From an optimization exercise on the open Yosys and OpenROAD flow, aimed at small area; shortcuts taken in it are not production practice. In this exercise RTL edits were held to simulation tests only and were not proved equivalent to the original. Not every run is shown, and edits may drop behaviour that the tests do not exercise. The flow treats the clock pin as an ideal source, which a real chip does not have.

==> design.v <==
`timescale 1ns / 1ps
module draw_line(clk, rst_n, wea, x, y, m, b, dir, range, index_rd, line_x, line_y, finish);
input             clk, rst_n;
input             wea;
input      [31:0] x, y, m, b, dir, range;
input      [31:0] index_rd;
output     [31:0] line_x, line_y;
output     reg finish;
reg        [31:0] cnt, cnt_upd;
reg        [31:0] x_reg, m_reg, acc;
reg               mv, dec;
reg        [4:0]  idx;
reg        [1:0]  ph;
genvar gi;
wire [32:0] ltc;
assign ltc[0] = 1'b0;
generate for (gi = 0; gi < 32; gi = gi + 1) begin : g_lt
    assign ltc[gi+1] = (range[gi] & ~cnt[gi]) | (range[gi] & ltc[gi]) | (~cnt[gi] & ltc[gi]);
end endgenerate
wire        lt = ltc[32];
wire [32:0] cch;
assign cch[0] = lt;
generate for (gi = 0; gi < 32; gi = gi + 1) begin : g_cnt
    assign cch[gi+1] = cch[gi] & cnt_upd[gi];
end endgenerate
always @(posedge clk or negedge rst_n) begin
    if (!rst_n) begin
        cnt     <= 32'd0;
        cnt_upd <= 32'd0;
        finish  <= 1'b0;
    end else begin
        cnt     <= cnt_upd ^ cch[31:0];
        cnt_upd <= cnt;
        finish  <= !lt;
    end
end
wire        start  = wea && !rst_n;
always @(posedge clk) begin
    if (start)
        ph <= 2'd0;
    else if (ph != 2'd3)
        ph <= ph + 2'd1;
end
wire        rd   = !start && ph == 2'd3;
wire        dneg = rd && dec;
wire [4:0]  kz   = mv ? idx : 5'd0;
reg  [31:0] mop;
reg  [7:0]  wop;
reg         wm1;
wire [31:0] aop = start ? b : acc;
always @(*) begin
    if (start) begin
        mop = m;                    wop = x[7:0];  wm1 = 1'b0;
    end else case (ph)
        2'd0: begin mop = {m_reg[23:0], 8'd0};  wop = x_reg[15:8];  wm1 = x_reg[7];  end
        2'd1: begin mop = {m_reg[15:0], 16'd0}; wop = x_reg[23:16]; wm1 = x_reg[15]; end
        2'd2: begin mop = {m_reg[7:0], 24'd0};  wop = x_reg[31:24]; wm1 = x_reg[23]; end
        default: begin mop = m_reg;             wop = {3'd0, kz};   wm1 = 1'b0; end
    endcase
end
wire [31:0] mac;
wire [3:0] one, two, neg;
wire [8:0] wx = {wop, wm1};
assign one[0] = wx[1] ^ wx[0];
assign two[0] = (wx[2] & ~wx[1] & ~wx[0]) | (~wx[2] & wx[1] & wx[0]);
assign neg[0] = wx[2] ^ dneg;
wire [31:0] bp0;
dl_bpp b0_0 (.m1(mop[0]), .m0(1'b0), .one(one[0]), .two(two[0]), .neg(neg[0]), .p(bp0[0]));
dl_bpp b0_1 (.m1(mop[1]), .m0(mop[0]), .one(one[0]), .two(two[0]), .neg(neg[0]), .p(bp0[1]));
dl_bpp b0_2 (.m1(mop[2]), .m0(mop[1]), .one(one[0]), .two(two[0]), .neg(neg[0]), .p(bp0[2]));
dl_bpp b0_3 (.m1(mop[3]), .m0(mop[2]), .one(one[0]), .two(two[0]), .neg(neg[0]), .p(bp0[3]));
dl_bpp b0_4 (.m1(mop[4]), .m0(mop[3]), .one(one[0]), .two(two[0]), .neg(neg[0]), .p(bp0[4]));
dl_bpp b0_5 (.m1(mop[5]), .m0(mop[4]), .one(one[0]), .two(two[0]), .neg(neg[0]), .p(bp0[5]));
dl_bpp b0_6 (.m1(mop[6]), .m0(mop[5]), .one(one[0]), .two(two[0]), .neg(neg[0]), .p(bp0[6]));
dl_bpp b0_7 (.m1(mop[7]), .m0(mop[6]), .one(one[0]), .two(two[0]), .neg(neg[0]), .p(bp0[7]));
dl_bpp b0_8 (.m1(mop[8]), .m0(mop[7]), .one(one[0]), .two(two[0]), .neg(neg[0]), .p(bp0[8]));
dl_bpp b0_9 (.m1(mop[9]), .m0(mop[8]), .one(one[0]), .two(two[0]), .neg(neg[0]), .p(bp0[9]));
dl_bpp b0_10 (.m1(mop[10]), .m0(mop[9]), .one(one[0]), .two(two[0]), .neg(neg[0]), .p(bp0[10]));
dl_bpp b0_11 (.m1(mop[11]), .m0(mop[10]), .one(one[0]), .two(two[0]), .neg(neg[0]), .p(bp0[11]));
dl_bpp b0_12 (.m1(mop[12]), .m0(mop[11]), .one(one[0]), .two(two[0]), .neg(neg[0]), .p(bp0[12]));
dl_bpp b0_13 (.m1(mop[13]), .m0(mop[12]), .one(one[0]), .two(two[0]), .neg(neg[0]), .p(bp0[13]));
dl_bpp b0_14 (.m1(mop[14]), .m0(mop[13]), .one(one[0]), .two(two[0]), .neg(neg[0]), .p(bp0[14]));
dl_bpp b0_15 (.m1(mop[15]), .m0(mop[14]), .one(one[0]), .two(two[0]), .neg(neg[0]), .p(bp0[15]));
dl_bpp b0_16 (.m1(mop[16]), .m0(mop[15]), .one(one[0]), .two(two[0]), .neg(neg[0]), .p(bp0[16]));
dl_bpp b0_17 (.m1(mop[17]), .m0(mop[16]), .one(one[0]), .two(two[0]), .neg(neg[0]), .p(bp0[17]));
dl_bpp b0_18 (.m1(mop[18]), .m0(mop[17]), .one(one[0]), .two(two[0]), .neg(neg[0]), .p(bp0[18]));
dl_bpp b0_19 (.m1(mop[19]), .m0(mop[18]), .one(one[0]), .two(two[0]), .neg(neg[0]), .p(bp0[19]));
dl_bpp b0_20 (.m1(mop[20]), .m0(mop[19]), .one(one[0]), .two(two[0]), .neg(neg[0]), .p(bp0[20]));
dl_bpp b0_21 (.m1(mop[21]), .m0(mop[20]), .one(one[0]), .two(two[0]), .neg(neg[0]), .p(bp0[21]));
dl_bpp b0_22 (.m1(mop[22]), .m0(mop[21]), .one(one[0]), .two(two[0]), .neg(neg[0]), .p(bp0[22]));
dl_bpp b0_23 (.m1(mop[23]), .m0(mop[22]), .one(one[0]), .two(two[0]), .neg(neg[0]), .p(bp0[23]));
dl_bpp b0_24 (.m1(mop[24]), .m0(mop[23]), .one(one[0]), .two(two[0]), .neg(neg[0]), .p(bp0[24]));
dl_bpp b0_25 (.m1(mop[25]), .m0(mop[24]), .one(one[0]), .two(two[0]), .neg(neg[0]), .p(bp0[25]));
dl_bpp b0_26 (.m1(mop[26]), .m0(mop[25]), .one(one[0]), .two(two[0]), .neg(neg[0]), .p(bp0[26]));
dl_bpp b0_27 (.m1(mop[27]), .m0(mop[26]), .one(one[0]), .two(two[0]), .neg(neg[0]), .p(bp0[27]));
dl_bpp b0_28 (.m1(mop[28]), .m0(mop[27]), .one(one[0]), .two(two[0]), .neg(neg[0]), .p(bp0[28]));
dl_bpp b0_29 (.m1(mop[29]), .m0(mop[28]), .one(one[0]), .two(two[0]), .neg(neg[0]), .p(bp0[29]));
dl_bpp b0_30 (.m1(mop[30]), .m0(mop[29]), .one(one[0]), .two(two[0]), .neg(neg[0]), .p(bp0[30]));
dl_bpp b0_31 (.m1(mop[31]), .m0(mop[30]), .one(one[0]), .two(two[0]), .neg(neg[0]), .p(bp0[31]));
assign one[1] = wx[3] ^ wx[2];
assign two[1] = (wx[4] & ~wx[3] & ~wx[2]) | (~wx[4] & wx[3] & wx[2]);
assign neg[1] = wx[4] ^ dneg;
wire [29:0] bp1;
dl_bpp b1_0 (.m1(mop[0]), .m0(1'b0), .one(one[1]), .two(two[1]), .neg(neg[1]), .p(bp1[0]));
dl_bpp b1_1 (.m1(mop[1]), .m0(mop[0]), .one(one[1]), .two(two[1]), .neg(neg[1]), .p(bp1[1]));
dl_bpp b1_2 (.m1(mop[2]), .m0(mop[1]), .one(one[1]), .two(two[1]), .neg(neg[1]), .p(bp1[2]));
dl_bpp b1_3 (.m1(mop[3]), .m0(mop[2]), .one(one[1]), .two(two[1]), .neg(neg[1]), .p(bp1[3]));
dl_bpp b1_4 (.m1(mop[4]), .m0(mop[3]), .one(one[1]), .two(two[1]), .neg(neg[1]), .p(bp1[4]));
dl_bpp b1_5 (.m1(mop[5]), .m0(mop[4]), .one(one[1]), .two(two[1]), .neg(neg[1]), .p(bp1[5]));
dl_bpp b1_6 (.m1(mop[6]), .m0(mop[5]), .one(one[1]), .two(two[1]), .neg(neg[1]), .p(bp1[6]));
dl_bpp b1_7 (.m1(mop[7]), .m0(mop[6]), .one(one[1]), .two(two[1]), .neg(neg[1]), .p(bp1[7]));
dl_bpp b1_8 (.m1(mop[8]), .m0(mop[7]), .one(one[1]), .two(two[1]), .neg(neg[1]), .p(bp1[8]));
dl_bpp b1_9 (.m1(mop[9]), .m0(mop[8]), .one(one[1]), .two(two[1]), .neg(neg[1]), .p(bp1[9]));
dl_bpp b1_10 (.m1(mop[10]), .m0(mop[9]), .one(one[1]), .two(two[1]), .neg(neg[1]), .p(bp1[10]));
dl_bpp b1_11 (.m1(mop[11]), .m0(mop[10]), .one(one[1]), .two(two[1]), .neg(neg[1]), .p(bp1[11]));
dl_bpp b1_12 (.m1(mop[12]), .m0(mop[11]), .one(one[1]), .two(two[1]), .neg(neg[1]), .p(bp1[12]));
dl_bpp b1_13 (.m1(mop[13]), .m0(mop[12]), .one(one[1]), .two(two[1]), .neg(neg[1]), .p(bp1[13]));
dl_bpp b1_14 (.m1(mop[14]), .m0(mop[13]), .one(one[1]), .two(two[1]), .neg(neg[1]), .p(bp1[14]));
dl_bpp b1_15 (.m1(mop[15]), .m0(mop[14]), .one(one[1]), .two(two[1]), .neg(neg[1]), .p(bp1[15]));
dl_bpp b1_16 (.m1(mop[16]), .m0(mop[15]), .one(one[1]), .two(two[1]), .neg(neg[1]), .p(bp1[16]));
dl_bpp b1_17 (.m1(mop[17]), .m0(mop[16]), .one(one[1]), .two(two[1]), .neg(neg[1]), .p(bp1[17]));
dl_bpp b1_18 (.m1(mop[18]), .m0(mop[17]), .one(one[1]), .two(two[1]), .neg(neg[1]), .p(bp1[18]));
dl_bpp b1_19 (.m1(mop[19]), .m0(mop[18]), .one(one[1]), .two(two[1]), .neg(neg[1]), .p(bp1[19]));
dl_bpp b1_20 (.m1(mop[20]), .m0(mop[19]), .one(one[1]), .two(two[1]), .neg(neg[1]), .p(bp1[20]));
dl_bpp b1_21 (.m1(mop[21]), .m0(mop[20]), .one(one[1]), .two(two[1]), .neg(neg[1]), .p(bp1[21]));
dl_bpp b1_22 (.m1(mop[22]), .m0(mop[21]), .one(one[1]), .two(two[1]), .neg(neg[1]), .p(bp1[22]));
dl_bpp b1_23 (.m1(mop[23]), .m0(mop[22]), .one(one[1]), .two(two[1]), .neg(neg[1]), .p(bp1[23]));
dl_bpp b1_24 (.m1(mop[24]), .m0(mop[23]), .one(one[1]), .two(two[1]), .neg(neg[1]), .p(bp1[24]));
dl_bpp b1_25 (.m1(mop[25]), .m0(mop[24]), .one(one[1]), .two(two[1]), .neg(neg[1]), .p(bp1[25]));
dl_bpp b1_26 (.m1(mop[26]), .m0(mop[25]), .one(one[1]), .two(two[1]), .neg(neg[1]), .p(bp1[26]));
dl_bpp b1_27 (.m1(mop[27]), .m0(mop[26]), .one(one[1]), .two(two[1]), .neg(neg[1]), .p(bp1[27]));
dl_bpp b1_28 (.m1(mop[28]), .m0(mop[27]), .one(one[1]), .two(two[1]), .neg(neg[1]), .p(bp1[28]));
dl_bpp b1_29 (.m1(mop[29]), .m0(mop[28]), .one(one[1]), .two(two[1]), .neg(neg[1]), .p(bp1[29]));
assign one[2] = wx[5] ^ wx[4];
assign two[2] = (wx[6] & ~wx[5] & ~wx[4]) | (~wx[6] & wx[5] & wx[4]);
assign neg[2] = wx[6] ^ dneg;
wire [27:0] bp2;
dl_bpp b2_0 (.m1(mop[0]), .m0(1'b0), .one(one[2]), .two(two[2]), .neg(neg[2]), .p(bp2[0]));
dl_bpp b2_1 (.m1(mop[1]), .m0(mop[0]), .one(one[2]), .two(two[2]), .neg(neg[2]), .p(bp2[1]));
dl_bpp b2_2 (.m1(mop[2]), .m0(mop[1]), .one(one[2]), .two(two[2]), .neg(neg[2]), .p(bp2[2]));
dl_bpp b2_3 (.m1(mop[3]), .m0(mop[2]), .one(one[2]), .two(two[2]), .neg(neg[2]), .p(bp2[3]));
dl_bpp b2_4 (.m1(mop[4]), .m0(mop[3]), .one(one[2]), .two(two[2]), .neg(neg[2]), .p(bp2[4]));
dl_bpp b2_5 (.m1(mop[5]), .m0(mop[4]), .one(one[2]), .two(two[2]), .neg(neg[2]), .p(bp2[5]));
dl_bpp b2_6 (.m1(mop[6]), .m0(mop[5]), .one(one[2]), .two(two[2]), .neg(neg[2]), .p(bp2[6]));
dl_bpp b2_7 (.m1(mop[7]), .m0(mop[6]), .one(one[2]), .two(two[2]), .neg(neg[2]), .p(bp2[7]));
dl_bpp b2_8 (.m1(mop[8]), .m0(mop[7]), .one(one[2]), .two(two[2]), .neg(neg[2]), .p(bp2[8]));
dl_bpp b2_9 (.m1(mop[9]), .m0(mop[8]), .one(one[2]), .two(two[2]), .neg(neg[2]), .p(bp2[9]));
dl_bpp b2_10 (.m1(mop[10]), .m0(mop[9]), .one(one[2]), .two(two[2]), .neg(neg[2]), .p(bp2[10]));
dl_bpp b2_11 (.m1(mop[11]), .m0(mop[10]), .one(one[2]), .two(two[2]), .neg(neg[2]), .p(bp2[11]));
dl_bpp b2_12 (.m1(mop[12]), .m0(mop[11]), .one(one[2]), .two(two[2]), .neg(neg[2]), .p(bp2[12]));
dl_bpp b2_13 (.m1(mop[13]), .m0(mop[12]), .one(one[2]), .two(two[2]), .neg(neg[2]), .p(bp2[13]));
dl_bpp b2_14 (.m1(mop[14]), .m0(mop[13]), .one(one[2]), .two(two[2]), .neg(neg[2]), .p(bp2[14]));
dl_bpp b2_15 (.m1(mop[15]), .m0(mop[14]), .one(one[2]), .two(two[2]), .neg(neg[2]), .p(bp2[15]));
dl_bpp b2_16 (.m1(mop[16]), .m0(mop[15]), .one(one[2]), .two(two[2]), .neg(neg[2]), .p(bp2[16]));
dl_bpp b2_17 (.m1(mop[17]), .m0(mop[16]), .one(one[2]), .two(two[2]), .neg(neg[2]), .p(bp2[17]));
dl_bpp b2_18 (.m1(mop[18]), .m0(mop[17]), .one(one[2]), .two(two[2]), .neg(neg[2]), .p(bp2[18]));
dl_bpp b2_19 (.m1(mop[19]), .m0(mop[18]), .one(one[2]), .two(two[2]), .neg(neg[2]), .p(bp2[19]));
dl_bpp b2_20 (.m1(mop[20]), .m0(mop[19]), .one(one[2]), .two(two[2]), .neg(neg[2]), .p(bp2[20]));
dl_bpp b2_21 (.m1(mop[21]), .m0(mop[20]), .one(one[2]), .two(two[2]), .neg(neg[2]), .p(bp2[21]));
dl_bpp b2_22 (.m1(mop[22]), .m0(mop[21]), .one(one[2]), .two(two[2]), .neg(neg[2]), .p(bp2[22]));
dl_bpp b2_23 (.m1(mop[23]), .m0(mop[22]), .one(one[2]), .two(two[2]), .neg(neg[2]), .p(bp2[23]));
dl_bpp b2_24 (.m1(mop[24]), .m0(mop[23]), .one(one[2]), .two(two[2]), .neg(neg[2]), .p(bp2[24]));
dl_bpp b2_25 (.m1(mop[25]), .m0(mop[24]), .one(one[2]), .two(two[2]), .neg(neg[2]), .p(bp2[25]));
dl_bpp b2_26 (.m1(mop[26]), .m0(mop[25]), .one(one[2]), .two(two[2]), .neg(neg[2]), .p(bp2[26]));
dl_bpp b2_27 (.m1(mop[27]), .m0(mop[26]), .one(one[2]), .two(two[2]), .neg(neg[2]), .p(bp2[27]));
assign one[3] = wx[7] ^ wx[6];
assign two[3] = (wx[8] & ~wx[7] & ~wx[6]) | (~wx[8] & wx[7] & wx[6]);
assign neg[3] = wx[8] ^ dneg;
wire [25:0] bp3;
dl_bpp b3_0 (.m1(mop[0]), .m0(1'b0), .one(one[3]), .two(two[3]), .neg(neg[3]), .p(bp3[0]));
dl_bpp b3_1 (.m1(mop[1]), .m0(mop[0]), .one(one[3]), .two(two[3]), .neg(neg[3]), .p(bp3[1]));
dl_bpp b3_2 (.m1(mop[2]), .m0(mop[1]), .one(one[3]), .two(two[3]), .neg(neg[3]), .p(bp3[2]));
dl_bpp b3_3 (.m1(mop[3]), .m0(mop[2]), .one(one[3]), .two(two[3]), .neg(neg[3]), .p(bp3[3]));
dl_bpp b3_4 (.m1(mop[4]), .m0(mop[3]), .one(one[3]), .two(two[3]), .neg(neg[3]), .p(bp3[4]));
dl_bpp b3_5 (.m1(mop[5]), .m0(mop[4]), .one(one[3]), .two(two[3]), .neg(neg[3]), .p(bp3[5]));
dl_bpp b3_6 (.m1(mop[6]), .m0(mop[5]), .one(one[3]), .two(two[3]), .neg(neg[3]), .p(bp3[6]));
dl_bpp b3_7 (.m1(mop[7]), .m0(mop[6]), .one(one[3]), .two(two[3]), .neg(neg[3]), .p(bp3[7]));
dl_bpp b3_8 (.m1(mop[8]), .m0(mop[7]), .one(one[3]), .two(two[3]), .neg(neg[3]), .p(bp3[8]));
dl_bpp b3_9 (.m1(mop[9]), .m0(mop[8]), .one(one[3]), .two(two[3]), .neg(neg[3]), .p(bp3[9]));
dl_bpp b3_10 (.m1(mop[10]), .m0(mop[9]), .one(one[3]), .two(two[3]), .neg(neg[3]), .p(bp3[10]));
dl_bpp b3_11 (.m1(mop[11]), .m0(mop[10]), .one(one[3]), .two(two[3]), .neg(neg[3]), .p(bp3[11]));
dl_bpp b3_12 (.m1(mop[12]), .m0(mop[11]), .one(one[3]), .two(two[3]), .neg(neg[3]), .p(bp3[12]));
dl_bpp b3_13 (.m1(mop[13]), .m0(mop[12]), .one(one[3]), .two(two[3]), .neg(neg[3]), .p(bp3[13]));
dl_bpp b3_14 (.m1(mop[14]), .m0(mop[13]), .one(one[3]), .two(two[3]), .neg(neg[3]), .p(bp3[14]));
dl_bpp b3_15 (.m1(mop[15]), .m0(mop[14]), .one(one[3]), .two(two[3]), .neg(neg[3]), .p(bp3[15]));
dl_bpp b3_16 (.m1(mop[16]), .m0(mop[15]), .one(one[3]), .two(two[3]), .neg(neg[3]), .p(bp3[16]));
dl_bpp b3_17 (.m1(mop[17]), .m0(mop[16]), .one(one[3]), .two(two[3]), .neg(neg[3]), .p(bp3[17]));
dl_bpp b3_18 (.m1(mop[18]), .m0(mop[17]), .one(one[3]), .two(two[3]), .neg(neg[3]), .p(bp3[18]));
dl_bpp b3_19 (.m1(mop[19]), .m0(mop[18]), .one(one[3]), .two(two[3]), .neg(neg[3]), .p(bp3[19]));
dl_bpp b3_20 (.m1(mop[20]), .m0(mop[19]), .one(one[3]), .two(two[3]), .neg(neg[3]), .p(bp3[20]));
dl_bpp b3_21 (.m1(mop[21]), .m0(mop[20]), .one(one[3]), .two(two[3]), .neg(neg[3]), .p(bp3[21]));
dl_bpp b3_22 (.m1(mop[22]), .m0(mop[21]), .one(one[3]), .two(two[3]), .neg(neg[3]), .p(bp3[22]));
dl_bpp b3_23 (.m1(mop[23]), .m0(mop[22]), .one(one[3]), .two(two[3]), .neg(neg[3]), .p(bp3[23]));
dl_bpp b3_24 (.m1(mop[24]), .m0(mop[23]), .one(one[3]), .two(two[3]), .neg(neg[3]), .p(bp3[24]));
dl_bpp b3_25 (.m1(mop[25]), .m0(mop[24]), .one(one[3]), .two(two[3]), .neg(neg[3]), .p(bp3[25]));
wire t1;
wire t2;
dl_ha u2 (.a(aop[4]), .b(bp0[4]), .s(t1), .co(t2));
wire t3;
wire t4;
dl_ha u4 (.a(aop[5]), .b(bp0[5]), .s(t3), .co(t4));
wire t5;
wire t6;
dl_fa u6 (.a(aop[6]), .b(bp0[6]), .c(bp1[4]), .s(t5), .co(t6));
wire t7;
wire t8;
dl_ha u8 (.a(bp2[2]), .b(neg[3]), .s(t7), .co(t8));
wire t9;
wire t10;
dl_fa u10 (.a(aop[7]), .b(bp0[7]), .c(bp1[5]), .s(t9), .co(t10));
wire t11;
wire t12;
dl_ha u12 (.a(bp2[3]), .b(bp3[1]), .s(t11), .co(t12));
wire t13;
wire t14;
dl_fa u14 (.a(aop[8]), .b(bp0[8]), .c(bp1[6]), .s(t13), .co(t14));
wire t15;
wire t16;
dl_ha u16 (.a(bp2[4]), .b(bp3[2]), .s(t15), .co(t16));
wire t17;
wire t18;
dl_fa u18 (.a(aop[9]), .b(bp0[9]), .c(bp1[7]), .s(t17), .co(t18));
wire t19;
wire t20;
dl_ha u20 (.a(bp2[5]), .b(bp3[3]), .s(t19), .co(t20));
wire t21;
wire t22;
dl_fa u22 (.a(aop[10]), .b(bp0[10]), .c(bp1[8]), .s(t21), .co(t22));
wire t23;
wire t24;
dl_ha u24 (.a(bp2[6]), .b(bp3[4]), .s(t23), .co(t24));
wire t25;
wire t26;
dl_fa u26 (.a(aop[11]), .b(bp0[11]), .c(bp1[9]), .s(t25), .co(t26));
wire t27;
wire t28;
dl_ha u28 (.a(bp2[7]), .b(bp3[5]), .s(t27), .co(t28));
wire t29;
wire t30;
dl_fa u30 (.a(aop[12]), .b(bp0[12]), .c(bp1[10]), .s(t29), .co(t30));
wire t31;
wire t32;
dl_ha u32 (.a(bp2[8]), .b(bp3[6]), .s(t31), .co(t32));
wire t33;
wire t34;
dl_fa u34 (.a(aop[13]), .b(bp0[13]), .c(bp1[11]), .s(t33), .co(t34));
wire t35;
wire t36;
dl_ha u36 (.a(bp2[9]), .b(bp3[7]), .s(t35), .co(t36));
wire t37;
wire t38;
dl_fa u38 (.a(aop[14]), .b(bp0[14]), .c(bp1[12]), .s(t37), .co(t38));
wire t39;
wire t40;
dl_ha u40 (.a(bp2[10]), .b(bp3[8]), .s(t39), .co(t40));
wire t41;
wire t42;
dl_fa u42 (.a(aop[15]), .b(bp0[15]), .c(bp1[13]), .s(t41), .co(t42));
wire t43;
wire t44;
dl_ha u44 (.a(bp2[11]), .b(bp3[9]), .s(t43), .co(t44));
wire t45;
wire t46;
dl_fa u46 (.a(aop[16]), .b(bp0[16]), .c(bp1[14]), .s(t45), .co(t46));
wire t47;
wire t48;
dl_ha u48 (.a(bp2[12]), .b(bp3[10]), .s(t47), .co(t48));
wire t49;
wire t50;
dl_fa u50 (.a(aop[17]), .b(bp0[17]), .c(bp1[15]), .s(t49), .co(t50));
wire t51;
wire t52;
dl_ha u52 (.a(bp2[13]), .b(bp3[11]), .s(t51), .co(t52));
wire t53;
wire t54;
dl_fa u54 (.a(aop[18]), .b(bp0[18]), .c(bp1[16]), .s(t53), .co(t54));
wire t55;
wire t56;
dl_ha u56 (.a(bp2[14]), .b(bp3[12]), .s(t55), .co(t56));
wire t57;
wire t58;
dl_fa u58 (.a(aop[19]), .b(bp0[19]), .c(bp1[17]), .s(t57), .co(t58));
wire t59;
wire t60;
dl_ha u60 (.a(bp2[15]), .b(bp3[13]), .s(t59), .co(t60));
wire t61;
wire t62;
dl_fa u62 (.a(aop[20]), .b(bp0[20]), .c(bp1[18]), .s(t61), .co(t62));
wire t63;
wire t64;
dl_ha u64 (.a(bp2[16]), .b(bp3[14]), .s(t63), .co(t64));
wire t65;
wire t66;
dl_fa u66 (.a(aop[21]), .b(bp0[21]), .c(bp1[19]), .s(t65), .co(t66));
wire t67;
wire t68;
dl_ha u68 (.a(bp2[17]), .b(bp3[15]), .s(t67), .co(t68));
wire t69;
wire t70;
dl_fa u70 (.a(aop[22]), .b(bp0[22]), .c(bp1[20]), .s(t69), .co(t70));
wire t71;
wire t72;
dl_ha u72 (.a(bp2[18]), .b(bp3[16]), .s(t71), .co(t72));
wire t73;
wire t74;
dl_fa u74 (.a(aop[23]), .b(bp0[23]), .c(bp1[21]), .s(t73), .co(t74));
wire t75;
wire t76;
dl_ha u76 (.a(bp2[19]), .b(bp3[17]), .s(t75), .co(t76));
wire t77;
wire t78;
dl_fa u78 (.a(aop[24]), .b(bp0[24]), .c(bp1[22]), .s(t77), .co(t78));
wire t79;
wire t80;
dl_ha u80 (.a(bp2[20]), .b(bp3[18]), .s(t79), .co(t80));
wire t81;
wire t82;
dl_fa u82 (.a(aop[25]), .b(bp0[25]), .c(bp1[23]), .s(t81), .co(t82));
wire t83;
wire t84;
dl_ha u84 (.a(bp2[21]), .b(bp3[19]), .s(t83), .co(t84));
wire t85;
wire t86;
dl_fa u86 (.a(aop[26]), .b(bp0[26]), .c(bp1[24]), .s(t85), .co(t86));
wire t87;
wire t88;
dl_ha u88 (.a(bp2[22]), .b(bp3[20]), .s(t87), .co(t88));
wire t89;
wire t90;
dl_fa u90 (.a(aop[27]), .b(bp0[27]), .c(bp1[25]), .s(t89), .co(t90));
wire t91;
wire t92;
dl_ha u92 (.a(bp2[23]), .b(bp3[21]), .s(t91), .co(t92));
wire t93;
wire t94;
dl_fa u94 (.a(aop[28]), .b(bp0[28]), .c(bp1[26]), .s(t93), .co(t94));
wire t95;
wire t96;
dl_ha u96 (.a(bp2[24]), .b(bp3[22]), .s(t95), .co(t96));
wire t97;
wire t98;
dl_fa u98 (.a(aop[29]), .b(bp0[29]), .c(bp1[27]), .s(t97), .co(t98));
wire t99;
wire t100;
dl_ha u100 (.a(bp2[25]), .b(bp3[23]), .s(t99), .co(t100));
wire t101;
wire t102;
dl_fa u102 (.a(aop[30]), .b(bp0[30]), .c(bp1[28]), .s(t101), .co(t102));
wire t103;
wire t104;
dl_ha u104 (.a(bp2[26]), .b(bp3[24]), .s(t103), .co(t104));
wire t105;
dl_fa u105 (.a(aop[31]), .b(bp0[31]), .c(bp1[29]), .s(t105), .co());
wire t106;
assign t106 = bp2[27] ^ bp3[25];
wire t107;
wire t108;
dl_ha u108 (.a(aop[2]), .b(bp0[2]), .s(t107), .co(t108));
wire t109;
wire t110;
dl_ha u110 (.a(aop[3]), .b(bp0[3]), .s(t109), .co(t110));
wire t111;
wire t112;
dl_fa u112 (.a(bp1[2]), .b(neg[2]), .c(bp2[0]), .s(t111), .co(t112));
wire t113;
wire t114;
dl_fa u114 (.a(bp1[3]), .b(bp2[1]), .c(t2), .s(t113), .co(t114));
wire t115;
wire t116;
dl_fa u116 (.a(bp3[0]), .b(t4), .c(t5), .s(t115), .co(t116));
wire t117;
wire t118;
dl_fa u118 (.a(t6), .b(t8), .c(t9), .s(t117), .co(t118));
wire t119;
wire t120;
dl_fa u120 (.a(t10), .b(t12), .c(t13), .s(t119), .co(t120));
wire t121;
wire t122;
dl_fa u122 (.a(t14), .b(t16), .c(t17), .s(t121), .co(t122));
wire t123;
wire t124;
dl_fa u124 (.a(t18), .b(t20), .c(t21), .s(t123), .co(t124));
wire t125;
wire t126;
dl_fa u126 (.a(t22), .b(t24), .c(t25), .s(t125), .co(t126));
wire t127;
wire t128;
dl_fa u128 (.a(t26), .b(t28), .c(t29), .s(t127), .co(t128));
wire t129;
wire t130;
dl_fa u130 (.a(t30), .b(t32), .c(t33), .s(t129), .co(t130));
wire t131;
wire t132;
dl_fa u132 (.a(t34), .b(t36), .c(t37), .s(t131), .co(t132));
wire t133;
wire t134;
dl_fa u134 (.a(t38), .b(t40), .c(t41), .s(t133), .co(t134));
wire t135;
wire t136;
dl_fa u136 (.a(t42), .b(t44), .c(t45), .s(t135), .co(t136));
wire t137;
wire t138;
dl_fa u138 (.a(t46), .b(t48), .c(t49), .s(t137), .co(t138));
wire t139;
wire t140;
dl_fa u140 (.a(t50), .b(t52), .c(t53), .s(t139), .co(t140));
wire t141;
wire t142;
dl_fa u142 (.a(t54), .b(t56), .c(t57), .s(t141), .co(t142));
wire t143;
wire t144;
dl_fa u144 (.a(t58), .b(t60), .c(t61), .s(t143), .co(t144));
wire t145;
wire t146;
dl_fa u146 (.a(t62), .b(t64), .c(t65), .s(t145), .co(t146));
wire t147;
wire t148;
dl_fa u148 (.a(t66), .b(t68), .c(t69), .s(t147), .co(t148));
wire t149;
wire t150;
dl_fa u150 (.a(t70), .b(t72), .c(t73), .s(t149), .co(t150));
wire t151;
wire t152;
dl_fa u152 (.a(t74), .b(t76), .c(t77), .s(t151), .co(t152));
wire t153;
wire t154;
dl_fa u154 (.a(t78), .b(t80), .c(t81), .s(t153), .co(t154));
wire t155;
wire t156;
dl_fa u156 (.a(t82), .b(t84), .c(t85), .s(t155), .co(t156));
wire t157;
wire t158;
dl_fa u158 (.a(t86), .b(t88), .c(t89), .s(t157), .co(t158));
wire t159;
wire t160;
dl_fa u160 (.a(t90), .b(t92), .c(t93), .s(t159), .co(t160));
wire t161;
wire t162;
dl_fa u162 (.a(t94), .b(t96), .c(t97), .s(t161), .co(t162));
wire t163;
wire t164;
dl_fa u164 (.a(t98), .b(t100), .c(t101), .s(t163), .co(t164));
wire t165;
dl_fa u165 (.a(t102), .b(t104), .c(t105), .s(t165), .co());
wire t166;
wire t167;
dl_ha u167 (.a(aop[0]), .b(neg[0]), .s(t166), .co(t167));
wire t168;
wire t169;
dl_ha u169 (.a(aop[1]), .b(bp0[1]), .s(t168), .co(t169));
wire t170;
wire t171;
dl_fa u171 (.a(neg[1]), .b(bp1[0]), .c(t107), .s(t170), .co(t171));
wire t172;
wire t173;
dl_fa u173 (.a(bp1[1]), .b(t108), .c(t109), .s(t172), .co(t173));
wire t174;
wire t175;
dl_fa u175 (.a(t1), .b(t110), .c(t111), .s(t174), .co(t175));
wire t176;
wire t177;
dl_fa u177 (.a(t3), .b(t112), .c(t113), .s(t176), .co(t177));
wire t178;
wire t179;
dl_fa u179 (.a(t7), .b(t114), .c(t115), .s(t178), .co(t179));
wire t180;
wire t181;
dl_fa u181 (.a(t11), .b(t116), .c(t117), .s(t180), .co(t181));
wire t182;
wire t183;
dl_fa u183 (.a(t15), .b(t118), .c(t119), .s(t182), .co(t183));
wire t184;
wire t185;
dl_fa u185 (.a(t19), .b(t120), .c(t121), .s(t184), .co(t185));
wire t186;
wire t187;
dl_fa u187 (.a(t23), .b(t122), .c(t123), .s(t186), .co(t187));
wire t188;
wire t189;
dl_fa u189 (.a(t27), .b(t124), .c(t125), .s(t188), .co(t189));
wire t190;
wire t191;
dl_fa u191 (.a(t31), .b(t126), .c(t127), .s(t190), .co(t191));
wire t192;
wire t193;
dl_fa u193 (.a(t35), .b(t128), .c(t129), .s(t192), .co(t193));
wire t194;
wire t195;
dl_fa u195 (.a(t39), .b(t130), .c(t131), .s(t194), .co(t195));
wire t196;
wire t197;
dl_fa u197 (.a(t43), .b(t132), .c(t133), .s(t196), .co(t197));
wire t198;
wire t199;
dl_fa u199 (.a(t47), .b(t134), .c(t135), .s(t198), .co(t199));
wire t200;
wire t201;
dl_fa u201 (.a(t51), .b(t136), .c(t137), .s(t200), .co(t201));
wire t202;
wire t203;
dl_fa u203 (.a(t55), .b(t138), .c(t139), .s(t202), .co(t203));
wire t204;
wire t205;
dl_fa u205 (.a(t59), .b(t140), .c(t141), .s(t204), .co(t205));
wire t206;
wire t207;
dl_fa u207 (.a(t63), .b(t142), .c(t143), .s(t206), .co(t207));
wire t208;
wire t209;
dl_fa u209 (.a(t67), .b(t144), .c(t145), .s(t208), .co(t209));
wire t210;
wire t211;
dl_fa u211 (.a(t71), .b(t146), .c(t147), .s(t210), .co(t211));
wire t212;
wire t213;
dl_fa u213 (.a(t75), .b(t148), .c(t149), .s(t212), .co(t213));
wire t214;
wire t215;
dl_fa u215 (.a(t79), .b(t150), .c(t151), .s(t214), .co(t215));
wire t216;
wire t217;
dl_fa u217 (.a(t83), .b(t152), .c(t153), .s(t216), .co(t217));
wire t218;
wire t219;
dl_fa u219 (.a(t87), .b(t154), .c(t155), .s(t218), .co(t219));
wire t220;
wire t221;
dl_fa u221 (.a(t91), .b(t156), .c(t157), .s(t220), .co(t221));
wire t222;
wire t223;
dl_fa u223 (.a(t95), .b(t158), .c(t159), .s(t222), .co(t223));
wire t224;
wire t225;
dl_fa u225 (.a(t99), .b(t160), .c(t161), .s(t224), .co(t225));
wire t226;
wire t227;
dl_fa u227 (.a(t103), .b(t162), .c(t163), .s(t226), .co(t227));
wire t228;
dl_fa u228 (.a(t106), .b(t164), .c(t165), .s(t228), .co());
wire t229;
wire t230;
dl_ha u230 (.a(bp0[0]), .b(t166), .s(t229), .co(t230));
wire t231;
wire t232;
dl_fa u232 (.a(t167), .b(t168), .c(t230), .s(t231), .co(t232));
wire t233;
wire t234;
dl_fa u234 (.a(t169), .b(t170), .c(t232), .s(t233), .co(t234));
wire t235;
wire t236;
dl_fa u236 (.a(t171), .b(t172), .c(t234), .s(t235), .co(t236));
wire t237;
wire t238;
dl_fa u238 (.a(t173), .b(t174), .c(t236), .s(t237), .co(t238));
wire t239;
wire t240;
dl_fa u240 (.a(t175), .b(t176), .c(t238), .s(t239), .co(t240));
wire t241;
wire t242;
dl_fa u242 (.a(t177), .b(t178), .c(t240), .s(t241), .co(t242));
wire t243;
wire t244;
dl_fa u244 (.a(t179), .b(t180), .c(t242), .s(t243), .co(t244));
wire t245;
wire t246;
dl_ha u246 (.a(t181), .b(t182), .s(t245), .co(t246));
wire t247;
wire t248;
dl_fa u248 (.a(t183), .b(t184), .c(t246), .s(t247), .co(t248));
wire t249;
wire t250;
dl_fa u250 (.a(t185), .b(t186), .c(t248), .s(t249), .co(t250));
wire t251;
wire t252;
dl_fa u252 (.a(t187), .b(t188), .c(t250), .s(t251), .co(t252));
wire t253;
wire t254;
dl_fa u254 (.a(t189), .b(t190), .c(t252), .s(t253), .co(t254));
wire t255;
wire t256;
dl_fa u256 (.a(t191), .b(t192), .c(t254), .s(t255), .co(t256));
wire t257;
wire t258;
dl_fa u258 (.a(t193), .b(t194), .c(t256), .s(t257), .co(t258));
wire t259;
wire t260;
dl_fa u260 (.a(t195), .b(t196), .c(t258), .s(t259), .co(t260));
wire t261;
assign t261 = t245 ^ t244;
wire t262;
assign t262 = t247 ^ (t244 & t245);
wire t263;
assign t263 = t245 & t247;
wire t264;
assign t264 = t249 ^ (t244 & t263);
wire t265;
assign t265 = t263 & t249;
wire t266;
assign t266 = t251 ^ (t244 & t265);
wire t267;
assign t267 = t265 & t251;
wire t268;
assign t268 = t253 ^ (t244 & t267);
wire t269;
assign t269 = t267 & t253;
wire t270;
assign t270 = t255 ^ (t244 & t269);
wire t271;
assign t271 = t269 & t255;
wire t272;
assign t272 = t257 ^ (t244 & t271);
wire t273;
assign t273 = t271 & t257;
wire t274;
assign t274 = t259 ^ (t244 & t273);
wire t275;
assign t275 = t273 & t259;
wire t276;
assign t276 = t260 | (t244 & t275);
wire t277;
wire t278;
dl_ha u278 (.a(t197), .b(t198), .s(t277), .co(t278));
wire t279;
wire t280;
dl_fa u280 (.a(t199), .b(t200), .c(t278), .s(t279), .co(t280));
wire t281;
wire t282;
dl_fa u282 (.a(t201), .b(t202), .c(t280), .s(t281), .co(t282));
wire t283;
wire t284;
dl_fa u284 (.a(t203), .b(t204), .c(t282), .s(t283), .co(t284));
wire t285;
wire t286;
dl_fa u286 (.a(t205), .b(t206), .c(t284), .s(t285), .co(t286));
wire t287;
wire t288;
dl_fa u288 (.a(t207), .b(t208), .c(t286), .s(t287), .co(t288));
wire t289;
wire t290;
dl_fa u290 (.a(t209), .b(t210), .c(t288), .s(t289), .co(t290));
wire t291;
wire t292;
dl_fa u292 (.a(t211), .b(t212), .c(t290), .s(t291), .co(t292));
wire t293;
assign t293 = t277 ^ t276;
wire t294;
assign t294 = t279 ^ (t276 & t277);
wire t295;
assign t295 = t277 & t279;
wire t296;
assign t296 = t281 ^ (t276 & t295);
wire t297;
assign t297 = t295 & t281;
wire t298;
assign t298 = t283 ^ (t276 & t297);
wire t299;
assign t299 = t297 & t283;
wire t300;
assign t300 = t285 ^ (t276 & t299);
wire t301;
assign t301 = t299 & t285;
wire t302;
assign t302 = t287 ^ (t276 & t301);
wire t303;
assign t303 = t301 & t287;
wire t304;
assign t304 = t289 ^ (t276 & t303);
wire t305;
assign t305 = t303 & t289;
wire t306;
assign t306 = t291 ^ (t276 & t305);
wire t307;
assign t307 = t305 & t291;
wire t308;
assign t308 = t292 | (t276 & t307);
wire t309;
wire t310;
dl_ha u310 (.a(t213), .b(t214), .s(t309), .co(t310));
wire t311;
wire t312;
dl_fa u312 (.a(t215), .b(t216), .c(t310), .s(t311), .co(t312));
wire t313;
wire t314;
dl_fa u314 (.a(t217), .b(t218), .c(t312), .s(t313), .co(t314));
wire t315;
wire t316;
dl_fa u316 (.a(t219), .b(t220), .c(t314), .s(t315), .co(t316));
wire t317;
wire t318;
dl_fa u318 (.a(t221), .b(t222), .c(t316), .s(t317), .co(t318));
wire t319;
wire t320;
dl_fa u320 (.a(t223), .b(t224), .c(t318), .s(t319), .co(t320));
wire t321;
wire t322;
dl_fa u322 (.a(t225), .b(t226), .c(t320), .s(t321), .co(t322));
wire t323;
dl_fa u323 (.a(t227), .b(t228), .c(t322), .s(t323), .co());
wire t324;
assign t324 = t309 ^ t308;
wire t325;
assign t325 = t311 ^ (t308 & t309);
wire t326;
assign t326 = t309 & t311;
wire t327;
assign t327 = t313 ^ (t308 & t326);
wire t328;
assign t328 = t326 & t313;
wire t329;
assign t329 = t315 ^ (t308 & t328);
wire t330;
assign t330 = t328 & t315;
wire t331;
assign t331 = t317 ^ (t308 & t330);
wire t332;
assign t332 = t330 & t317;
wire t333;
assign t333 = t319 ^ (t308 & t332);
wire t334;
assign t334 = t332 & t319;
wire t335;
assign t335 = t321 ^ (t308 & t334);
wire t336;
assign t336 = t334 & t321;
wire t337;
assign t337 = t323 ^ (t308 & t336);
assign mac = {t337, t335, t333, t331, t329, t327, t325, t324, t306, t304, t302, t300, t298, t296, t294, t293, t274, t272, t270, t268, t266, t264, t262, t261, t243, t241, t239, t237, t235, t233, t231, t229};
always @(posedge clk) begin
    if (start) begin
        x_reg <= x;
        m_reg <= m;
        dec   <= (dir == 32'd0);
        mv    <= (dir == 32'd0) || (dir == 32'd1);
    end
    if (start || ph != 2'd3)
        acc <= mac;
    idx <= index_rd[4:0];
end
wire [5:0]  lx_lo = {1'b0, x_reg[4:0]} + {1'b0, kz ^ {5{dec}}} + {5'd0, dec};
wire [27:0] lxc;
assign lxc[0] = lx_lo[5] ^ dec;
assign line_x[4:0] = lx_lo[4:0];
generate for (gi = 0; gi < 27; gi = gi + 1) begin : g_lx
    assign line_x[5+gi] = x_reg[5+gi] ^ lxc[gi];
    assign lxc[gi+1]    = lxc[gi] & (x_reg[5+gi] ^ dec);
end endgenerate
assign line_y = mac;
endmodule
module dl_fa(a, b, c, s, co);
input  a, b, c;
output s, co;
assign s  = a ^ b ^ c;
assign co = (a & b) | (a & c) | (b & c);
endmodule
module dl_ha(a, b, s, co);
input  a, b;
output s, co;
assign s  = a ^ b;
assign co = a & b;
endmodule
module dl_bpp(m1, m0, one, two, neg, p);
input  m1, m0, one, two, neg;
output p;
assign p = ((m1 & one) | (m0 & two)) ^ neg;
endmodule
==> flow/run.sh <==
#!/bin/bash
# The standard layout (standard.sh: the standard synthesis and ORFS
# from floorplan to finish), with these changes to how the layout is made:
#  - at the start of the floorplan step, flow/downsize.tcl swaps every
#    combinational cell for the smallest cell of the same function; the
#    timing repair of the floorplan and later steps sizes up what is needed;
#  - the port buffers that global placement adds to every input and output
#    are sky130_fd_sc_hd__buf_1 cells instead of the default buffer;
#  - clock tree synthesis adds no dummy loads and uses clkbuf_8 buffers.
# make's full output goes to flow_make.log in this folder.
set -euo pipefail
here=$(pwd)
bash standard.sh \
  "PRE_FLOORPLAN_TCL=$here/flow/downsize.tcl" \
  "BUFFER_PORTS_ARGS=-buffer_cell sky130_fd_sc_hd__buf_1" \
  "CTS_ARGS=-sink_clustering_enable -repair_clock_nets -dont_use_dummy_load -buf_list sky130_fd_sc_hd__clkbuf_8" \
  finish > flow_make.log 2>&1
==> flow/downsize.tcl <==
# Sized-down start for the resizer: every combinational cell of the
# synthesized netlist is swapped for the smallest cell of the same function
# (same name but for the drive-strength suffix). Registers, tie cells and
# buffers are left as they are. The floorplan's and later stages' timing
# repair then size up what the timing needs.
set db [ord::get_db]
set n 0
set saved 0.0
foreach inst [[ord::get_db_block] getInsts] {
  set mname [[$inst getMaster] getName]
  if {![regexp {^(sky130_fd_sc_hd__([a-z0-9]+))_([0-9]+)$} $mname -> base func drive]} { continue }
  if {[regexp {^(df|edf|sdf|sed|dl|conb|buf|clkbuf|clkdly|dlygate|tap|fill|decap|diode)} $func]} { continue }
  set cur [$inst getMaster]
  set best $cur
  set best_area [expr {[$cur getWidth] * [$cur getHeight]}]
  foreach d {0 1 2 4 6 8 12 16} {
    set cand [$db findMaster "${base}_$d"]
    if {$cand == "NULL" || $cand == ""} { continue }
    set a [expr {[$cand getWidth] * [$cand getHeight]}]
    if {$a < $best_area} { set best $cand; set best_area $a }
  }
  if {$best != $cur} {
    set saved [expr {$saved + [$cur getWidth] * [$cur getHeight] - $best_area}]
    $inst swapMaster $best
    incr n
  }
}
puts "downsize.tcl: swapped $n cells to their smallest size, [expr {$saved / 1e6}] um2 less"
==> standard.sh <==
#!/bin/bash
# synth_recipe.tcl (not shown) runs the flow's synth.tcl, then flattens the netlist and writes it again
# the make line also repeats each setting of config.mk as NAME=value (left out here)
make -C /OpenROAD-flow-scripts/flow DESIGN_CONFIG=/design/flow/config.mk WORK_HOME=/design/flow/orfs CLKGATE_MAP_FILE= SYNTH_SCRIPT=/design/flow/synth_recipe.tcl "${@:-finish}"
==> config.mk <==
export PLATFORM = sky130hd
export DESIGN_NAME = draw_line
export DESIGN_NICKNAME = draw_line
export VERILOG_FILES = /design/flow/design.v
export SDC_FILE = /design/flow/constraint.sdc
export NUM_CORES = 4
export LEC_CHECK = 0
export CAP_MARGIN = 20
export CORE_MARGIN = 2
export CORE_UTILIZATION = 40
export SLEW_MARGIN = 20
export SYNTH_HIERARCHICAL = 1
export SYNTH_MINIMUM_KEEP_SIZE = 0
==> constraint.sdc <==
create_clock -name core_clock -period 14.0 [get_ports {clk}]
set_input_delay 2.8000 -clock core_clock [delete_from_list [all_inputs] [get_ports {clk}]]
set_output_delay 2.8000 -clock core_clock [all_outputs]
set_load 0.01 [all_outputs]
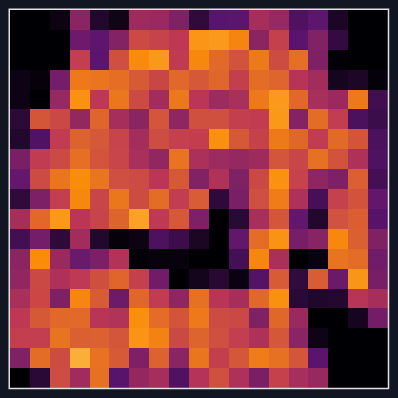
Figure 1: run 1, local utilization.
Drawn at 2 px/um. 19 x 19 tiles, from black (low) to pale yellow (high), 0 to 100% covered.
nearly empty tiles	11%
fullest tile	83%
mean over tiles	42%
tiles over 75% full	4.7%

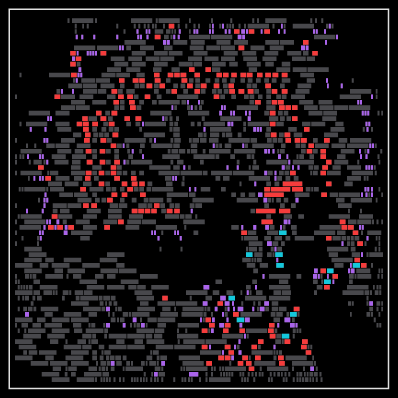
Figure 2: run 1, selected gate families.
Drawn at 2 px/um.
color	family	cells
red	xor and xnor cells	190
purple	nand cells	235
cyan	mux cells	11

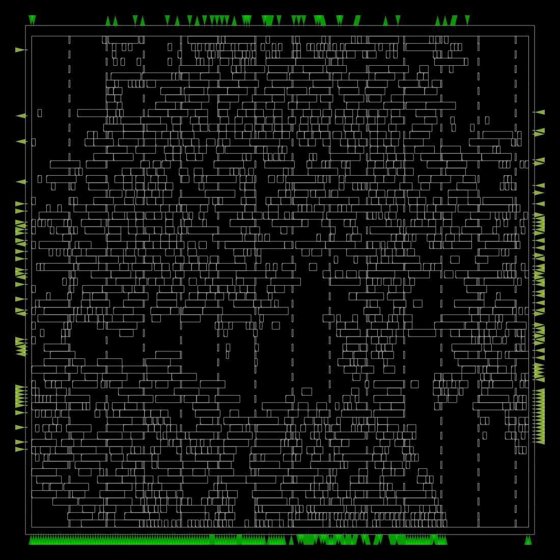
Figure 3: run 1, cell outlines without signal wires.
share of the final layout cell area in sequential cells: 30.3%
count of flip-flops and latches: 170
post-route non-filler standard cell count: 1928
tap cells: 448

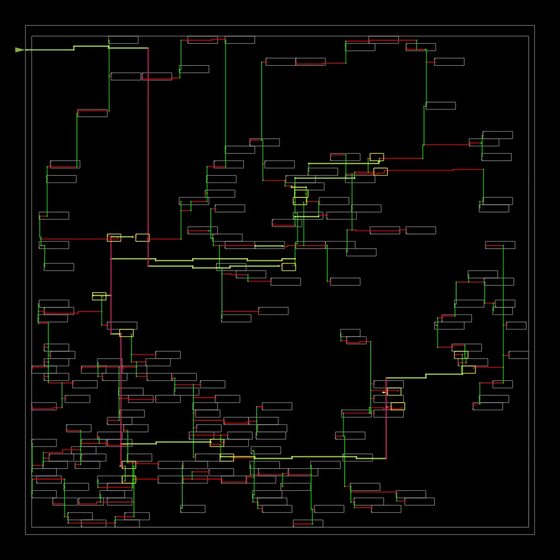
Figure 4: run 1, the clock network.
number of clock sinks: 170
TritonCTS buffer count: 17
clock latency on the worst-skew pair: 0.49 ns
number of clock buffers in the layout: 17

==> impl_summary.txt, run 1 <==
----------------------------------------------------
[Setup path]
  Crit path capture ... line_y[31]
  Depth of the worst register-to-register path ... 29

[Floorplan]
  Boundary Pins ... 292
  Placement row count ... 67

[Timing]
  Count of endpoints failing setup in the final report ... 0
  Fin Setup TNS ... 0 ns
  Setup slack after layout ... 0.411 ns
  Fmax ... 73.6 MHz

[Place]
  Number of port buffers ... 232
  Pre-CTS WS ... -0.0415 ns
  Placement Cell Area ... 15200 sq um
  Inst Count DP ... 1902

[GRT]
  Global Route met3 Usage ... 3.48%
  Met1 usage in global routing ... 28.0%

[Finish]
  Non-clock inverters ... 33
  Dominant kind of cell ... multi-input combinational cells
  Clock-cell share ... 1.51%

[Clock tree]
  Clk pin slew, worst setup/hold paths ... 0.08 ns
  H-Tree Depth ... 4
  Bufs on Longest Clock Path ... 2
  TritonCTS clock tree ... yes

[Job]
  Number of maximum-capacitance violations ... 0

[Route]
  Routed wire per std cell ... 18.5 um

[Status]
  Status ... timing/DRC/antenna clean

----------------------------------------------------
Figure 5. M1 wires (run 1).
Drawn at 3 px/um. Supply wires on this layer in gray. Cells faint in the background.
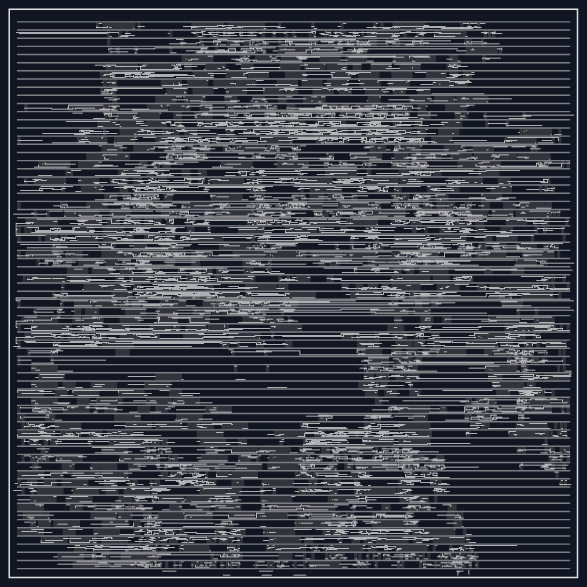

==> run 1 -> run 2 <==
--- a/config.mk
+++ b/config.mk
@@ -8,6 +8,7 @@
 export CAP_MARGIN = 20
 export CORE_MARGIN = 2
 export CORE_UTILIZATION = 40
+export GPL_TIMING_DRIVEN = 0
 export SLEW_MARGIN = 20
 export SYNTH_HIERARCHICAL = 1
 export SYNTH_MINIMUM_KEEP_SIZE = 0
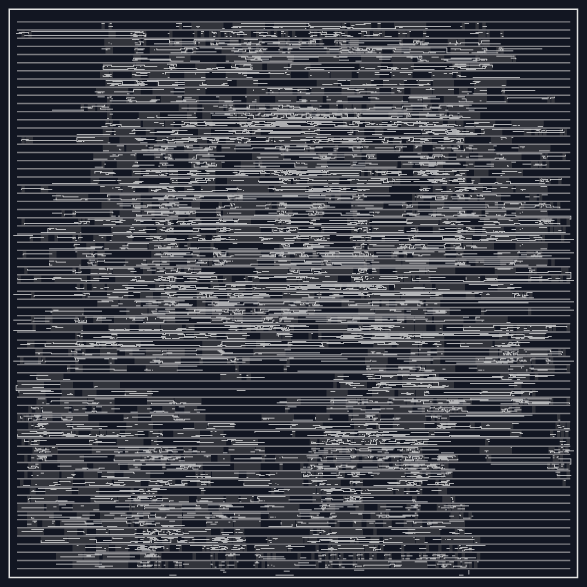
Figure 6: run 2, M1 wires.
Drawn at 3 px/um. Supply wires on this layer in gray. Cells faint in the background.
nets with wire on the layer	1695
wire length on this layer	17100 um
share of all routed wire	44%
main direction	horizontal
longest straight run	70.8 um

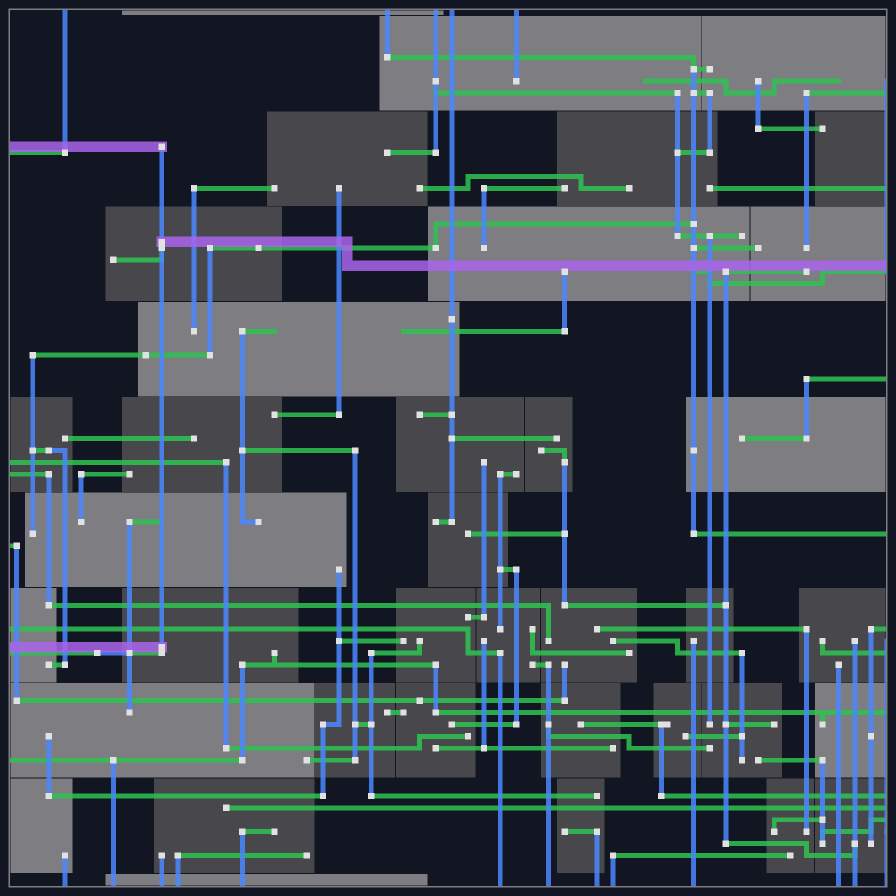
Figure 7: run 2, a small window of the routed layout.
Window x 35 to 60, y 35 to 60 um. Cells in gray, sequential cells in the stronger gray; small squares are vias.
color	layer
green	M1
purple	M3
blue	M2
most frequent	dfrtp_1 (7), ha_1 (4), nor2b_1 (3)
sequential cells in the window	7
netlist names of flops here include	`cnt` (5), `cnt_upd` (2)
cells with their middle in the window	29

==> run 2 against run 1 <==
Still clean. Flip-flop and latch count stayed put. Die area did not move. Via count is 4.6% higher. Critical path depth grew 4. Final cell count rose by 3.9%. Non-clock buffer count grew 72. Synthesized cell count stayed put. Global-route usage grew 2.5 points. Highest routed layer unchanged.
==> impl_summary.txt, run 2 <==
----------------------------------------------------
[Floorplan]
  Boundary Pins ... 292 (unchanged)
  Placement row count ... 67 (unchanged)
  Tap cells ... 448 (unchanged)
  Vertical extent of the die ... 189 um

[Place]
  Placement Cell Area ... 15600 sq um (+3.0%)
  Number of port buffers ... 232 (unchanged)
  DP HPWL ... 29.3 mm
  Inst Count DP ... 1948 (+2.4%)
  Pre-CTS WS ... -2.16 ns (-2.12 ns)

[Job]
  Number of maximum-capacitance violations ... 0 (unchanged)

[Clock tree]
  H-Tree Depth ... 4 (unchanged)
  Clk pin slew, worst setup/hold paths ... 0.10 ns (+0.02 ns)
  Bufs on Longest Clock Path ... 2 (unchanged)
  Number of clock sinks ... 170 (unchanged)
  TritonCTS clock tree ... yes
  TritonCTS buffer count ... 17 (unchanged)

[Finish]
  Register Area ... 4710 sq um
  Dominant kind of cell ... multi-input combinational cells
  Number of clock buffers in the layout ... 17 (unchanged)
  Post-route non-filler standard cell count ... 2003 (+3.9%)
  Share of the final layout cell area in sequential cells ... 28.6% (-1.8 points)
  Share of cells above drive strength 1 ... 10.7%
  Fin util ... 49.0%
  Non-clock inverters ... 33 (unchanged)
  Count of antenna diodes in the layout ... 3
  Net count, final ... 1972
  Count of flip-flops and latches ... 170 (unchanged)
  Leading cell type in the layout, fill and taps excluded ... buf_1
  Clock-cell share ... 1.42% (-0.088 points)
  Area of the multi-input gates ... 8930 sq um

[Setup path]
  Critical path origin ... rst_n
  CP Launch Type ... input pin
  Depth of the worst register-to-register path ... 25 (-14%)
  CP most frequent cell ... fa_1
  Top fanout value on the critical path ... 15
  Crit path capture ... line_y[30]

[GRT]
  Global Route met3 Usage ... 4.62% (+1.1 points)
  Total congestion overflow after global routing ... 0
  Largest net degree at the start of global routing ... 38
  Met1 usage in global routing ... 30.7% (+2.8 points)

[Timing]
  Fin Setup TNS ... 0 ns (unchanged)
  Setup slack after layout ... 0.406 ns (-0.00503 ns)
  Final critical-path share of the clock period ... 97.1%
  Fmax ... 73.6 MHz (about the same)
  Count of endpoints failing setup in the final report ... 0 (unchanged)
  Post-Route Hold Slack ... 0.368 ns

[Route]
  Routed met2 length ... 18.2 mm
  Number of vias per cell after detailed routing ... 5.43
  Total length of routed wires ... 39.0 mm
  Routed wire per std cell ... 19.5 um (+5.2%)

[Hold path]
  Hold Path End ... cnt_upd[8]

[Status]
  Status ... timing/DRC/antenna clean

----------------------------------------------------
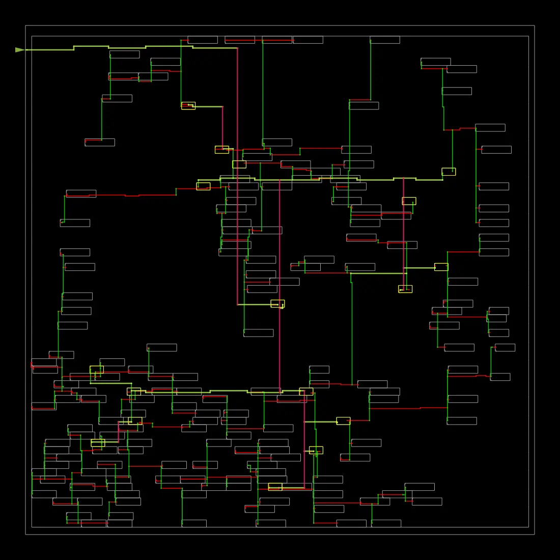
Figure 8: run 2, the clock network.
clk_skew: 0.0298 ns
clock latency on the worst-skew pair: 0.51 ns

Figure 9. Selected gate families (run 2).
Drawn at 2 px/um.
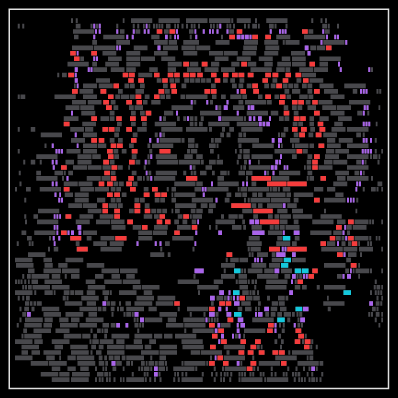

==> run 2 -> run 3 <==
--- a/config.mk
+++ b/config.mk
@@ -5,10 +5,10 @@
 export SDC_FILE = /design/flow/constraint.sdc
 export NUM_CORES = 4
 export LEC_CHECK = 0
-export CAP_MARGIN = 20
+export CAP_MARGIN = 5
 export CORE_MARGIN = 2
 export CORE_UTILIZATION = 40
 export GPL_TIMING_DRIVEN = 0
-export SLEW_MARGIN = 20
+export SLEW_MARGIN = 5
 export SYNTH_HIERARCHICAL = 1
 export SYNTH_MINIMUM_KEEP_SIZE = 0
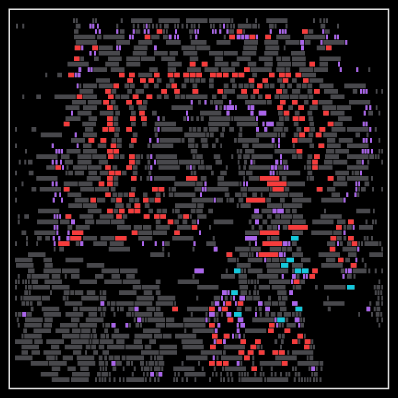
Figure 10: run 3, selected gate families.
Drawn at 2 px/um.
color	family	cells
cyan	mux cells	11
purple	nand cells	235
red	xor and xnor cells	191

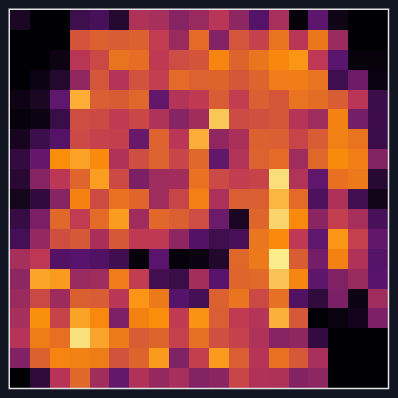
Figure 11: run 3, local utilization.
Drawn at 2 px/um. 19 x 19 tiles, from black (low) to pale yellow (high), 0 to 100% covered.
fullest tile	96%
tiles over 75% full	7.2%
nearly empty tiles	8.0%
mean over tiles	45%

==> run 3 against run 2 <==
Register-to-register slack is essentially flat. Hold slack better by 0.014 ns. Global-route usage decreased by 0.29 points. Flip-flop and latch count unchanged. Synthesized cell count unchanged.
==> impl_summary.txt, run 3 <==
----------------------------------------------------
[Finish]
  Area of the multi-input gates ... 8930 sq um (about the same)
  Clock-cell share ... 1.41% (-0.0063 points)
  Number of clock buffers in the layout ... 17 (unchanged)
  Register Area ... 4710 sq um (unchanged)
  Fin util ... 49.3% (+0.22 points)
  Share of the final layout cell area in sequential cells ... 28.4% (-0.13 points)
  Count of antenna diodes in the layout ... 3 (unchanged)
  Net count, final ... 1982 (+0.51%)
  Non-clock inverters ... 33 (unchanged)
  Share of cells above drive strength 1 ... 11.2% (+0.51 points)
  Post-route non-filler standard cell count ... 2013 (+0.50%)
  Count of flip-flops and latches ... 170 (unchanged)
  Leading cell type in the layout, fill and taps excluded ... buf_1

[Route]
  Number of vias per cell after detailed routing ... 5.37 (-1.1%)
  Routed wire per std cell ... 19.3 um (-0.91%)
  Routed met2 length ... 18.0 mm (-0.98%)
  Number of antenna-violating nets in the routed design ... 0
  Detailed Routing Iterations Pass 1 ... 8
  Total length of routed wires ... 38.8 mm (-0.42%)

[Setup path]
  CP most frequent cell ... fa_1
  Slowest stage delay, CP ... 0.59 ns
  Worst path depth ... 31
  Top fanout value on the critical path ... 15 (unchanged)
  Depth of the worst register-to-register path ... 26 (+4.0%)
  Crit path capture ... line_y[29]
  Critical path origin ... rst_n
  CP Launch Type ... input pin

[Floorplan]
  Boundary Pins ... 292 (unchanged)
  Tap cells ... 448 (unchanged)
  Initial Util ... 40.7%
  Placement row count ... 67 (unchanged)

[Hold path]
  Hold Path End ... cnt_upd[8]

[Place]
  Placement Cell Area ... 15500 sq um (-0.35%)
  Pre-CTS WS ... -2.17 ns (-0.00481 ns)
  DP HPWL ... 29.3 mm (about the same)
  Inst Count DP ... 1947 (-0.051%)
  Number of port buffers ... 232 (unchanged)

[Status]
  Status ... timing/DRC/antenna clean

[Timing]
  Final critical-path share of the clock period ... 97.1% (about the same)
  Count of endpoints failing setup in the final report ... 0 (unchanged)
  Fmax ... 73.6 MHz (about the same)
  Post-Route Hold Slack ... 0.382 ns (+0.0138 ns)
  Setup slack after layout ... 0.407 ns (+0.00120 ns)
  Fin Setup TNS ... 0 ns (unchanged)

[Job]
  Number of maximum-capacitance violations ... 0 (unchanged)

[GRT]
  Largest net degree at the start of global routing ... 38 (unchanged)
  Met1 usage in global routing ... 30.3% (-0.44 points)

[Clock tree]
  Clk pin slew, worst setup/hold paths ... 0.09 ns (about the same)
  Bufs on Longest Clock Path ... 2 (unchanged)
  Clock latency on the worst-skew pair ... 0.50 ns (about the same)
  TritonCTS clock tree ... yes
  H-Tree Depth ... 4 (unchanged)

----------------------------------------------------
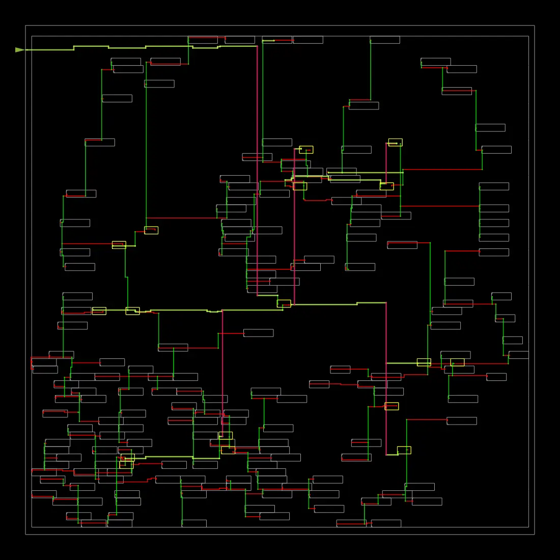
Figure 12: run 3, the clock network.
clk_skew: 0.0303 ns

Figure 13. A small window of the routed layout (run 3).
Window x 35 to 60, y 35 to 60 um. Cells in gray, sequential cells in the stronger gray; small squares are vias.
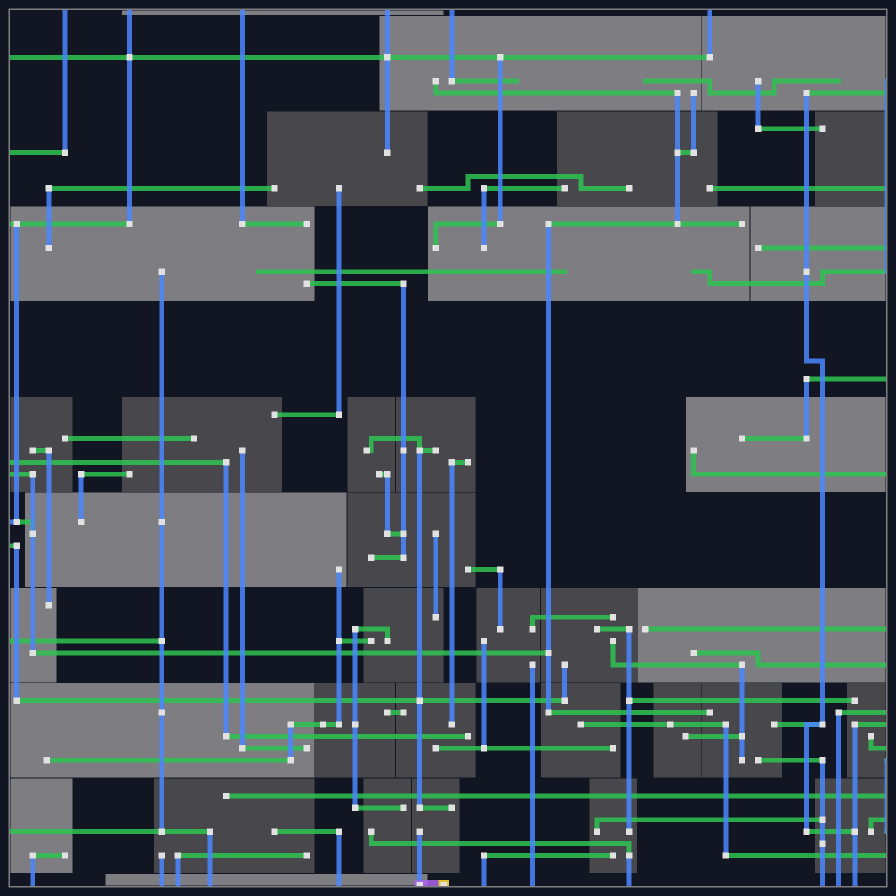

==> run 3 -> run 4 <==
--- a/config.mk
+++ b/config.mk
@@ -8,7 +8,6 @@
 export CAP_MARGIN = 5
 export CORE_MARGIN = 2
 export CORE_UTILIZATION = 40
-export GPL_TIMING_DRIVEN = 0
 export SLEW_MARGIN = 5
 export SYNTH_HIERARCHICAL = 1
 export SYNTH_MINIMUM_KEEP_SIZE = 0
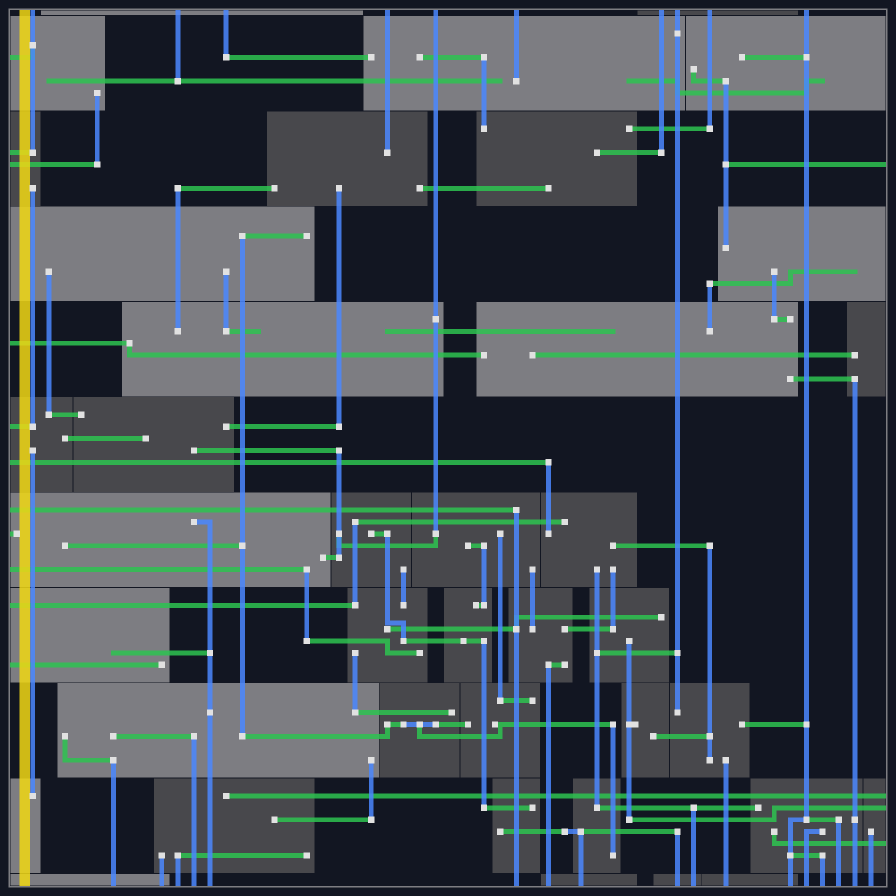
Figure 14: run 4, a small window of the routed layout.
Window x 35 to 60, y 35 to 60 um. Cells in gray, sequential cells in the stronger gray; small squares are vias.
color	layer
blue	M2
green	M1
yellow	M4
cells with their middle in the window	26
sequential cells in the window	8
most frequent	dfrtp_1 (8), ha_1 (4), nor2b_1 (3)
netlist names of flops here include	`cnt` (4), `cnt_upd` (4)

==> run 4 against run 3 <==
Non-clock buffer count is 83 lower. Global-route usage decreased by 2.2 points. Maximum frequency barely moved. Core utilization decreased by 3.1 points. Clock skew up 0.0055 ns. Flip-flop and latch count stayed put. Final area decreased by 6.3%. Critical endpoint is now line_y[31]. Highest routed layer unchanged.
==> impl_summary.txt, run 4 <==
----------------------------------------------------
[Setup path]
  Crit path capture ... line_y[31]
  Depth of the worst register-to-register path ... 29 (+12%)
  CP most frequent cell ... fa_1
  CP Launch Type ... input pin

[Timing]
  Clk_skew ... 0.0358 ns (+0.00555 ns)
  Count of endpoints failing setup in the final report ... 0 (unchanged)
  Final critical-path share of the clock period ... 97.1% (about the same)
  Fmax ... 73.6 MHz (about the same)

[Clock tree]
  Clk pin slew, worst setup/hold paths ... 0.08 ns (about the same)
  Bufs on Longest Clock Path ... 2 (unchanged)
  H-Tree Depth ... 4 (unchanged)

[Finish]
  Count of antenna diodes in the layout ... 3 (unchanged)
  Count of flip-flops and latches ... 170 (unchanged)
  Clock-cell share ... 1.51% (+0.094 points)
  Non-clock inverters ... 33 (unchanged)
  Post-route non-filler standard cell count ... 1928 (-4.2%)
  Number of clock buffers in the layout ... 17 (unchanged)

[Floorplan]
  Placement row count ... 67 (unchanged)
  Tap cells ... 448 (unchanged)
  Boundary Pins ... 292 (unchanged)

[Place]
  Pre-CTS WS ... -0.0415 ns (+2.13 ns)
  DP HPWL ... 27.2 mm (-7.2%)

[GRT]
  Largest net degree at the start of global routing ... 105 (+180%)
  Met1 usage in global routing ... 28.0% (-2.3 points)

[Route]
  Number of antenna-violating nets in the routed design ... 0 (unchanged)

[Status]
  Status ... timing/DRC/antenna clean

[Hold path]
  Hold Path End ... cnt_upd[0]

----------------------------------------------------
==> run 4 -> run 5 <==
--- a/config.mk
+++ b/config.mk
@@ -5,9 +5,9 @@
 export SDC_FILE = /design/flow/constraint.sdc
 export NUM_CORES = 4
 export LEC_CHECK = 0
-export CAP_MARGIN = 5
+export CAP_MARGIN = 20
 export CORE_MARGIN = 2
-export CORE_UTILIZATION = 40
-export SLEW_MARGIN = 5
+export CORE_UTILIZATION = 65
+export SLEW_MARGIN = 20
 export SYNTH_HIERARCHICAL = 1
 export SYNTH_MINIMUM_KEEP_SIZE = 0
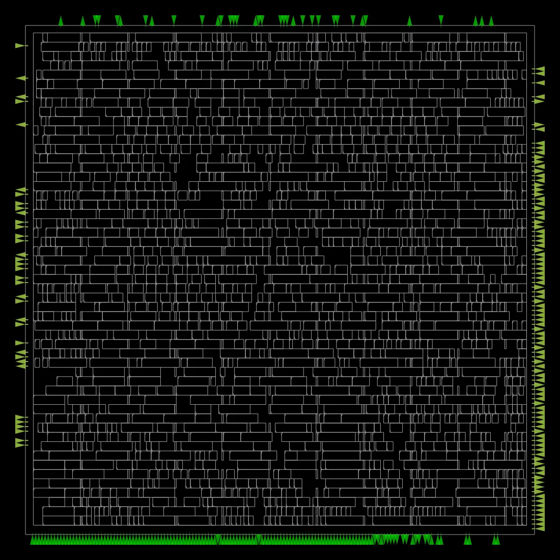
Figure 15: run 5, cell outlines without signal wires.
fill cell total of the finished layout: 1621
fin util: 74.0%
placement row count: 53
post-route non-filler standard cell count: 1771
tap cells: 275

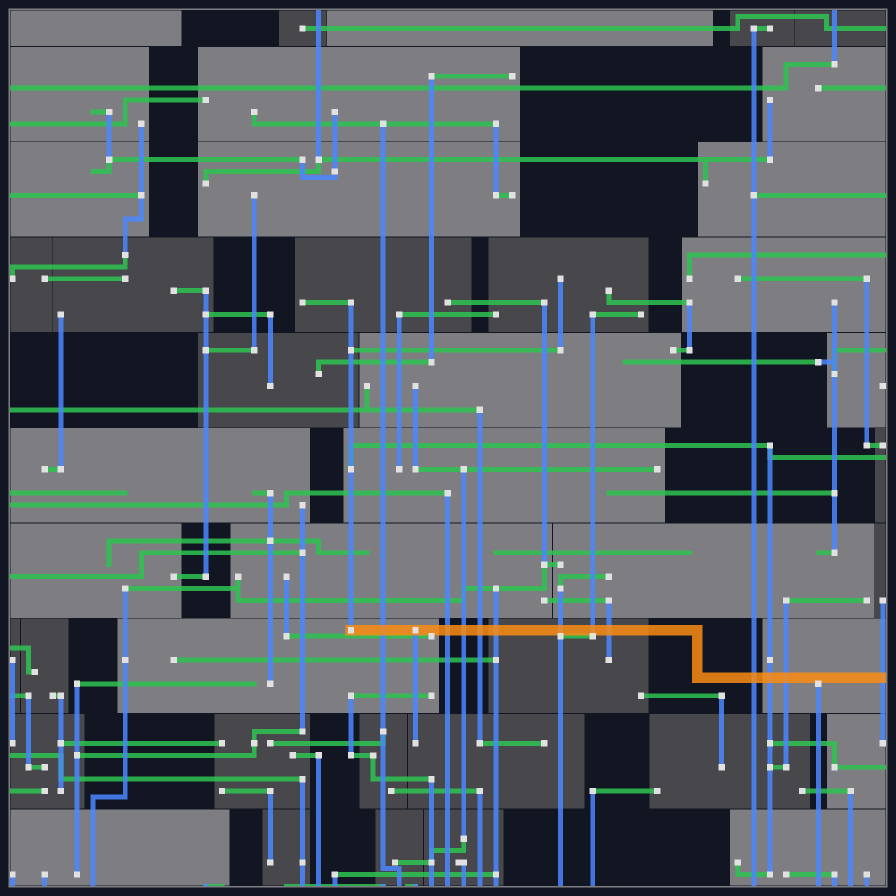
Figure 16: run 5, a small window of the routed layout.
Window x 25 to 50, y 25 to 50 um. Cells in gray, sequential cells in the stronger gray; small squares are vias.
color	layer
orange	M3
green	M1
blue	M2
most frequent	dfrtp_1 (12), ha_1 (5), inv_1 (3)
netlist names of flops here include	`cnt_upd` (7), `cnt` (5)
cells with their middle in the window	26
sequential cells in the window	12

==> run 5 against run 4 <==
Non-clock buffer count increased by 18. Final area decreased by 0.72%. Critical path depth increased by 2. First-iteration DRC count decreased by 2.6%. Critical path type unchanged.
==> impl_summary.txt, run 5 <==
----------------------------------------------------
[Place]
  DP HPWL ... 24.9 mm (-8.4%)
  Pre-CTS WS ... 0.0405 ns (+0.0820 ns)

[Timing]
  Post-layout minimum cycle time ... 13.61 ns
  Final critical-path share of the clock period ... 97.2% (+0.18 points)
  Count of endpoints failing setup in the final report ... 0 (unchanged)
  Fmax ... 73.5 MHz (-0.18%)
  Clk_skew ... 0.0454 ns (+0.00960 ns)

[Clock tree]
  Bufs on Longest Clock Path ... 2 (unchanged)
  Clk pin slew, worst setup/hold paths ... 0.09 ns (about the same)

[Route]
  Number of antenna-violating nets in the routed design ... 0 (unchanged)

[Finish]
  Number of clock buffers in the layout ... 17 (unchanged)
  Non-clock inverters ... 33 (unchanged)
  Count of antenna diodes in the layout ... 1 (-2)
  Count of flip-flops and latches ... 170 (unchanged)
  Number of buffers outside the clock class in the layout ... 296
  Clock-cell share ... 1.52% (+0.011 points)

[GRT]
  Largest net degree at the start of global routing ... 66 (-37%)
  Met1 usage in global routing ... 43.4% (+15 points)

[Floorplan]
  Boundary Pins ... 292 (unchanged)
  Core outline area ... 20800 sq um

[Setup path]
  Worst path depth ... 29
  CP Launch Type ... input pin
  Launch point of the worst reg-to-reg path ... ph[0]
  CP most frequent cell ... fa_1
  Depth of the worst register-to-register path ... 28 (-3.4%)

[Hold path]
  Hold Path End ... cnt_upd[21]

[Status]
  Status ... timing/DRC/antenna clean

----------------------------------------------------
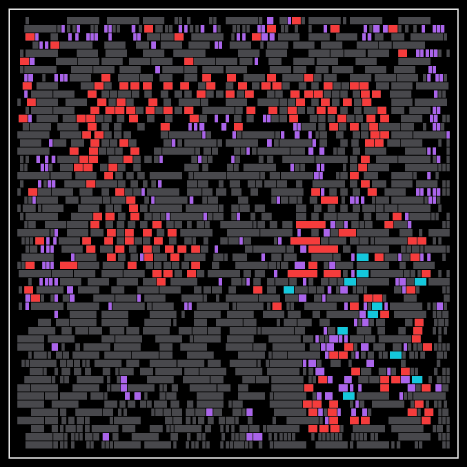
Figure 17: run 5, selected gate families.
Drawn at 3 px/um.
color	family	cells
purple	nand cells	235
red	xor and xnor cells	190
cyan	mux cells	11

Figure 18. M1 wires (run 5).
Drawn at 4 px/um. Supply wires on this layer in gray. Cells faint in the background.
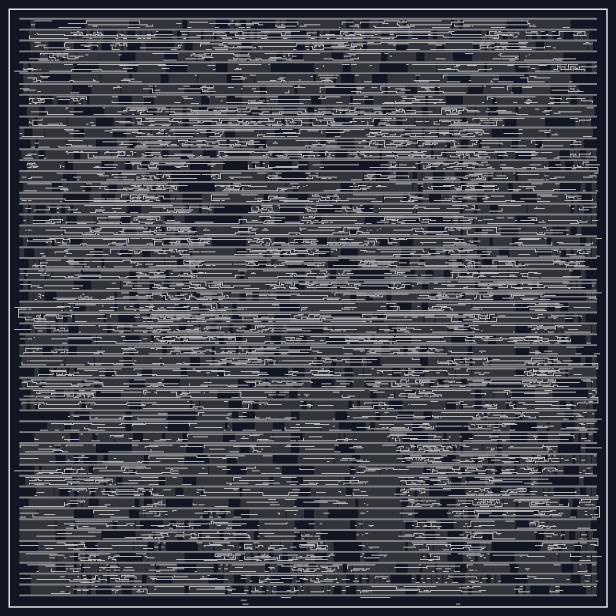

==> run 5 -> run 6 <==
--- a/design.v
+++ b/design.v
@@ -563,13 +563,13 @@
 dl_fa u244 (.a(t179), .b(t180), .c(t242), .s(t243), .co(t244));
 wire t245;
 wire t246;
-dl_ha u246 (.a(t181), .b(t182), .s(t245), .co(t246));
+dl_fa u246 (.a(t181), .b(t182), .c(t244), .s(t245), .co(t246));
 wire t247;
 wire t248;
 dl_fa u248 (.a(t183), .b(t184), .c(t246), .s(t247), .co(t248));
 wire t249;
 wire t250;
-dl_fa u250 (.a(t185), .b(t186), .c(t248), .s(t249), .co(t250));
+dl_ha u250 (.a(t185), .b(t186), .s(t249), .co(t250));
 wire t251;
 wire t252;
 dl_fa u252 (.a(t187), .b(t188), .c(t250), .s(t251), .co(t252));
@@ -586,46 +586,46 @@
 wire t260;
 dl_fa u260 (.a(t195), .b(t196), .c(t258), .s(t259), .co(t260));
 wire t261;
-assign t261 = t245 ^ t244;
 wire t262;
-assign t262 = t247 ^ (t244 & t245);
+dl_fa u262 (.a(t197), .b(t198), .c(t260), .s(t261), .co(t262));
 wire t263;
-assign t263 = t245 & t247;
 wire t264;
-assign t264 = t249 ^ (t244 & t263);
+dl_fa u264 (.a(t199), .b(t200), .c(t262), .s(t263), .co(t264));
 wire t265;
-assign t265 = t263 & t249;
+assign t265 = t249 ^ t248;
 wire t266;
-assign t266 = t251 ^ (t244 & t265);
+assign t266 = t251 ^ (t248 & t249);
 wire t267;
-assign t267 = t265 & t251;
+assign t267 = t249 & t251;
 wire t268;
-assign t268 = t253 ^ (t244 & t267);
+assign t268 = t253 ^ (t248 & t267);
 wire t269;
 assign t269 = t267 & t253;
 wire t270;
-assign t270 = t255 ^ (t244 & t269);
+assign t270 = t255 ^ (t248 & t269);
 wire t271;
 assign t271 = t269 & t255;
 wire t272;
-assign t272 = t257 ^ (t244 & t271);
+assign t272 = t257 ^ (t248 & t271);
 wire t273;
 assign t273 = t271 & t257;
 wire t274;
-assign t274 = t259 ^ (t244 & t273);
+assign t274 = t259 ^ (t248 & t273);
 wire t275;
 assign t275 = t273 & t259;
 wire t276;
-assign t276 = t260 | (t244 & t275);
+assign t276 = t261 ^ (t248 & t275);
 wire t277;
+assign t277 = t275 & t261;
 wire t278;
-dl_ha u278 (.a(t197), .b(t198), .s(t277), .co(t278));
+assign t278 = t263 ^ (t248 & t277);
 wire t279;
+assign t279 = t277 & t263;
 wire t280;
-dl_fa u280 (.a(t199), .b(t200), .c(t278), .s(t279), .co(t280));
+assign t280 = t264 | (t248 & t279);
 wire t281;
 wire t282;
-dl_fa u282 (.a(t201), .b(t202), .c(t280), .s(t281), .co(t282));
+dl_ha u282 (.a(t201), .b(t202), .s(t281), .co(t282));
 wire t283;
 wire t284;
 dl_fa u284 (.a(t203), .b(t204), .c(t282), .s(t283), .co(t284));
@@ -642,89 +642,81 @@
 wire t292;
 dl_fa u292 (.a(t211), .b(t212), .c(t290), .s(t291), .co(t292));
 wire t293;
-assign t293 = t277 ^ t276;
 wire t294;
-assign t294 = t279 ^ (t276 & t277);
+dl_fa u294 (.a(t213), .b(t214), .c(t292), .s(t293), .co(t294));
 wire t295;
-assign t295 = t277 & t279;
+assign t295 = t281 ^ t280;
 wire t296;
-assign t296 = t281 ^ (t276 & t295);
+assign t296 = t283 ^ (t280 & t281);
 wire t297;
-assign t297 = t295 & t281;
+assign t297 = t281 & t283;
 wire t298;
-assign t298 = t283 ^ (t276 & t297);
+assign t298 = t285 ^ (t280 & t297);
 wire t299;
-assign t299 = t297 & t283;
+assign t299 = t297 & t285;
 wire t300;
-assign t300 = t285 ^ (t276 & t299);
+assign t300 = t287 ^ (t280 & t299);
 wire t301;
-assign t301 = t299 & t285;
+assign t301 = t299 & t287;
 wire t302;
-assign t302 = t287 ^ (t276 & t301);
+assign t302 = t289 ^ (t280 & t301);
 wire t303;
-assign t303 = t301 & t287;
+assign t303 = t301 & t289;
 wire t304;
-assign t304 = t289 ^ (t276 & t303);
+assign t304 = t291 ^ (t280 & t303);
 wire t305;
-assign t305 = t303 & t289;
+assign t305 = t303 & t291;
 wire t306;
-assign t306 = t291 ^ (t276 & t305);
+assign t306 = t293 ^ (t280 & t305);
 wire t307;
-assign t307 = t305 & t291;
+assign t307 = t305 & t293;
 wire t308;
-assign t308 = t292 | (t276 & t307);
+assign t308 = t294 | (t280 & t307);
 wire t309;
 wire t310;
-dl_ha u310 (.a(t213), .b(t214), .s(t309), .co(t310));
+dl_ha u310 (.a(t215), .b(t216), .s(t309), .co(t310));
 wire t311;
 wire t312;
-dl_fa u312 (.a(t215), .b(t216), .c(t310), .s(t311), .co(t312));
+dl_fa u312 (.a(t217), .b(t218), .c(t310), .s(t311), .co(t312));
 wire t313;
 wire t314;
-dl_fa u314 (.a(t217), .b(t218), .c(t312), .s(t313), .co(t314));
+dl_fa u314 (.a(t219), .b(t220), .c(t312), .s(t313), .co(t314));
 wire t315;
 wire t316;
-dl_fa u316 (.a(t219), .b(t220), .c(t314), .s(t315), .co(t316));
+dl_fa u316 (.a(t221), .b(t222), .c(t314), .s(t315), .co(t316));
 wire t317;
 wire t318;
-dl_fa u318 (.a(t221), .b(t222), .c(t316), .s(t317), .co(t318));
+dl_fa u318 (.a(t223), .b(t224), .c(t316), .s(t317), .co(t318));
 wire t319;
 wire t320;
-dl_fa u320 (.a(t223), .b(t224), .c(t318), .s(t319), .co(t320));
+dl_fa u320 (.a(t225), .b(t226), .c(t318), .s(t319), .co(t320));
 wire t321;
+dl_fa u321 (.a(t227), .b(t228), .c(t320), .s(t321), .co());
 wire t322;
-dl_fa u322 (.a(t225), .b(t226), .c(t320), .s(t321), .co(t322));
+assign t322 = t309 ^ t308;
 wire t323;
-dl_fa u323 (.a(t227), .b(t228), .c(t322), .s(t323), .co());
+assign t323 = t311 ^ (t308 & t309);
 wire t324;
-assign t324 = t309 ^ t308;
+assign t324 = t309 & t311;
 wire t325;
-assign t325 = t311 ^ (t308 & t309);
+assign t325 = t313 ^ (t308 & t324);
 wire t326;
-assign t326 = t309 & t311;
+assign t326 = t324 & t313;
 wire t327;
-assign t327 = t313 ^ (t308 & t326);
+assign t327 = t315 ^ (t308 & t326);
 wire t328;
-assign t328 = t326 & t313;
+assign t328 = t326 & t315;
 wire t329;
-assign t329 = t315 ^ (t308 & t328);
+assign t329 = t317 ^ (t308 & t328);
 wire t330;
-assign t330 = t328 & t315;
+assign t330 = t328 & t317;
 wire t331;
-assign t331 = t317 ^ (t308 & t330);
+assign t331 = t319 ^ (t308 & t330);
 wire t332;
-assign t332 = t330 & t317;
+assign t332 = t330 & t319;
 wire t333;
-assign t333 = t319 ^ (t308 & t332);
-wire t334;
-assign t334 = t332 & t319;
-wire t335;
-assign t335 = t321 ^ (t308 & t334);
-wire t336;
-assign t336 = t334 & t321;
-wire t337;
-assign t337 = t323 ^ (t308 & t336);
-assign mac = {t337, t335, t333, t331, t329, t327, t325, t324, t306, t304, t302, t300, t298, t296, t294, t293, t274, t272, t270, t268, t266, t264, t262, t261, t243, t241, t239, t237, t235, t233, t231, t229};
+assign t333 = t321 ^ (t308 & t332);
+assign mac = {t333, t331, t329, t327, t325, t323, t322, t306, t304, t302, t300, t298, t296, t295, t278, t276, t274, t272, t270, t268, t266, t265, t247, t245, t243, t241, t239, t237, t235, t233, t231, t229};
 always @(posedge clk) begin
     if (start) begin
         x_reg <= x;
--- a/config.mk
+++ b/config.mk
@@ -7,7 +7,7 @@
 export LEC_CHECK = 0
 export CAP_MARGIN = 20
 export CORE_MARGIN = 2
-export CORE_UTILIZATION = 65
+export CORE_UTILIZATION = 40
 export SLEW_MARGIN = 20
 export SYNTH_HIERARCHICAL = 1
 export SYNTH_MINIMUM_KEEP_SIZE = 0
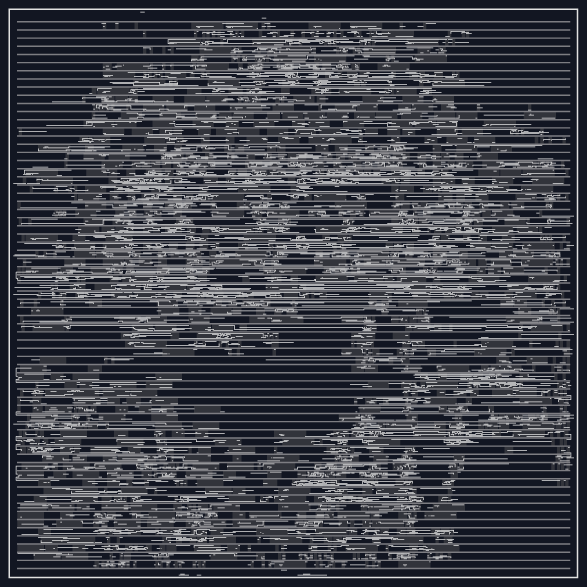
Figure 19: run 6, M1 wires.
Drawn at 3 px/um. Supply wires on this layer in gray. Cells faint in the background.
wire length on this layer	16300 um
share of all routed wire	45%

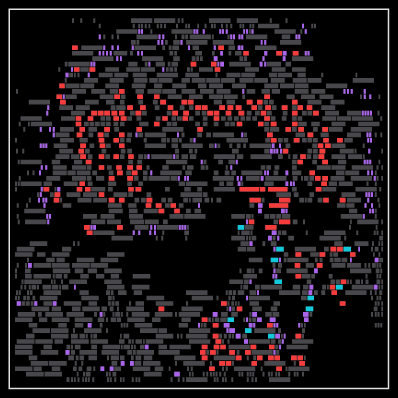
Figure 20: run 6, selected gate families.
Drawn at 2 px/um.
color	family	cells
cyan	mux cells	11
red	xor and xnor cells	188
purple	nand cells	220

==> run 6 against run 5 <==
Still clean on timing, DRC and antenna. First-iteration DRC count is 5.4% lower. Count of clock-buffer cells in the layout stayed put. Wire length is 9.4% higher. Hold slack better by 0.011 ns. Critical path depth is 1 lower. Clock skew is 0.021 ns lower. Register-to-register slack better by 0.18 ns. Via count is 0.98% lower.
==> impl_summary.txt, run 6 <==
----------------------------------------------------
[Hold path]
  Hold Path End ... cnt_upd[14]

[Setup path]
  CP most frequent cell ... fa_1
  Worst path depth ... 28 (-3.4%)
  Launch point of the worst reg-to-reg path ... ph[0]
  Depth of the worst register-to-register path ... 28 (unchanged)
  CP Launch Type ... input pin

[Finish]
  Number of buffers outside the clock class in the layout ... 274 (-7.4%)
  Number of clock buffers in the layout ... 17 (unchanged)
  Count of flip-flops and latches ... 170 (unchanged)
  Non-clock inverters ... 36 (+9.1%)
  Fin util ... 45.9% (-28 points)
  Clock-cell share ... 1.52% (about the same)
  Area of the multi-input gates ... 8560 sq um
  Count of antenna diodes in the layout ... 2 (+1)
  Fill cell total of the finished layout ... 3262 (+100%)

[Timing]
  Fmax ... 74.1 MHz (+0.93%)
  Post-Route Hold Slack ... 0.384 ns
  Count of endpoints failing setup in the final report ... 0 (unchanged)

[Status]
  Status ... timing/DRC/antenna clean

[GRT]
  Met1 usage in global routing ... 28.5% (-15 points)
  Largest net degree at the start of global routing ... 67 (+1.5%)

[Floorplan]
  Core outline area ... 33600 sq um (+61%)
  Placement row count ... 67 (+26%)
  Tap cells ... 448 (+63%)
  Boundary Pins ... 292 (unchanged)

[Place]
  DP HPWL ... 28.0 mm (+12%)
  Placement Cell Area ... 15100 sq um
  Pre-CTS WS ... 0.116 ns (+0.0757 ns)

[Route]
  Number of antenna-violating nets in the routed design ... 0 (unchanged)

[Clock tree]
  Clk pin slew, worst setup/hold paths ... 0.09 ns (about the same)
  Bufs on Longest Clock Path ... 2 (unchanged)

----------------------------------------------------
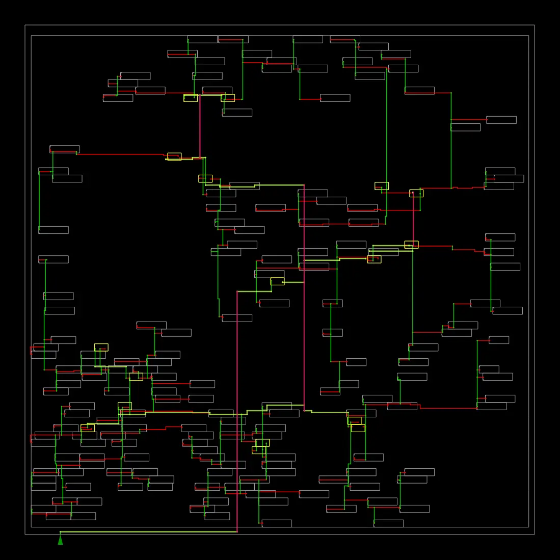
Figure 21: run 6, the clock network.
clk_skew: 0.0247 ns
clock latency on the worst-skew pair: 0.49 ns

Figure 22. Cell outlines without signal wires (run 6).
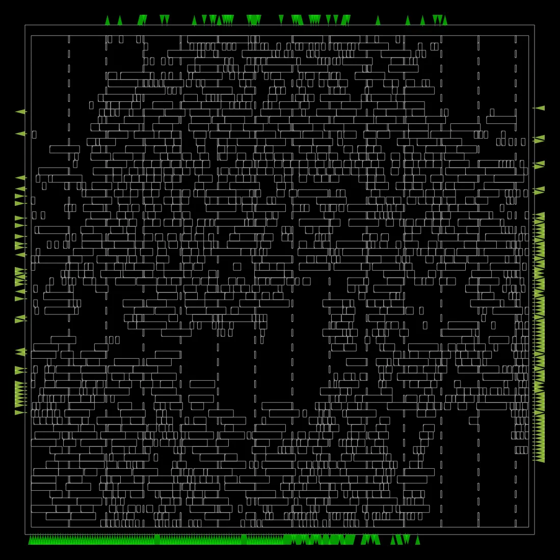

==> run 6 -> run 7 <==
--- a/design.v
+++ b/design.v
@@ -569,13 +569,13 @@
 dl_fa u248 (.a(t183), .b(t184), .c(t246), .s(t247), .co(t248));
 wire t249;
 wire t250;
-dl_ha u250 (.a(t185), .b(t186), .s(t249), .co(t250));
+dl_fa u250 (.a(t185), .b(t186), .c(t248), .s(t249), .co(t250));
 wire t251;
 wire t252;
 dl_fa u252 (.a(t187), .b(t188), .c(t250), .s(t251), .co(t252));
 wire t253;
 wire t254;
-dl_fa u254 (.a(t189), .b(t190), .c(t252), .s(t253), .co(t254));
+dl_ha u254 (.a(t189), .b(t190), .s(t253), .co(t254));
 wire t255;
 wire t256;
 dl_fa u256 (.a(t191), .b(t192), .c(t254), .s(t255), .co(t256));
@@ -592,131 +592,123 @@
 wire t264;
 dl_fa u264 (.a(t199), .b(t200), .c(t262), .s(t263), .co(t264));
 wire t265;
-assign t265 = t249 ^ t248;
 wire t266;
-assign t266 = t251 ^ (t248 & t249);
+dl_fa u266 (.a(t201), .b(t202), .c(t264), .s(t265), .co(t266));
 wire t267;
-assign t267 = t249 & t251;
 wire t268;
-assign t268 = t253 ^ (t248 & t267);
+dl_fa u268 (.a(t203), .b(t204), .c(t266), .s(t267), .co(t268));
 wire t269;
-assign t269 = t267 & t253;
 wire t270;
-assign t270 = t255 ^ (t248 & t269);
+dl_fa u270 (.a(t205), .b(t206), .c(t268), .s(t269), .co(t270));
 wire t271;
-assign t271 = t269 & t255;
 wire t272;
-assign t272 = t257 ^ (t248 & t271);
+dl_fa u272 (.a(t207), .b(t208), .c(t270), .s(t271), .co(t272));
 wire t273;
-assign t273 = t271 & t257;
+assign t273 = t253 ^ t252;
 wire t274;
-assign t274 = t259 ^ (t248 & t273);
+assign t274 = t255 ^ (t252 & t253);
 wire t275;
-assign t275 = t273 & t259;
+assign t275 = t253 & t255;
 wire t276;
-assign t276 = t261 ^ (t248 & t275);
+assign t276 = t257 ^ (t252 & t275);
 wire t277;
-assign t277 = t275 & t261;
+assign t277 = t275 & t257;
 wire t278;
-assign t278 = t263 ^ (t248 & t277);
+assign t278 = t259 ^ (t252 & t277);
 wire t279;
-assign t279 = t277 & t263;
+assign t279 = t277 & t259;
 wire t280;
-assign t280 = t264 | (t248 & t279);
+assign t280 = t261 ^ (t252 & t279);
 wire t281;
+assign t281 = t279 & t261;
 wire t282;
-dl_ha u282 (.a(t201), .b(t202), .s(t281), .co(t282));
+assign t282 = t263 ^ (t252 & t281);
 wire t283;
+assign t283 = t281 & t263;
 wire t284;
-dl_fa u284 (.a(t203), .b(t204), .c(t282), .s(t283), .co(t284));
+assign t284 = t265 ^ (t252 & t283);
 wire t285;
+assign t285 = t283 & t265;
 wire t286;
-dl_fa u286 (.a(t205), .b(t206), .c(t284), .s(t285), .co(t286));
+assign t286 = t267 ^ (t252 & t285);
 wire t287;
+assign t287 = t285 & t267;
 wire t288;
-dl_fa u288 (.a(t207), .b(t208), .c(t286), .s(t287), .co(t288));
+assign t288 = t269 ^ (t252 & t287);
 wire t289;
+assign t289 = t287 & t269;
 wire t290;
-dl_fa u290 (.a(t209), .b(t210), .c(t288), .s(t289), .co(t290));
+assign t290 = t271 ^ (t252 & t289);
 wire t291;
+assign t291 = t289 & t271;
 wire t292;
-dl_fa u292 (.a(t211), .b(t212), .c(t290), .s(t291), .co(t292));
+assign t292 = t272 | (t252 & t291);
 wire t293;
 wire t294;
-dl_fa u294 (.a(t213), .b(t214), .c(t292), .s(t293), .co(t294));
+dl_ha u294 (.a(t209), .b(t210), .s(t293), .co(t294));
 wire t295;
-assign t295 = t281 ^ t280;
 wire t296;
-assign t296 = t283 ^ (t280 & t281);
+dl_fa u296 (.a(t211), .b(t212), .c(t294), .s(t295), .co(t296));
 wire t297;
-assign t297 = t281 & t283;
 wire t298;
-assign t298 = t285 ^ (t280 & t297);
+dl_fa u298 (.a(t213), .b(t214), .c(t296), .s(t297), .co(t298));
 wire t299;
-assign t299 = t297 & t285;
 wire t300;
-assign t300 = t287 ^ (t280 & t299);
+dl_fa u300 (.a(t215), .b(t216), .c(t298), .s(t299), .co(t300));
 wire t301;
-assign t301 = t299 & t287;
 wire t302;
-assign t302 = t289 ^ (t280 & t301);
+dl_fa u302 (.a(t217), .b(t218), .c(t300), .s(t301), .co(t302));
 wire t303;
-assign t303 = t301 & t289;
 wire t304;
-assign t304 = t291 ^ (t280 & t303);
+dl_fa u304 (.a(t219), .b(t220), .c(t302), .s(t303), .co(t304));
 wire t305;
-assign t305 = t303 & t291;
 wire t306;
-assign t306 = t293 ^ (t280 & t305);
+dl_fa u306 (.a(t221), .b(t222), .c(t304), .s(t305), .co(t306));
 wire t307;
-assign t307 = t305 & t293;
 wire t308;
-assign t308 = t294 | (t280 & t307);
+dl_fa u308 (.a(t223), .b(t224), .c(t306), .s(t307), .co(t308));
 wire t309;
 wire t310;
-dl_ha u310 (.a(t215), .b(t216), .s(t309), .co(t310));
+dl_fa u310 (.a(t225), .b(t226), .c(t308), .s(t309), .co(t310));
 wire t311;
+dl_fa u311 (.a(t227), .b(t228), .c(t310), .s(t311), .co());
 wire t312;
-dl_fa u312 (.a(t217), .b(t218), .c(t310), .s(t311), .co(t312));
+assign t312 = t293 ^ t292;
 wire t313;
+assign t313 = t295 ^ (t292 & t293);
 wire t314;
-dl_fa u314 (.a(t219), .b(t220), .c(t312), .s(t313), .co(t314));
+assign t314 = t293 & t295;
 wire t315;
+assign t315 = t297 ^ (t292 & t314);
 wire t316;
-dl_fa u316 (.a(t221), .b(t222), .c(t314), .s(t315), .co(t316));
+assign t316 = t314 & t297;
 wire t317;
+assign t317 = t299 ^ (t292 & t316);
 wire t318;
-dl_fa u318 (.a(t223), .b(t224), .c(t316), .s(t317), .co(t318));
+assign t318 = t316 & t299;
 wire t319;
+assign t319 = t301 ^ (t292 & t318);
 wire t320;
-dl_fa u320 (.a(t225), .b(t226), .c(t318), .s(t319), .co(t320));
+assign t320 = t318 & t301;
 wire t321;
-dl_fa u321 (.a(t227), .b(t228), .c(t320), .s(t321), .co());
+assign t321 = t303 ^ (t292 & t320);
 wire t322;
-assign t322 = t309 ^ t308;
+assign t322 = t320 & t303;
 wire t323;
-assign t323 = t311 ^ (t308 & t309);
+assign t323 = t305 ^ (t292 & t322);
 wire t324;
-assign t324 = t309 & t311;
+assign t324 = t322 & t305;
 wire t325;
-assign t325 = t313 ^ (t308 & t324);
+assign t325 = t307 ^ (t292 & t324);
 wire t326;
-assign t326 = t324 & t313;
+assign t326 = t324 & t307;
 wire t327;
-assign t327 = t315 ^ (t308 & t326);
+assign t327 = t309 ^ (t292 & t326);
 wire t328;
-assign t328 = t326 & t315;
+assign t328 = t326 & t309;
 wire t329;
-assign t329 = t317 ^ (t308 & t328);
-wire t330;
-assign t330 = t328 & t317;
-wire t331;
-assign t331 = t319 ^ (t308 & t330);
-wire t332;
-assign t332 = t330 & t319;
-wire t333;
-assign t333 = t321 ^ (t308 & t332);
-assign mac = {t333, t331, t329, t327, t325, t323, t322, t306, t304, t302, t300, t298, t296, t295, t278, t276, t274, t272, t270, t268, t266, t265, t247, t245, t243, t241, t239, t237, t235, t233, t231, t229};
+assign t329 = t311 ^ (t292 & t328);
+assign mac = {t329, t327, t325, t323, t321, t319, t317, t315, t313, t312, t290, t288, t286, t284, t282, t280, t278, t276, t274, t273, t251, t249, t247, t245, t243, t241, t239, t237, t235, t233, t231, t229};
 always @(posedge clk) begin
     if (start) begin
         x_reg <= x;
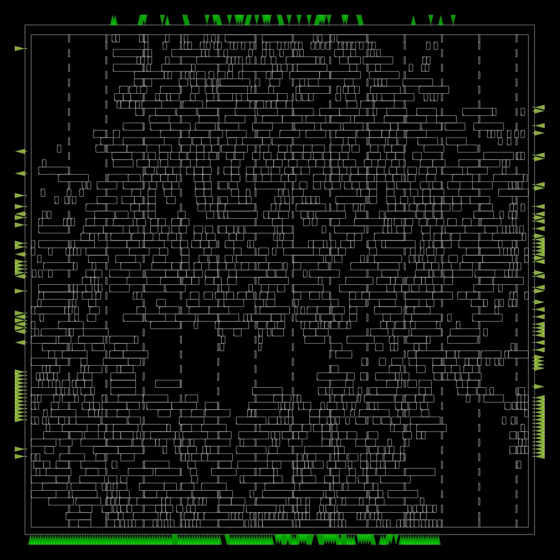
Figure 23: run 7, cell outlines without signal wires.
fill cell total of the finished layout: 3190
tap cells: 448
core outline area: 33500 sq um
share of the final layout cell area in sequential cells: 29.5%
post-route non-filler standard cell count: 1964

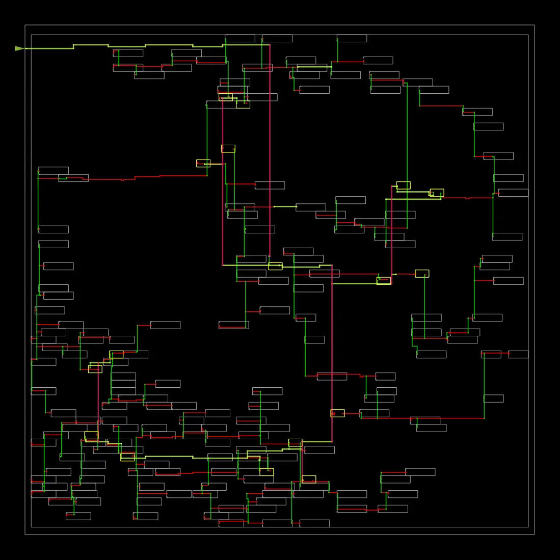
Figure 24: run 7, the clock network.
clk_skew: 0.0308 ns
clock latency on the worst-skew pair: 0.50 ns

==> run 7 against run 6 <==
Via count up 0.23%. Non-clock buffer count up 49. Maximum frequency down 0.80%. Flip-flop and latch count unchanged. Critical endpoint is now line_y[29].
==> impl_summary.txt, run 7 <==
----------------------------------------------------
[GRT]
  Initial antenna violation count ... 4
  Largest net degree at the start of global routing ... 69 (+3.0%)
  Highest-utilization routing layer at the global route stage ... met2
  Met2 track demand over resource ... 33.6%
  Met1 usage in global routing ... 28.4% (-0.069 points)
  First-pass GRT wire length ... 57.4 mm
  Total congestion overflow after global routing ... 0

[Setup path]
  CP Launch Type ... input pin
  Worst path depth ... 30 (+7.1%)
  CP most frequent cell ... fa_1
  Depth of the worst register-to-register path ... 32 (+14%)
  Launch point of the worst reg-to-reg path ... ph[1]
  Crit path capture ... line_y[29]

[Finish]
  Number of buffers outside the clock class in the layout ... 323 (+18%)
  Area of the multi-input gates ... 8680 sq um (+1.3%)
  Count of antenna diodes in the layout ... 4 (+2)
  Clock-cell share ... 1.47% (-0.052 points)
  Share of cell area taken by multi-input logic gates ... 54.3%
  Number of clock buffers in the layout ... 17 (unchanged)
  Non-clock inverters ... 37 (+2.8%)
  Fin util ... 47.6% (+1.8 points)
  Multi-input comb cells ... 965
  Count of flip-flops and latches ... 170 (unchanged)

[Place]
  Pre-CTS WS ... -0.0308 ns (-0.147 ns)
  DP HPWL ... 28.0 mm (+0.19%)
  Placement Cell Area ... 15400 sq um (+1.9%)

[Floorplan]
  Placement row count ... 67 (unchanged)
  Vertical extent of the die ... 189 um
  Boundary Pins ... 292 (unchanged)

[Route]
  Number of antenna-violating nets in the routed design ... 0 (unchanged)
  Via total after detailed routing ... 10.5k
  Number of vias per cell after detailed routing ... 5.35
  Routed wire per std cell ... 18.4 um
  Initial drt markers ... 920

[Status]
  Status ... timing/DRC/antenna clean

[Timing]
  Setup slack after layout ... 0.403 ns
  Final count of hold timing violations ... 0
  Final Slew Violations ... 0
  Count of endpoints failing setup in the final report ... 0 (unchanged)
  Fmax ... 73.5 MHz (-0.80%)
  Post-Route Hold Slack ... 0.385 ns (+0.000967 ns)

[Hold path]
  Hold_sp ... cnt[16]
  Hold Path End ... cnt_upd[16]

[Clock tree]
  Clk Tree Root Cell ... clkbuf_8
  Bufs on Longest Clock Path ... 2 (unchanged)
  Clk pin slew, worst setup/hold paths ... 0.08 ns (about the same)

----------------------------------------------------
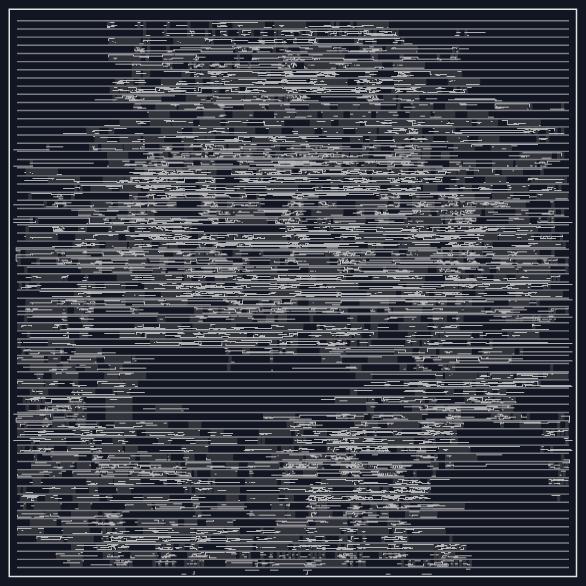
Figure 25: run 7, M1 wires.
Drawn at 3 px/um. Supply wires on this layer in gray. Cells faint in the background.
share of all routed wire	45%
main direction	horizontal
nets with wire on the layer	1622
longest straight run	52.9 um

Figure 26. Selected gate families (run 7).
Drawn at 2 px/um.
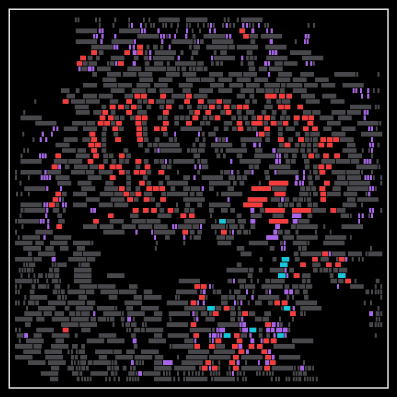

==> run 7 -> run 8 <==
--- a/design.v
+++ b/design.v
@@ -557,7 +557,7 @@
 dl_fa u240 (.a(t175), .b(t176), .c(t238), .s(t239), .co(t240));
 wire t241;
 wire t242;
-dl_fa u242 (.a(t177), .b(t178), .c(t240), .s(t241), .co(t242));
+dl_ha u242 (.a(t177), .b(t178), .s(t241), .co(t242));
 wire t243;
 wire t244;
 dl_fa u244 (.a(t179), .b(t180), .c(t242), .s(t243), .co(t244));
@@ -575,140 +575,164 @@
 dl_fa u252 (.a(t187), .b(t188), .c(t250), .s(t251), .co(t252));
 wire t253;
 wire t254;
-dl_ha u254 (.a(t189), .b(t190), .s(t253), .co(t254));
+dl_fa u254 (.a(t189), .b(t190), .c(t252), .s(t253), .co(t254));
 wire t255;
+assign t255 = t241 ^ t240;
 wire t256;
-dl_fa u256 (.a(t191), .b(t192), .c(t254), .s(t255), .co(t256));
+assign t256 = t243 ^ (t240 & t241);
 wire t257;
+assign t257 = t241 & t243;
 wire t258;
-dl_fa u258 (.a(t193), .b(t194), .c(t256), .s(t257), .co(t258));
+assign t258 = t245 ^ (t240 & t257);
 wire t259;
+assign t259 = t257 & t245;
 wire t260;
-dl_fa u260 (.a(t195), .b(t196), .c(t258), .s(t259), .co(t260));
+assign t260 = t247 ^ (t240 & t259);
 wire t261;
+assign t261 = t259 & t247;
 wire t262;
-dl_fa u262 (.a(t197), .b(t198), .c(t260), .s(t261), .co(t262));
+assign t262 = t249 ^ (t240 & t261);
 wire t263;
+assign t263 = t261 & t249;
 wire t264;
-dl_fa u264 (.a(t199), .b(t200), .c(t262), .s(t263), .co(t264));
+assign t264 = t251 ^ (t240 & t263);
 wire t265;
+assign t265 = t263 & t251;
 wire t266;
-dl_fa u266 (.a(t201), .b(t202), .c(t264), .s(t265), .co(t266));
+assign t266 = t253 ^ (t240 & t265);
 wire t267;
+assign t267 = t265 & t253;
 wire t268;
-dl_fa u268 (.a(t203), .b(t204), .c(t266), .s(t267), .co(t268));
+assign t268 = t254 | (t240 & t267);
 wire t269;
 wire t270;
-dl_fa u270 (.a(t205), .b(t206), .c(t268), .s(t269), .co(t270));
+dl_ha u270 (.a(t191), .b(t192), .s(t269), .co(t270));
 wire t271;
 wire t272;
-dl_fa u272 (.a(t207), .b(t208), .c(t270), .s(t271), .co(t272));
+dl_fa u272 (.a(t193), .b(t194), .c(t270), .s(t271), .co(t272));
 wire t273;
-assign t273 = t253 ^ t252;
 wire t274;
-assign t274 = t255 ^ (t252 & t253);
+dl_fa u274 (.a(t195), .b(t196), .c(t272), .s(t273), .co(t274));
 wire t275;
-assign t275 = t253 & t255;
 wire t276;
-assign t276 = t257 ^ (t252 & t275);
+dl_fa u276 (.a(t197), .b(t198), .c(t274), .s(t275), .co(t276));
 wire t277;
-assign t277 = t275 & t257;
 wire t278;
-assign t278 = t259 ^ (t252 & t277);
+dl_fa u278 (.a(t199), .b(t200), .c(t276), .s(t277), .co(t278));
 wire t279;
-assign t279 = t277 & t259;
 wire t280;
-assign t280 = t261 ^ (t252 & t279);
+dl_fa u280 (.a(t201), .b(t202), .c(t278), .s(t279), .co(t280));
 wire t281;
-assign t281 = t279 & t261;
 wire t282;
-assign t282 = t263 ^ (t252 & t281);
+dl_fa u282 (.a(t203), .b(t204), .c(t280), .s(t281), .co(t282));
 wire t283;
-assign t283 = t281 & t263;
+assign t283 = t269 ^ t268;
 wire t284;
-assign t284 = t265 ^ (t252 & t283);
+assign t284 = t271 ^ (t268 & t269);
 wire t285;
-assign t285 = t283 & t265;
+assign t285 = t269 & t271;
 wire t286;
-assign t286 = t267 ^ (t252 & t285);
+assign t286 = t273 ^ (t268 & t285);
 wire t287;
-assign t287 = t285 & t267;
+assign t287 = t285 & t273;
 wire t288;
-assign t288 = t269 ^ (t252 & t287);
+assign t288 = t275 ^ (t268 & t287);
 wire t289;
-assign t289 = t287 & t269;
+assign t289 = t287 & t275;
 wire t290;
-assign t290 = t271 ^ (t252 & t289);
+assign t290 = t277 ^ (t268 & t289);
 wire t291;
-assign t291 = t289 & t271;
+assign t291 = t289 & t277;
 wire t292;
-assign t292 = t272 | (t252 & t291);
+assign t292 = t279 ^ (t268 & t291);
 wire t293;
+assign t293 = t291 & t279;
 wire t294;
-dl_ha u294 (.a(t209), .b(t210), .s(t293), .co(t294));
+assign t294 = t281 ^ (t268 & t293);
 wire t295;
+assign t295 = t293 & t281;
 wire t296;
-dl_fa u296 (.a(t211), .b(t212), .c(t294), .s(t295), .co(t296));
+assign t296 = t282 | (t268 & t295);
 wire t297;
 wire t298;
-dl_fa u298 (.a(t213), .b(t214), .c(t296), .s(t297), .co(t298));
+dl_ha u298 (.a(t205), .b(t206), .s(t297), .co(t298));
 wire t299;
 wire t300;
-dl_fa u300 (.a(t215), .b(t216), .c(t298), .s(t299), .co(t300));
+dl_fa u300 (.a(t207), .b(t208), .c(t298), .s(t299), .co(t300));
 wire t301;
 wire t302;
-dl_fa u302 (.a(t217), .b(t218), .c(t300), .s(t301), .co(t302));
+dl_fa u302 (.a(t209), .b(t210), .c(t300), .s(t301), .co(t302));
 wire t303;
 wire t304;
-dl_fa u304 (.a(t219), .b(t220), .c(t302), .s(t303), .co(t304));
+dl_fa u304 (.a(t211), .b(t212), .c(t302), .s(t303), .co(t304));
 wire t305;
 wire t306;
-dl_fa u306 (.a(t221), .b(t222), .c(t304), .s(t305), .co(t306));
+dl_fa u306 (.a(t213), .b(t214), .c(t304), .s(t305), .co(t306));
 wire t307;
 wire t308;
-dl_fa u308 (.a(t223), .b(t224), .c(t306), .s(t307), .co(t308));
+dl_fa u308 (.a(t215), .b(t216), .c(t306), .s(t307), .co(t308));
 wire t309;
+assign t309 = t297 ^ t296;
 wire t310;
-dl_fa u310 (.a(t225), .b(t226), .c(t308), .s(t309), .co(t310));
+assign t310 = t299 ^ (t296 & t297);
 wire t311;
-dl_fa u311 (.a(t227), .b(t228), .c(t310), .s(t311), .co());
+assign t311 = t297 & t299;
 wire t312;
-assign t312 = t293 ^ t292;
+assign t312 = t301 ^ (t296 & t311);
 wire t313;
-assign t313 = t295 ^ (t292 & t293);
+assign t313 = t311 & t301;
 wire t314;
-assign t314 = t293 & t295;
+assign t314 = t303 ^ (t296 & t313);
 wire t315;
-assign t315 = t297 ^ (t292 & t314);
+assign t315 = t313 & t303;
 wire t316;
-assign t316 = t314 & t297;
+assign t316 = t305 ^ (t296 & t315);
 wire t317;
-assign t317 = t299 ^ (t292 & t316);
+assign t317 = t315 & t305;
 wire t318;
-assign t318 = t316 & t299;
+assign t318 = t307 ^ (t296 & t317);
 wire t319;
-assign t319 = t301 ^ (t292 & t318);
+assign t319 = t317 & t307;
 wire t320;
-assign t320 = t318 & t301;
+assign t320 = t308 | (t296 & t319);
 wire t321;
-assign t321 = t303 ^ (t292 & t320);
 wire t322;
-assign t322 = t320 & t303;
+dl_ha u322 (.a(t217), .b(t218), .s(t321), .co(t322));
 wire t323;
-assign t323 = t305 ^ (t292 & t322);
 wire t324;
-assign t324 = t322 & t305;
+dl_fa u324 (.a(t219), .b(t220), .c(t322), .s(t323), .co(t324));
 wire t325;
-assign t325 = t307 ^ (t292 & t324);
 wire t326;
-assign t326 = t324 & t307;
+dl_fa u326 (.a(t221), .b(t222), .c(t324), .s(t325), .co(t326));
 wire t327;
-assign t327 = t309 ^ (t292 & t326);
 wire t328;
-assign t328 = t326 & t309;
+dl_fa u328 (.a(t223), .b(t224), .c(t326), .s(t327), .co(t328));
 wire t329;
-assign t329 = t311 ^ (t292 & t328);
-assign mac = {t329, t327, t325, t323, t321, t319, t317, t315, t313, t312, t290, t288, t286, t284, t282, t280, t278, t276, t274, t273, t251, t249, t247, t245, t243, t241, t239, t237, t235, t233, t231, t229};
+wire t330;
+dl_fa u330 (.a(t225), .b(t226), .c(t328), .s(t329), .co(t330));
+wire t331;
+dl_fa u331 (.a(t227), .b(t228), .c(t330), .s(t331), .co());
+wire t332;
+assign t332 = t321 ^ t320;
+wire t333;
+assign t333 = t323 ^ (t320 & t321);
+wire t334;
+assign t334 = t321 & t323;
+wire t335;
+assign t335 = t325 ^ (t320 & t334);
+wire t336;
+assign t336 = t334 & t325;
+wire t337;
+assign t337 = t327 ^ (t320 & t336);
+wire t338;
+assign t338 = t336 & t327;
+wire t339;
+assign t339 = t329 ^ (t320 & t338);
+wire t340;
+assign t340 = t338 & t329;
+wire t341;
+assign t341 = t331 ^ (t320 & t340);
+assign mac = {t341, t339, t337, t335, t333, t332, t318, t316, t314, t312, t310, t309, t294, t292, t290, t288, t286, t284, t283, t266, t264, t262, t260, t258, t256, t255, t239, t237, t235, t233, t231, t229};
 always @(posedge clk) begin
     if (start) begin
         x_reg <= x;
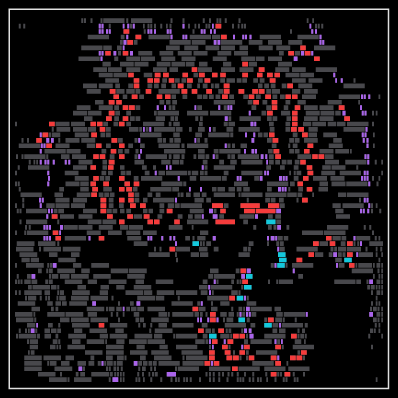
Figure 27: run 8, selected gate families.
Drawn at 2 px/um.
color	family	cells
cyan	mux cells	12
red	xor and xnor cells	189
purple	nand cells	220

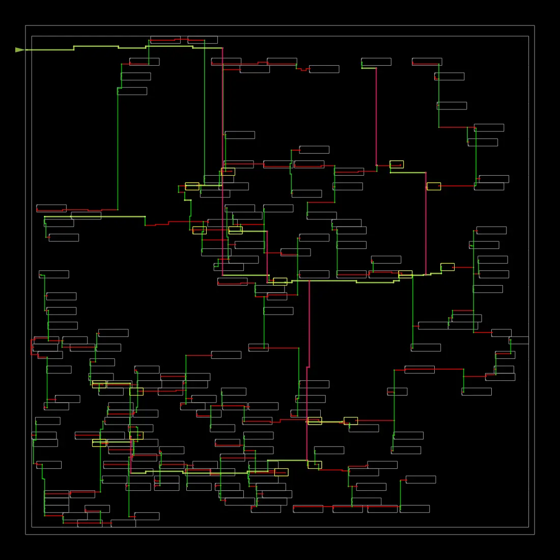
Figure 28: run 8, the clock network.
clock latency on the worst-skew pair: 0.48 ns
clk_skew: 0.0331 ns

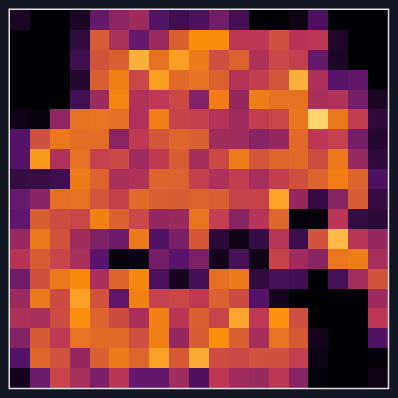
Figure 29: run 8, local utilization.
Drawn at 2 px/um. 19 x 19 tiles, from black (low) to pale yellow (high), 0 to 100% covered.
fullest tile	91%
emptiest ninth of the die	south-east
tiles over 75% full	4.4%

==> run 8 against run 7 <==
Still clean. Sequential share of layout area rose by 0.88 points. Final cell count fell by 1.3%. Flip-flop and latch count did not move. Non-clock buffer count fell by 39. Worst setup slack improved by 0.16 ns. Critical path depth fell by 4. Clock skew rose by 0.0024 ns. Via count fell by 1.5%. Critical path type unchanged.
==> impl_summary.txt, run 8 <==
----------------------------------------------------
[Status]
  Status ... timing/DRC/antenna clean

[Floorplan]
  Initial Util ... 40.7%
  Boundary Pins ... 292 (unchanged)
  Core outline area ... 33600 sq um (+0.25%)
  Vertical extent of the die ... 189 um (+0.19%)
  Placement row count ... 67 (unchanged)
  Tap cells ... 448 (unchanged)

[Timing]
  Fmax ... 74.4 MHz (+1.2%)
  Post-Route Hold Slack ... 0.374 ns (-0.0106 ns)
  Setup slack after layout ... 0.558 ns (+0.156 ns)
  Final count of hold timing violations ... 0 (unchanged)
  Count of endpoints failing setup in the final report ... 0 (unchanged)

[Setup path]
  Depth of the worst register-to-register path ... 27 (-16%)
  Worst path depth ... 26 (-13%)
  CP Launch Type ... input pin
  Crit path capture ... line_y[31]

[Clock tree]
  TritonCTS clock tree ... yes
  Clk Tree Root Cell ... clkbuf_8
  Bufs on Longest Clock Path ... 2 (unchanged)
  Clk pin slew, worst setup/hold paths ... 0.09 ns (about the same)

[Hold path]
  Hold_sp ... cnt[23]
  Hold Path End ... cnt_upd[23]
  Min-Delay Path Class ... reg2reg

[Finish]
  Count of antenna diodes in the layout ... 2 (-2)
  Clock-cell share ... 1.51% (+0.044 points)
  Fill cell total of the finished layout ... 3205 (+0.47%)
  Non-clock inverters ... 36 (-2.7%)
  Share of cell area taken by multi-input logic gates ... 55.3% (+0.96 points)
  Share of the final layout cell area in sequential cells ... 30.4% (+0.88 points)
  Fin util ... 46.1% (-1.5 points)
  Number of buffers outside the clock class in the layout ... 284 (-12%)
  Post-route non-filler standard cell count ... 1938 (-1.3%)
  Number of clock buffers in the layout ... 17 (unchanged)
  Area of the multi-input gates ... 8580 sq um (-1.2%)
  Count of flip-flops and latches ... 170 (unchanged)

[Route]
  Initial drt markers ... 935 (+1.6%)
  Via total after detailed routing ... 10.3k (-1.5%)
  Number of antenna-violating nets in the routed design ... 0 (unchanged)
  Number of vias per cell after detailed routing ... 5.34 (-0.14%)
  Routed wire per std cell ... 18.2 um (-1.3%)

[GRT]
  Initial antenna violation count ... 2 (-2)
  Total congestion overflow after global routing ... 0 (unchanged)
  Highest-utilization routing layer at the global route stage ... met2
  First-pass GRT wire length ... 56.0 mm (-2.5%)
  Met1 usage in global routing ... 28.4% (about the same)
  Met2 track demand over resource ... 32.4% (-1.2 points)

[Place]
  DP HPWL ... 27.5 mm (-1.9%)
  Pre-CTS WS ... 0.0459 ns (+0.0767 ns)
  Placement Cell Area ... 15200 sq um (-1.6%)

----------------------------------------------------
Figure 30. M1 wires (run 8).
Drawn at 3 px/um. Supply wires on this layer in gray. Cells faint in the background.
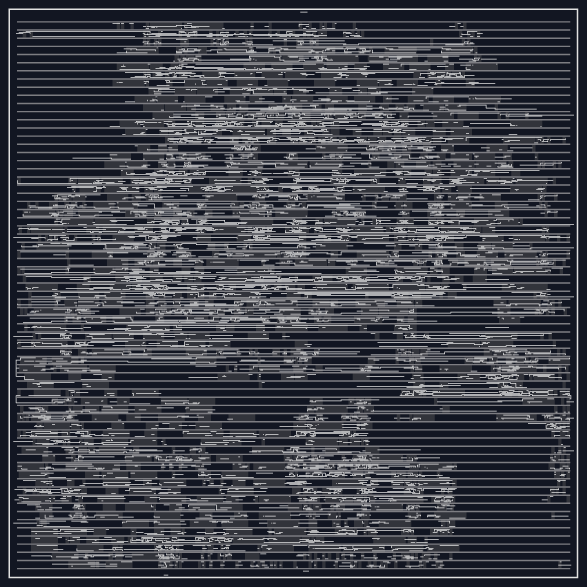

--- run 9 (changed files replaced; the others as in run 8) ---
==> design.v <==
`timescale 1ns / 1ps
module draw_line(clk, rst_n, wea, x, y, m, b, dir, range, index_rd, line_x, line_y, finish);
input             clk, rst_n;
input             wea;
input      [31:0] x, y, m, b, dir, range;
input      [31:0] index_rd;
output     [31:0] line_x, line_y;
output     reg finish;
reg        [31:0] cnt, cnt_upd;
reg        [31:0] x_reg, m_reg, acc;
reg               mv, dec;
reg        [4:0]  idx;
reg        [1:0]  ph;
genvar gi;
wire [32:0] ltc;
assign ltc[0] = 1'b0;
generate for (gi = 0; gi < 32; gi = gi + 1) begin : g_lt
    assign ltc[gi+1] = (range[gi] & ~cnt[gi]) | (range[gi] & ltc[gi]) | (~cnt[gi] & ltc[gi]);
end endgenerate
wire        lt = ltc[32];
wire [32:0] cch;
assign cch[0] = lt;
generate for (gi = 0; gi < 32; gi = gi + 1) begin : g_cnt
    assign cch[gi+1] = cch[gi] & cnt_upd[gi];
end endgenerate
always @(posedge clk or negedge rst_n) begin
    if (!rst_n) begin
        cnt     <= 32'd0;
        cnt_upd <= 32'd0;
        finish  <= 1'b0;
    end else begin
        cnt     <= cnt_upd ^ cch[31:0];
        cnt_upd <= cnt;
        finish  <= !lt;
    end
end
wire        start  = wea && !rst_n;
always @(posedge clk) begin
    if (start)
        ph <= 2'd0;
    else if (ph != 2'd3)
        ph <= ph + 2'd1;
end
wire        rd   = !start && ph == 2'd3;
wire        dneg = rd && dec;
wire [4:0]  kz   = mv ? idx : 5'd0;
reg  [31:0] mop;
reg  [7:0]  wop;
reg         wm1;
wire [31:0] aop = start ? b : acc;
always @(*) begin
    if (start) begin
        mop = m;                    wop = x[7:0];  wm1 = 1'b0;
    end else case (ph)
        2'd0: begin mop = {m_reg[23:0], 8'd0};  wop = x_reg[15:8];  wm1 = x_reg[7];  end
        2'd1: begin mop = {m_reg[15:0], 16'd0}; wop = x_reg[23:16]; wm1 = x_reg[15]; end
        2'd2: begin mop = {m_reg[7:0], 24'd0};  wop = x_reg[31:24]; wm1 = x_reg[23]; end
        default: begin mop = m_reg;             wop = {3'd0, kz};   wm1 = 1'b0; end
    endcase
end
wire [31:0] mac;
wire [3:0] one, two, neg;
wire [31:0] mopn = ~mop;
wire [8:0] wx = {wop, wm1};
assign one[0] = wx[1] ^ wx[0];
assign two[0] = (wx[2] & ~wx[1] & ~wx[0]) | (~wx[2] & wx[1] & wx[0]);
assign neg[0] = wx[2] ^ dneg;
wire [31:0] bp0;
dl_bpp b0_0 (.mn1(mopn[0]), .mn0(1'b1), .onen(~one[0]), .twon(~two[0]), .neg(neg[0]), .p(bp0[0]));
dl_bpp b0_1 (.mn1(mopn[1]), .mn0(mopn[0]), .onen(~one[0]), .twon(~two[0]), .neg(neg[0]), .p(bp0[1]));
dl_bpp b0_2 (.mn1(mopn[2]), .mn0(mopn[1]), .onen(~one[0]), .twon(~two[0]), .neg(neg[0]), .p(bp0[2]));
dl_bpp b0_3 (.mn1(mopn[3]), .mn0(mopn[2]), .onen(~one[0]), .twon(~two[0]), .neg(neg[0]), .p(bp0[3]));
dl_bpp b0_4 (.mn1(mopn[4]), .mn0(mopn[3]), .onen(~one[0]), .twon(~two[0]), .neg(neg[0]), .p(bp0[4]));
dl_bpp b0_5 (.mn1(mopn[5]), .mn0(mopn[4]), .onen(~one[0]), .twon(~two[0]), .neg(neg[0]), .p(bp0[5]));
dl_bpp b0_6 (.mn1(mopn[6]), .mn0(mopn[5]), .onen(~one[0]), .twon(~two[0]), .neg(neg[0]), .p(bp0[6]));
dl_bpp b0_7 (.mn1(mopn[7]), .mn0(mopn[6]), .onen(~one[0]), .twon(~two[0]), .neg(neg[0]), .p(bp0[7]));
dl_bpp b0_8 (.mn1(mopn[8]), .mn0(mopn[7]), .onen(~one[0]), .twon(~two[0]), .neg(neg[0]), .p(bp0[8]));
dl_bpp b0_9 (.mn1(mopn[9]), .mn0(mopn[8]), .onen(~one[0]), .twon(~two[0]), .neg(neg[0]), .p(bp0[9]));
dl_bpp b0_10 (.mn1(mopn[10]), .mn0(mopn[9]), .onen(~one[0]), .twon(~two[0]), .neg(neg[0]), .p(bp0[10]));
dl_bpp b0_11 (.mn1(mopn[11]), .mn0(mopn[10]), .onen(~one[0]), .twon(~two[0]), .neg(neg[0]), .p(bp0[11]));
dl_bpp b0_12 (.mn1(mopn[12]), .mn0(mopn[11]), .onen(~one[0]), .twon(~two[0]), .neg(neg[0]), .p(bp0[12]));
dl_bpp b0_13 (.mn1(mopn[13]), .mn0(mopn[12]), .onen(~one[0]), .twon(~two[0]), .neg(neg[0]), .p(bp0[13]));
dl_bpp b0_14 (.mn1(mopn[14]), .mn0(mopn[13]), .onen(~one[0]), .twon(~two[0]), .neg(neg[0]), .p(bp0[14]));
dl_bpp b0_15 (.mn1(mopn[15]), .mn0(mopn[14]), .onen(~one[0]), .twon(~two[0]), .neg(neg[0]), .p(bp0[15]));
dl_bpp b0_16 (.mn1(mopn[16]), .mn0(mopn[15]), .onen(~one[0]), .twon(~two[0]), .neg(neg[0]), .p(bp0[16]));
dl_bpp b0_17 (.mn1(mopn[17]), .mn0(mopn[16]), .onen(~one[0]), .twon(~two[0]), .neg(neg[0]), .p(bp0[17]));
dl_bpp b0_18 (.mn1(mopn[18]), .mn0(mopn[17]), .onen(~one[0]), .twon(~two[0]), .neg(neg[0]), .p(bp0[18]));
dl_bpp b0_19 (.mn1(mopn[19]), .mn0(mopn[18]), .onen(~one[0]), .twon(~two[0]), .neg(neg[0]), .p(bp0[19]));
dl_bpp b0_20 (.mn1(mopn[20]), .mn0(mopn[19]), .onen(~one[0]), .twon(~two[0]), .neg(neg[0]), .p(bp0[20]));
dl_bpp b0_21 (.mn1(mopn[21]), .mn0(mopn[20]), .onen(~one[0]), .twon(~two[0]), .neg(neg[0]), .p(bp0[21]));
dl_bpp b0_22 (.mn1(mopn[22]), .mn0(mopn[21]), .onen(~one[0]), .twon(~two[0]), .neg(neg[0]), .p(bp0[22]));
dl_bpp b0_23 (.mn1(mopn[23]), .mn0(mopn[22]), .onen(~one[0]), .twon(~two[0]), .neg(neg[0]), .p(bp0[23]));
dl_bpp b0_24 (.mn1(mopn[24]), .mn0(mopn[23]), .onen(~one[0]), .twon(~two[0]), .neg(neg[0]), .p(bp0[24]));
dl_bpp b0_25 (.mn1(mopn[25]), .mn0(mopn[24]), .onen(~one[0]), .twon(~two[0]), .neg(neg[0]), .p(bp0[25]));
dl_bpp b0_26 (.mn1(mopn[26]), .mn0(mopn[25]), .onen(~one[0]), .twon(~two[0]), .neg(neg[0]), .p(bp0[26]));
dl_bpp b0_27 (.mn1(mopn[27]), .mn0(mopn[26]), .onen(~one[0]), .twon(~two[0]), .neg(neg[0]), .p(bp0[27]));
dl_bpp b0_28 (.mn1(mopn[28]), .mn0(mopn[27]), .onen(~one[0]), .twon(~two[0]), .neg(neg[0]), .p(bp0[28]));
dl_bpp b0_29 (.mn1(mopn[29]), .mn0(mopn[28]), .onen(~one[0]), .twon(~two[0]), .neg(neg[0]), .p(bp0[29]));
dl_bpp b0_30 (.mn1(mopn[30]), .mn0(mopn[29]), .onen(~one[0]), .twon(~two[0]), .neg(neg[0]), .p(bp0[30]));
dl_bpp b0_31 (.mn1(mopn[31]), .mn0(mopn[30]), .onen(~one[0]), .twon(~two[0]), .neg(neg[0]), .p(bp0[31]));
assign one[1] = wx[3] ^ wx[2];
assign two[1] = (wx[4] & ~wx[3] & ~wx[2]) | (~wx[4] & wx[3] & wx[2]);
assign neg[1] = wx[4] ^ dneg;
wire [29:0] bp1;
dl_bpp b1_0 (.mn1(mopn[0]), .mn0(1'b1), .onen(~one[1]), .twon(~two[1]), .neg(neg[1]), .p(bp1[0]));
dl_bpp b1_1 (.mn1(mopn[1]), .mn0(mopn[0]), .onen(~one[1]), .twon(~two[1]), .neg(neg[1]), .p(bp1[1]));
dl_bpp b1_2 (.mn1(mopn[2]), .mn0(mopn[1]), .onen(~one[1]), .twon(~two[1]), .neg(neg[1]), .p(bp1[2]));
dl_bpp b1_3 (.mn1(mopn[3]), .mn0(mopn[2]), .onen(~one[1]), .twon(~two[1]), .neg(neg[1]), .p(bp1[3]));
dl_bpp b1_4 (.mn1(mopn[4]), .mn0(mopn[3]), .onen(~one[1]), .twon(~two[1]), .neg(neg[1]), .p(bp1[4]));
dl_bpp b1_5 (.mn1(mopn[5]), .mn0(mopn[4]), .onen(~one[1]), .twon(~two[1]), .neg(neg[1]), .p(bp1[5]));
dl_bpp b1_6 (.mn1(mopn[6]), .mn0(mopn[5]), .onen(~one[1]), .twon(~two[1]), .neg(neg[1]), .p(bp1[6]));
dl_bpp b1_7 (.mn1(mopn[7]), .mn0(mopn[6]), .onen(~one[1]), .twon(~two[1]), .neg(neg[1]), .p(bp1[7]));
dl_bpp b1_8 (.mn1(mopn[8]), .mn0(mopn[7]), .onen(~one[1]), .twon(~two[1]), .neg(neg[1]), .p(bp1[8]));
dl_bpp b1_9 (.mn1(mopn[9]), .mn0(mopn[8]), .onen(~one[1]), .twon(~two[1]), .neg(neg[1]), .p(bp1[9]));
dl_bpp b1_10 (.mn1(mopn[10]), .mn0(mopn[9]), .onen(~one[1]), .twon(~two[1]), .neg(neg[1]), .p(bp1[10]));
dl_bpp b1_11 (.mn1(mopn[11]), .mn0(mopn[10]), .onen(~one[1]), .twon(~two[1]), .neg(neg[1]), .p(bp1[11]));
dl_bpp b1_12 (.mn1(mopn[12]), .mn0(mopn[11]), .onen(~one[1]), .twon(~two[1]), .neg(neg[1]), .p(bp1[12]));
dl_bpp b1_13 (.mn1(mopn[13]), .mn0(mopn[12]), .onen(~one[1]), .twon(~two[1]), .neg(neg[1]), .p(bp1[13]));
dl_bpp b1_14 (.mn1(mopn[14]), .mn0(mopn[13]), .onen(~one[1]), .twon(~two[1]), .neg(neg[1]), .p(bp1[14]));
dl_bpp b1_15 (.mn1(mopn[15]), .mn0(mopn[14]), .onen(~one[1]), .twon(~two[1]), .neg(neg[1]), .p(bp1[15]));
dl_bpp b1_16 (.mn1(mopn[16]), .mn0(mopn[15]), .onen(~one[1]), .twon(~two[1]), .neg(neg[1]), .p(bp1[16]));
dl_bpp b1_17 (.mn1(mopn[17]), .mn0(mopn[16]), .onen(~one[1]), .twon(~two[1]), .neg(neg[1]), .p(bp1[17]));
dl_bpp b1_18 (.mn1(mopn[18]), .mn0(mopn[17]), .onen(~one[1]), .twon(~two[1]), .neg(neg[1]), .p(bp1[18]));
dl_bpp b1_19 (.mn1(mopn[19]), .mn0(mopn[18]), .onen(~one[1]), .twon(~two[1]), .neg(neg[1]), .p(bp1[19]));
dl_bpp b1_20 (.mn1(mopn[20]), .mn0(mopn[19]), .onen(~one[1]), .twon(~two[1]), .neg(neg[1]), .p(bp1[20]));
dl_bpp b1_21 (.mn1(mopn[21]), .mn0(mopn[20]), .onen(~one[1]), .twon(~two[1]), .neg(neg[1]), .p(bp1[21]));
dl_bpp b1_22 (.mn1(mopn[22]), .mn0(mopn[21]), .onen(~one[1]), .twon(~two[1]), .neg(neg[1]), .p(bp1[22]));
dl_bpp b1_23 (.mn1(mopn[23]), .mn0(mopn[22]), .onen(~one[1]), .twon(~two[1]), .neg(neg[1]), .p(bp1[23]));
dl_bpp b1_24 (.mn1(mopn[24]), .mn0(mopn[23]), .onen(~one[1]), .twon(~two[1]), .neg(neg[1]), .p(bp1[24]));
dl_bpp b1_25 (.mn1(mopn[25]), .mn0(mopn[24]), .onen(~one[1]), .twon(~two[1]), .neg(neg[1]), .p(bp1[25]));
dl_bpp b1_26 (.mn1(mopn[26]), .mn0(mopn[25]), .onen(~one[1]), .twon(~two[1]), .neg(neg[1]), .p(bp1[26]));
dl_bpp b1_27 (.mn1(mopn[27]), .mn0(mopn[26]), .onen(~one[1]), .twon(~two[1]), .neg(neg[1]), .p(bp1[27]));
dl_bpp b1_28 (.mn1(mopn[28]), .mn0(mopn[27]), .onen(~one[1]), .twon(~two[1]), .neg(neg[1]), .p(bp1[28]));
dl_bpp b1_29 (.mn1(mopn[29]), .mn0(mopn[28]), .onen(~one[1]), .twon(~two[1]), .neg(neg[1]), .p(bp1[29]));
assign one[2] = wx[5] ^ wx[4];
assign two[2] = (wx[6] & ~wx[5] & ~wx[4]) | (~wx[6] & wx[5] & wx[4]);
assign neg[2] = wx[6] ^ dneg;
wire [27:0] bp2;
dl_bpp b2_0 (.mn1(mopn[0]), .mn0(1'b1), .onen(~one[2]), .twon(~two[2]), .neg(neg[2]), .p(bp2[0]));
dl_bpp b2_1 (.mn1(mopn[1]), .mn0(mopn[0]), .onen(~one[2]), .twon(~two[2]), .neg(neg[2]), .p(bp2[1]));
dl_bpp b2_2 (.mn1(mopn[2]), .mn0(mopn[1]), .onen(~one[2]), .twon(~two[2]), .neg(neg[2]), .p(bp2[2]));
dl_bpp b2_3 (.mn1(mopn[3]), .mn0(mopn[2]), .onen(~one[2]), .twon(~two[2]), .neg(neg[2]), .p(bp2[3]));
dl_bpp b2_4 (.mn1(mopn[4]), .mn0(mopn[3]), .onen(~one[2]), .twon(~two[2]), .neg(neg[2]), .p(bp2[4]));
dl_bpp b2_5 (.mn1(mopn[5]), .mn0(mopn[4]), .onen(~one[2]), .twon(~two[2]), .neg(neg[2]), .p(bp2[5]));
dl_bpp b2_6 (.mn1(mopn[6]), .mn0(mopn[5]), .onen(~one[2]), .twon(~two[2]), .neg(neg[2]), .p(bp2[6]));
dl_bpp b2_7 (.mn1(mopn[7]), .mn0(mopn[6]), .onen(~one[2]), .twon(~two[2]), .neg(neg[2]), .p(bp2[7]));
dl_bpp b2_8 (.mn1(mopn[8]), .mn0(mopn[7]), .onen(~one[2]), .twon(~two[2]), .neg(neg[2]), .p(bp2[8]));
dl_bpp b2_9 (.mn1(mopn[9]), .mn0(mopn[8]), .onen(~one[2]), .twon(~two[2]), .neg(neg[2]), .p(bp2[9]));
dl_bpp b2_10 (.mn1(mopn[10]), .mn0(mopn[9]), .onen(~one[2]), .twon(~two[2]), .neg(neg[2]), .p(bp2[10]));
dl_bpp b2_11 (.mn1(mopn[11]), .mn0(mopn[10]), .onen(~one[2]), .twon(~two[2]), .neg(neg[2]), .p(bp2[11]));
dl_bpp b2_12 (.mn1(mopn[12]), .mn0(mopn[11]), .onen(~one[2]), .twon(~two[2]), .neg(neg[2]), .p(bp2[12]));
dl_bpp b2_13 (.mn1(mopn[13]), .mn0(mopn[12]), .onen(~one[2]), .twon(~two[2]), .neg(neg[2]), .p(bp2[13]));
dl_bpp b2_14 (.mn1(mopn[14]), .mn0(mopn[13]), .onen(~one[2]), .twon(~two[2]), .neg(neg[2]), .p(bp2[14]));
dl_bpp b2_15 (.mn1(mopn[15]), .mn0(mopn[14]), .onen(~one[2]), .twon(~two[2]), .neg(neg[2]), .p(bp2[15]));
dl_bpp b2_16 (.mn1(mopn[16]), .mn0(mopn[15]), .onen(~one[2]), .twon(~two[2]), .neg(neg[2]), .p(bp2[16]));
dl_bpp b2_17 (.mn1(mopn[17]), .mn0(mopn[16]), .onen(~one[2]), .twon(~two[2]), .neg(neg[2]), .p(bp2[17]));
dl_bpp b2_18 (.mn1(mopn[18]), .mn0(mopn[17]), .onen(~one[2]), .twon(~two[2]), .neg(neg[2]), .p(bp2[18]));
dl_bpp b2_19 (.mn1(mopn[19]), .mn0(mopn[18]), .onen(~one[2]), .twon(~two[2]), .neg(neg[2]), .p(bp2[19]));
dl_bpp b2_20 (.mn1(mopn[20]), .mn0(mopn[19]), .onen(~one[2]), .twon(~two[2]), .neg(neg[2]), .p(bp2[20]));
dl_bpp b2_21 (.mn1(mopn[21]), .mn0(mopn[20]), .onen(~one[2]), .twon(~two[2]), .neg(neg[2]), .p(bp2[21]));
dl_bpp b2_22 (.mn1(mopn[22]), .mn0(mopn[21]), .onen(~one[2]), .twon(~two[2]), .neg(neg[2]), .p(bp2[22]));
dl_bpp b2_23 (.mn1(mopn[23]), .mn0(mopn[22]), .onen(~one[2]), .twon(~two[2]), .neg(neg[2]), .p(bp2[23]));
dl_bpp b2_24 (.mn1(mopn[24]), .mn0(mopn[23]), .onen(~one[2]), .twon(~two[2]), .neg(neg[2]), .p(bp2[24]));
dl_bpp b2_25 (.mn1(mopn[25]), .mn0(mopn[24]), .onen(~one[2]), .twon(~two[2]), .neg(neg[2]), .p(bp2[25]));
dl_bpp b2_26 (.mn1(mopn[26]), .mn0(mopn[25]), .onen(~one[2]), .twon(~two[2]), .neg(neg[2]), .p(bp2[26]));
dl_bpp b2_27 (.mn1(mopn[27]), .mn0(mopn[26]), .onen(~one[2]), .twon(~two[2]), .neg(neg[2]), .p(bp2[27]));
assign one[3] = wx[7] ^ wx[6];
assign two[3] = (wx[8] & ~wx[7] & ~wx[6]) | (~wx[8] & wx[7] & wx[6]);
assign neg[3] = wx[8] ^ dneg;
wire [25:0] bp3;
dl_bpp b3_0 (.mn1(mopn[0]), .mn0(1'b1), .onen(~one[3]), .twon(~two[3]), .neg(neg[3]), .p(bp3[0]));
dl_bpp b3_1 (.mn1(mopn[1]), .mn0(mopn[0]), .onen(~one[3]), .twon(~two[3]), .neg(neg[3]), .p(bp3[1]));
dl_bpp b3_2 (.mn1(mopn[2]), .mn0(mopn[1]), .onen(~one[3]), .twon(~two[3]), .neg(neg[3]), .p(bp3[2]));
dl_bpp b3_3 (.mn1(mopn[3]), .mn0(mopn[2]), .onen(~one[3]), .twon(~two[3]), .neg(neg[3]), .p(bp3[3]));
dl_bpp b3_4 (.mn1(mopn[4]), .mn0(mopn[3]), .onen(~one[3]), .twon(~two[3]), .neg(neg[3]), .p(bp3[4]));
dl_bpp b3_5 (.mn1(mopn[5]), .mn0(mopn[4]), .onen(~one[3]), .twon(~two[3]), .neg(neg[3]), .p(bp3[5]));
dl_bpp b3_6 (.mn1(mopn[6]), .mn0(mopn[5]), .onen(~one[3]), .twon(~two[3]), .neg(neg[3]), .p(bp3[6]));
dl_bpp b3_7 (.mn1(mopn[7]), .mn0(mopn[6]), .onen(~one[3]), .twon(~two[3]), .neg(neg[3]), .p(bp3[7]));
dl_bpp b3_8 (.mn1(mopn[8]), .mn0(mopn[7]), .onen(~one[3]), .twon(~two[3]), .neg(neg[3]), .p(bp3[8]));
dl_bpp b3_9 (.mn1(mopn[9]), .mn0(mopn[8]), .onen(~one[3]), .twon(~two[3]), .neg(neg[3]), .p(bp3[9]));
dl_bpp b3_10 (.mn1(mopn[10]), .mn0(mopn[9]), .onen(~one[3]), .twon(~two[3]), .neg(neg[3]), .p(bp3[10]));
dl_bpp b3_11 (.mn1(mopn[11]), .mn0(mopn[10]), .onen(~one[3]), .twon(~two[3]), .neg(neg[3]), .p(bp3[11]));
dl_bpp b3_12 (.mn1(mopn[12]), .mn0(mopn[11]), .onen(~one[3]), .twon(~two[3]), .neg(neg[3]), .p(bp3[12]));
dl_bpp b3_13 (.mn1(mopn[13]), .mn0(mopn[12]), .onen(~one[3]), .twon(~two[3]), .neg(neg[3]), .p(bp3[13]));
dl_bpp b3_14 (.mn1(mopn[14]), .mn0(mopn[13]), .onen(~one[3]), .twon(~two[3]), .neg(neg[3]), .p(bp3[14]));
dl_bpp b3_15 (.mn1(mopn[15]), .mn0(mopn[14]), .onen(~one[3]), .twon(~two[3]), .neg(neg[3]), .p(bp3[15]));
dl_bpp b3_16 (.mn1(mopn[16]), .mn0(mopn[15]), .onen(~one[3]), .twon(~two[3]), .neg(neg[3]), .p(bp3[16]));
dl_bpp b3_17 (.mn1(mopn[17]), .mn0(mopn[16]), .onen(~one[3]), .twon(~two[3]), .neg(neg[3]), .p(bp3[17]));
dl_bpp b3_18 (.mn1(mopn[18]), .mn0(mopn[17]), .onen(~one[3]), .twon(~two[3]), .neg(neg[3]), .p(bp3[18]));
dl_bpp b3_19 (.mn1(mopn[19]), .mn0(mopn[18]), .onen(~one[3]), .twon(~two[3]), .neg(neg[3]), .p(bp3[19]));
dl_bpp b3_20 (.mn1(mopn[20]), .mn0(mopn[19]), .onen(~one[3]), .twon(~two[3]), .neg(neg[3]), .p(bp3[20]));
dl_bpp b3_21 (.mn1(mopn[21]), .mn0(mopn[20]), .onen(~one[3]), .twon(~two[3]), .neg(neg[3]), .p(bp3[21]));
dl_bpp b3_22 (.mn1(mopn[22]), .mn0(mopn[21]), .onen(~one[3]), .twon(~two[3]), .neg(neg[3]), .p(bp3[22]));
dl_bpp b3_23 (.mn1(mopn[23]), .mn0(mopn[22]), .onen(~one[3]), .twon(~two[3]), .neg(neg[3]), .p(bp3[23]));
dl_bpp b3_24 (.mn1(mopn[24]), .mn0(mopn[23]), .onen(~one[3]), .twon(~two[3]), .neg(neg[3]), .p(bp3[24]));
dl_bpp b3_25 (.mn1(mopn[25]), .mn0(mopn[24]), .onen(~one[3]), .twon(~two[3]), .neg(neg[3]), .p(bp3[25]));
wire t1;
wire t2;
dl_ha u2 (.a(aop[4]), .b(bp0[4]), .s(t1), .co(t2));
wire t3;
wire t4;
dl_ha u4 (.a(aop[5]), .b(bp0[5]), .s(t3), .co(t4));
wire t5;
wire t6;
dl_fa u6 (.a(aop[6]), .b(bp0[6]), .c(bp1[4]), .s(t5), .co(t6));
wire t7;
wire t8;
dl_ha u8 (.a(bp2[2]), .b(neg[3]), .s(t7), .co(t8));
wire t9;
wire t10;
dl_fa u10 (.a(aop[7]), .b(bp0[7]), .c(bp1[5]), .s(t9), .co(t10));
wire t11;
wire t12;
dl_ha u12 (.a(bp2[3]), .b(bp3[1]), .s(t11), .co(t12));
wire t13;
wire t14;
dl_fa u14 (.a(aop[8]), .b(bp0[8]), .c(bp1[6]), .s(t13), .co(t14));
wire t15;
wire t16;
dl_ha u16 (.a(bp2[4]), .b(bp3[2]), .s(t15), .co(t16));
wire t17;
wire t18;
dl_fa u18 (.a(aop[9]), .b(bp0[9]), .c(bp1[7]), .s(t17), .co(t18));
wire t19;
wire t20;
dl_ha u20 (.a(bp2[5]), .b(bp3[3]), .s(t19), .co(t20));
wire t21;
wire t22;
dl_fa u22 (.a(aop[10]), .b(bp0[10]), .c(bp1[8]), .s(t21), .co(t22));
wire t23;
wire t24;
dl_ha u24 (.a(bp2[6]), .b(bp3[4]), .s(t23), .co(t24));
wire t25;
wire t26;
dl_fa u26 (.a(aop[11]), .b(bp0[11]), .c(bp1[9]), .s(t25), .co(t26));
wire t27;
wire t28;
dl_ha u28 (.a(bp2[7]), .b(bp3[5]), .s(t27), .co(t28));
wire t29;
wire t30;
dl_fa u30 (.a(aop[12]), .b(bp0[12]), .c(bp1[10]), .s(t29), .co(t30));
wire t31;
wire t32;
dl_ha u32 (.a(bp2[8]), .b(bp3[6]), .s(t31), .co(t32));
wire t33;
wire t34;
dl_fa u34 (.a(aop[13]), .b(bp0[13]), .c(bp1[11]), .s(t33), .co(t34));
wire t35;
wire t36;
dl_ha u36 (.a(bp2[9]), .b(bp3[7]), .s(t35), .co(t36));
wire t37;
wire t38;
dl_fa u38 (.a(aop[14]), .b(bp0[14]), .c(bp1[12]), .s(t37), .co(t38));
wire t39;
wire t40;
dl_ha u40 (.a(bp2[10]), .b(bp3[8]), .s(t39), .co(t40));
wire t41;
wire t42;
dl_fa u42 (.a(aop[15]), .b(bp0[15]), .c(bp1[13]), .s(t41), .co(t42));
wire t43;
wire t44;
dl_ha u44 (.a(bp2[11]), .b(bp3[9]), .s(t43), .co(t44));
wire t45;
wire t46;
dl_fa u46 (.a(aop[16]), .b(bp0[16]), .c(bp1[14]), .s(t45), .co(t46));
wire t47;
wire t48;
dl_ha u48 (.a(bp2[12]), .b(bp3[10]), .s(t47), .co(t48));
wire t49;
wire t50;
dl_fa u50 (.a(aop[17]), .b(bp0[17]), .c(bp1[15]), .s(t49), .co(t50));
wire t51;
wire t52;
dl_ha u52 (.a(bp2[13]), .b(bp3[11]), .s(t51), .co(t52));
wire t53;
wire t54;
dl_fa u54 (.a(aop[18]), .b(bp0[18]), .c(bp1[16]), .s(t53), .co(t54));
wire t55;
wire t56;
dl_ha u56 (.a(bp2[14]), .b(bp3[12]), .s(t55), .co(t56));
wire t57;
wire t58;
dl_fa u58 (.a(aop[19]), .b(bp0[19]), .c(bp1[17]), .s(t57), .co(t58));
wire t59;
wire t60;
dl_ha u60 (.a(bp2[15]), .b(bp3[13]), .s(t59), .co(t60));
wire t61;
wire t62;
dl_fa u62 (.a(aop[20]), .b(bp0[20]), .c(bp1[18]), .s(t61), .co(t62));
wire t63;
wire t64;
dl_ha u64 (.a(bp2[16]), .b(bp3[14]), .s(t63), .co(t64));
wire t65;
wire t66;
dl_fa u66 (.a(aop[21]), .b(bp0[21]), .c(bp1[19]), .s(t65), .co(t66));
wire t67;
wire t68;
dl_ha u68 (.a(bp2[17]), .b(bp3[15]), .s(t67), .co(t68));
wire t69;
wire t70;
dl_fa u70 (.a(aop[22]), .b(bp0[22]), .c(bp1[20]), .s(t69), .co(t70));
wire t71;
wire t72;
dl_ha u72 (.a(bp2[18]), .b(bp3[16]), .s(t71), .co(t72));
wire t73;
wire t74;
dl_fa u74 (.a(aop[23]), .b(bp0[23]), .c(bp1[21]), .s(t73), .co(t74));
wire t75;
wire t76;
dl_ha u76 (.a(bp2[19]), .b(bp3[17]), .s(t75), .co(t76));
wire t77;
wire t78;
dl_fa u78 (.a(aop[24]), .b(bp0[24]), .c(bp1[22]), .s(t77), .co(t78));
wire t79;
wire t80;
dl_ha u80 (.a(bp2[20]), .b(bp3[18]), .s(t79), .co(t80));
wire t81;
wire t82;
dl_fa u82 (.a(aop[25]), .b(bp0[25]), .c(bp1[23]), .s(t81), .co(t82));
wire t83;
wire t84;
dl_ha u84 (.a(bp2[21]), .b(bp3[19]), .s(t83), .co(t84));
wire t85;
wire t86;
dl_fa u86 (.a(aop[26]), .b(bp0[26]), .c(bp1[24]), .s(t85), .co(t86));
wire t87;
wire t88;
dl_ha u88 (.a(bp2[22]), .b(bp3[20]), .s(t87), .co(t88));
wire t89;
wire t90;
dl_fa u90 (.a(aop[27]), .b(bp0[27]), .c(bp1[25]), .s(t89), .co(t90));
wire t91;
wire t92;
dl_ha u92 (.a(bp2[23]), .b(bp3[21]), .s(t91), .co(t92));
wire t93;
wire t94;
dl_fa u94 (.a(aop[28]), .b(bp0[28]), .c(bp1[26]), .s(t93), .co(t94));
wire t95;
wire t96;
dl_ha u96 (.a(bp2[24]), .b(bp3[22]), .s(t95), .co(t96));
wire t97;
wire t98;
dl_fa u98 (.a(aop[29]), .b(bp0[29]), .c(bp1[27]), .s(t97), .co(t98));
wire t99;
wire t100;
dl_ha u100 (.a(bp2[25]), .b(bp3[23]), .s(t99), .co(t100));
wire t101;
wire t102;
dl_fa u102 (.a(aop[30]), .b(bp0[30]), .c(bp1[28]), .s(t101), .co(t102));
wire t103;
wire t104;
dl_ha u104 (.a(bp2[26]), .b(bp3[24]), .s(t103), .co(t104));
wire t105;
dl_fa u105 (.a(aop[31]), .b(bp0[31]), .c(bp1[29]), .s(t105), .co());
wire t106;
assign t106 = bp2[27] ^ bp3[25];
wire t107;
wire t108;
dl_ha u108 (.a(aop[2]), .b(bp0[2]), .s(t107), .co(t108));
wire t109;
wire t110;
dl_ha u110 (.a(aop[3]), .b(bp0[3]), .s(t109), .co(t110));
wire t111;
wire t112;
dl_fa u112 (.a(bp1[2]), .b(neg[2]), .c(bp2[0]), .s(t111), .co(t112));
wire t113;
wire t114;
dl_fa u114 (.a(bp1[3]), .b(bp2[1]), .c(t2), .s(t113), .co(t114));
wire t115;
wire t116;
dl_fa u116 (.a(bp3[0]), .b(t4), .c(t5), .s(t115), .co(t116));
wire t117;
wire t118;
dl_fa u118 (.a(t6), .b(t8), .c(t9), .s(t117), .co(t118));
wire t119;
wire t120;
dl_fa u120 (.a(t10), .b(t12), .c(t13), .s(t119), .co(t120));
wire t121;
wire t122;
dl_fa u122 (.a(t14), .b(t16), .c(t17), .s(t121), .co(t122));
wire t123;
wire t124;
dl_fa u124 (.a(t18), .b(t20), .c(t21), .s(t123), .co(t124));
wire t125;
wire t126;
dl_fa u126 (.a(t22), .b(t24), .c(t25), .s(t125), .co(t126));
wire t127;
wire t128;
dl_fa u128 (.a(t26), .b(t28), .c(t29), .s(t127), .co(t128));
wire t129;
wire t130;
dl_fa u130 (.a(t30), .b(t32), .c(t33), .s(t129), .co(t130));
wire t131;
wire t132;
dl_fa u132 (.a(t34), .b(t36), .c(t37), .s(t131), .co(t132));
wire t133;
wire t134;
dl_fa u134 (.a(t38), .b(t40), .c(t41), .s(t133), .co(t134));
wire t135;
wire t136;
dl_fa u136 (.a(t42), .b(t44), .c(t45), .s(t135), .co(t136));
wire t137;
wire t138;
dl_fa u138 (.a(t46), .b(t48), .c(t49), .s(t137), .co(t138));
wire t139;
wire t140;
dl_fa u140 (.a(t50), .b(t52), .c(t53), .s(t139), .co(t140));
wire t141;
wire t142;
dl_fa u142 (.a(t54), .b(t56), .c(t57), .s(t141), .co(t142));
wire t143;
wire t144;
dl_fa u144 (.a(t58), .b(t60), .c(t61), .s(t143), .co(t144));
wire t145;
wire t146;
dl_fa u146 (.a(t62), .b(t64), .c(t65), .s(t145), .co(t146));
wire t147;
wire t148;
dl_fa u148 (.a(t66), .b(t68), .c(t69), .s(t147), .co(t148));
wire t149;
wire t150;
dl_fa u150 (.a(t70), .b(t72), .c(t73), .s(t149), .co(t150));
wire t151;
wire t152;
dl_fa u152 (.a(t74), .b(t76), .c(t77), .s(t151), .co(t152));
wire t153;
wire t154;
dl_fa u154 (.a(t78), .b(t80), .c(t81), .s(t153), .co(t154));
wire t155;
wire t156;
dl_fa u156 (.a(t82), .b(t84), .c(t85), .s(t155), .co(t156));
wire t157;
wire t158;
dl_fa u158 (.a(t86), .b(t88), .c(t89), .s(t157), .co(t158));
wire t159;
wire t160;
dl_fa u160 (.a(t90), .b(t92), .c(t93), .s(t159), .co(t160));
wire t161;
wire t162;
dl_fa u162 (.a(t94), .b(t96), .c(t97), .s(t161), .co(t162));
wire t163;
wire t164;
dl_fa u164 (.a(t98), .b(t100), .c(t101), .s(t163), .co(t164));
wire t165;
dl_fa u165 (.a(t102), .b(t104), .c(t105), .s(t165), .co());
wire t166;
wire t167;
dl_ha u167 (.a(aop[0]), .b(neg[0]), .s(t166), .co(t167));
wire t168;
wire t169;
dl_ha u169 (.a(aop[1]), .b(bp0[1]), .s(t168), .co(t169));
wire t170;
wire t171;
dl_fa u171 (.a(neg[1]), .b(bp1[0]), .c(t107), .s(t170), .co(t171));
wire t172;
wire t173;
dl_fa u173 (.a(bp1[1]), .b(t108), .c(t109), .s(t172), .co(t173));
wire t174;
wire t175;
dl_fa u175 (.a(t1), .b(t110), .c(t111), .s(t174), .co(t175));
wire t176;
wire t177;
dl_fa u177 (.a(t3), .b(t112), .c(t113), .s(t176), .co(t177));
wire t178;
wire t179;
dl_fa u179 (.a(t7), .b(t114), .c(t115), .s(t178), .co(t179));
wire t180;
wire t181;
dl_fa u181 (.a(t11), .b(t116), .c(t117), .s(t180), .co(t181));
wire t182;
wire t183;
dl_fa u183 (.a(t15), .b(t118), .c(t119), .s(t182), .co(t183));
wire t184;
wire t185;
dl_fa u185 (.a(t19), .b(t120), .c(t121), .s(t184), .co(t185));
wire t186;
wire t187;
dl_fa u187 (.a(t23), .b(t122), .c(t123), .s(t186), .co(t187));
wire t188;
wire t189;
dl_fa u189 (.a(t27), .b(t124), .c(t125), .s(t188), .co(t189));
wire t190;
wire t191;
dl_fa u191 (.a(t31), .b(t126), .c(t127), .s(t190), .co(t191));
wire t192;
wire t193;
dl_fa u193 (.a(t35), .b(t128), .c(t129), .s(t192), .co(t193));
wire t194;
wire t195;
dl_fa u195 (.a(t39), .b(t130), .c(t131), .s(t194), .co(t195));
wire t196;
wire t197;
dl_fa u197 (.a(t43), .b(t132), .c(t133), .s(t196), .co(t197));
wire t198;
wire t199;
dl_fa u199 (.a(t47), .b(t134), .c(t135), .s(t198), .co(t199));
wire t200;
wire t201;
dl_fa u201 (.a(t51), .b(t136), .c(t137), .s(t200), .co(t201));
wire t202;
wire t203;
dl_fa u203 (.a(t55), .b(t138), .c(t139), .s(t202), .co(t203));
wire t204;
wire t205;
dl_fa u205 (.a(t59), .b(t140), .c(t141), .s(t204), .co(t205));
wire t206;
wire t207;
dl_fa u207 (.a(t63), .b(t142), .c(t143), .s(t206), .co(t207));
wire t208;
wire t209;
dl_fa u209 (.a(t67), .b(t144), .c(t145), .s(t208), .co(t209));
wire t210;
wire t211;
dl_fa u211 (.a(t71), .b(t146), .c(t147), .s(t210), .co(t211));
wire t212;
wire t213;
dl_fa u213 (.a(t75), .b(t148), .c(t149), .s(t212), .co(t213));
wire t214;
wire t215;
dl_fa u215 (.a(t79), .b(t150), .c(t151), .s(t214), .co(t215));
wire t216;
wire t217;
dl_fa u217 (.a(t83), .b(t152), .c(t153), .s(t216), .co(t217));
wire t218;
wire t219;
dl_fa u219 (.a(t87), .b(t154), .c(t155), .s(t218), .co(t219));
wire t220;
wire t221;
dl_fa u221 (.a(t91), .b(t156), .c(t157), .s(t220), .co(t221));
wire t222;
wire t223;
dl_fa u223 (.a(t95), .b(t158), .c(t159), .s(t222), .co(t223));
wire t224;
wire t225;
dl_fa u225 (.a(t99), .b(t160), .c(t161), .s(t224), .co(t225));
wire t226;
wire t227;
dl_fa u227 (.a(t103), .b(t162), .c(t163), .s(t226), .co(t227));
wire t228;
dl_fa u228 (.a(t106), .b(t164), .c(t165), .s(t228), .co());
wire t229;
wire t230;
dl_ha u230 (.a(bp0[0]), .b(t166), .s(t229), .co(t230));
wire t231;
wire t232;
dl_fa u232 (.a(t167), .b(t168), .c(t230), .s(t231), .co(t232));
wire t233;
wire t234;
dl_fa u234 (.a(t169), .b(t170), .c(t232), .s(t233), .co(t234));
wire t235;
wire t236;
dl_fa u236 (.a(t171), .b(t172), .c(t234), .s(t235), .co(t236));
wire t237;
wire t238;
dl_fa u238 (.a(t173), .b(t174), .c(t236), .s(t237), .co(t238));
wire t239;
wire t240;
dl_fa u240 (.a(t175), .b(t176), .c(t238), .s(t239), .co(t240));
wire t241;
wire t242;
dl_fa u242 (.a(t177), .b(t178), .c(t240), .s(t241), .co(t242));
wire t243;
wire t244;
dl_fa u244 (.a(t179), .b(t180), .c(t242), .s(t243), .co(t244));
wire t245;
wire t246;
dl_ha u246 (.a(t181), .b(t182), .s(t245), .co(t246));
wire t247;
wire t248;
dl_fa u248 (.a(t183), .b(t184), .c(t246), .s(t247), .co(t248));
wire t249;
wire t250;
dl_fa u250 (.a(t185), .b(t186), .c(t248), .s(t249), .co(t250));
wire t251;
wire t252;
dl_fa u252 (.a(t187), .b(t188), .c(t250), .s(t251), .co(t252));
wire t253;
wire t254;
dl_fa u254 (.a(t189), .b(t190), .c(t252), .s(t253), .co(t254));
wire t255;
wire t256;
dl_fa u256 (.a(t191), .b(t192), .c(t254), .s(t255), .co(t256));
wire t257;
wire t258;
dl_fa u258 (.a(t193), .b(t194), .c(t256), .s(t257), .co(t258));
wire t259;
wire t260;
dl_fa u260 (.a(t195), .b(t196), .c(t258), .s(t259), .co(t260));
wire t261;
assign t261 = t245 ^ t244;
wire t262;
assign t262 = t247 ^ (t244 & t245);
wire t263;
assign t263 = t245 & t247;
wire t264;
assign t264 = t249 ^ (t244 & t263);
wire t265;
assign t265 = t263 & t249;
wire t266;
assign t266 = t251 ^ (t244 & t265);
wire t267;
assign t267 = t265 & t251;
wire t268;
assign t268 = t253 ^ (t244 & t267);
wire t269;
assign t269 = t267 & t253;
wire t270;
assign t270 = t255 ^ (t244 & t269);
wire t271;
assign t271 = t269 & t255;
wire t272;
assign t272 = t257 ^ (t244 & t271);
wire t273;
assign t273 = t271 & t257;
wire t274;
assign t274 = t259 ^ (t244 & t273);
wire t275;
assign t275 = t273 & t259;
wire t276;
assign t276 = t260 | (t244 & t275);
wire t277;
wire t278;
dl_ha u278 (.a(t197), .b(t198), .s(t277), .co(t278));
wire t279;
wire t280;
dl_fa u280 (.a(t199), .b(t200), .c(t278), .s(t279), .co(t280));
wire t281;
wire t282;
dl_fa u282 (.a(t201), .b(t202), .c(t280), .s(t281), .co(t282));
wire t283;
wire t284;
dl_fa u284 (.a(t203), .b(t204), .c(t282), .s(t283), .co(t284));
wire t285;
wire t286;
dl_fa u286 (.a(t205), .b(t206), .c(t284), .s(t285), .co(t286));
wire t287;
wire t288;
dl_fa u288 (.a(t207), .b(t208), .c(t286), .s(t287), .co(t288));
wire t289;
wire t290;
dl_fa u290 (.a(t209), .b(t210), .c(t288), .s(t289), .co(t290));
wire t291;
wire t292;
dl_fa u292 (.a(t211), .b(t212), .c(t290), .s(t291), .co(t292));
wire t293;
assign t293 = t277 ^ t276;
wire t294;
assign t294 = t279 ^ (t276 & t277);
wire t295;
assign t295 = t277 & t279;
wire t296;
assign t296 = t281 ^ (t276 & t295);
wire t297;
assign t297 = t295 & t281;
wire t298;
assign t298 = t283 ^ (t276 & t297);
wire t299;
assign t299 = t297 & t283;
wire t300;
assign t300 = t285 ^ (t276 & t299);
wire t301;
assign t301 = t299 & t285;
wire t302;
assign t302 = t287 ^ (t276 & t301);
wire t303;
assign t303 = t301 & t287;
wire t304;
assign t304 = t289 ^ (t276 & t303);
wire t305;
assign t305 = t303 & t289;
wire t306;
assign t306 = t291 ^ (t276 & t305);
wire t307;
assign t307 = t305 & t291;
wire t308;
assign t308 = t292 | (t276 & t307);
wire t309;
wire t310;
dl_ha u310 (.a(t213), .b(t214), .s(t309), .co(t310));
wire t311;
wire t312;
dl_fa u312 (.a(t215), .b(t216), .c(t310), .s(t311), .co(t312));
wire t313;
wire t314;
dl_fa u314 (.a(t217), .b(t218), .c(t312), .s(t313), .co(t314));
wire t315;
wire t316;
dl_fa u316 (.a(t219), .b(t220), .c(t314), .s(t315), .co(t316));
wire t317;
wire t318;
dl_fa u318 (.a(t221), .b(t222), .c(t316), .s(t317), .co(t318));
wire t319;
wire t320;
dl_fa u320 (.a(t223), .b(t224), .c(t318), .s(t319), .co(t320));
wire t321;
wire t322;
dl_fa u322 (.a(t225), .b(t226), .c(t320), .s(t321), .co(t322));
wire t323;
dl_fa u323 (.a(t227), .b(t228), .c(t322), .s(t323), .co());
wire t324;
assign t324 = t309 ^ t308;
wire t325;
assign t325 = t311 ^ (t308 & t309);
wire t326;
assign t326 = t309 & t311;
wire t327;
assign t327 = t313 ^ (t308 & t326);
wire t328;
assign t328 = t326 & t313;
wire t329;
assign t329 = t315 ^ (t308 & t328);
wire t330;
assign t330 = t328 & t315;
wire t331;
assign t331 = t317 ^ (t308 & t330);
wire t332;
assign t332 = t330 & t317;
wire t333;
assign t333 = t319 ^ (t308 & t332);
wire t334;
assign t334 = t332 & t319;
wire t335;
assign t335 = t321 ^ (t308 & t334);
wire t336;
assign t336 = t334 & t321;
wire t337;
assign t337 = t323 ^ (t308 & t336);
assign mac = {t337, t335, t333, t331, t329, t327, t325, t324, t306, t304, t302, t300, t298, t296, t294, t293, t274, t272, t270, t268, t266, t264, t262, t261, t243, t241, t239, t237, t235, t233, t231, t229};
always @(posedge clk) begin
    if (start) begin
        x_reg <= x;
        m_reg <= m;
        dec   <= (dir == 32'd0);
        mv    <= (dir == 32'd0) || (dir == 32'd1);
    end
    if (start || ph != 2'd3)
        acc <= mac;
    idx <= index_rd[4:0];
end
wire [5:0]  lx_lo = {1'b0, x_reg[4:0]} + {1'b0, kz ^ {5{dec}}} + {5'd0, dec};
wire [27:0] lxc;
assign lxc[0] = lx_lo[5] ^ dec;
assign line_x[4:0] = lx_lo[4:0];
generate for (gi = 0; gi < 27; gi = gi + 1) begin : g_lx
    assign line_x[5+gi] = x_reg[5+gi] ^ lxc[gi];
    assign lxc[gi+1]    = lxc[gi] & (x_reg[5+gi] ^ dec);
end endgenerate
assign line_y = mac;
endmodule
module dl_fa(a, b, c, s, co);
input  a, b, c;
output s, co;
assign s  = a ^ b ^ c;
assign co = (a & b) | (a & c) | (b & c);
endmodule
module dl_ha(a, b, s, co);
input  a, b;
output s, co;
assign s  = a ^ b;
assign co = a & b;
endmodule
module dl_bpp(mn1, mn0, onen, twon, neg, p);
input  mn1, mn0, onen, twon, neg;
output p;
assign p = ~((mn1 | onen) & (mn0 | twon)) ^ neg;
endmodule
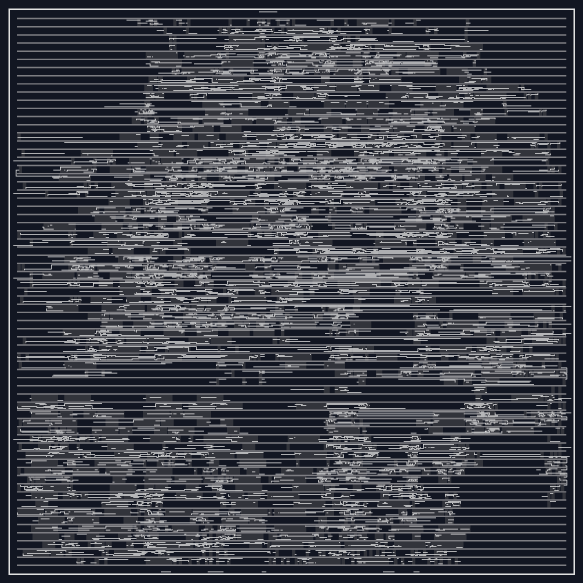
Figure 31: run 9, M1 wires.
Drawn at 3 px/um. Supply wires on this layer in gray. Cells faint in the background.
wire length on this layer	16100 um
main direction	horizontal
share of all routed wire	45%
longest straight run	92.0 um

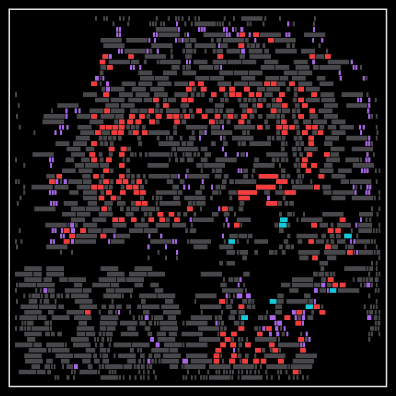
Figure 32: run 9, selected gate families.
Drawn at 2 px/um.
color	family	cells
cyan	mux cells	8
red	xor and xnor cells	190
purple	nand cells	184

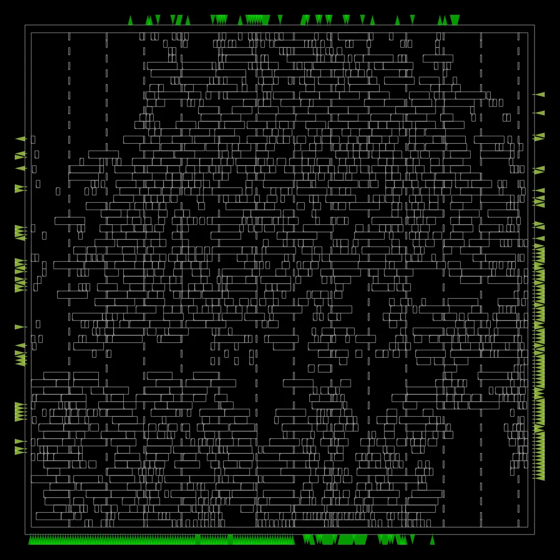
Figure 33: run 9, cell outlines without signal wires.
share of the final layout cell area in sequential cells: 30.9%
core outline area: 33400 sq um
post-route non-filler standard cell count: 1914
fin util: 45.7%

==> run 9 against run 8 <==
Clock skew is 0.00063 ns higher. Wire length grew 2.6%. Critical endpoint is now line_y[25]. Largest cell class unchanged. Die area fell by 1.2%.
==> impl_summary.txt, run 9 <==
----------------------------------------------------
[Clock tree]
  Clk Tree Root Cell ... clkbuf_8
  Clock latency on the worst-skew pair ... 0.48 ns (about the same)
  TritonCTS clock tree ... yes
  Bufs on Longest Clock Path ... 2 (unchanged)
  Clk pin slew, worst setup/hold paths ... 0.11 ns (+0.02 ns)

[Finish]
  Clock-cell share ... 1.53% (+0.026 points)
  Most used cells in the layout excluding fill and tap cells ... buf_1 (231), nand2_1 (150), xor2_1 (148)
  Share of cell area taken by multi-input logic gates ... 54.9% (-0.39 points)
  Count of flip-flops and latches ... 170 (unchanged)
  Area of the multi-input gates ... 8370 sq um (-2.4%)
  Non-clock inverters ... 39 (+8.3%)
  Count of antenna diodes in the layout ... 0 (-2)
  Number of buffers outside the clock class in the layout ... 275 (-3.2%)
  Number of clock buffers in the layout ... 17 (unchanged)

[Setup path]
  Depth of the worst register-to-register path ... 28 (+3.7%)
  Critical path origin ... rst_n
  CP Launch Type ... input pin
  Worst path depth ... 26 (unchanged)
  Total buffers and inverters traversed by the critical path ... 5
  Crit path capture ... line_y[25]

[Route]
  Initial drt markers ... 854 (-8.7%)
  Number of vias per cell after detailed routing ... 5.42 (+1.6%)
  Via total after detailed routing ... 10.4k (+0.31%)
  Number of antenna-violating nets in the routed design ... 0 (unchanged)
  Total length of routed wires ... 36.1 mm
  Routed wire per std cell ... 18.9 um (+3.8%)

[Floorplan]
  Vertical extent of the die ... 188 um (-0.58%)
  Boundary Pins ... 292 (unchanged)
  Initial Util ... 40.5% (-0.18 points)
  Placement row count ... 67 (unchanged)
  Tap cells ... 448 (unchanged)

[Place]
  DP HPWL ... 27.5 mm (about the same)
  Placement Cell Area ... 15000 sq um (-1.3%)
  Pre-CTS WS ... 0.426 ns (+0.380 ns)

[Hold path]
  Number of cells traversed by the worst hold path ... 0
  Hold_sp ... cnt[16]
  Hold Path End ... cnt_upd[16]
  Min-Delay Path Class ... reg2reg

[Timing]
  Clk_skew ... 0.0338 ns (+0.000631 ns)
  Setup slack after layout ... 0.484 ns (-0.0743 ns)
  Fmax ... 74.0 MHz (-0.55%)
  Final count of hold timing violations ... 0 (unchanged)
  Count of endpoints failing setup in the final report ... 0 (unchanged)

[GRT]
  Total congestion overflow after global routing ... 0 (unchanged)
  Initial antenna violation count ... 4 (+2)
  First-pass GRT wire length ... 57.4 mm (+2.6%)
  Highest-utilization routing layer at the global route stage ... met2
  Met1 usage in global routing ... 28.8% (+0.42 points)
  Met2 track demand over resource ... 33.7% (+1.3 points)

[Status]
  Status ... timing/DRC/antenna clean

----------------------------------------------------
==> run 9 -> run 10 <==
--- a/flow/run.sh
+++ b/flow/run.sh
@@ -6,12 +6,12 @@
 #    timing repair of the floorplan and later steps sizes up what is needed;
 #  - the port buffers that global placement adds to every input and output
 #    are sky130_fd_sc_hd__buf_1 cells instead of the default buffer;
-#  - clock tree synthesis adds no dummy loads and uses clkbuf_8 buffers.
+#  - clock tree synthesis adds no dummy loads and uses clkbuf_8 buffers for clusters of up to 30 sinks.
 # make's full output goes to flow_make.log in this folder.
 set -euo pipefail
 here=$(pwd)
 bash standard.sh \
   "PRE_FLOORPLAN_TCL=$here/flow/downsize.tcl" \
   "BUFFER_PORTS_ARGS=-buffer_cell sky130_fd_sc_hd__buf_1" \
-  "CTS_ARGS=-sink_clustering_enable -repair_clock_nets -dont_use_dummy_load -buf_list sky130_fd_sc_hd__clkbuf_8" \
+  "CTS_ARGS=-sink_clustering_enable -repair_clock_nets -dont_use_dummy_load -buf_list sky130_fd_sc_hd__clkbuf_8 -sink_clustering_size 30 -sink_clustering_max_diameter 150" \
   finish > flow_make.log 2>&1
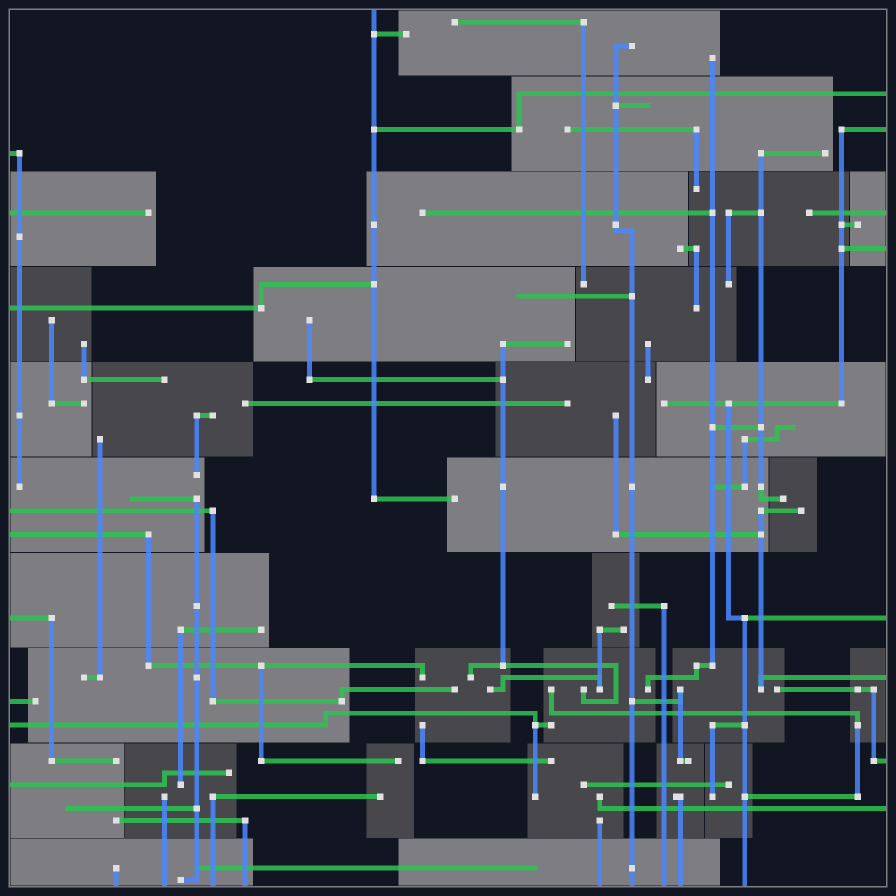
Figure 34: run 10, a small window of the routed layout.
Window x 34 to 59, y 34 to 59 um. Cells in gray, sequential cells in the stronger gray; small squares are vias.
color	layer
blue	M2
green	M1
most frequent	dfrtp_1 (11), ha_1 (5), inv_1 (4)
netlist names of flops here include	`cnt_upd` (6), `cnt` (5)
cells with their middle in the window	26
sequential cells in the window	11

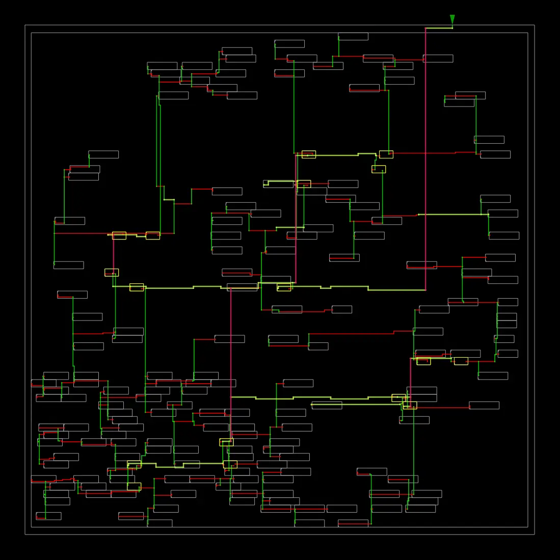
Figure 35: run 10, the clock network.
clk_skew: 0.0338 ns

==> run 10 against run 9 <==
Core utilization did not move. Hold slack unchanged. Flip-flop and latch count unchanged. Largest cell class unchanged. Clock skew did not move. Register-to-register slack hardly changed. Die area unchanged.
==> impl_summary.txt, run 10 <==
----------------------------------------------------
[GRT]
  First-pass GRT wire length ... 57.4 mm (unchanged)
  Initial antenna violation count ... 4 (unchanged)
  Met2 track demand over resource ... 33.7% (unchanged)
  Total congestion overflow after global routing ... 0 (unchanged)
  Highest-utilization routing layer at the global route stage ... met2

[Setup path]
  Crit path capture ... line_y[25]
  CP Launch Type ... input pin
  Worst path depth ... 26 (unchanged)
  Depth of the worst register-to-register path ... 28 (unchanged)
  Total buffers and inverters traversed by the critical path ... 5 (unchanged)

[Clock tree]
  Bufs on Longest Clock Path ... 2 (unchanged)
  Clock latency on the worst-skew pair ... 0.48 ns (about the same)
  Clk pin slew, worst setup/hold paths ... 0.11 ns (about the same)
  TritonCTS clock tree ... yes
  Clk Tree Root Cell ... clkbuf_8

[Finish]
  Count of antenna diodes in the layout ... 0 (unchanged)
  Count of flip-flops and latches ... 170 (unchanged)
  Clock-cell share ... 1.53% (unchanged)
  Most used cells in the layout excluding fill and tap cells ... buf_1 (231), nand2_1 (150), xor2_1 (148)
  Share of cell area taken by multi-input logic gates ... 54.9% (unchanged)
  Number of buffers outside the clock class in the layout ... 275 (unchanged)
  Post-route non-filler standard cell count ... 1914 (unchanged)
  Non-clock inverters ... 39 (unchanged)
  Number of clock buffers in the layout ... 17 (unchanged)
  Share of the final layout cell area in sequential cells ... 30.9% (unchanged)

[Route]
  Number of antenna-violating nets in the routed design ... 0 (unchanged)
  Via total after detailed routing ... 10.4k (unchanged)
  Routed wire per std cell ... 18.9 um (unchanged)
  Number of vias per cell after detailed routing ... 5.42 (unchanged)
  Initial drt markers ... 854 (unchanged)
  Total length of routed wires ... 36.1 mm (unchanged)

[Status]
  Status ... timing/DRC/antenna clean

[Place]
  DP HPWL ... 27.5 mm (unchanged)
  Placement Cell Area ... 15000 sq um (unchanged)

[Floorplan]
  Initial Util ... 40.5% (unchanged)
  Boundary Pins ... 292 (unchanged)
  Tap cells ... 448 (unchanged)
  Placement row count ... 67 (unchanged)
  Vertical extent of the die ... 188 um (unchanged)

[Hold path]
  Number of cells traversed by the worst hold path ... 0 (unchanged)
  Hold_sp ... cnt[16]
  Hold Path End ... cnt_upd[16]

[Timing]
  Setup slack after layout ... 0.484 ns (unchanged)
  Count of endpoints failing setup in the final report ... 0 (unchanged)

----------------------------------------------------
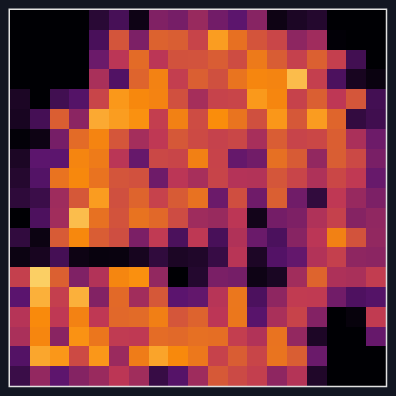
Figure 36: run 10, local utilization.
Drawn at 2 px/um. 19 x 19 tiles, from black (low) to pale yellow (high), 0 to 100% covered.
tiles over 75% full	5.8%
mean over tiles	42%
emptiest ninth of the die	north-west

==> run 10 -> run 11 <==
--- a/design.v
+++ b/design.v
@@ -44,18 +44,25 @@
 wire        rd   = !start && ph == 2'd3;
 wire        dneg = rd && dec;
 wire [4:0]  kz   = mv ? idx : 5'd0;
-reg  [31:0] mop;
+always @(posedge clk) begin
+    if (start || ph != 2'd3)
+        m_reg <= start ? {m[23:0], m[31:24]} : {m_reg[23:0], m_reg[31:24]};
+end
+wire [31:0] mmask = (ph == 2'd0) ? 32'hFFFFFF00 :
+                    (ph == 2'd1) ? 32'hFFFF0000 :
+                    (ph == 2'd2) ? 32'hFF000000 : 32'hFFFFFFFF;
+wire [31:0] mop = start ? m : (m_reg & mmask);
 reg  [7:0]  wop;
 reg         wm1;
 wire [31:0] aop = start ? b : acc;
 always @(*) begin
     if (start) begin
-        mop = m;                    wop = x[7:0];  wm1 = 1'b0;
+        wop = x[7:0];  wm1 = 1'b0;
     end else case (ph)
-        2'd0: begin mop = {m_reg[23:0], 8'd0};  wop = x_reg[15:8];  wm1 = x_reg[7];  end
-        2'd1: begin mop = {m_reg[15:0], 16'd0}; wop = x_reg[23:16]; wm1 = x_reg[15]; end
-        2'd2: begin mop = {m_reg[7:0], 24'd0};  wop = x_reg[31:24]; wm1 = x_reg[23]; end
-        default: begin mop = m_reg;             wop = {3'd0, kz};   wm1 = 1'b0; end
+        2'd0: begin wop = x_reg[15:8];  wm1 = x_reg[7];  end
+        2'd1: begin wop = x_reg[23:16]; wm1 = x_reg[15]; end
+        2'd2: begin wop = x_reg[31:24]; wm1 = x_reg[23]; end
+        default: begin wop = {3'd0, kz}; wm1 = 1'b0; end
     endcase
 end
 wire [31:0] mac;
@@ -729,7 +736,6 @@
 always @(posedge clk) begin
     if (start) begin
         x_reg <= x;
-        m_reg <= m;
         dec   <= (dir == 32'd0);
         mv    <= (dir == 32'd0) || (dir == 32'd1);
     end
==> flow/run.sh (replaced) <==
#!/bin/bash
# The standard layout (standard.sh: the standard synthesis and ORFS
# from floorplan to finish), with these changes to how the layout is made:
#  - at the start of the floorplan step, flow/downsize.tcl swaps every
#    combinational cell for the smallest cell of the same function; the
#    timing repair of the floorplan and later steps sizes up what is needed;
#  - the port buffers that global placement adds to every input and output
#    are sky130_fd_sc_hd__buf_1 cells instead of the default buffer;
#  - clock tree synthesis adds no dummy loads and uses clkbuf_8 buffers.
# make's full output goes to flow_make.log in this folder.
set -euo pipefail
here=$(pwd)
bash standard.sh \
  "PRE_FLOORPLAN_TCL=$here/flow/downsize.tcl" \
  "BUFFER_PORTS_ARGS=-buffer_cell sky130_fd_sc_hd__buf_1" \
  "CTS_ARGS=-sink_clustering_enable -repair_clock_nets -dont_use_dummy_load -buf_list sky130_fd_sc_hd__clkbuf_8" \
  finish > flow_make.log 2>&1
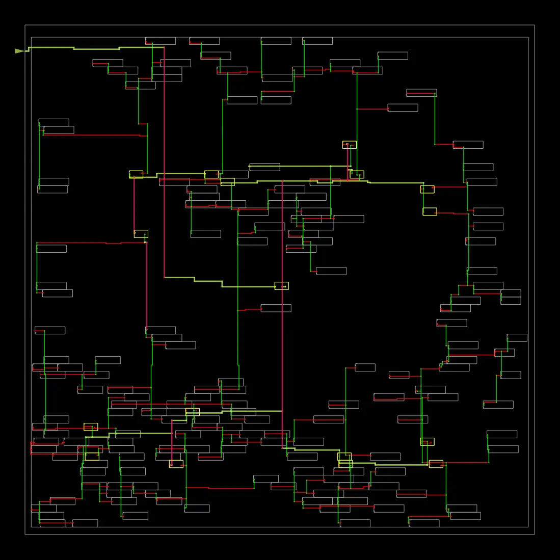
Figure 37: run 11, the clock network.
clk_skew: 0.0346 ns

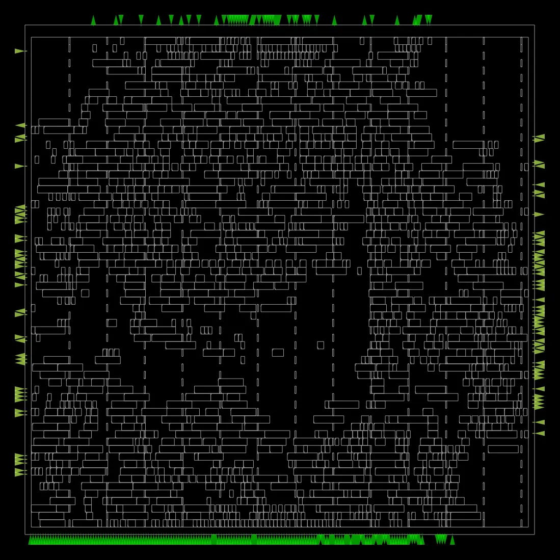
Figure 38: run 11, cell outlines without signal wires.
core outline area: 32700 sq um
placement row count: 66
tap cells: 442
fill cell total of the finished layout: 3180

==> run 11 against run 10 <==
Still clean. Final area rose by 0.57%. Register-to-register slack better by 0.18 ns. Synthesized cell count is 0.64% lower. Wire length down 3.6%. Via count fell by 2.0%. Critical path type unchanged. Critical endpoint is now line_y[31].
==> impl_summary.txt, run 11 <==
----------------------------------------------------
[Status]
  Status ... timing/DRC/antenna clean

[Finish]
  Count of antenna diodes in the layout ... 0 (unchanged)
  Count of flip-flops and latches ... 170 (unchanged)
  Clock-cell share ... 1.53% (-0.0086 points)
  Number of clock buffers in the layout ... 17 (unchanged)
  Share of the final layout cell area in sequential cells ... 30.7% (-0.17 points)

[Hold path]
  Hold_sp ... cnt[21]
  Number of cells traversed by the worst hold path ... 0 (unchanged)
  Hold Path End ... cnt_upd[21]

[Floorplan]
  Vertical extent of the die ... 187 um (-0.59%)
  Boundary Pins ... 292 (unchanged)
  Initial Util ... 40.8% (+0.32 points)

[Timing]
  Count of endpoints failing setup in the final report ... 0 (unchanged)

[Route]
  Number of antenna-violating nets in the routed design ... 0 (unchanged)
  Total length of routed wires ... 34.8 mm (-3.6%)
  Routed wire per std cell ... 18.1 um (-4.0%)
  Initial drt markers ... 586 (-31%)

[Place]
  DP HPWL ... 26.5 mm (-3.5%)
  Placement Cell Area ... 14900 sq um (-0.60%)

[Clock tree]
  Clk Tree Root Cell ... clkbuf_8
  Clock latency on the worst-skew pair ... 0.48 ns (about the same)

[Setup path]
  Worst path depth ... 29 (+12%)
  Total buffers and inverters traversed by the critical path ... 8 (+3)

[GRT]
  Highest-utilization routing layer at the global route stage ... met2

----------------------------------------------------
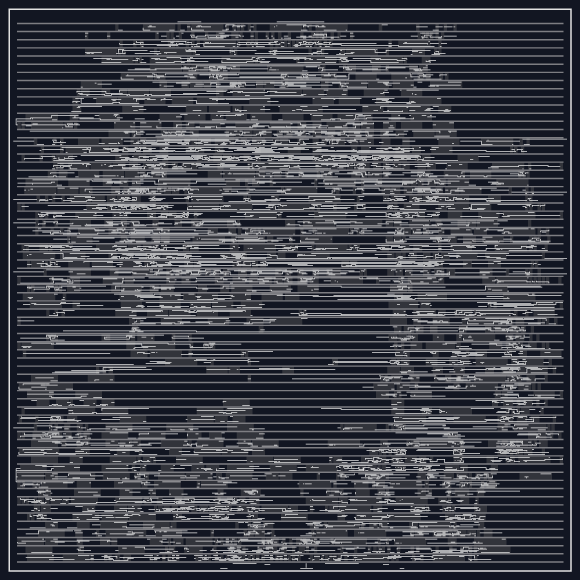
Figure 39: run 11, M1 wires.
Drawn at 3 px/um. Supply wires on this layer in gray. Cells faint in the background.
wire length on this layer	16000 um
longest straight run	71.5 um

Figure 40. Selected gate families (run 11).
Drawn at 2 px/um.
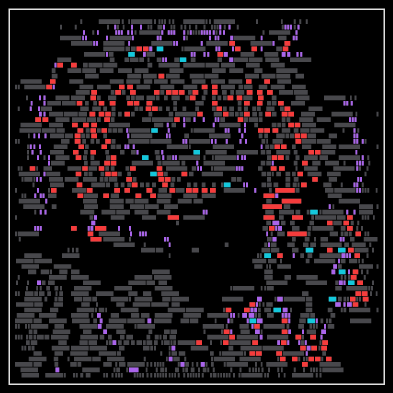

==> run 11 -> run 12 <==
--- a/design.v
+++ b/design.v
@@ -743,13 +743,16 @@
         acc <= mac;
     idx <= index_rd[4:0];
 end
-wire [5:0]  lx_lo = {1'b0, x_reg[4:0]} + {1'b0, kz ^ {5{dec}}} + {5'd0, dec};
-wire [27:0] lxc;
-assign lxc[0] = lx_lo[5] ^ dec;
-assign line_x[4:0] = lx_lo[4:0];
-generate for (gi = 0; gi < 27; gi = gi + 1) begin : g_lx
-    assign line_x[5+gi] = x_reg[5+gi] ^ lxc[gi];
-    assign lxc[gi+1]    = lxc[gi] & (x_reg[5+gi] ^ dec);
+wire [32:0] lxc;
+assign lxc[0] = dec;
+generate for (gi = 0; gi < 5; gi = gi + 1) begin : g_lxl
+    dl_fa u (.a(x_reg[gi]), .b(kz[gi] ^ dec), .c(lxc[gi]), .s(line_x[gi]), .co(lxc[gi+1]));
+end endgenerate
+wire        lxu = lxc[5] ^ dec;
+wire [27:0] lxh;
+assign lxh[0] = lxu;
+generate for (gi = 0; gi < 27; gi = gi + 1) begin : g_lxh
+    dl_ud u (.x(x_reg[5+gi]), .dec(dec), .c(lxh[gi]), .y(line_x[5+gi]), .co(lxh[gi+1]));
 end endgenerate
 assign line_y = mac;
 endmodule
@@ -765,6 +768,12 @@
 assign s  = a ^ b;
 assign co = a & b;
 endmodule
+module dl_ud(x, dec, c, y, co);
+input  x, dec, c;
+output y, co;
+assign y  = x ^ c;
+assign co = c & (x ^ dec);
+endmodule
 module dl_bpp(mn1, mn0, onen, twon, neg, p);
 input  mn1, mn0, onen, twon, neg;
 output p;
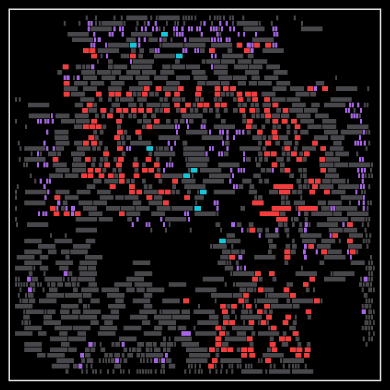
Figure 41: run 12, selected gate families.
Drawn at 2 px/um.
color	family	cells
purple	nand cells	229
cyan	mux cells	9
red	xor and xnor cells	207

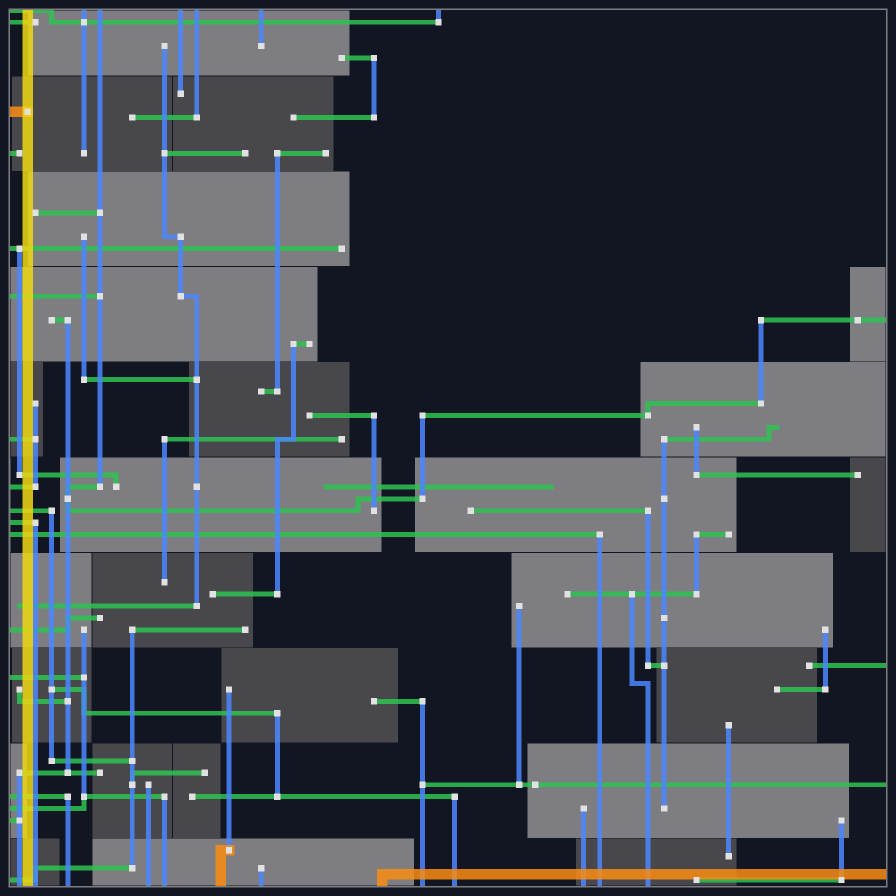
Figure 42: run 12, a small window of the routed layout.
Window x 34 to 59, y 34 to 59 um. Cells in gray, sequential cells in the stronger gray; small squares are vias.
color	layer
yellow	M4
green	M1
blue	M2
orange	M3
netlist names of flops here include	`cnt_upd` (5), `cnt` (4)
most frequent	dfrtp_1 (9), ha_1 (6)
sequential cells in the window	9
cells with their middle in the window	20

==> run 12 against run 11 <==
Still clean. Count of clock-buffer cells in the layout is the same. Via count fell by 5.4%. Die area shrank 2.0%. Final cell count shrank 3.0%. Critical path type unchanged. Critical endpoint unchanged. Largest cell class unchanged. Highest routed layer unchanged.
==> impl_summary.txt, run 12 <==
----------------------------------------------------
[Route]
  Routed wire per std cell ... 17.8 um (-1.8%)
  DRC errors left ... 0
  Detailed Routing Iterations Pass 1 ... 8
  Number of vias per cell after detailed routing ... 5.16
  Top layer used by detailed routing ... met4
  Number of antenna-violating nets in the routed design ... 0 (unchanged)
  Routed met2 length ... 15.7 mm
  Met3 routed WL ... 1.75 mm
  Total length of routed wires ... 33.1 mm (-4.8%)
  Initial drt markers ... 695 (+19%)

[Finish]
  Fill cell total of the finished layout ... 3143 (-1.2%)
  Count of flip-flops and latches ... 170 (unchanged)
  Clock-cell share ... 1.56% (+0.038 points)
  Number of clock buffers in the layout ... 17 (unchanged)
  Number of buffers outside the clock class in the layout ... 283
  Net count, final ... 1841
  Count of antenna diodes in the layout ... 2 (+2)
  Share of cells above drive strength 1 ... 5.92%
  Area grow syn2layout ... 14.3%
  Share of the final layout cell area in sequential cells ... 31.5% (+0.77 points)

[Timing]
  Count of endpoints failing setup in the final report ... 0 (unchanged)
  Fin Setup TNS ... 0 ns
  Fmax ... 73.6 MHz
  Clk_skew ... 0.0382 ns (+0.00357 ns)

[Place]
  Placement Cell Area ... 14700 sq um (-1.6%)
  Final Wtd Congestion ... 0.815
  DP HPWL ... 25.7 mm (-3.2%)

[Hold path]
  Hold_sp ... cnt[10]
  Number of cells traversed by the worst hold path ... 0 (unchanged)
  Hold Path End ... cnt_upd[10]

[Clock tree]
  Number of setup buffers added after CTS ... 0
  Hold-fix buffers at CTS ... 0
  Clk Tree Root Cell ... clkbuf_8

[Status]
  Status ... timing/DRC/antenna clean

[Setup path]
  Top fanout value on the critical path ... 38
  Worst path depth ... 26 (-10%)
  Total buffers and inverters traversed by the critical path ... 5 (-3)
  Launch point of the worst reg-to-reg path ... ph[0]

[Logic synthesis]
  Post-Syn Area ... 13100 sq um

[Floorplan]
  Boundary Pins ... 292 (unchanged)
  Tap cells ... 442 (unchanged)
  Core outline area ... 32400 sq um (-1.0%)
  Placement row count ... 66 (unchanged)
  Initial Util ... 40.4% (-0.42 points)

[GRT]
  Total congestion overflow after global routing ... 0
  First-pass GRT wire length ... 51.2 mm
  Highest-utilization routing layer at the global route stage ... met2

----------------------------------------------------
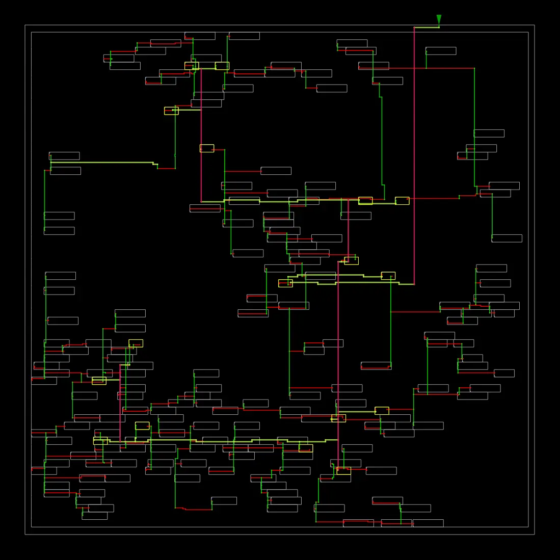
Figure 43: run 12, the clock network.
clock latency on the worst-skew pair: 0.50 ns

Figure 44. M1 wires (run 12).
Drawn at 3 px/um. Supply wires on this layer in gray. Cells faint in the background.
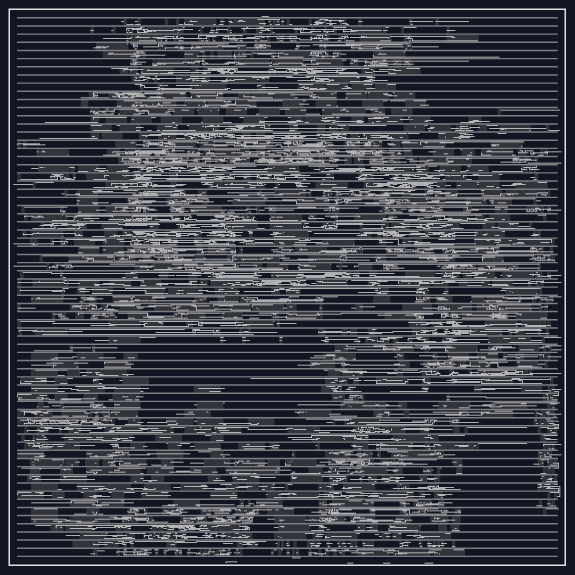

==> run 12 -> run 13 <==
--- a/design.v
+++ b/design.v
@@ -44,25 +44,18 @@
 wire        rd   = !start && ph == 2'd3;
 wire        dneg = rd && dec;
 wire [4:0]  kz   = mv ? idx : 5'd0;
-always @(posedge clk) begin
-    if (start || ph != 2'd3)
-        m_reg <= start ? {m[23:0], m[31:24]} : {m_reg[23:0], m_reg[31:24]};
-end
-wire [31:0] mmask = (ph == 2'd0) ? 32'hFFFFFF00 :
-                    (ph == 2'd1) ? 32'hFFFF0000 :
-                    (ph == 2'd2) ? 32'hFF000000 : 32'hFFFFFFFF;
-wire [31:0] mop = start ? m : (m_reg & mmask);
+reg  [31:0] mop;
 reg  [7:0]  wop;
 reg         wm1;
 wire [31:0] aop = start ? b : acc;
 always @(*) begin
     if (start) begin
-        wop = x[7:0];  wm1 = 1'b0;
+        mop = m;                    wop = x[7:0];  wm1 = 1'b0;
     end else case (ph)
-        2'd0: begin wop = x_reg[15:8];  wm1 = x_reg[7];  end
-        2'd1: begin wop = x_reg[23:16]; wm1 = x_reg[15]; end
-        2'd2: begin wop = x_reg[31:24]; wm1 = x_reg[23]; end
-        default: begin wop = {3'd0, kz}; wm1 = 1'b0; end
+        2'd0: begin mop = {m_reg[23:0], 8'd0};  wop = x_reg[15:8];  wm1 = x_reg[7];  end
+        2'd1: begin mop = {m_reg[15:0], 16'd0}; wop = x_reg[23:16]; wm1 = x_reg[15]; end
+        2'd2: begin mop = {m_reg[7:0], 24'd0};  wop = x_reg[31:24]; wm1 = x_reg[23]; end
+        default: begin mop = m_reg;             wop = {3'd0, kz};   wm1 = 1'b0; end
     endcase
 end
 wire [31:0] mac;
@@ -571,13 +564,13 @@
 dl_fa u244 (.a(t179), .b(t180), .c(t242), .s(t243), .co(t244));
 wire t245;
 wire t246;
-dl_ha u246 (.a(t181), .b(t182), .s(t245), .co(t246));
+dl_fa u246 (.a(t181), .b(t182), .c(t244), .s(t245), .co(t246));
 wire t247;
 wire t248;
 dl_fa u248 (.a(t183), .b(t184), .c(t246), .s(t247), .co(t248));
 wire t249;
 wire t250;
-dl_fa u250 (.a(t185), .b(t186), .c(t248), .s(t249), .co(t250));
+dl_ha u250 (.a(t185), .b(t186), .s(t249), .co(t250));
 wire t251;
 wire t252;
 dl_fa u252 (.a(t187), .b(t188), .c(t250), .s(t251), .co(t252));
@@ -594,46 +587,46 @@
 wire t260;
 dl_fa u260 (.a(t195), .b(t196), .c(t258), .s(t259), .co(t260));
 wire t261;
-assign t261 = t245 ^ t244;
 wire t262;
-assign t262 = t247 ^ (t244 & t245);
+dl_fa u262 (.a(t197), .b(t198), .c(t260), .s(t261), .co(t262));
 wire t263;
-assign t263 = t245 & t247;
 wire t264;
-assign t264 = t249 ^ (t244 & t263);
+dl_fa u264 (.a(t199), .b(t200), .c(t262), .s(t263), .co(t264));
 wire t265;
-assign t265 = t263 & t249;
+assign t265 = t249 ^ t248;
 wire t266;
-assign t266 = t251 ^ (t244 & t265);
+assign t266 = t251 ^ (t248 & t249);
 wire t267;
-assign t267 = t265 & t251;
+assign t267 = t249 & t251;
 wire t268;
-assign t268 = t253 ^ (t244 & t267);
+assign t268 = t253 ^ (t248 & t267);
 wire t269;
 assign t269 = t267 & t253;
 wire t270;
-assign t270 = t255 ^ (t244 & t269);
+assign t270 = t255 ^ (t248 & t269);
 wire t271;
 assign t271 = t269 & t255;
 wire t272;
-assign t272 = t257 ^ (t244 & t271);
+assign t272 = t257 ^ (t248 & t271);
 wire t273;
 assign t273 = t271 & t257;
 wire t274;
-assign t274 = t259 ^ (t244 & t273);
+assign t274 = t259 ^ (t248 & t273);
 wire t275;
 assign t275 = t273 & t259;
 wire t276;
-assign t276 = t260 | (t244 & t275);
+assign t276 = t261 ^ (t248 & t275);
 wire t277;
+assign t277 = t275 & t261;
 wire t278;
-dl_ha u278 (.a(t197), .b(t198), .s(t277), .co(t278));
+assign t278 = t263 ^ (t248 & t277);
 wire t279;
+assign t279 = t277 & t263;
 wire t280;
-dl_fa u280 (.a(t199), .b(t200), .c(t278), .s(t279), .co(t280));
+assign t280 = t264 | (t248 & t279);
 wire t281;
 wire t282;
-dl_fa u282 (.a(t201), .b(t202), .c(t280), .s(t281), .co(t282));
+dl_ha u282 (.a(t201), .b(t202), .s(t281), .co(t282));
 wire t283;
 wire t284;
 dl_fa u284 (.a(t203), .b(t204), .c(t282), .s(t283), .co(t284));
@@ -650,92 +643,85 @@
 wire t292;
 dl_fa u292 (.a(t211), .b(t212), .c(t290), .s(t291), .co(t292));
 wire t293;
-assign t293 = t277 ^ t276;
 wire t294;
-assign t294 = t279 ^ (t276 & t277);
+dl_fa u294 (.a(t213), .b(t214), .c(t292), .s(t293), .co(t294));
 wire t295;
-assign t295 = t277 & t279;
+assign t295 = t281 ^ t280;
 wire t296;
-assign t296 = t281 ^ (t276 & t295);
+assign t296 = t283 ^ (t280 & t281);
 wire t297;
-assign t297 = t295 & t281;
+assign t297 = t281 & t283;
 wire t298;
-assign t298 = t283 ^ (t276 & t297);
+assign t298 = t285 ^ (t280 & t297);
 wire t299;
-assign t299 = t297 & t283;
+assign t299 = t297 & t285;
 wire t300;
-assign t300 = t285 ^ (t276 & t299);
+assign t300 = t287 ^ (t280 & t299);
 wire t301;
-assign t301 = t299 & t285;
+assign t301 = t299 & t287;
 wire t302;
-assign t302 = t287 ^ (t276 & t301);
+assign t302 = t289 ^ (t280 & t301);
 wire t303;
-assign t303 = t301 & t287;
+assign t303 = t301 & t289;
 wire t304;
-assign t304 = t289 ^ (t276 & t303);
+assign t304 = t291 ^ (t280 & t303);
 wire t305;
-assign t305 = t303 & t289;
+assign t305 = t303 & t291;
 wire t306;
-assign t306 = t291 ^ (t276 & t305);
+assign t306 = t293 ^ (t280 & t305);
 wire t307;
-assign t307 = t305 & t291;
+assign t307 = t305 & t293;
 wire t308;
-assign t308 = t292 | (t276 & t307);
+assign t308 = t294 | (t280 & t307);
 wire t309;
 wire t310;
-dl_ha u310 (.a(t213), .b(t214), .s(t309), .co(t310));
+dl_ha u310 (.a(t215), .b(t216), .s(t309), .co(t310));
 wire t311;
 wire t312;
-dl_fa u312 (.a(t215), .b(t216), .c(t310), .s(t311), .co(t312));
+dl_fa u312 (.a(t217), .b(t218), .c(t310), .s(t311), .co(t312));
 wire t313;
 wire t314;
-dl_fa u314 (.a(t217), .b(t218), .c(t312), .s(t313), .co(t314));
+dl_fa u314 (.a(t219), .b(t220), .c(t312), .s(t313), .co(t314));
 wire t315;
 wire t316;
-dl_fa u316 (.a(t219), .b(t220), .c(t314), .s(t315), .co(t316));
+dl_fa u316 (.a(t221), .b(t222), .c(t314), .s(t315), .co(t316));
 wire t317;
 wire t318;
-dl_fa u318 (.a(t221), .b(t222), .c(t316), .s(t317), .co(t318));
+dl_fa u318 (.a(t223), .b(t224), .c(t316), .s(t317), .co(t318));
 wire t319;
 wire t320;
-dl_fa u320 (.a(t223), .b(t224), .c(t318), .s(t319), .co(t320));
+dl_fa u320 (.a(t225), .b(t226), .c(t318), .s(t319), .co(t320));
 wire t321;
+dl_fa u321 (.a(t227), .b(t228), .c(t320), .s(t321), .co());
 wire t322;
-dl_fa u322 (.a(t225), .b(t226), .c(t320), .s(t321), .co(t322));
+assign t322 = t309 ^ t308;
 wire t323;
-dl_fa u323 (.a(t227), .b(t228), .c(t322), .s(t323), .co());
+assign t323 = t311 ^ (t308 & t309);
 wire t324;
-assign t324 = t309 ^ t308;
+assign t324 = t309 & t311;
 wire t325;
-assign t325 = t311 ^ (t308 & t309);
+assign t325 = t313 ^ (t308 & t324);
 wire t326;
-assign t326 = t309 & t311;
+assign t326 = t324 & t313;
 wire t327;
-assign t327 = t313 ^ (t308 & t326);
+assign t327 = t315 ^ (t308 & t326);
 wire t328;
-assign t328 = t326 & t313;
+assign t328 = t326 & t315;
 wire t329;
-assign t329 = t315 ^ (t308 & t328);
+assign t329 = t317 ^ (t308 & t328);
 wire t330;
-assign t330 = t328 & t315;
+assign t330 = t328 & t317;
 wire t331;
-assign t331 = t317 ^ (t308 & t330);
+assign t331 = t319 ^ (t308 & t330);
 wire t332;
-assign t332 = t330 & t317;
+assign t332 = t330 & t319;
 wire t333;
-assign t333 = t319 ^ (t308 & t332);
-wire t334;
-assign t334 = t332 & t319;
-wire t335;
-assign t335 = t321 ^ (t308 & t334);
-wire t336;
-assign t336 = t334 & t321;
-wire t337;
-assign t337 = t323 ^ (t308 & t336);
-assign mac = {t337, t335, t333, t331, t329, t327, t325, t324, t306, t304, t302, t300, t298, t296, t294, t293, t274, t272, t270, t268, t266, t264, t262, t261, t243, t241, t239, t237, t235, t233, t231, t229};
+assign t333 = t321 ^ (t308 & t332);
+assign mac = {t333, t331, t329, t327, t325, t323, t322, t306, t304, t302, t300, t298, t296, t295, t278, t276, t274, t272, t270, t268, t266, t265, t247, t245, t243, t241, t239, t237, t235, t233, t231, t229};
 always @(posedge clk) begin
     if (start) begin
         x_reg <= x;
+        m_reg <= m;
         dec   <= (dir == 32'd0);
         mv    <= (dir == 32'd0) || (dir == 32'd1);
     end
@@ -743,16 +729,13 @@
         acc <= mac;
     idx <= index_rd[4:0];
 end
-wire [32:0] lxc;
-assign lxc[0] = dec;
-generate for (gi = 0; gi < 5; gi = gi + 1) begin : g_lxl
-    dl_fa u (.a(x_reg[gi]), .b(kz[gi] ^ dec), .c(lxc[gi]), .s(line_x[gi]), .co(lxc[gi+1]));
-end endgenerate
-wire        lxu = lxc[5] ^ dec;
-wire [27:0] lxh;
-assign lxh[0] = lxu;
-generate for (gi = 0; gi < 27; gi = gi + 1) begin : g_lxh
-    dl_ud u (.x(x_reg[5+gi]), .dec(dec), .c(lxh[gi]), .y(line_x[5+gi]), .co(lxh[gi+1]));
+wire [5:0]  lx_lo = {1'b0, x_reg[4:0]} + {1'b0, kz ^ {5{dec}}} + {5'd0, dec};
+wire [27:0] lxc;
+assign lxc[0] = lx_lo[5] ^ dec;
+assign line_x[4:0] = lx_lo[4:0];
+generate for (gi = 0; gi < 27; gi = gi + 1) begin : g_lx
+    assign line_x[5+gi] = x_reg[5+gi] ^ lxc[gi];
+    assign lxc[gi+1]    = lxc[gi] & (x_reg[5+gi] ^ dec);
 end endgenerate
 assign line_y = mac;
 endmodule
@@ -768,12 +751,6 @@
 assign s  = a ^ b;
 assign co = a & b;
 endmodule
-module dl_ud(x, dec, c, y, co);
-input  x, dec, c;
-output y, co;
-assign y  = x ^ c;
-assign co = c & (x ^ dec);
-endmodule
 module dl_bpp(mn1, mn0, onen, twon, neg, p);
 input  mn1, mn0, onen, twon, neg;
 output p;
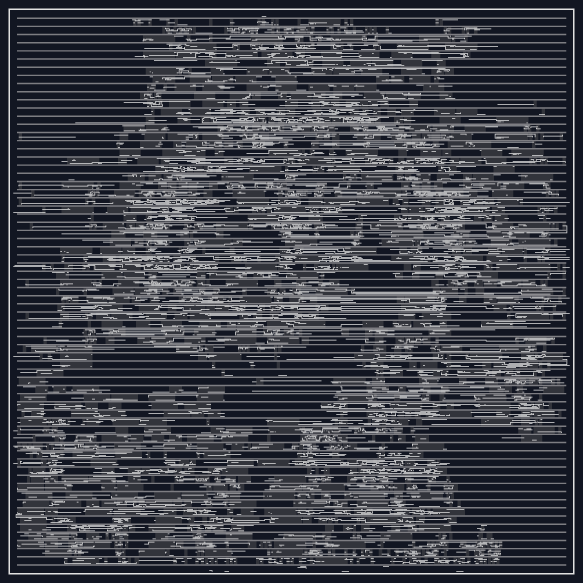
Figure 45: run 13, M1 wires.
Drawn at 3 px/um. Supply wires on this layer in gray. Cells faint in the background.
nets with wire on the layer	1629
wire length on this layer	15500 um
main direction	horizontal
share of all routed wire	44%
longest straight run	68.5 um

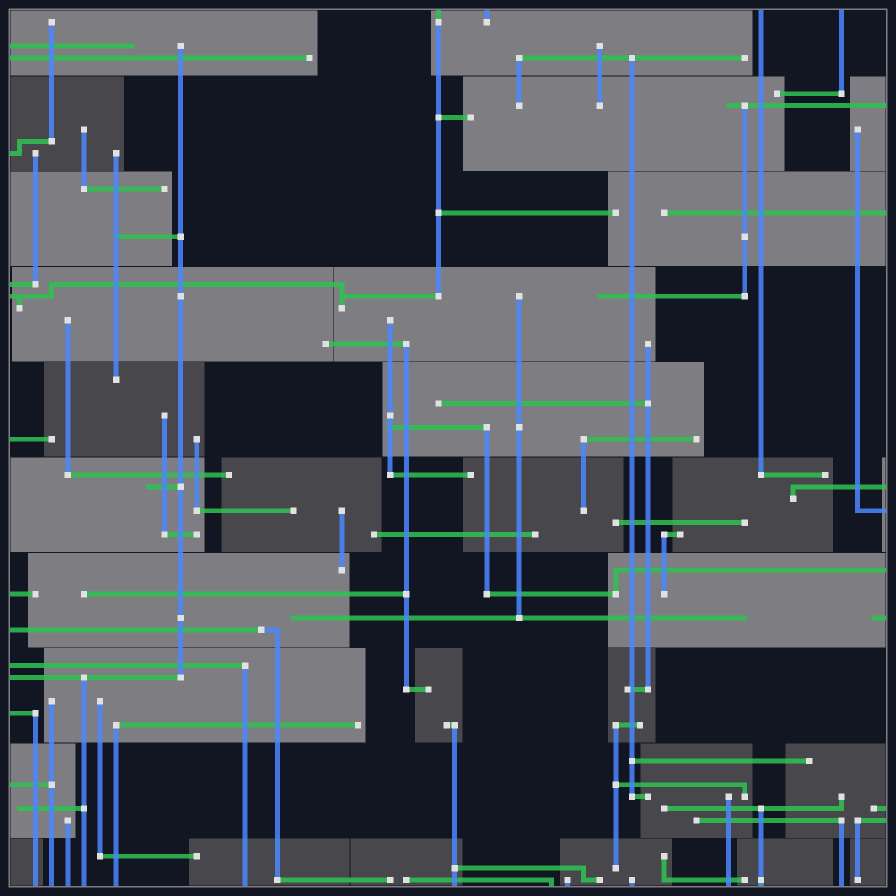
Figure 46: run 13, a small window of the routed layout.
Window x 34 to 59, y 34 to 59 um. Cells in gray, sequential cells in the stronger gray; small squares are vias.
color	layer
blue	M2
green	M1
cells with their middle in the window	26
most frequent	dfrtp_1 (12), ha_1 (6), inv_1 (2)
netlist names of flops here include	`cnt` (6), `cnt_upd` (6)
sequential cells in the window	12

==> run 13 against run 12 <==
Still clean. Wire length up 5.9%. First-iteration DRC count grew 23%. Count of clock-buffer cells in the layout unchanged. Flip-flop and latch count stayed put. Worst setup slack gained 0.13 ns. Critical path type unchanged. Largest cell class unchanged.
==> impl_summary.txt, run 13 <==
----------------------------------------------------
[Place]
  Final Wtd Congestion ... 0.810 (-0.65%)
  DP HPWL ... 26.9 mm (+4.9%)
  Placement Cell Area ... 15000 sq um (+2.1%)

[Finish]
  Share of cells above drive strength 1 ... 6.33% (+0.42 points)
  Count of flip-flops and latches ... 170 (unchanged)
  Count of antenna diodes in the layout ... 6 (+4)
  Net count, final ... 1889 (+2.6%)
  Fill cell total of the finished layout ... 3212 (+2.2%)
  Number of buffers outside the clock class in the layout ... 286 (+1.1%)

[Hold path]
  Number of cells traversed by the worst hold path ... 0 (unchanged)
  Hold Path End ... cnt_upd[19]
  Hold_sp ... cnt[19]

[Clock tree]
  Clock latency on the worst-skew pair ... 0.47 ns (-0.03 ns)
  Number of setup buffers added after CTS ... 0 (unchanged)
  Clk Tree Root Cell ... clkbuf_8

[Floorplan]
  Initial Util ... 40.5% (+0.045 points)
  Placement row count ... 67 (+1.5%)

[Route]
  Total length of routed wires ... 35.1 mm (+5.9%)
  Met3 routed WL ... 2.02 mm (+16%)
  Routed wire per std cell ... 18.2 um (+2.6%)
  Detailed Routing Iterations Pass 1 ... 9 (+1)
  Routed met2 length ... 16.8 mm (+7.4%)
  Top layer used by detailed routing ... met5

[Timing]
  Count of endpoints failing setup in the final report ... 0 (unchanged)
  Fin Setup TNS ... 0 ns (unchanged)
  Fmax ... 74.3 MHz (+0.93%)

[Setup path]
  Top fanout value on the critical path ... 11 (-71%)
  Worst path depth ... 25 (-3.8%)
  Total buffers and inverters traversed by the critical path ... 5 (unchanged)

[GRT]
  Highest-utilization routing layer at the global route stage ... met2
  First-pass GRT wire length ... 56.4 mm (+10%)

[Status]
  Status ... timing/DRC/antenna clean

----------------------------------------------------
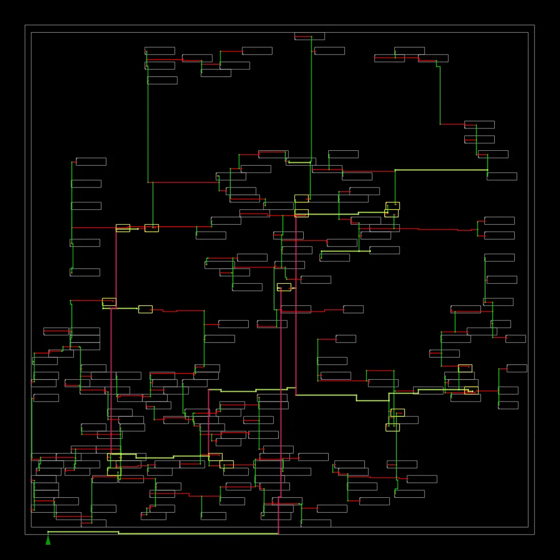
Figure 47: run 13, the clock network.
clk_skew: 0.0355 ns

Figure 48. Cell outlines without signal wires (run 13).
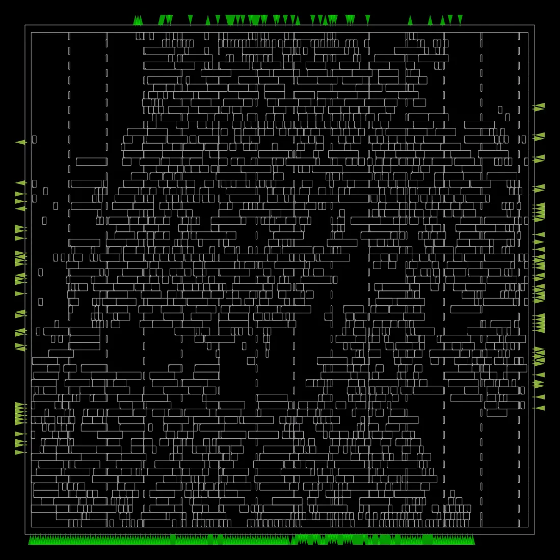

==> run 14: too many edits to list; what changed since run 13 <==
design.v: 758 -> 686 lines; modules unchanged: 3
  draw_line: edited, 740 -> 662 lines
  dl_ud: new, 6 lines
==> module dl_ud as of run 14 <==
module dl_ud(x, dec, c, y, co);
input  x, dec, c;
output y, co;
assign y  = x ^ c;
assign co = c & (x ^ dec);
endmodule
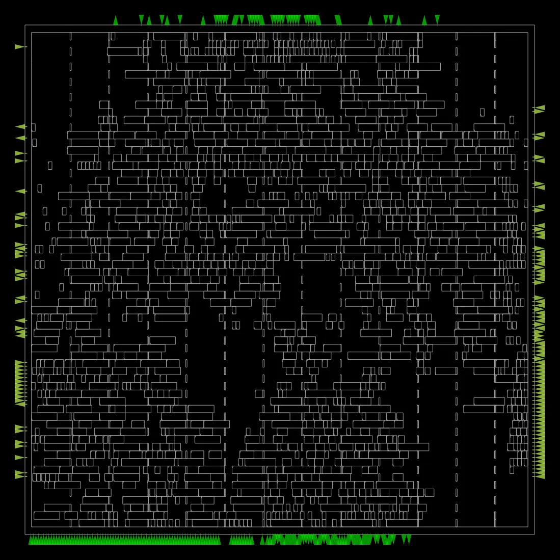
Figure 49: run 14, cell outlines without signal wires.
fin util: 46.0%
core outline area: 31400 sq um

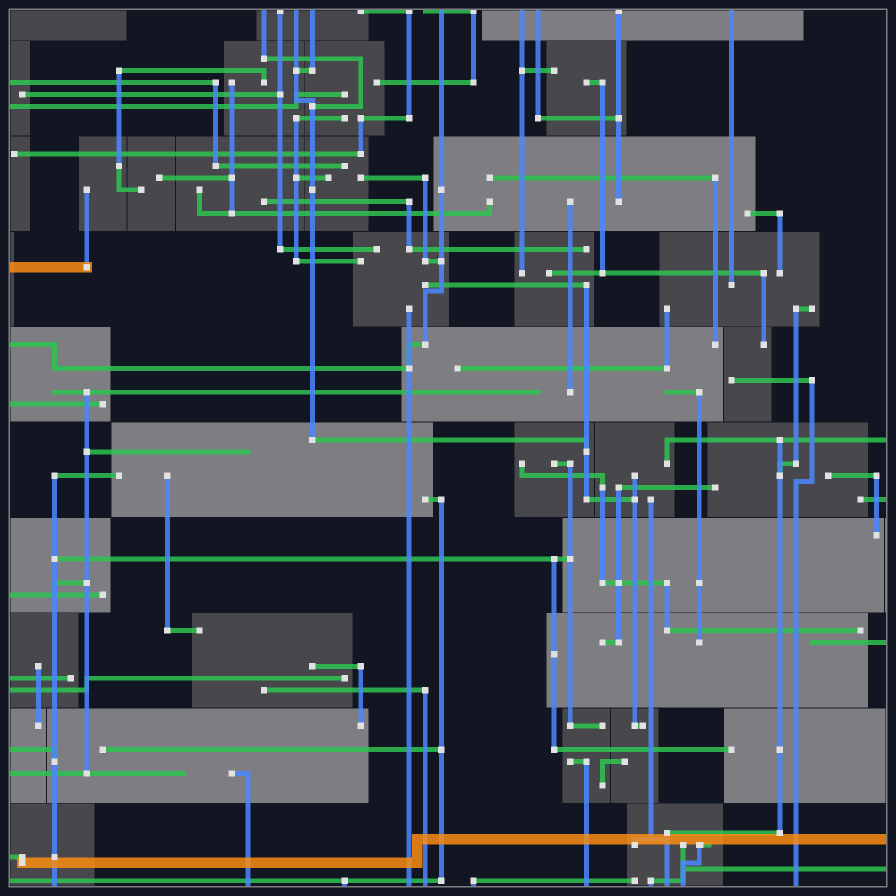
Figure 50: run 14, a small window of the routed layout.
Window x 33 to 58, y 33 to 58 um. Cells in gray, sequential cells in the stronger gray; small squares are vias.
color	layer
blue	M2
green	M1
orange	M3
netlist names of flops here include	`cnt_upd` (4), `cnt` (3)
cells with their middle in the window	25
most frequent	dfrtp_1 (7)
sequential cells in the window	7

==> run 14 against run 13 <==
Final area down 5.8%. Global-route usage down 0.54 points. Count of clock-buffer cells in the layout is the same. Critical path depth is 1 higher. Wire length shrank 9.0%. Via count is 10% lower.
==> impl_summary.txt, run 14 <==
----------------------------------------------------
[GRT]
  First-pass GRT wire length ... 50.7 mm (-10%)
  Highest-utilization routing layer at the global route stage ... met2

[Clock tree]
  Number of setup buffers added after CTS ... 0 (unchanged)
  Clk Tree Root Cell ... clkbuf_8

[Hold path]
  Number of cells traversed by the worst hold path ... 0 (unchanged)
  Hold Path End ... cnt_upd[3]
  Hold_sp ... cnt[3]

[Finish]
  Fill cell total of the finished layout ... 3043 (-5.3%)
  Share of cells above drive strength 1 ... 5.50% (-0.83 points)
  Count of flip-flops and latches ... 170 (unchanged)
  Count of antenna diodes in the layout ... 0 (-6)
  Clock-cell share ... 1.62%
  Number of buffers outside the clock class in the layout ... 274 (-4.2%)

[Timing]
  Count of endpoints failing setup in the final report ... 0 (unchanged)
  Fin Setup TNS ... 0 ns (unchanged)

[Route]
  Routed wire per std cell ... 17.9 um (-1.9%)
  Routed met2 length ... 14.9 mm (-11%)
  Met3 routed WL ... 1.74 mm (-14%)
  Top layer used by detailed routing ... met4
  Total length of routed wires ... 31.9 mm (-9.0%)
  Detailed Routing Iterations Pass 1 ... 6 (-3)

[Setup path]
  Top fanout value on the critical path ... 24 (+13)
  Total buffers and inverters traversed by the critical path ... 5 (unchanged)
  Kind of end point of the critical path ... output port
  Worst path depth ... 26 (+4.0%)

[Status]
  Status ... timing/DRC/antenna clean

[Floorplan]
  Initial Util ... 40.5% (about the same)
  Placement row count ... 65 (-3.0%)

----------------------------------------------------
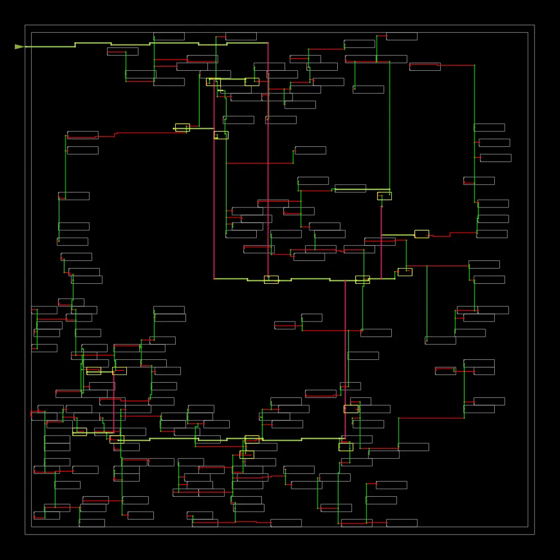
Figure 51: run 14, the clock network.
clk_skew: 0.0264 ns
clock latency on the worst-skew pair: 0.48 ns

==> run 14 -> run 15 <==
--- a/flow/run.sh
+++ b/flow/run.sh
@@ -6,12 +6,11 @@
 #    timing repair of the floorplan and later steps sizes up what is needed;
 #  - the port buffers that global placement adds to every input and output
 #    are sky130_fd_sc_hd__buf_1 cells instead of the default buffer;
-#  - clock tree synthesis adds no dummy loads and uses clkbuf_8 buffers.
-# make's full output goes to flow_make.log in this folder.
 set -euo pipefail
 here=$(pwd)
 bash standard.sh \
   "PRE_FLOORPLAN_TCL=$here/flow/downsize.tcl" \
+  "POST_CTS_TCL=$here/flow/clkfix.tcl" \
   "BUFFER_PORTS_ARGS=-buffer_cell sky130_fd_sc_hd__buf_1" \
   "CTS_ARGS=-sink_clustering_enable -repair_clock_nets -dont_use_dummy_load -buf_list sky130_fd_sc_hd__clkbuf_8" \
   finish > flow_make.log 2>&1
==> flow/clkfix.tcl (new file) <==
estimate_parasitics -placement
set fix [dict create]
foreach p [get_pins -hierarchical */CLK] {
  set v [get_property $p slew_max_rise]
  set v2 [get_property $p slew_max_fall]
  if {$v2 > $v} { set v $v2 }
  if {$v > 0.115} {
    foreach d [get_pins -of_objects [get_nets -of_objects $p] -filter "direction==output"] {
      dict set fix [get_full_name [get_cells -of_objects $d]] 1
    }
  }
}
set n 0
foreach name [dict keys $fix] {
  set inst [get_cells $name]
  if {[string match "sky130_fd_sc_hd__clkbuf_*" [get_property $inst ref_name]] &&
      [get_property $inst ref_name] ne "sky130_fd_sc_hd__clkbuf_16"} {
    replace_cell $inst sky130_fd_sc_hd__clkbuf_16
    incr n
  }
}
if {$n > 0} {
  detailed_placement
  estimate_parasitics -placement
}
puts "clkfix.tcl: swapped $n clock buffers for clkbuf_16"
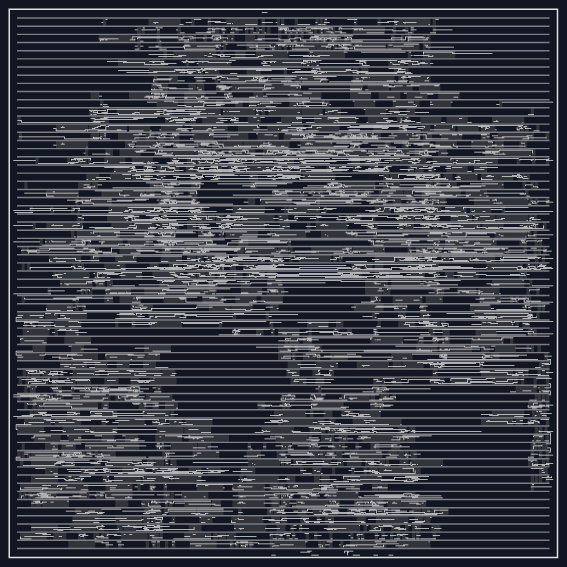
Figure 52: run 15, M1 wires.
Drawn at 3 px/um. Supply wires on this layer in gray. Cells faint in the background.
wire length on this layer	14500 um
nets with wire on the layer	1497

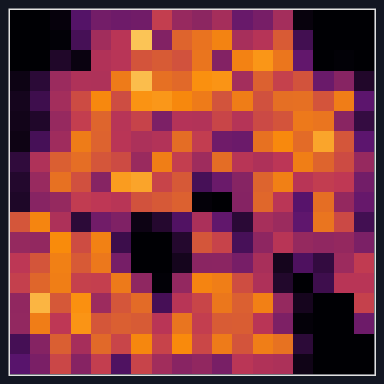
Figure 53: run 15, local utilization.
Drawn at 2 px/um. 18 x 18 tiles, from black (low) to pale yellow (high), 0 to 100% covered.
nearly empty tiles	11%
tiles over 75% full	4.0%
fullest tile	87%
mean over tiles	42%
densest ninth of the die	north

==> run 15 against run 14 <==
Count of clock-buffer cells in the layout did not move. Wire length unchanged. Flip-flop and latch count did not move.
==> impl_summary.txt, run 15 <==
----------------------------------------------------
[Floorplan]
  Initial Util ... 40.5% (unchanged)
  Core outline area ... 31400 sq um (unchanged)
  Vertical extent of the die ... 182 um
  Placement row count ... 65 (unchanged)

[Setup path]
  Kind of end point of the critical path ... output port
  Total buffers and inverters traversed by the critical path ... 5 (unchanged)
  Critical path origin ... rst_n
  Worst path depth ... 26 (unchanged)
  Top fanout value on the critical path ... 24 (unchanged)

[Finish]
  Count of flip-flops and latches ... 170 (unchanged)
  Area of the multi-input gates ... 7650 sq um
  Share of cells above drive strength 1 ... 5.50% (unchanged)
  Buffer share of cell area ... 8.29%
  Fin util ... 46.0% (unchanged)
  Clock-cell share ... 1.62% (unchanged)
  Number of buffers outside the clock class in the layout ... 274 (unchanged)
  Count of antenna diodes in the layout ... 0 (unchanged)
  Post-route non-filler standard cell count ... 1783
  Fill cell total of the finished layout ... 3043 (unchanged)

[Hold path]
  Number of cells traversed by the worst hold path ... 0 (unchanged)
  Hold_sp ... cnt[3]
  Hold Path End ... cnt_upd[3]

[Route]
  Routed met2 length ... 14.9 mm (unchanged)
  Routed wire per std cell ... 17.9 um (unchanged)
  Top layer used by detailed routing ... met4
  Total length of routed wires ... 31.9 mm (unchanged)
  Met3 routed WL ... 1.74 mm (unchanged)

[Logic synthesis]
  Post-Syn Area ... 12700 sq um

[GRT]
  Highest-utilization routing layer at the global route stage ... met2
  First-pass GRT wire length ... 50.7 mm (unchanged)
  Initial antenna violation count ... 0
  Met2 track demand over resource ... 31.7%

[Timing]
  Fin Setup TNS ... 0 ns (unchanged)
  Clk_skew ... 0.0264 ns (unchanged)

[Place]
  Final Wtd Congestion ... 0.824

[Clock tree]
  Clock latency on the worst-skew pair ... 0.48 ns (about the same)

[Status]
  Status ... timing/DRC/antenna clean

----------------------------------------------------
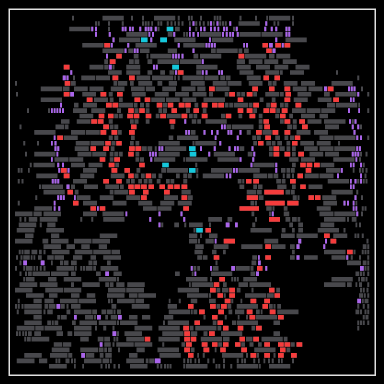
Figure 54: run 15, selected gate families.
Drawn at 2 px/um.
color	family	cells
cyan	mux cells	9
red	xor and xnor cells	206
purple	nand cells	226

==> run 15 -> run 16 <==
--- a/design.v
+++ b/design.v
@@ -41,17 +41,18 @@
     else if (ph != 2'd3)
         ph <= ph + 2'd1;
 end
-wire        rd   = !start && ph == 2'd3;
-wire        dneg = rd && dec;
+wire        dneg = !wea && ph == 2'd3 && dec;
 wire [4:0]  kz   = mv ? idx : 5'd0;
+wire [31:0] msel = start ? m : m_reg;
 always @(posedge clk) begin
     if (start || ph != 2'd3)
-        m_reg <= start ? {m[23:0], m[31:24]} : {m_reg[23:0], m_reg[31:24]};
+        m_reg <= {msel[23:0], msel[31:24]};
 end
-wire [31:0] mmask = (ph == 2'd0) ? 32'hFFFFFF00 :
-                    (ph == 2'd1) ? 32'hFFFF0000 :
-                    (ph == 2'd2) ? 32'hFF000000 : 32'hFFFFFFFF;
-wire [31:0] mop = start ? m : (m_reg & mmask);
+wire [2:0]  keep;
+assign keep[0] = start || ph == 2'd3;
+assign keep[1] = start || ph == 2'd3 || ph == 2'd0;
+assign keep[2] = start || ph != 2'd2;
+wire [31:0] mop = msel & {8'hFF, {8{keep[2]}}, {8{keep[1]}}, {8{keep[0]}}};
 reg  [7:0]  wop;
 reg         wm1;
 wire [31:0] aop = start ? b : acc;
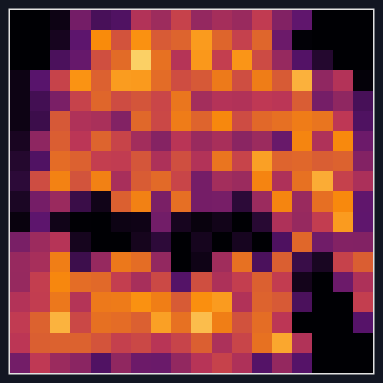
Figure 55: run 16, local utilization.
Drawn at 2 px/um. 18 x 18 tiles, from black (low) to pale yellow (high), 0 to 100% covered.
emptiest ninth of the die	south-east
tiles over 75% full	5.9%
mean over tiles	42%
fullest tile	90%
nearly empty tiles	11%
densest ninth of the die	north

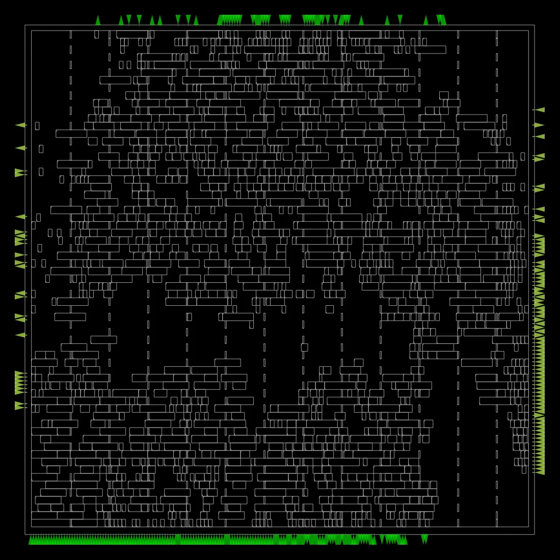
Figure 56: run 16, cell outlines without signal wires.
fill cell total of the finished layout: 3006
tap cells: 402
core outline area: 31300 sq um

==> run 16 against run 15 <==
Wire length rose by 1.1%. Sequential share of layout area is 0.30 points higher. Count of clock-buffer cells in the layout unchanged. Final cell count fell by 0.28%.
==> impl_summary.txt, run 16 <==
----------------------------------------------------
[Finish]
  Area grow syn2layout ... 13.5%
  Count of antenna diodes in the layout ... 1 (+1)
  Count of flip-flops and latches ... 170 (unchanged)
  Share of cells above drive strength 1 ... 5.38% (-0.12 points)
  Area of the multi-input gates ... 7500 sq um (-2.0%)
  Number of buffers outside the clock class in the layout ... 275 (+0.36%)
  Clock-cell share ... 1.64% (+0.015 points)
  Buffer share of cell area ... 8.44% (+0.15 points)
  Fin util ... 45.7% (-0.30 points)
  Post-route non-filler standard cell count ... 1778 (-0.28%)
  Non-clock inverters ... 40

[Hold path]
  Hold Path End ... cnt_upd[30]
  Number of cells traversed by the worst hold path ... 0 (unchanged)
  Hold_sp ... cnt[30]

[Floorplan]
  Die Span X ... 182 um
  Vertical extent of the die ... 182 um (-0.38%)
  Placement row count ... 65 (unchanged)
  Initial Util ... 40.3% (-0.21 points)
  Boundary Pins ... 292

[GRT]
  Initial antenna violation count ... 1 (+1)
  Highest-utilization routing layer at the global route stage ... met2
  Met2 track demand over resource ... 33.7% (+1.9 points)
  First-pass GRT wire length ... 51.4 mm (+1.4%)

[Timing]
  Post-layout minimum cycle time ... 13.46 ns
  Fin Setup TNS ... 0 ns (unchanged)
  Clk_skew ... 0.0272 ns (+0.000745 ns)
  Slew at the pin closest to its max-slew limit ... 0.913 ns

[Place]
  Number of port buffers ... 232
  Inst Count DP ... 1760
  Final Wtd Congestion ... 0.843 (+2.4%)

[Setup path]
  Total buffers and inverters traversed by the critical path ... 7 (+2)
  Top fanout value on the critical path ... 16 (-33%)
  Slowest stage delay, CP ... 0.53 ns
  Critical path required time ... 11.20 ns
  Critical path origin ... rst_n
  Kind of end point of the critical path ... output port
  Worst path depth ... 28 (+7.7%)

[Route]
  Number of vias per cell after detailed routing ... 5.26
  Top layer used by detailed routing ... met4
  Routed wire per std cell ... 18.1 um (+1.4%)
  Routed met2 length ... 15.7 mm (+4.9%)
  DRC errors left ... 0
  Met3 routed WL ... 1.89 mm (+8.4%)
  Total length of routed wires ... 32.3 mm (+1.1%)

[Clock tree]
  Clock latency on the worst-skew pair ... 0.49 ns (about the same)

[Status]
  Status ... timing/DRC/antenna clean

[Logic synthesis]
  Post-Syn Area ... 12600 sq um (-0.77%)
  Count of yosys warnings during synthesis ... 7

----------------------------------------------------
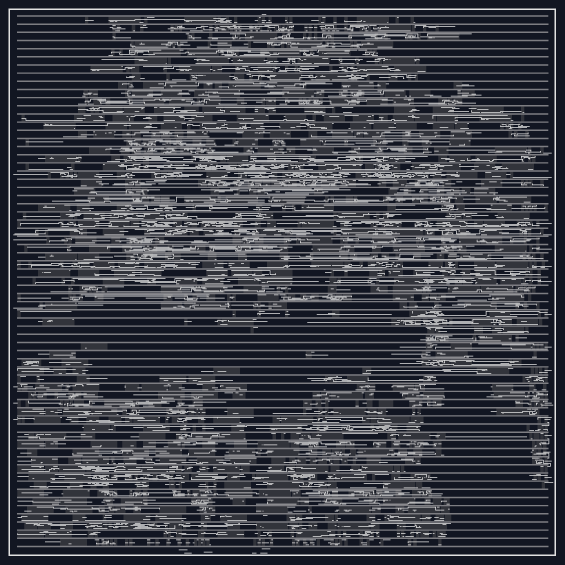
Figure 57: run 16, M1 wires.
Drawn at 3 px/um. Supply wires on this layer in gray. Cells faint in the background.
main direction	horizontal
share of all routed wire	43%
longest straight run	42.8 um
nets with wire on the layer	1495
wire length on this layer	13800 um

Figure 58. Selected gate families (run 16).
Drawn at 2 px/um.
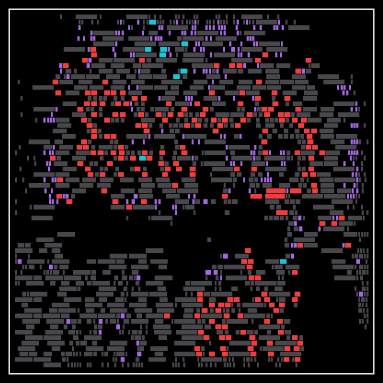

==> run 16 -> run 17 <==
--- a/flow/run.sh
+++ b/flow/run.sh
@@ -4,6 +4,8 @@
 #  - at the start of the floorplan step, flow/downsize.tcl swaps every
 #    combinational cell for the smallest cell of the same function; the
 #    timing repair of the floorplan and later steps sizes up what is needed;
+#  - timing-driven global placement does not keep the buffers and sizes
+#    of its virtual repair (GPL_KEEP_OVERFLOW=0);
 #  - the port buffers that global placement adds to every input and output
 #    are sky130_fd_sc_hd__buf_1 cells instead of the default buffer;
 set -euo pipefail
@@ -11,6 +13,7 @@
 bash standard.sh \
   "PRE_FLOORPLAN_TCL=$here/flow/downsize.tcl" \
   "POST_CTS_TCL=$here/flow/clkfix.tcl" \
+  "GPL_KEEP_OVERFLOW=0" \
   "BUFFER_PORTS_ARGS=-buffer_cell sky130_fd_sc_hd__buf_1" \
   "CTS_ARGS=-sink_clustering_enable -repair_clock_nets -dont_use_dummy_load -buf_list sky130_fd_sc_hd__clkbuf_8" \
   finish > flow_make.log 2>&1
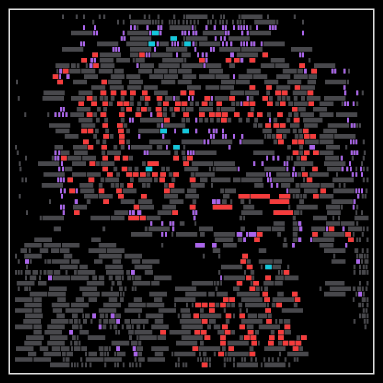
Figure 59: run 17, selected gate families.
Drawn at 2 px/um.
color	family	cells
purple	nand cells	242
red	xor and xnor cells	205
cyan	mux cells	9

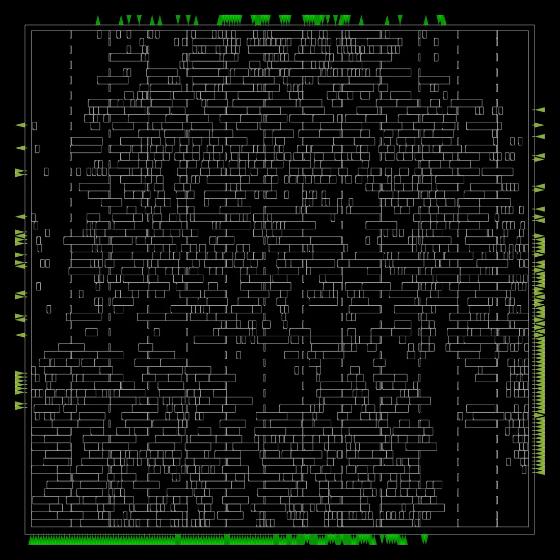
Figure 60: run 17, cell outlines without signal wires.
fill cell total of the finished layout: 2924
share of the final layout cell area in sequential cells: 31.9%
fin util: 47.1%
post-route non-filler standard cell count: 1767
placement row count: 65

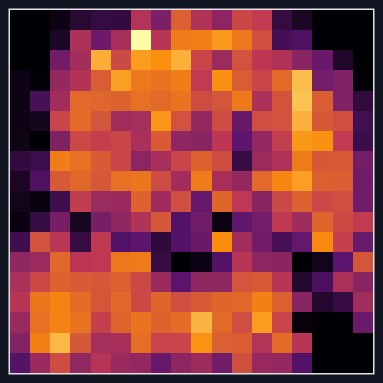
Figure 61: run 17, local utilization.
Drawn at 2 px/um. 18 x 18 tiles, from black (low) to pale yellow (high), 0 to 100% covered.
fullest tile	100%
mean over tiles	43%
densest ninth of the die	north
nearly empty tiles	8.3%
tiles over 75% full	6.2%

==> run 17 against run 16 <==
Still clean on timing, DRC and antenna. Hold slack gained 0.012 ns. Non-clock buffer count shrank 14. Final cell count shrank 0.62%. Sequential share of layout area shrank 0.99 points. Synthesized cell count is the same. Worst setup slack lost 0.18 ns. Flip-flop and latch count is the same. Global-route usage grew 1.1 points. Largest cell class unchanged.
==> impl_summary.txt, run 17 <==
----------------------------------------------------
[Finish]
  Area of the multi-input gates ... 7700 sq um (+2.7%)
  Count of flip-flops and latches ... 170 (unchanged)
  Number of buffers outside the clock class in the layout ... 261 (-5.1%)
  Non-clock inverters ... 40 (unchanged)
  Share of cells above drive strength 1 ... 6.01% (+0.63 points)
  Clock-cell share ... 1.59% (-0.049 points)
  Count of antenna diodes in the layout ... 1 (unchanged)

[Timing]
  Fin Setup TNS ... 0 ns (unchanged)
  Slew at the pin closest to its max-slew limit ... 0.908 ns (-0.00530 ns)
  Post-layout minimum cycle time ... 13.64 ns (+0.178 ns)

[Floorplan]
  Initial Util ... 40.3% (unchanged)
  Tap cells ... 402 (unchanged)
  Vertical extent of the die ... 182 um (unchanged)
  Boundary Pins ... 292 (unchanged)
  Core outline area ... 31300 sq um (unchanged)

[Hold path]
  Hold Path End ... cnt_upd[29]
  Hold_sp ... cnt[29]

[Setup path]
  Critical path required time ... 11.20 ns (about the same)
  Total buffers and inverters traversed by the critical path ... 7 (unchanged)
  Worst path depth ... 28 (unchanged)
  Kind of end point of the critical path ... output port
  Slowest stage delay, CP ... 0.54 ns (about the same)
  Top fanout value on the critical path ... 38 (+22)

[Route]
  DRC errors left ... 0 (unchanged)
  Top layer used by detailed routing ... met4
  Number of vias per cell after detailed routing ... 5.34 (+1.5%)
  Routed met2 length ... 16.4 mm (+4.4%)
  Met3 routed WL ... 1.99 mm (+5.2%)
  Total length of routed wires ... 34.0 mm (+5.4%)
  Routed wire per std cell ... 19.2 um (+6.0%)

[Place]
  Inst Count DP ... 1735 (-1.4%)
  Final Wtd Congestion ... 0.820 (-2.8%)
  Number of port buffers ... 232 (unchanged)

[Clock tree]
  Clock latency on the worst-skew pair ... 0.49 ns (about the same)

[GRT]
  Met2 track demand over resource ... 34.6% (+0.92 points)
  First-pass GRT wire length ... 53.9 mm (+4.9%)
  Initial antenna violation count ... 1 (unchanged)

[Logic synthesis]
  Count of yosys warnings during synthesis ... 7 (unchanged)

[Status]
  Status ... timing/DRC/antenna clean

----------------------------------------------------
Figure 62. A small window of the routed layout (run 17).
Window x 33 to 58, y 33 to 58 um. Cells in gray, sequential cells in the stronger gray; small squares are vias.
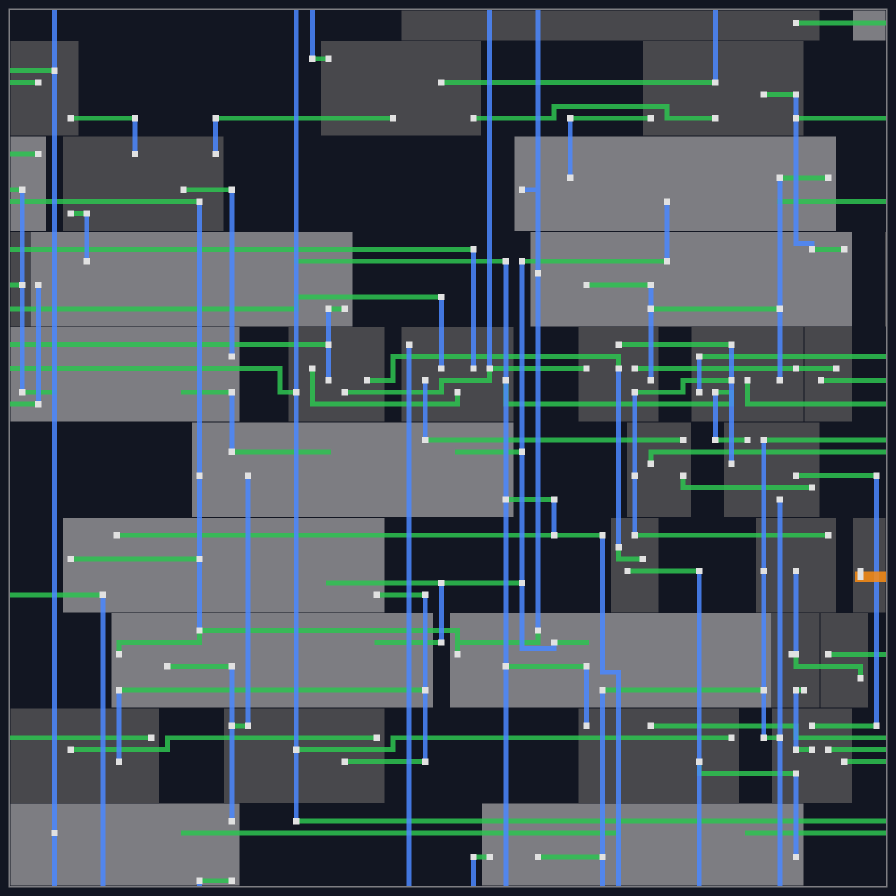

==> run 17 -> run 18 <==
--- a/design.v
+++ b/design.v
@@ -10,7 +10,7 @@
 reg        [31:0] x_reg, m_reg, acc;
 reg               mv, dec;
 reg        [4:0]  idx;
-reg        [1:0]  ph;
+reg        [2:0]  ph;
 genvar gi;
 wire [32:0] ltc;
 assign ltc[0] = 1'b0;
@@ -37,33 +37,34 @@
 wire        start  = wea && !rst_n;
 always @(posedge clk) begin
     if (start)
-        ph <= 2'd0;
-    else if (ph != 2'd3)
-        ph <= ph + 2'd1;
+        ph <= 3'd0;
+    else if (!ph[2])
+        ph <= ph + 3'd1;
 end
-wire        dneg = !wea && ph == 2'd3 && dec;
+wire        rd   = ph[2];
+wire [1:0]  st   = ph[1:0];
+wire        dneg = rd && dec;
 wire [4:0]  kz   = mv ? idx : 5'd0;
-wire [31:0] msel = start ? m : m_reg;
 always @(posedge clk) begin
-    if (start || ph != 2'd3)
-        m_reg <= {msel[23:0], msel[31:24]};
+    if (start || !rd)
+        m_reg <= start ? m : {m_reg[23:0], m_reg[31:24]};
 end
 wire [2:0]  keep;
-assign keep[0] = start || ph == 2'd3;
-assign keep[1] = start || ph == 2'd3 || ph == 2'd0;
-assign keep[2] = start || ph != 2'd2;
-wire [31:0] mop = msel & {8'hFF, {8{keep[2]}}, {8{keep[1]}}, {8{keep[0]}}};
+assign keep[0] = rd || st == 2'd0;
+assign keep[1] = rd || st <= 2'd1;
+assign keep[2] = rd || st <= 2'd2;
+wire [31:0] mop = m_reg & {8'hFF, {8{keep[2]}}, {8{keep[1]}}, {8{keep[0]}}};
+wire [31:0] aop = acc;
 reg  [7:0]  wop;
 reg         wm1;
-wire [31:0] aop = start ? b : acc;
 always @(*) begin
-    if (start) begin
-        wop = x[7:0];  wm1 = 1'b0;
-    end else case (ph)
-        2'd0: begin wop = x_reg[15:8];  wm1 = x_reg[7];  end
-        2'd1: begin wop = x_reg[23:16]; wm1 = x_reg[15]; end
-        2'd2: begin wop = x_reg[31:24]; wm1 = x_reg[23]; end
-        default: begin wop = {3'd0, kz}; wm1 = 1'b0; end
+    if (rd) begin
+        wop = {3'd0, kz};      wm1 = 1'b0;
+    end else case (st)
+        2'd0: begin wop = x_reg[7:0];   wm1 = 1'b0;      end
+        2'd1: begin wop = x_reg[15:8];  wm1 = x_reg[7];  end
+        2'd2: begin wop = x_reg[23:16]; wm1 = x_reg[15]; end
+        default: begin wop = x_reg[31:24]; wm1 = x_reg[23]; end
     endcase
 end
 wire [31:0] mac;
@@ -645,11 +646,11 @@
         dec   <= (dir == 32'd0);
         mv    <= (dir == 32'd0) || (dir == 32'd1);
     end
-    if (start || ph != 2'd3)
-        acc <= mac;
+    if (start || !rd)
+        acc <= start ? b : mac;
     idx <= index_rd[4:0];
 end
-wire [32:0] lxc;
+wire [5:0]  lxc;
 assign lxc[0] = dec;
 generate for (gi = 0; gi < 5; gi = gi + 1) begin : g_lxl
     dl_fa u (.a(x_reg[gi]), .b(kz[gi] ^ dec), .c(lxc[gi]), .s(line_x[gi]), .co(lxc[gi+1]));
==> flow/run.sh (replaced) <==
#!/bin/bash
# The standard layout (standard.sh: the standard synthesis and ORFS
# from floorplan to finish), with these changes to how the layout is made:
#  - at the start of the floorplan step, flow/downsize.tcl swaps every
#    combinational cell for the smallest cell of the same function; the
#    timing repair of the floorplan and later steps sizes up what is needed;
#  - the port buffers that global placement adds to every input and output
#    are sky130_fd_sc_hd__buf_1 cells instead of the default buffer;
set -euo pipefail
here=$(pwd)
bash standard.sh \
  "PRE_FLOORPLAN_TCL=$here/flow/downsize.tcl" \
  "POST_CTS_TCL=$here/flow/clkfix.tcl" \
  "BUFFER_PORTS_ARGS=-buffer_cell sky130_fd_sc_hd__buf_1" \
  "CTS_ARGS=-sink_clustering_enable -repair_clock_nets -dont_use_dummy_load -buf_list sky130_fd_sc_hd__clkbuf_8" \
  finish > flow_make.log 2>&1
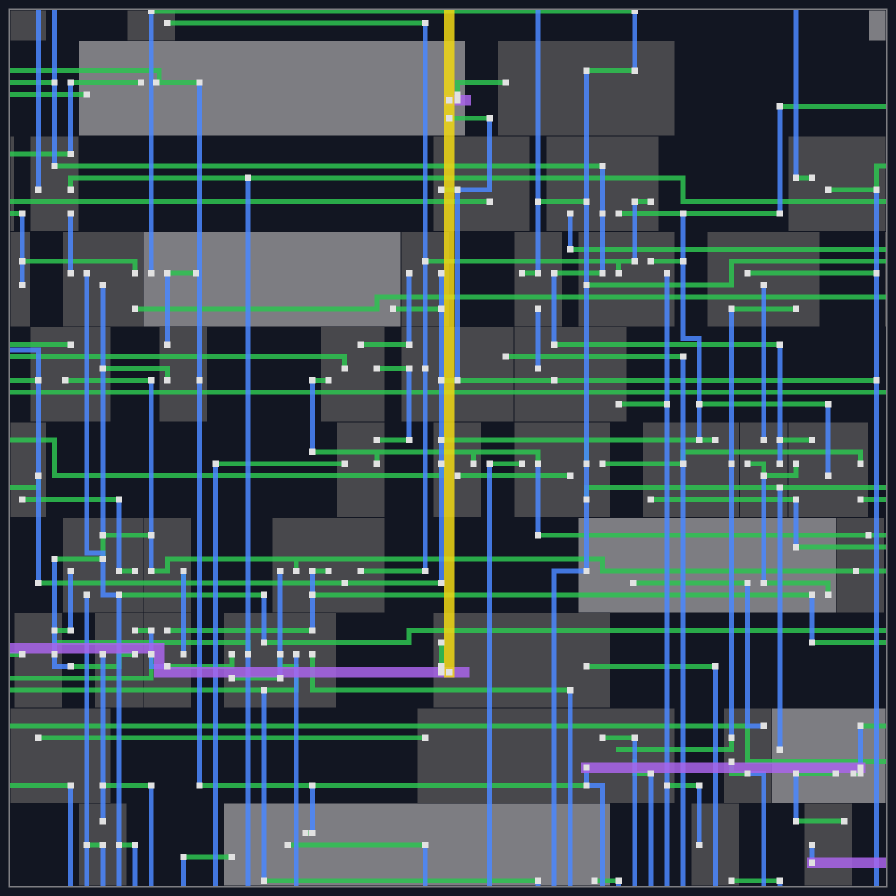
Figure 63: run 18, a small window of the routed layout.
Window x 33 to 58, y 33 to 58 um. Cells in gray, sequential cells in the stronger gray; small squares are vias.
color	layer
purple	M3
blue	M2
yellow	M4
green	M1
most frequent	nand2_1 (7), nor2_1 (5)
cells with their middle in the window	40
sequential cells in the window	4

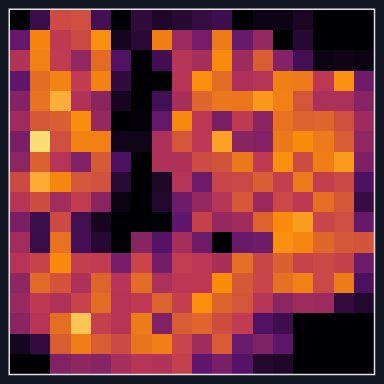
Figure 64: run 18, local utilization.
Drawn at 2 px/um. 18 x 18 tiles, from black (low) to pale yellow (high), 0 to 100% covered.
nearly empty tiles	12%
fullest tile	93%
emptiest ninth of the die	south-east
tiles over 75% full	4.9%

==> run 18 against run 17 <==
Still clean. Die area up 0.45%. Synthesized cell count barely moved. Final cell count shrank 0.57%. Hold slack got worse by 0.010 ns. Register-to-register slack got worse by 1.1 ns. Critical path type is now reg2out. Largest cell class unchanged. Highest routed layer is now met5.
==> impl_summary.txt, run 18 <==
----------------------------------------------------
[Route]
  Routed met2 length ... 15.4 mm (-5.8%)
  Routed wire per std cell ... 18.2 um (-5.5%)
  Number of vias per cell after detailed routing ... 5.22 (-2.3%)
  Top layer used by detailed routing ... met5
  Total length of routed wires ... 31.9 mm (-6.1%)
  Met3 routed WL ... 2.23 mm (+12%)

[Hold path]
  Number of cells traversed by the worst hold path ... 0
  Hold Path End ... cnt_upd[31]

[Setup path]
  Critical path required time ... 11.20 ns (about the same)
  Top fanout value on the critical path ... 25 (-34%)
  Kind of end point of the critical path ... output port
  Worst path depth ... 26 (-7.1%)
  Crit Path Category ... reg2out
  Total buffers and inverters traversed by the critical path ... 3 (-4)
  Slowest stage delay, CP ... 0.87 ns (+0.33 ns)

[Timing]
  Post-layout minimum cycle time ... 12.90 ns (-0.734 ns)
  Slew at the pin closest to its max-slew limit ... 1.06 ns (+0.153 ns)
  Fin Setup TNS ... 0 ns (unchanged)

[Finish]
  Number of buffers outside the clock class in the layout ... 249 (-4.6%)
  Count of antenna diodes in the layout ... 3 (+2)
  Count of flip-flops and latches ... 171 (+0.59%)
  Share of cells above drive strength 1 ... 4.51% (-1.5 points)
  Fin util ... 45.1% (-2.0 points)
  Non-clock inverters ... 41 (+2.5%)
  Area grow syn2layout ... 11.9%
  Clock-cell share ... 1.73% (+0.14 points)
  Register Area ... 4730 sq um

[GRT]
  Total global-route track usage ... 19.8%
  Total congestion overflow after global routing ... 0
  Met2 track demand over resource ... 32.9% (-1.7 points)

[Floorplan]
  Vertical extent of the die ... 182 um (+0.22%)
  Placement row count ... 65 (unchanged)
  Initial Util ... 40.3% (+0.079 points)
  Tap cells ... 402 (unchanged)

[Status]
  Status ... timing/DRC/antenna clean

[Logic synthesis]
  Count of yosys warnings during synthesis ... 7 (unchanged)

[Clock tree]
  Clock latency on the worst-skew pair ... 0.49 ns (about the same)

[Place]
  Final Wtd Congestion ... 0.824 (+0.52%)
  Inst Count DP ... 1736 (+0.058%)
  Number of port buffers ... 232 (unchanged)

----------------------------------------------------
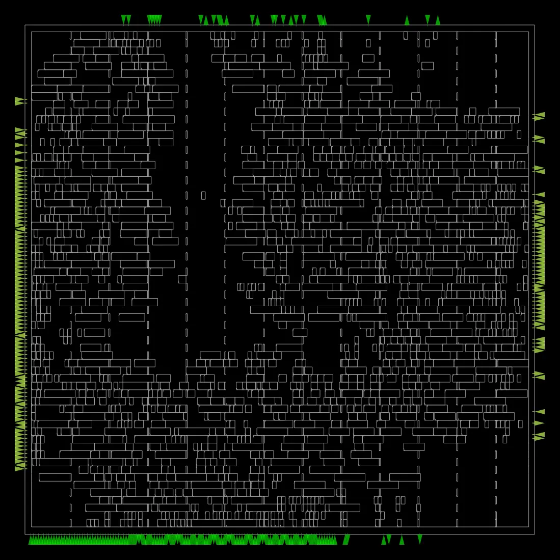
Figure 65: run 18, cell outlines without signal wires.
post-route non-filler standard cell count: 1757
share of the final layout cell area in sequential cells: 33.4%

[static timing again, ports no longer ideal]
Ports are ideal in the flow. The routed layouts listed here were re-timed in OpenROAD. Step 1 sets driving cells, clkbuf_16 on the clock port and buf_2 on the other inputs (assumed; they add their load-dependent delay and slew). Step 2 moves the port delays by t, midway between the first and last clock arrival at a register: inputs arrive t later, outputs are due t later. That takes back most of the time a late clock gives input paths. Three values: ideal ports, drivers, drivers and shift; two values: the first two.
| run | shift t [ns] | setup WS [ns] | worst data-port slew with drivers (ns) |
|---|---|---|---|
| run 1 | 0.520 | 0.411 / 0.386 / 0.386 | 0.09 |
| run 2 | 0.539 | 0.406 / 0.353 / 0.353 | 0.09 |
| run 3 | 0.538 | 0.407 / 0.366 / 0.366 | 0.10 |
| run 4 | 0.520 | 0.411 / 0.386 / 0.386 | 0.09 |
| run 5 | 0.502 | 0.386 / 0.362 / 0.362 | 0.09 |
| run 6 | 0.520 | 0.511 / 0.491 / 0.491 | 0.10 |
| run 7 | 0.534 | 0.403 / 0.377 / 0.377 | 0.10 |
| run 8 | 0.520 | 0.558 / 0.527 / 0.527 | 0.09 |
| run 9 | 0.518 | 0.484 / 0.463 / 0.463 | 0.08 |
| run 10 | 0.518 | 0.484 / 0.463 / 0.463 | 0.08 |
| run 11 | 0.514 | 0.464 / 0.440 / 0.440 | 0.07 |
| run 12 | 0.528 | 0.418 / 0.398 / 0.398 | 0.08 |
| run 13 | 0.503 | 0.544 / 0.508 / 0.508 | 0.10 |
| run 14 | 0.518 | 0.551 / 0.527 / 0.527 | 0.07 |
| run 15 | 0.518 | 0.551 / 0.527 / 0.527 | 0.07 |
| run 16 | 0.526 | 0.540 / 0.494 / 0.494 | 0.08 |
| run 17 | 0.522 | 0.362 / 0.231 / 0.231 | 0.13 |
| run 18 | 0.524 | 1.095 / 1.047 / 1.572 | 0.10 |
After both steps every run listed still meets setup and hold. For run 17, which loses most, drivers alone change the setup slack by -0.131 ns; drivers and shift together by -0.131 ns.
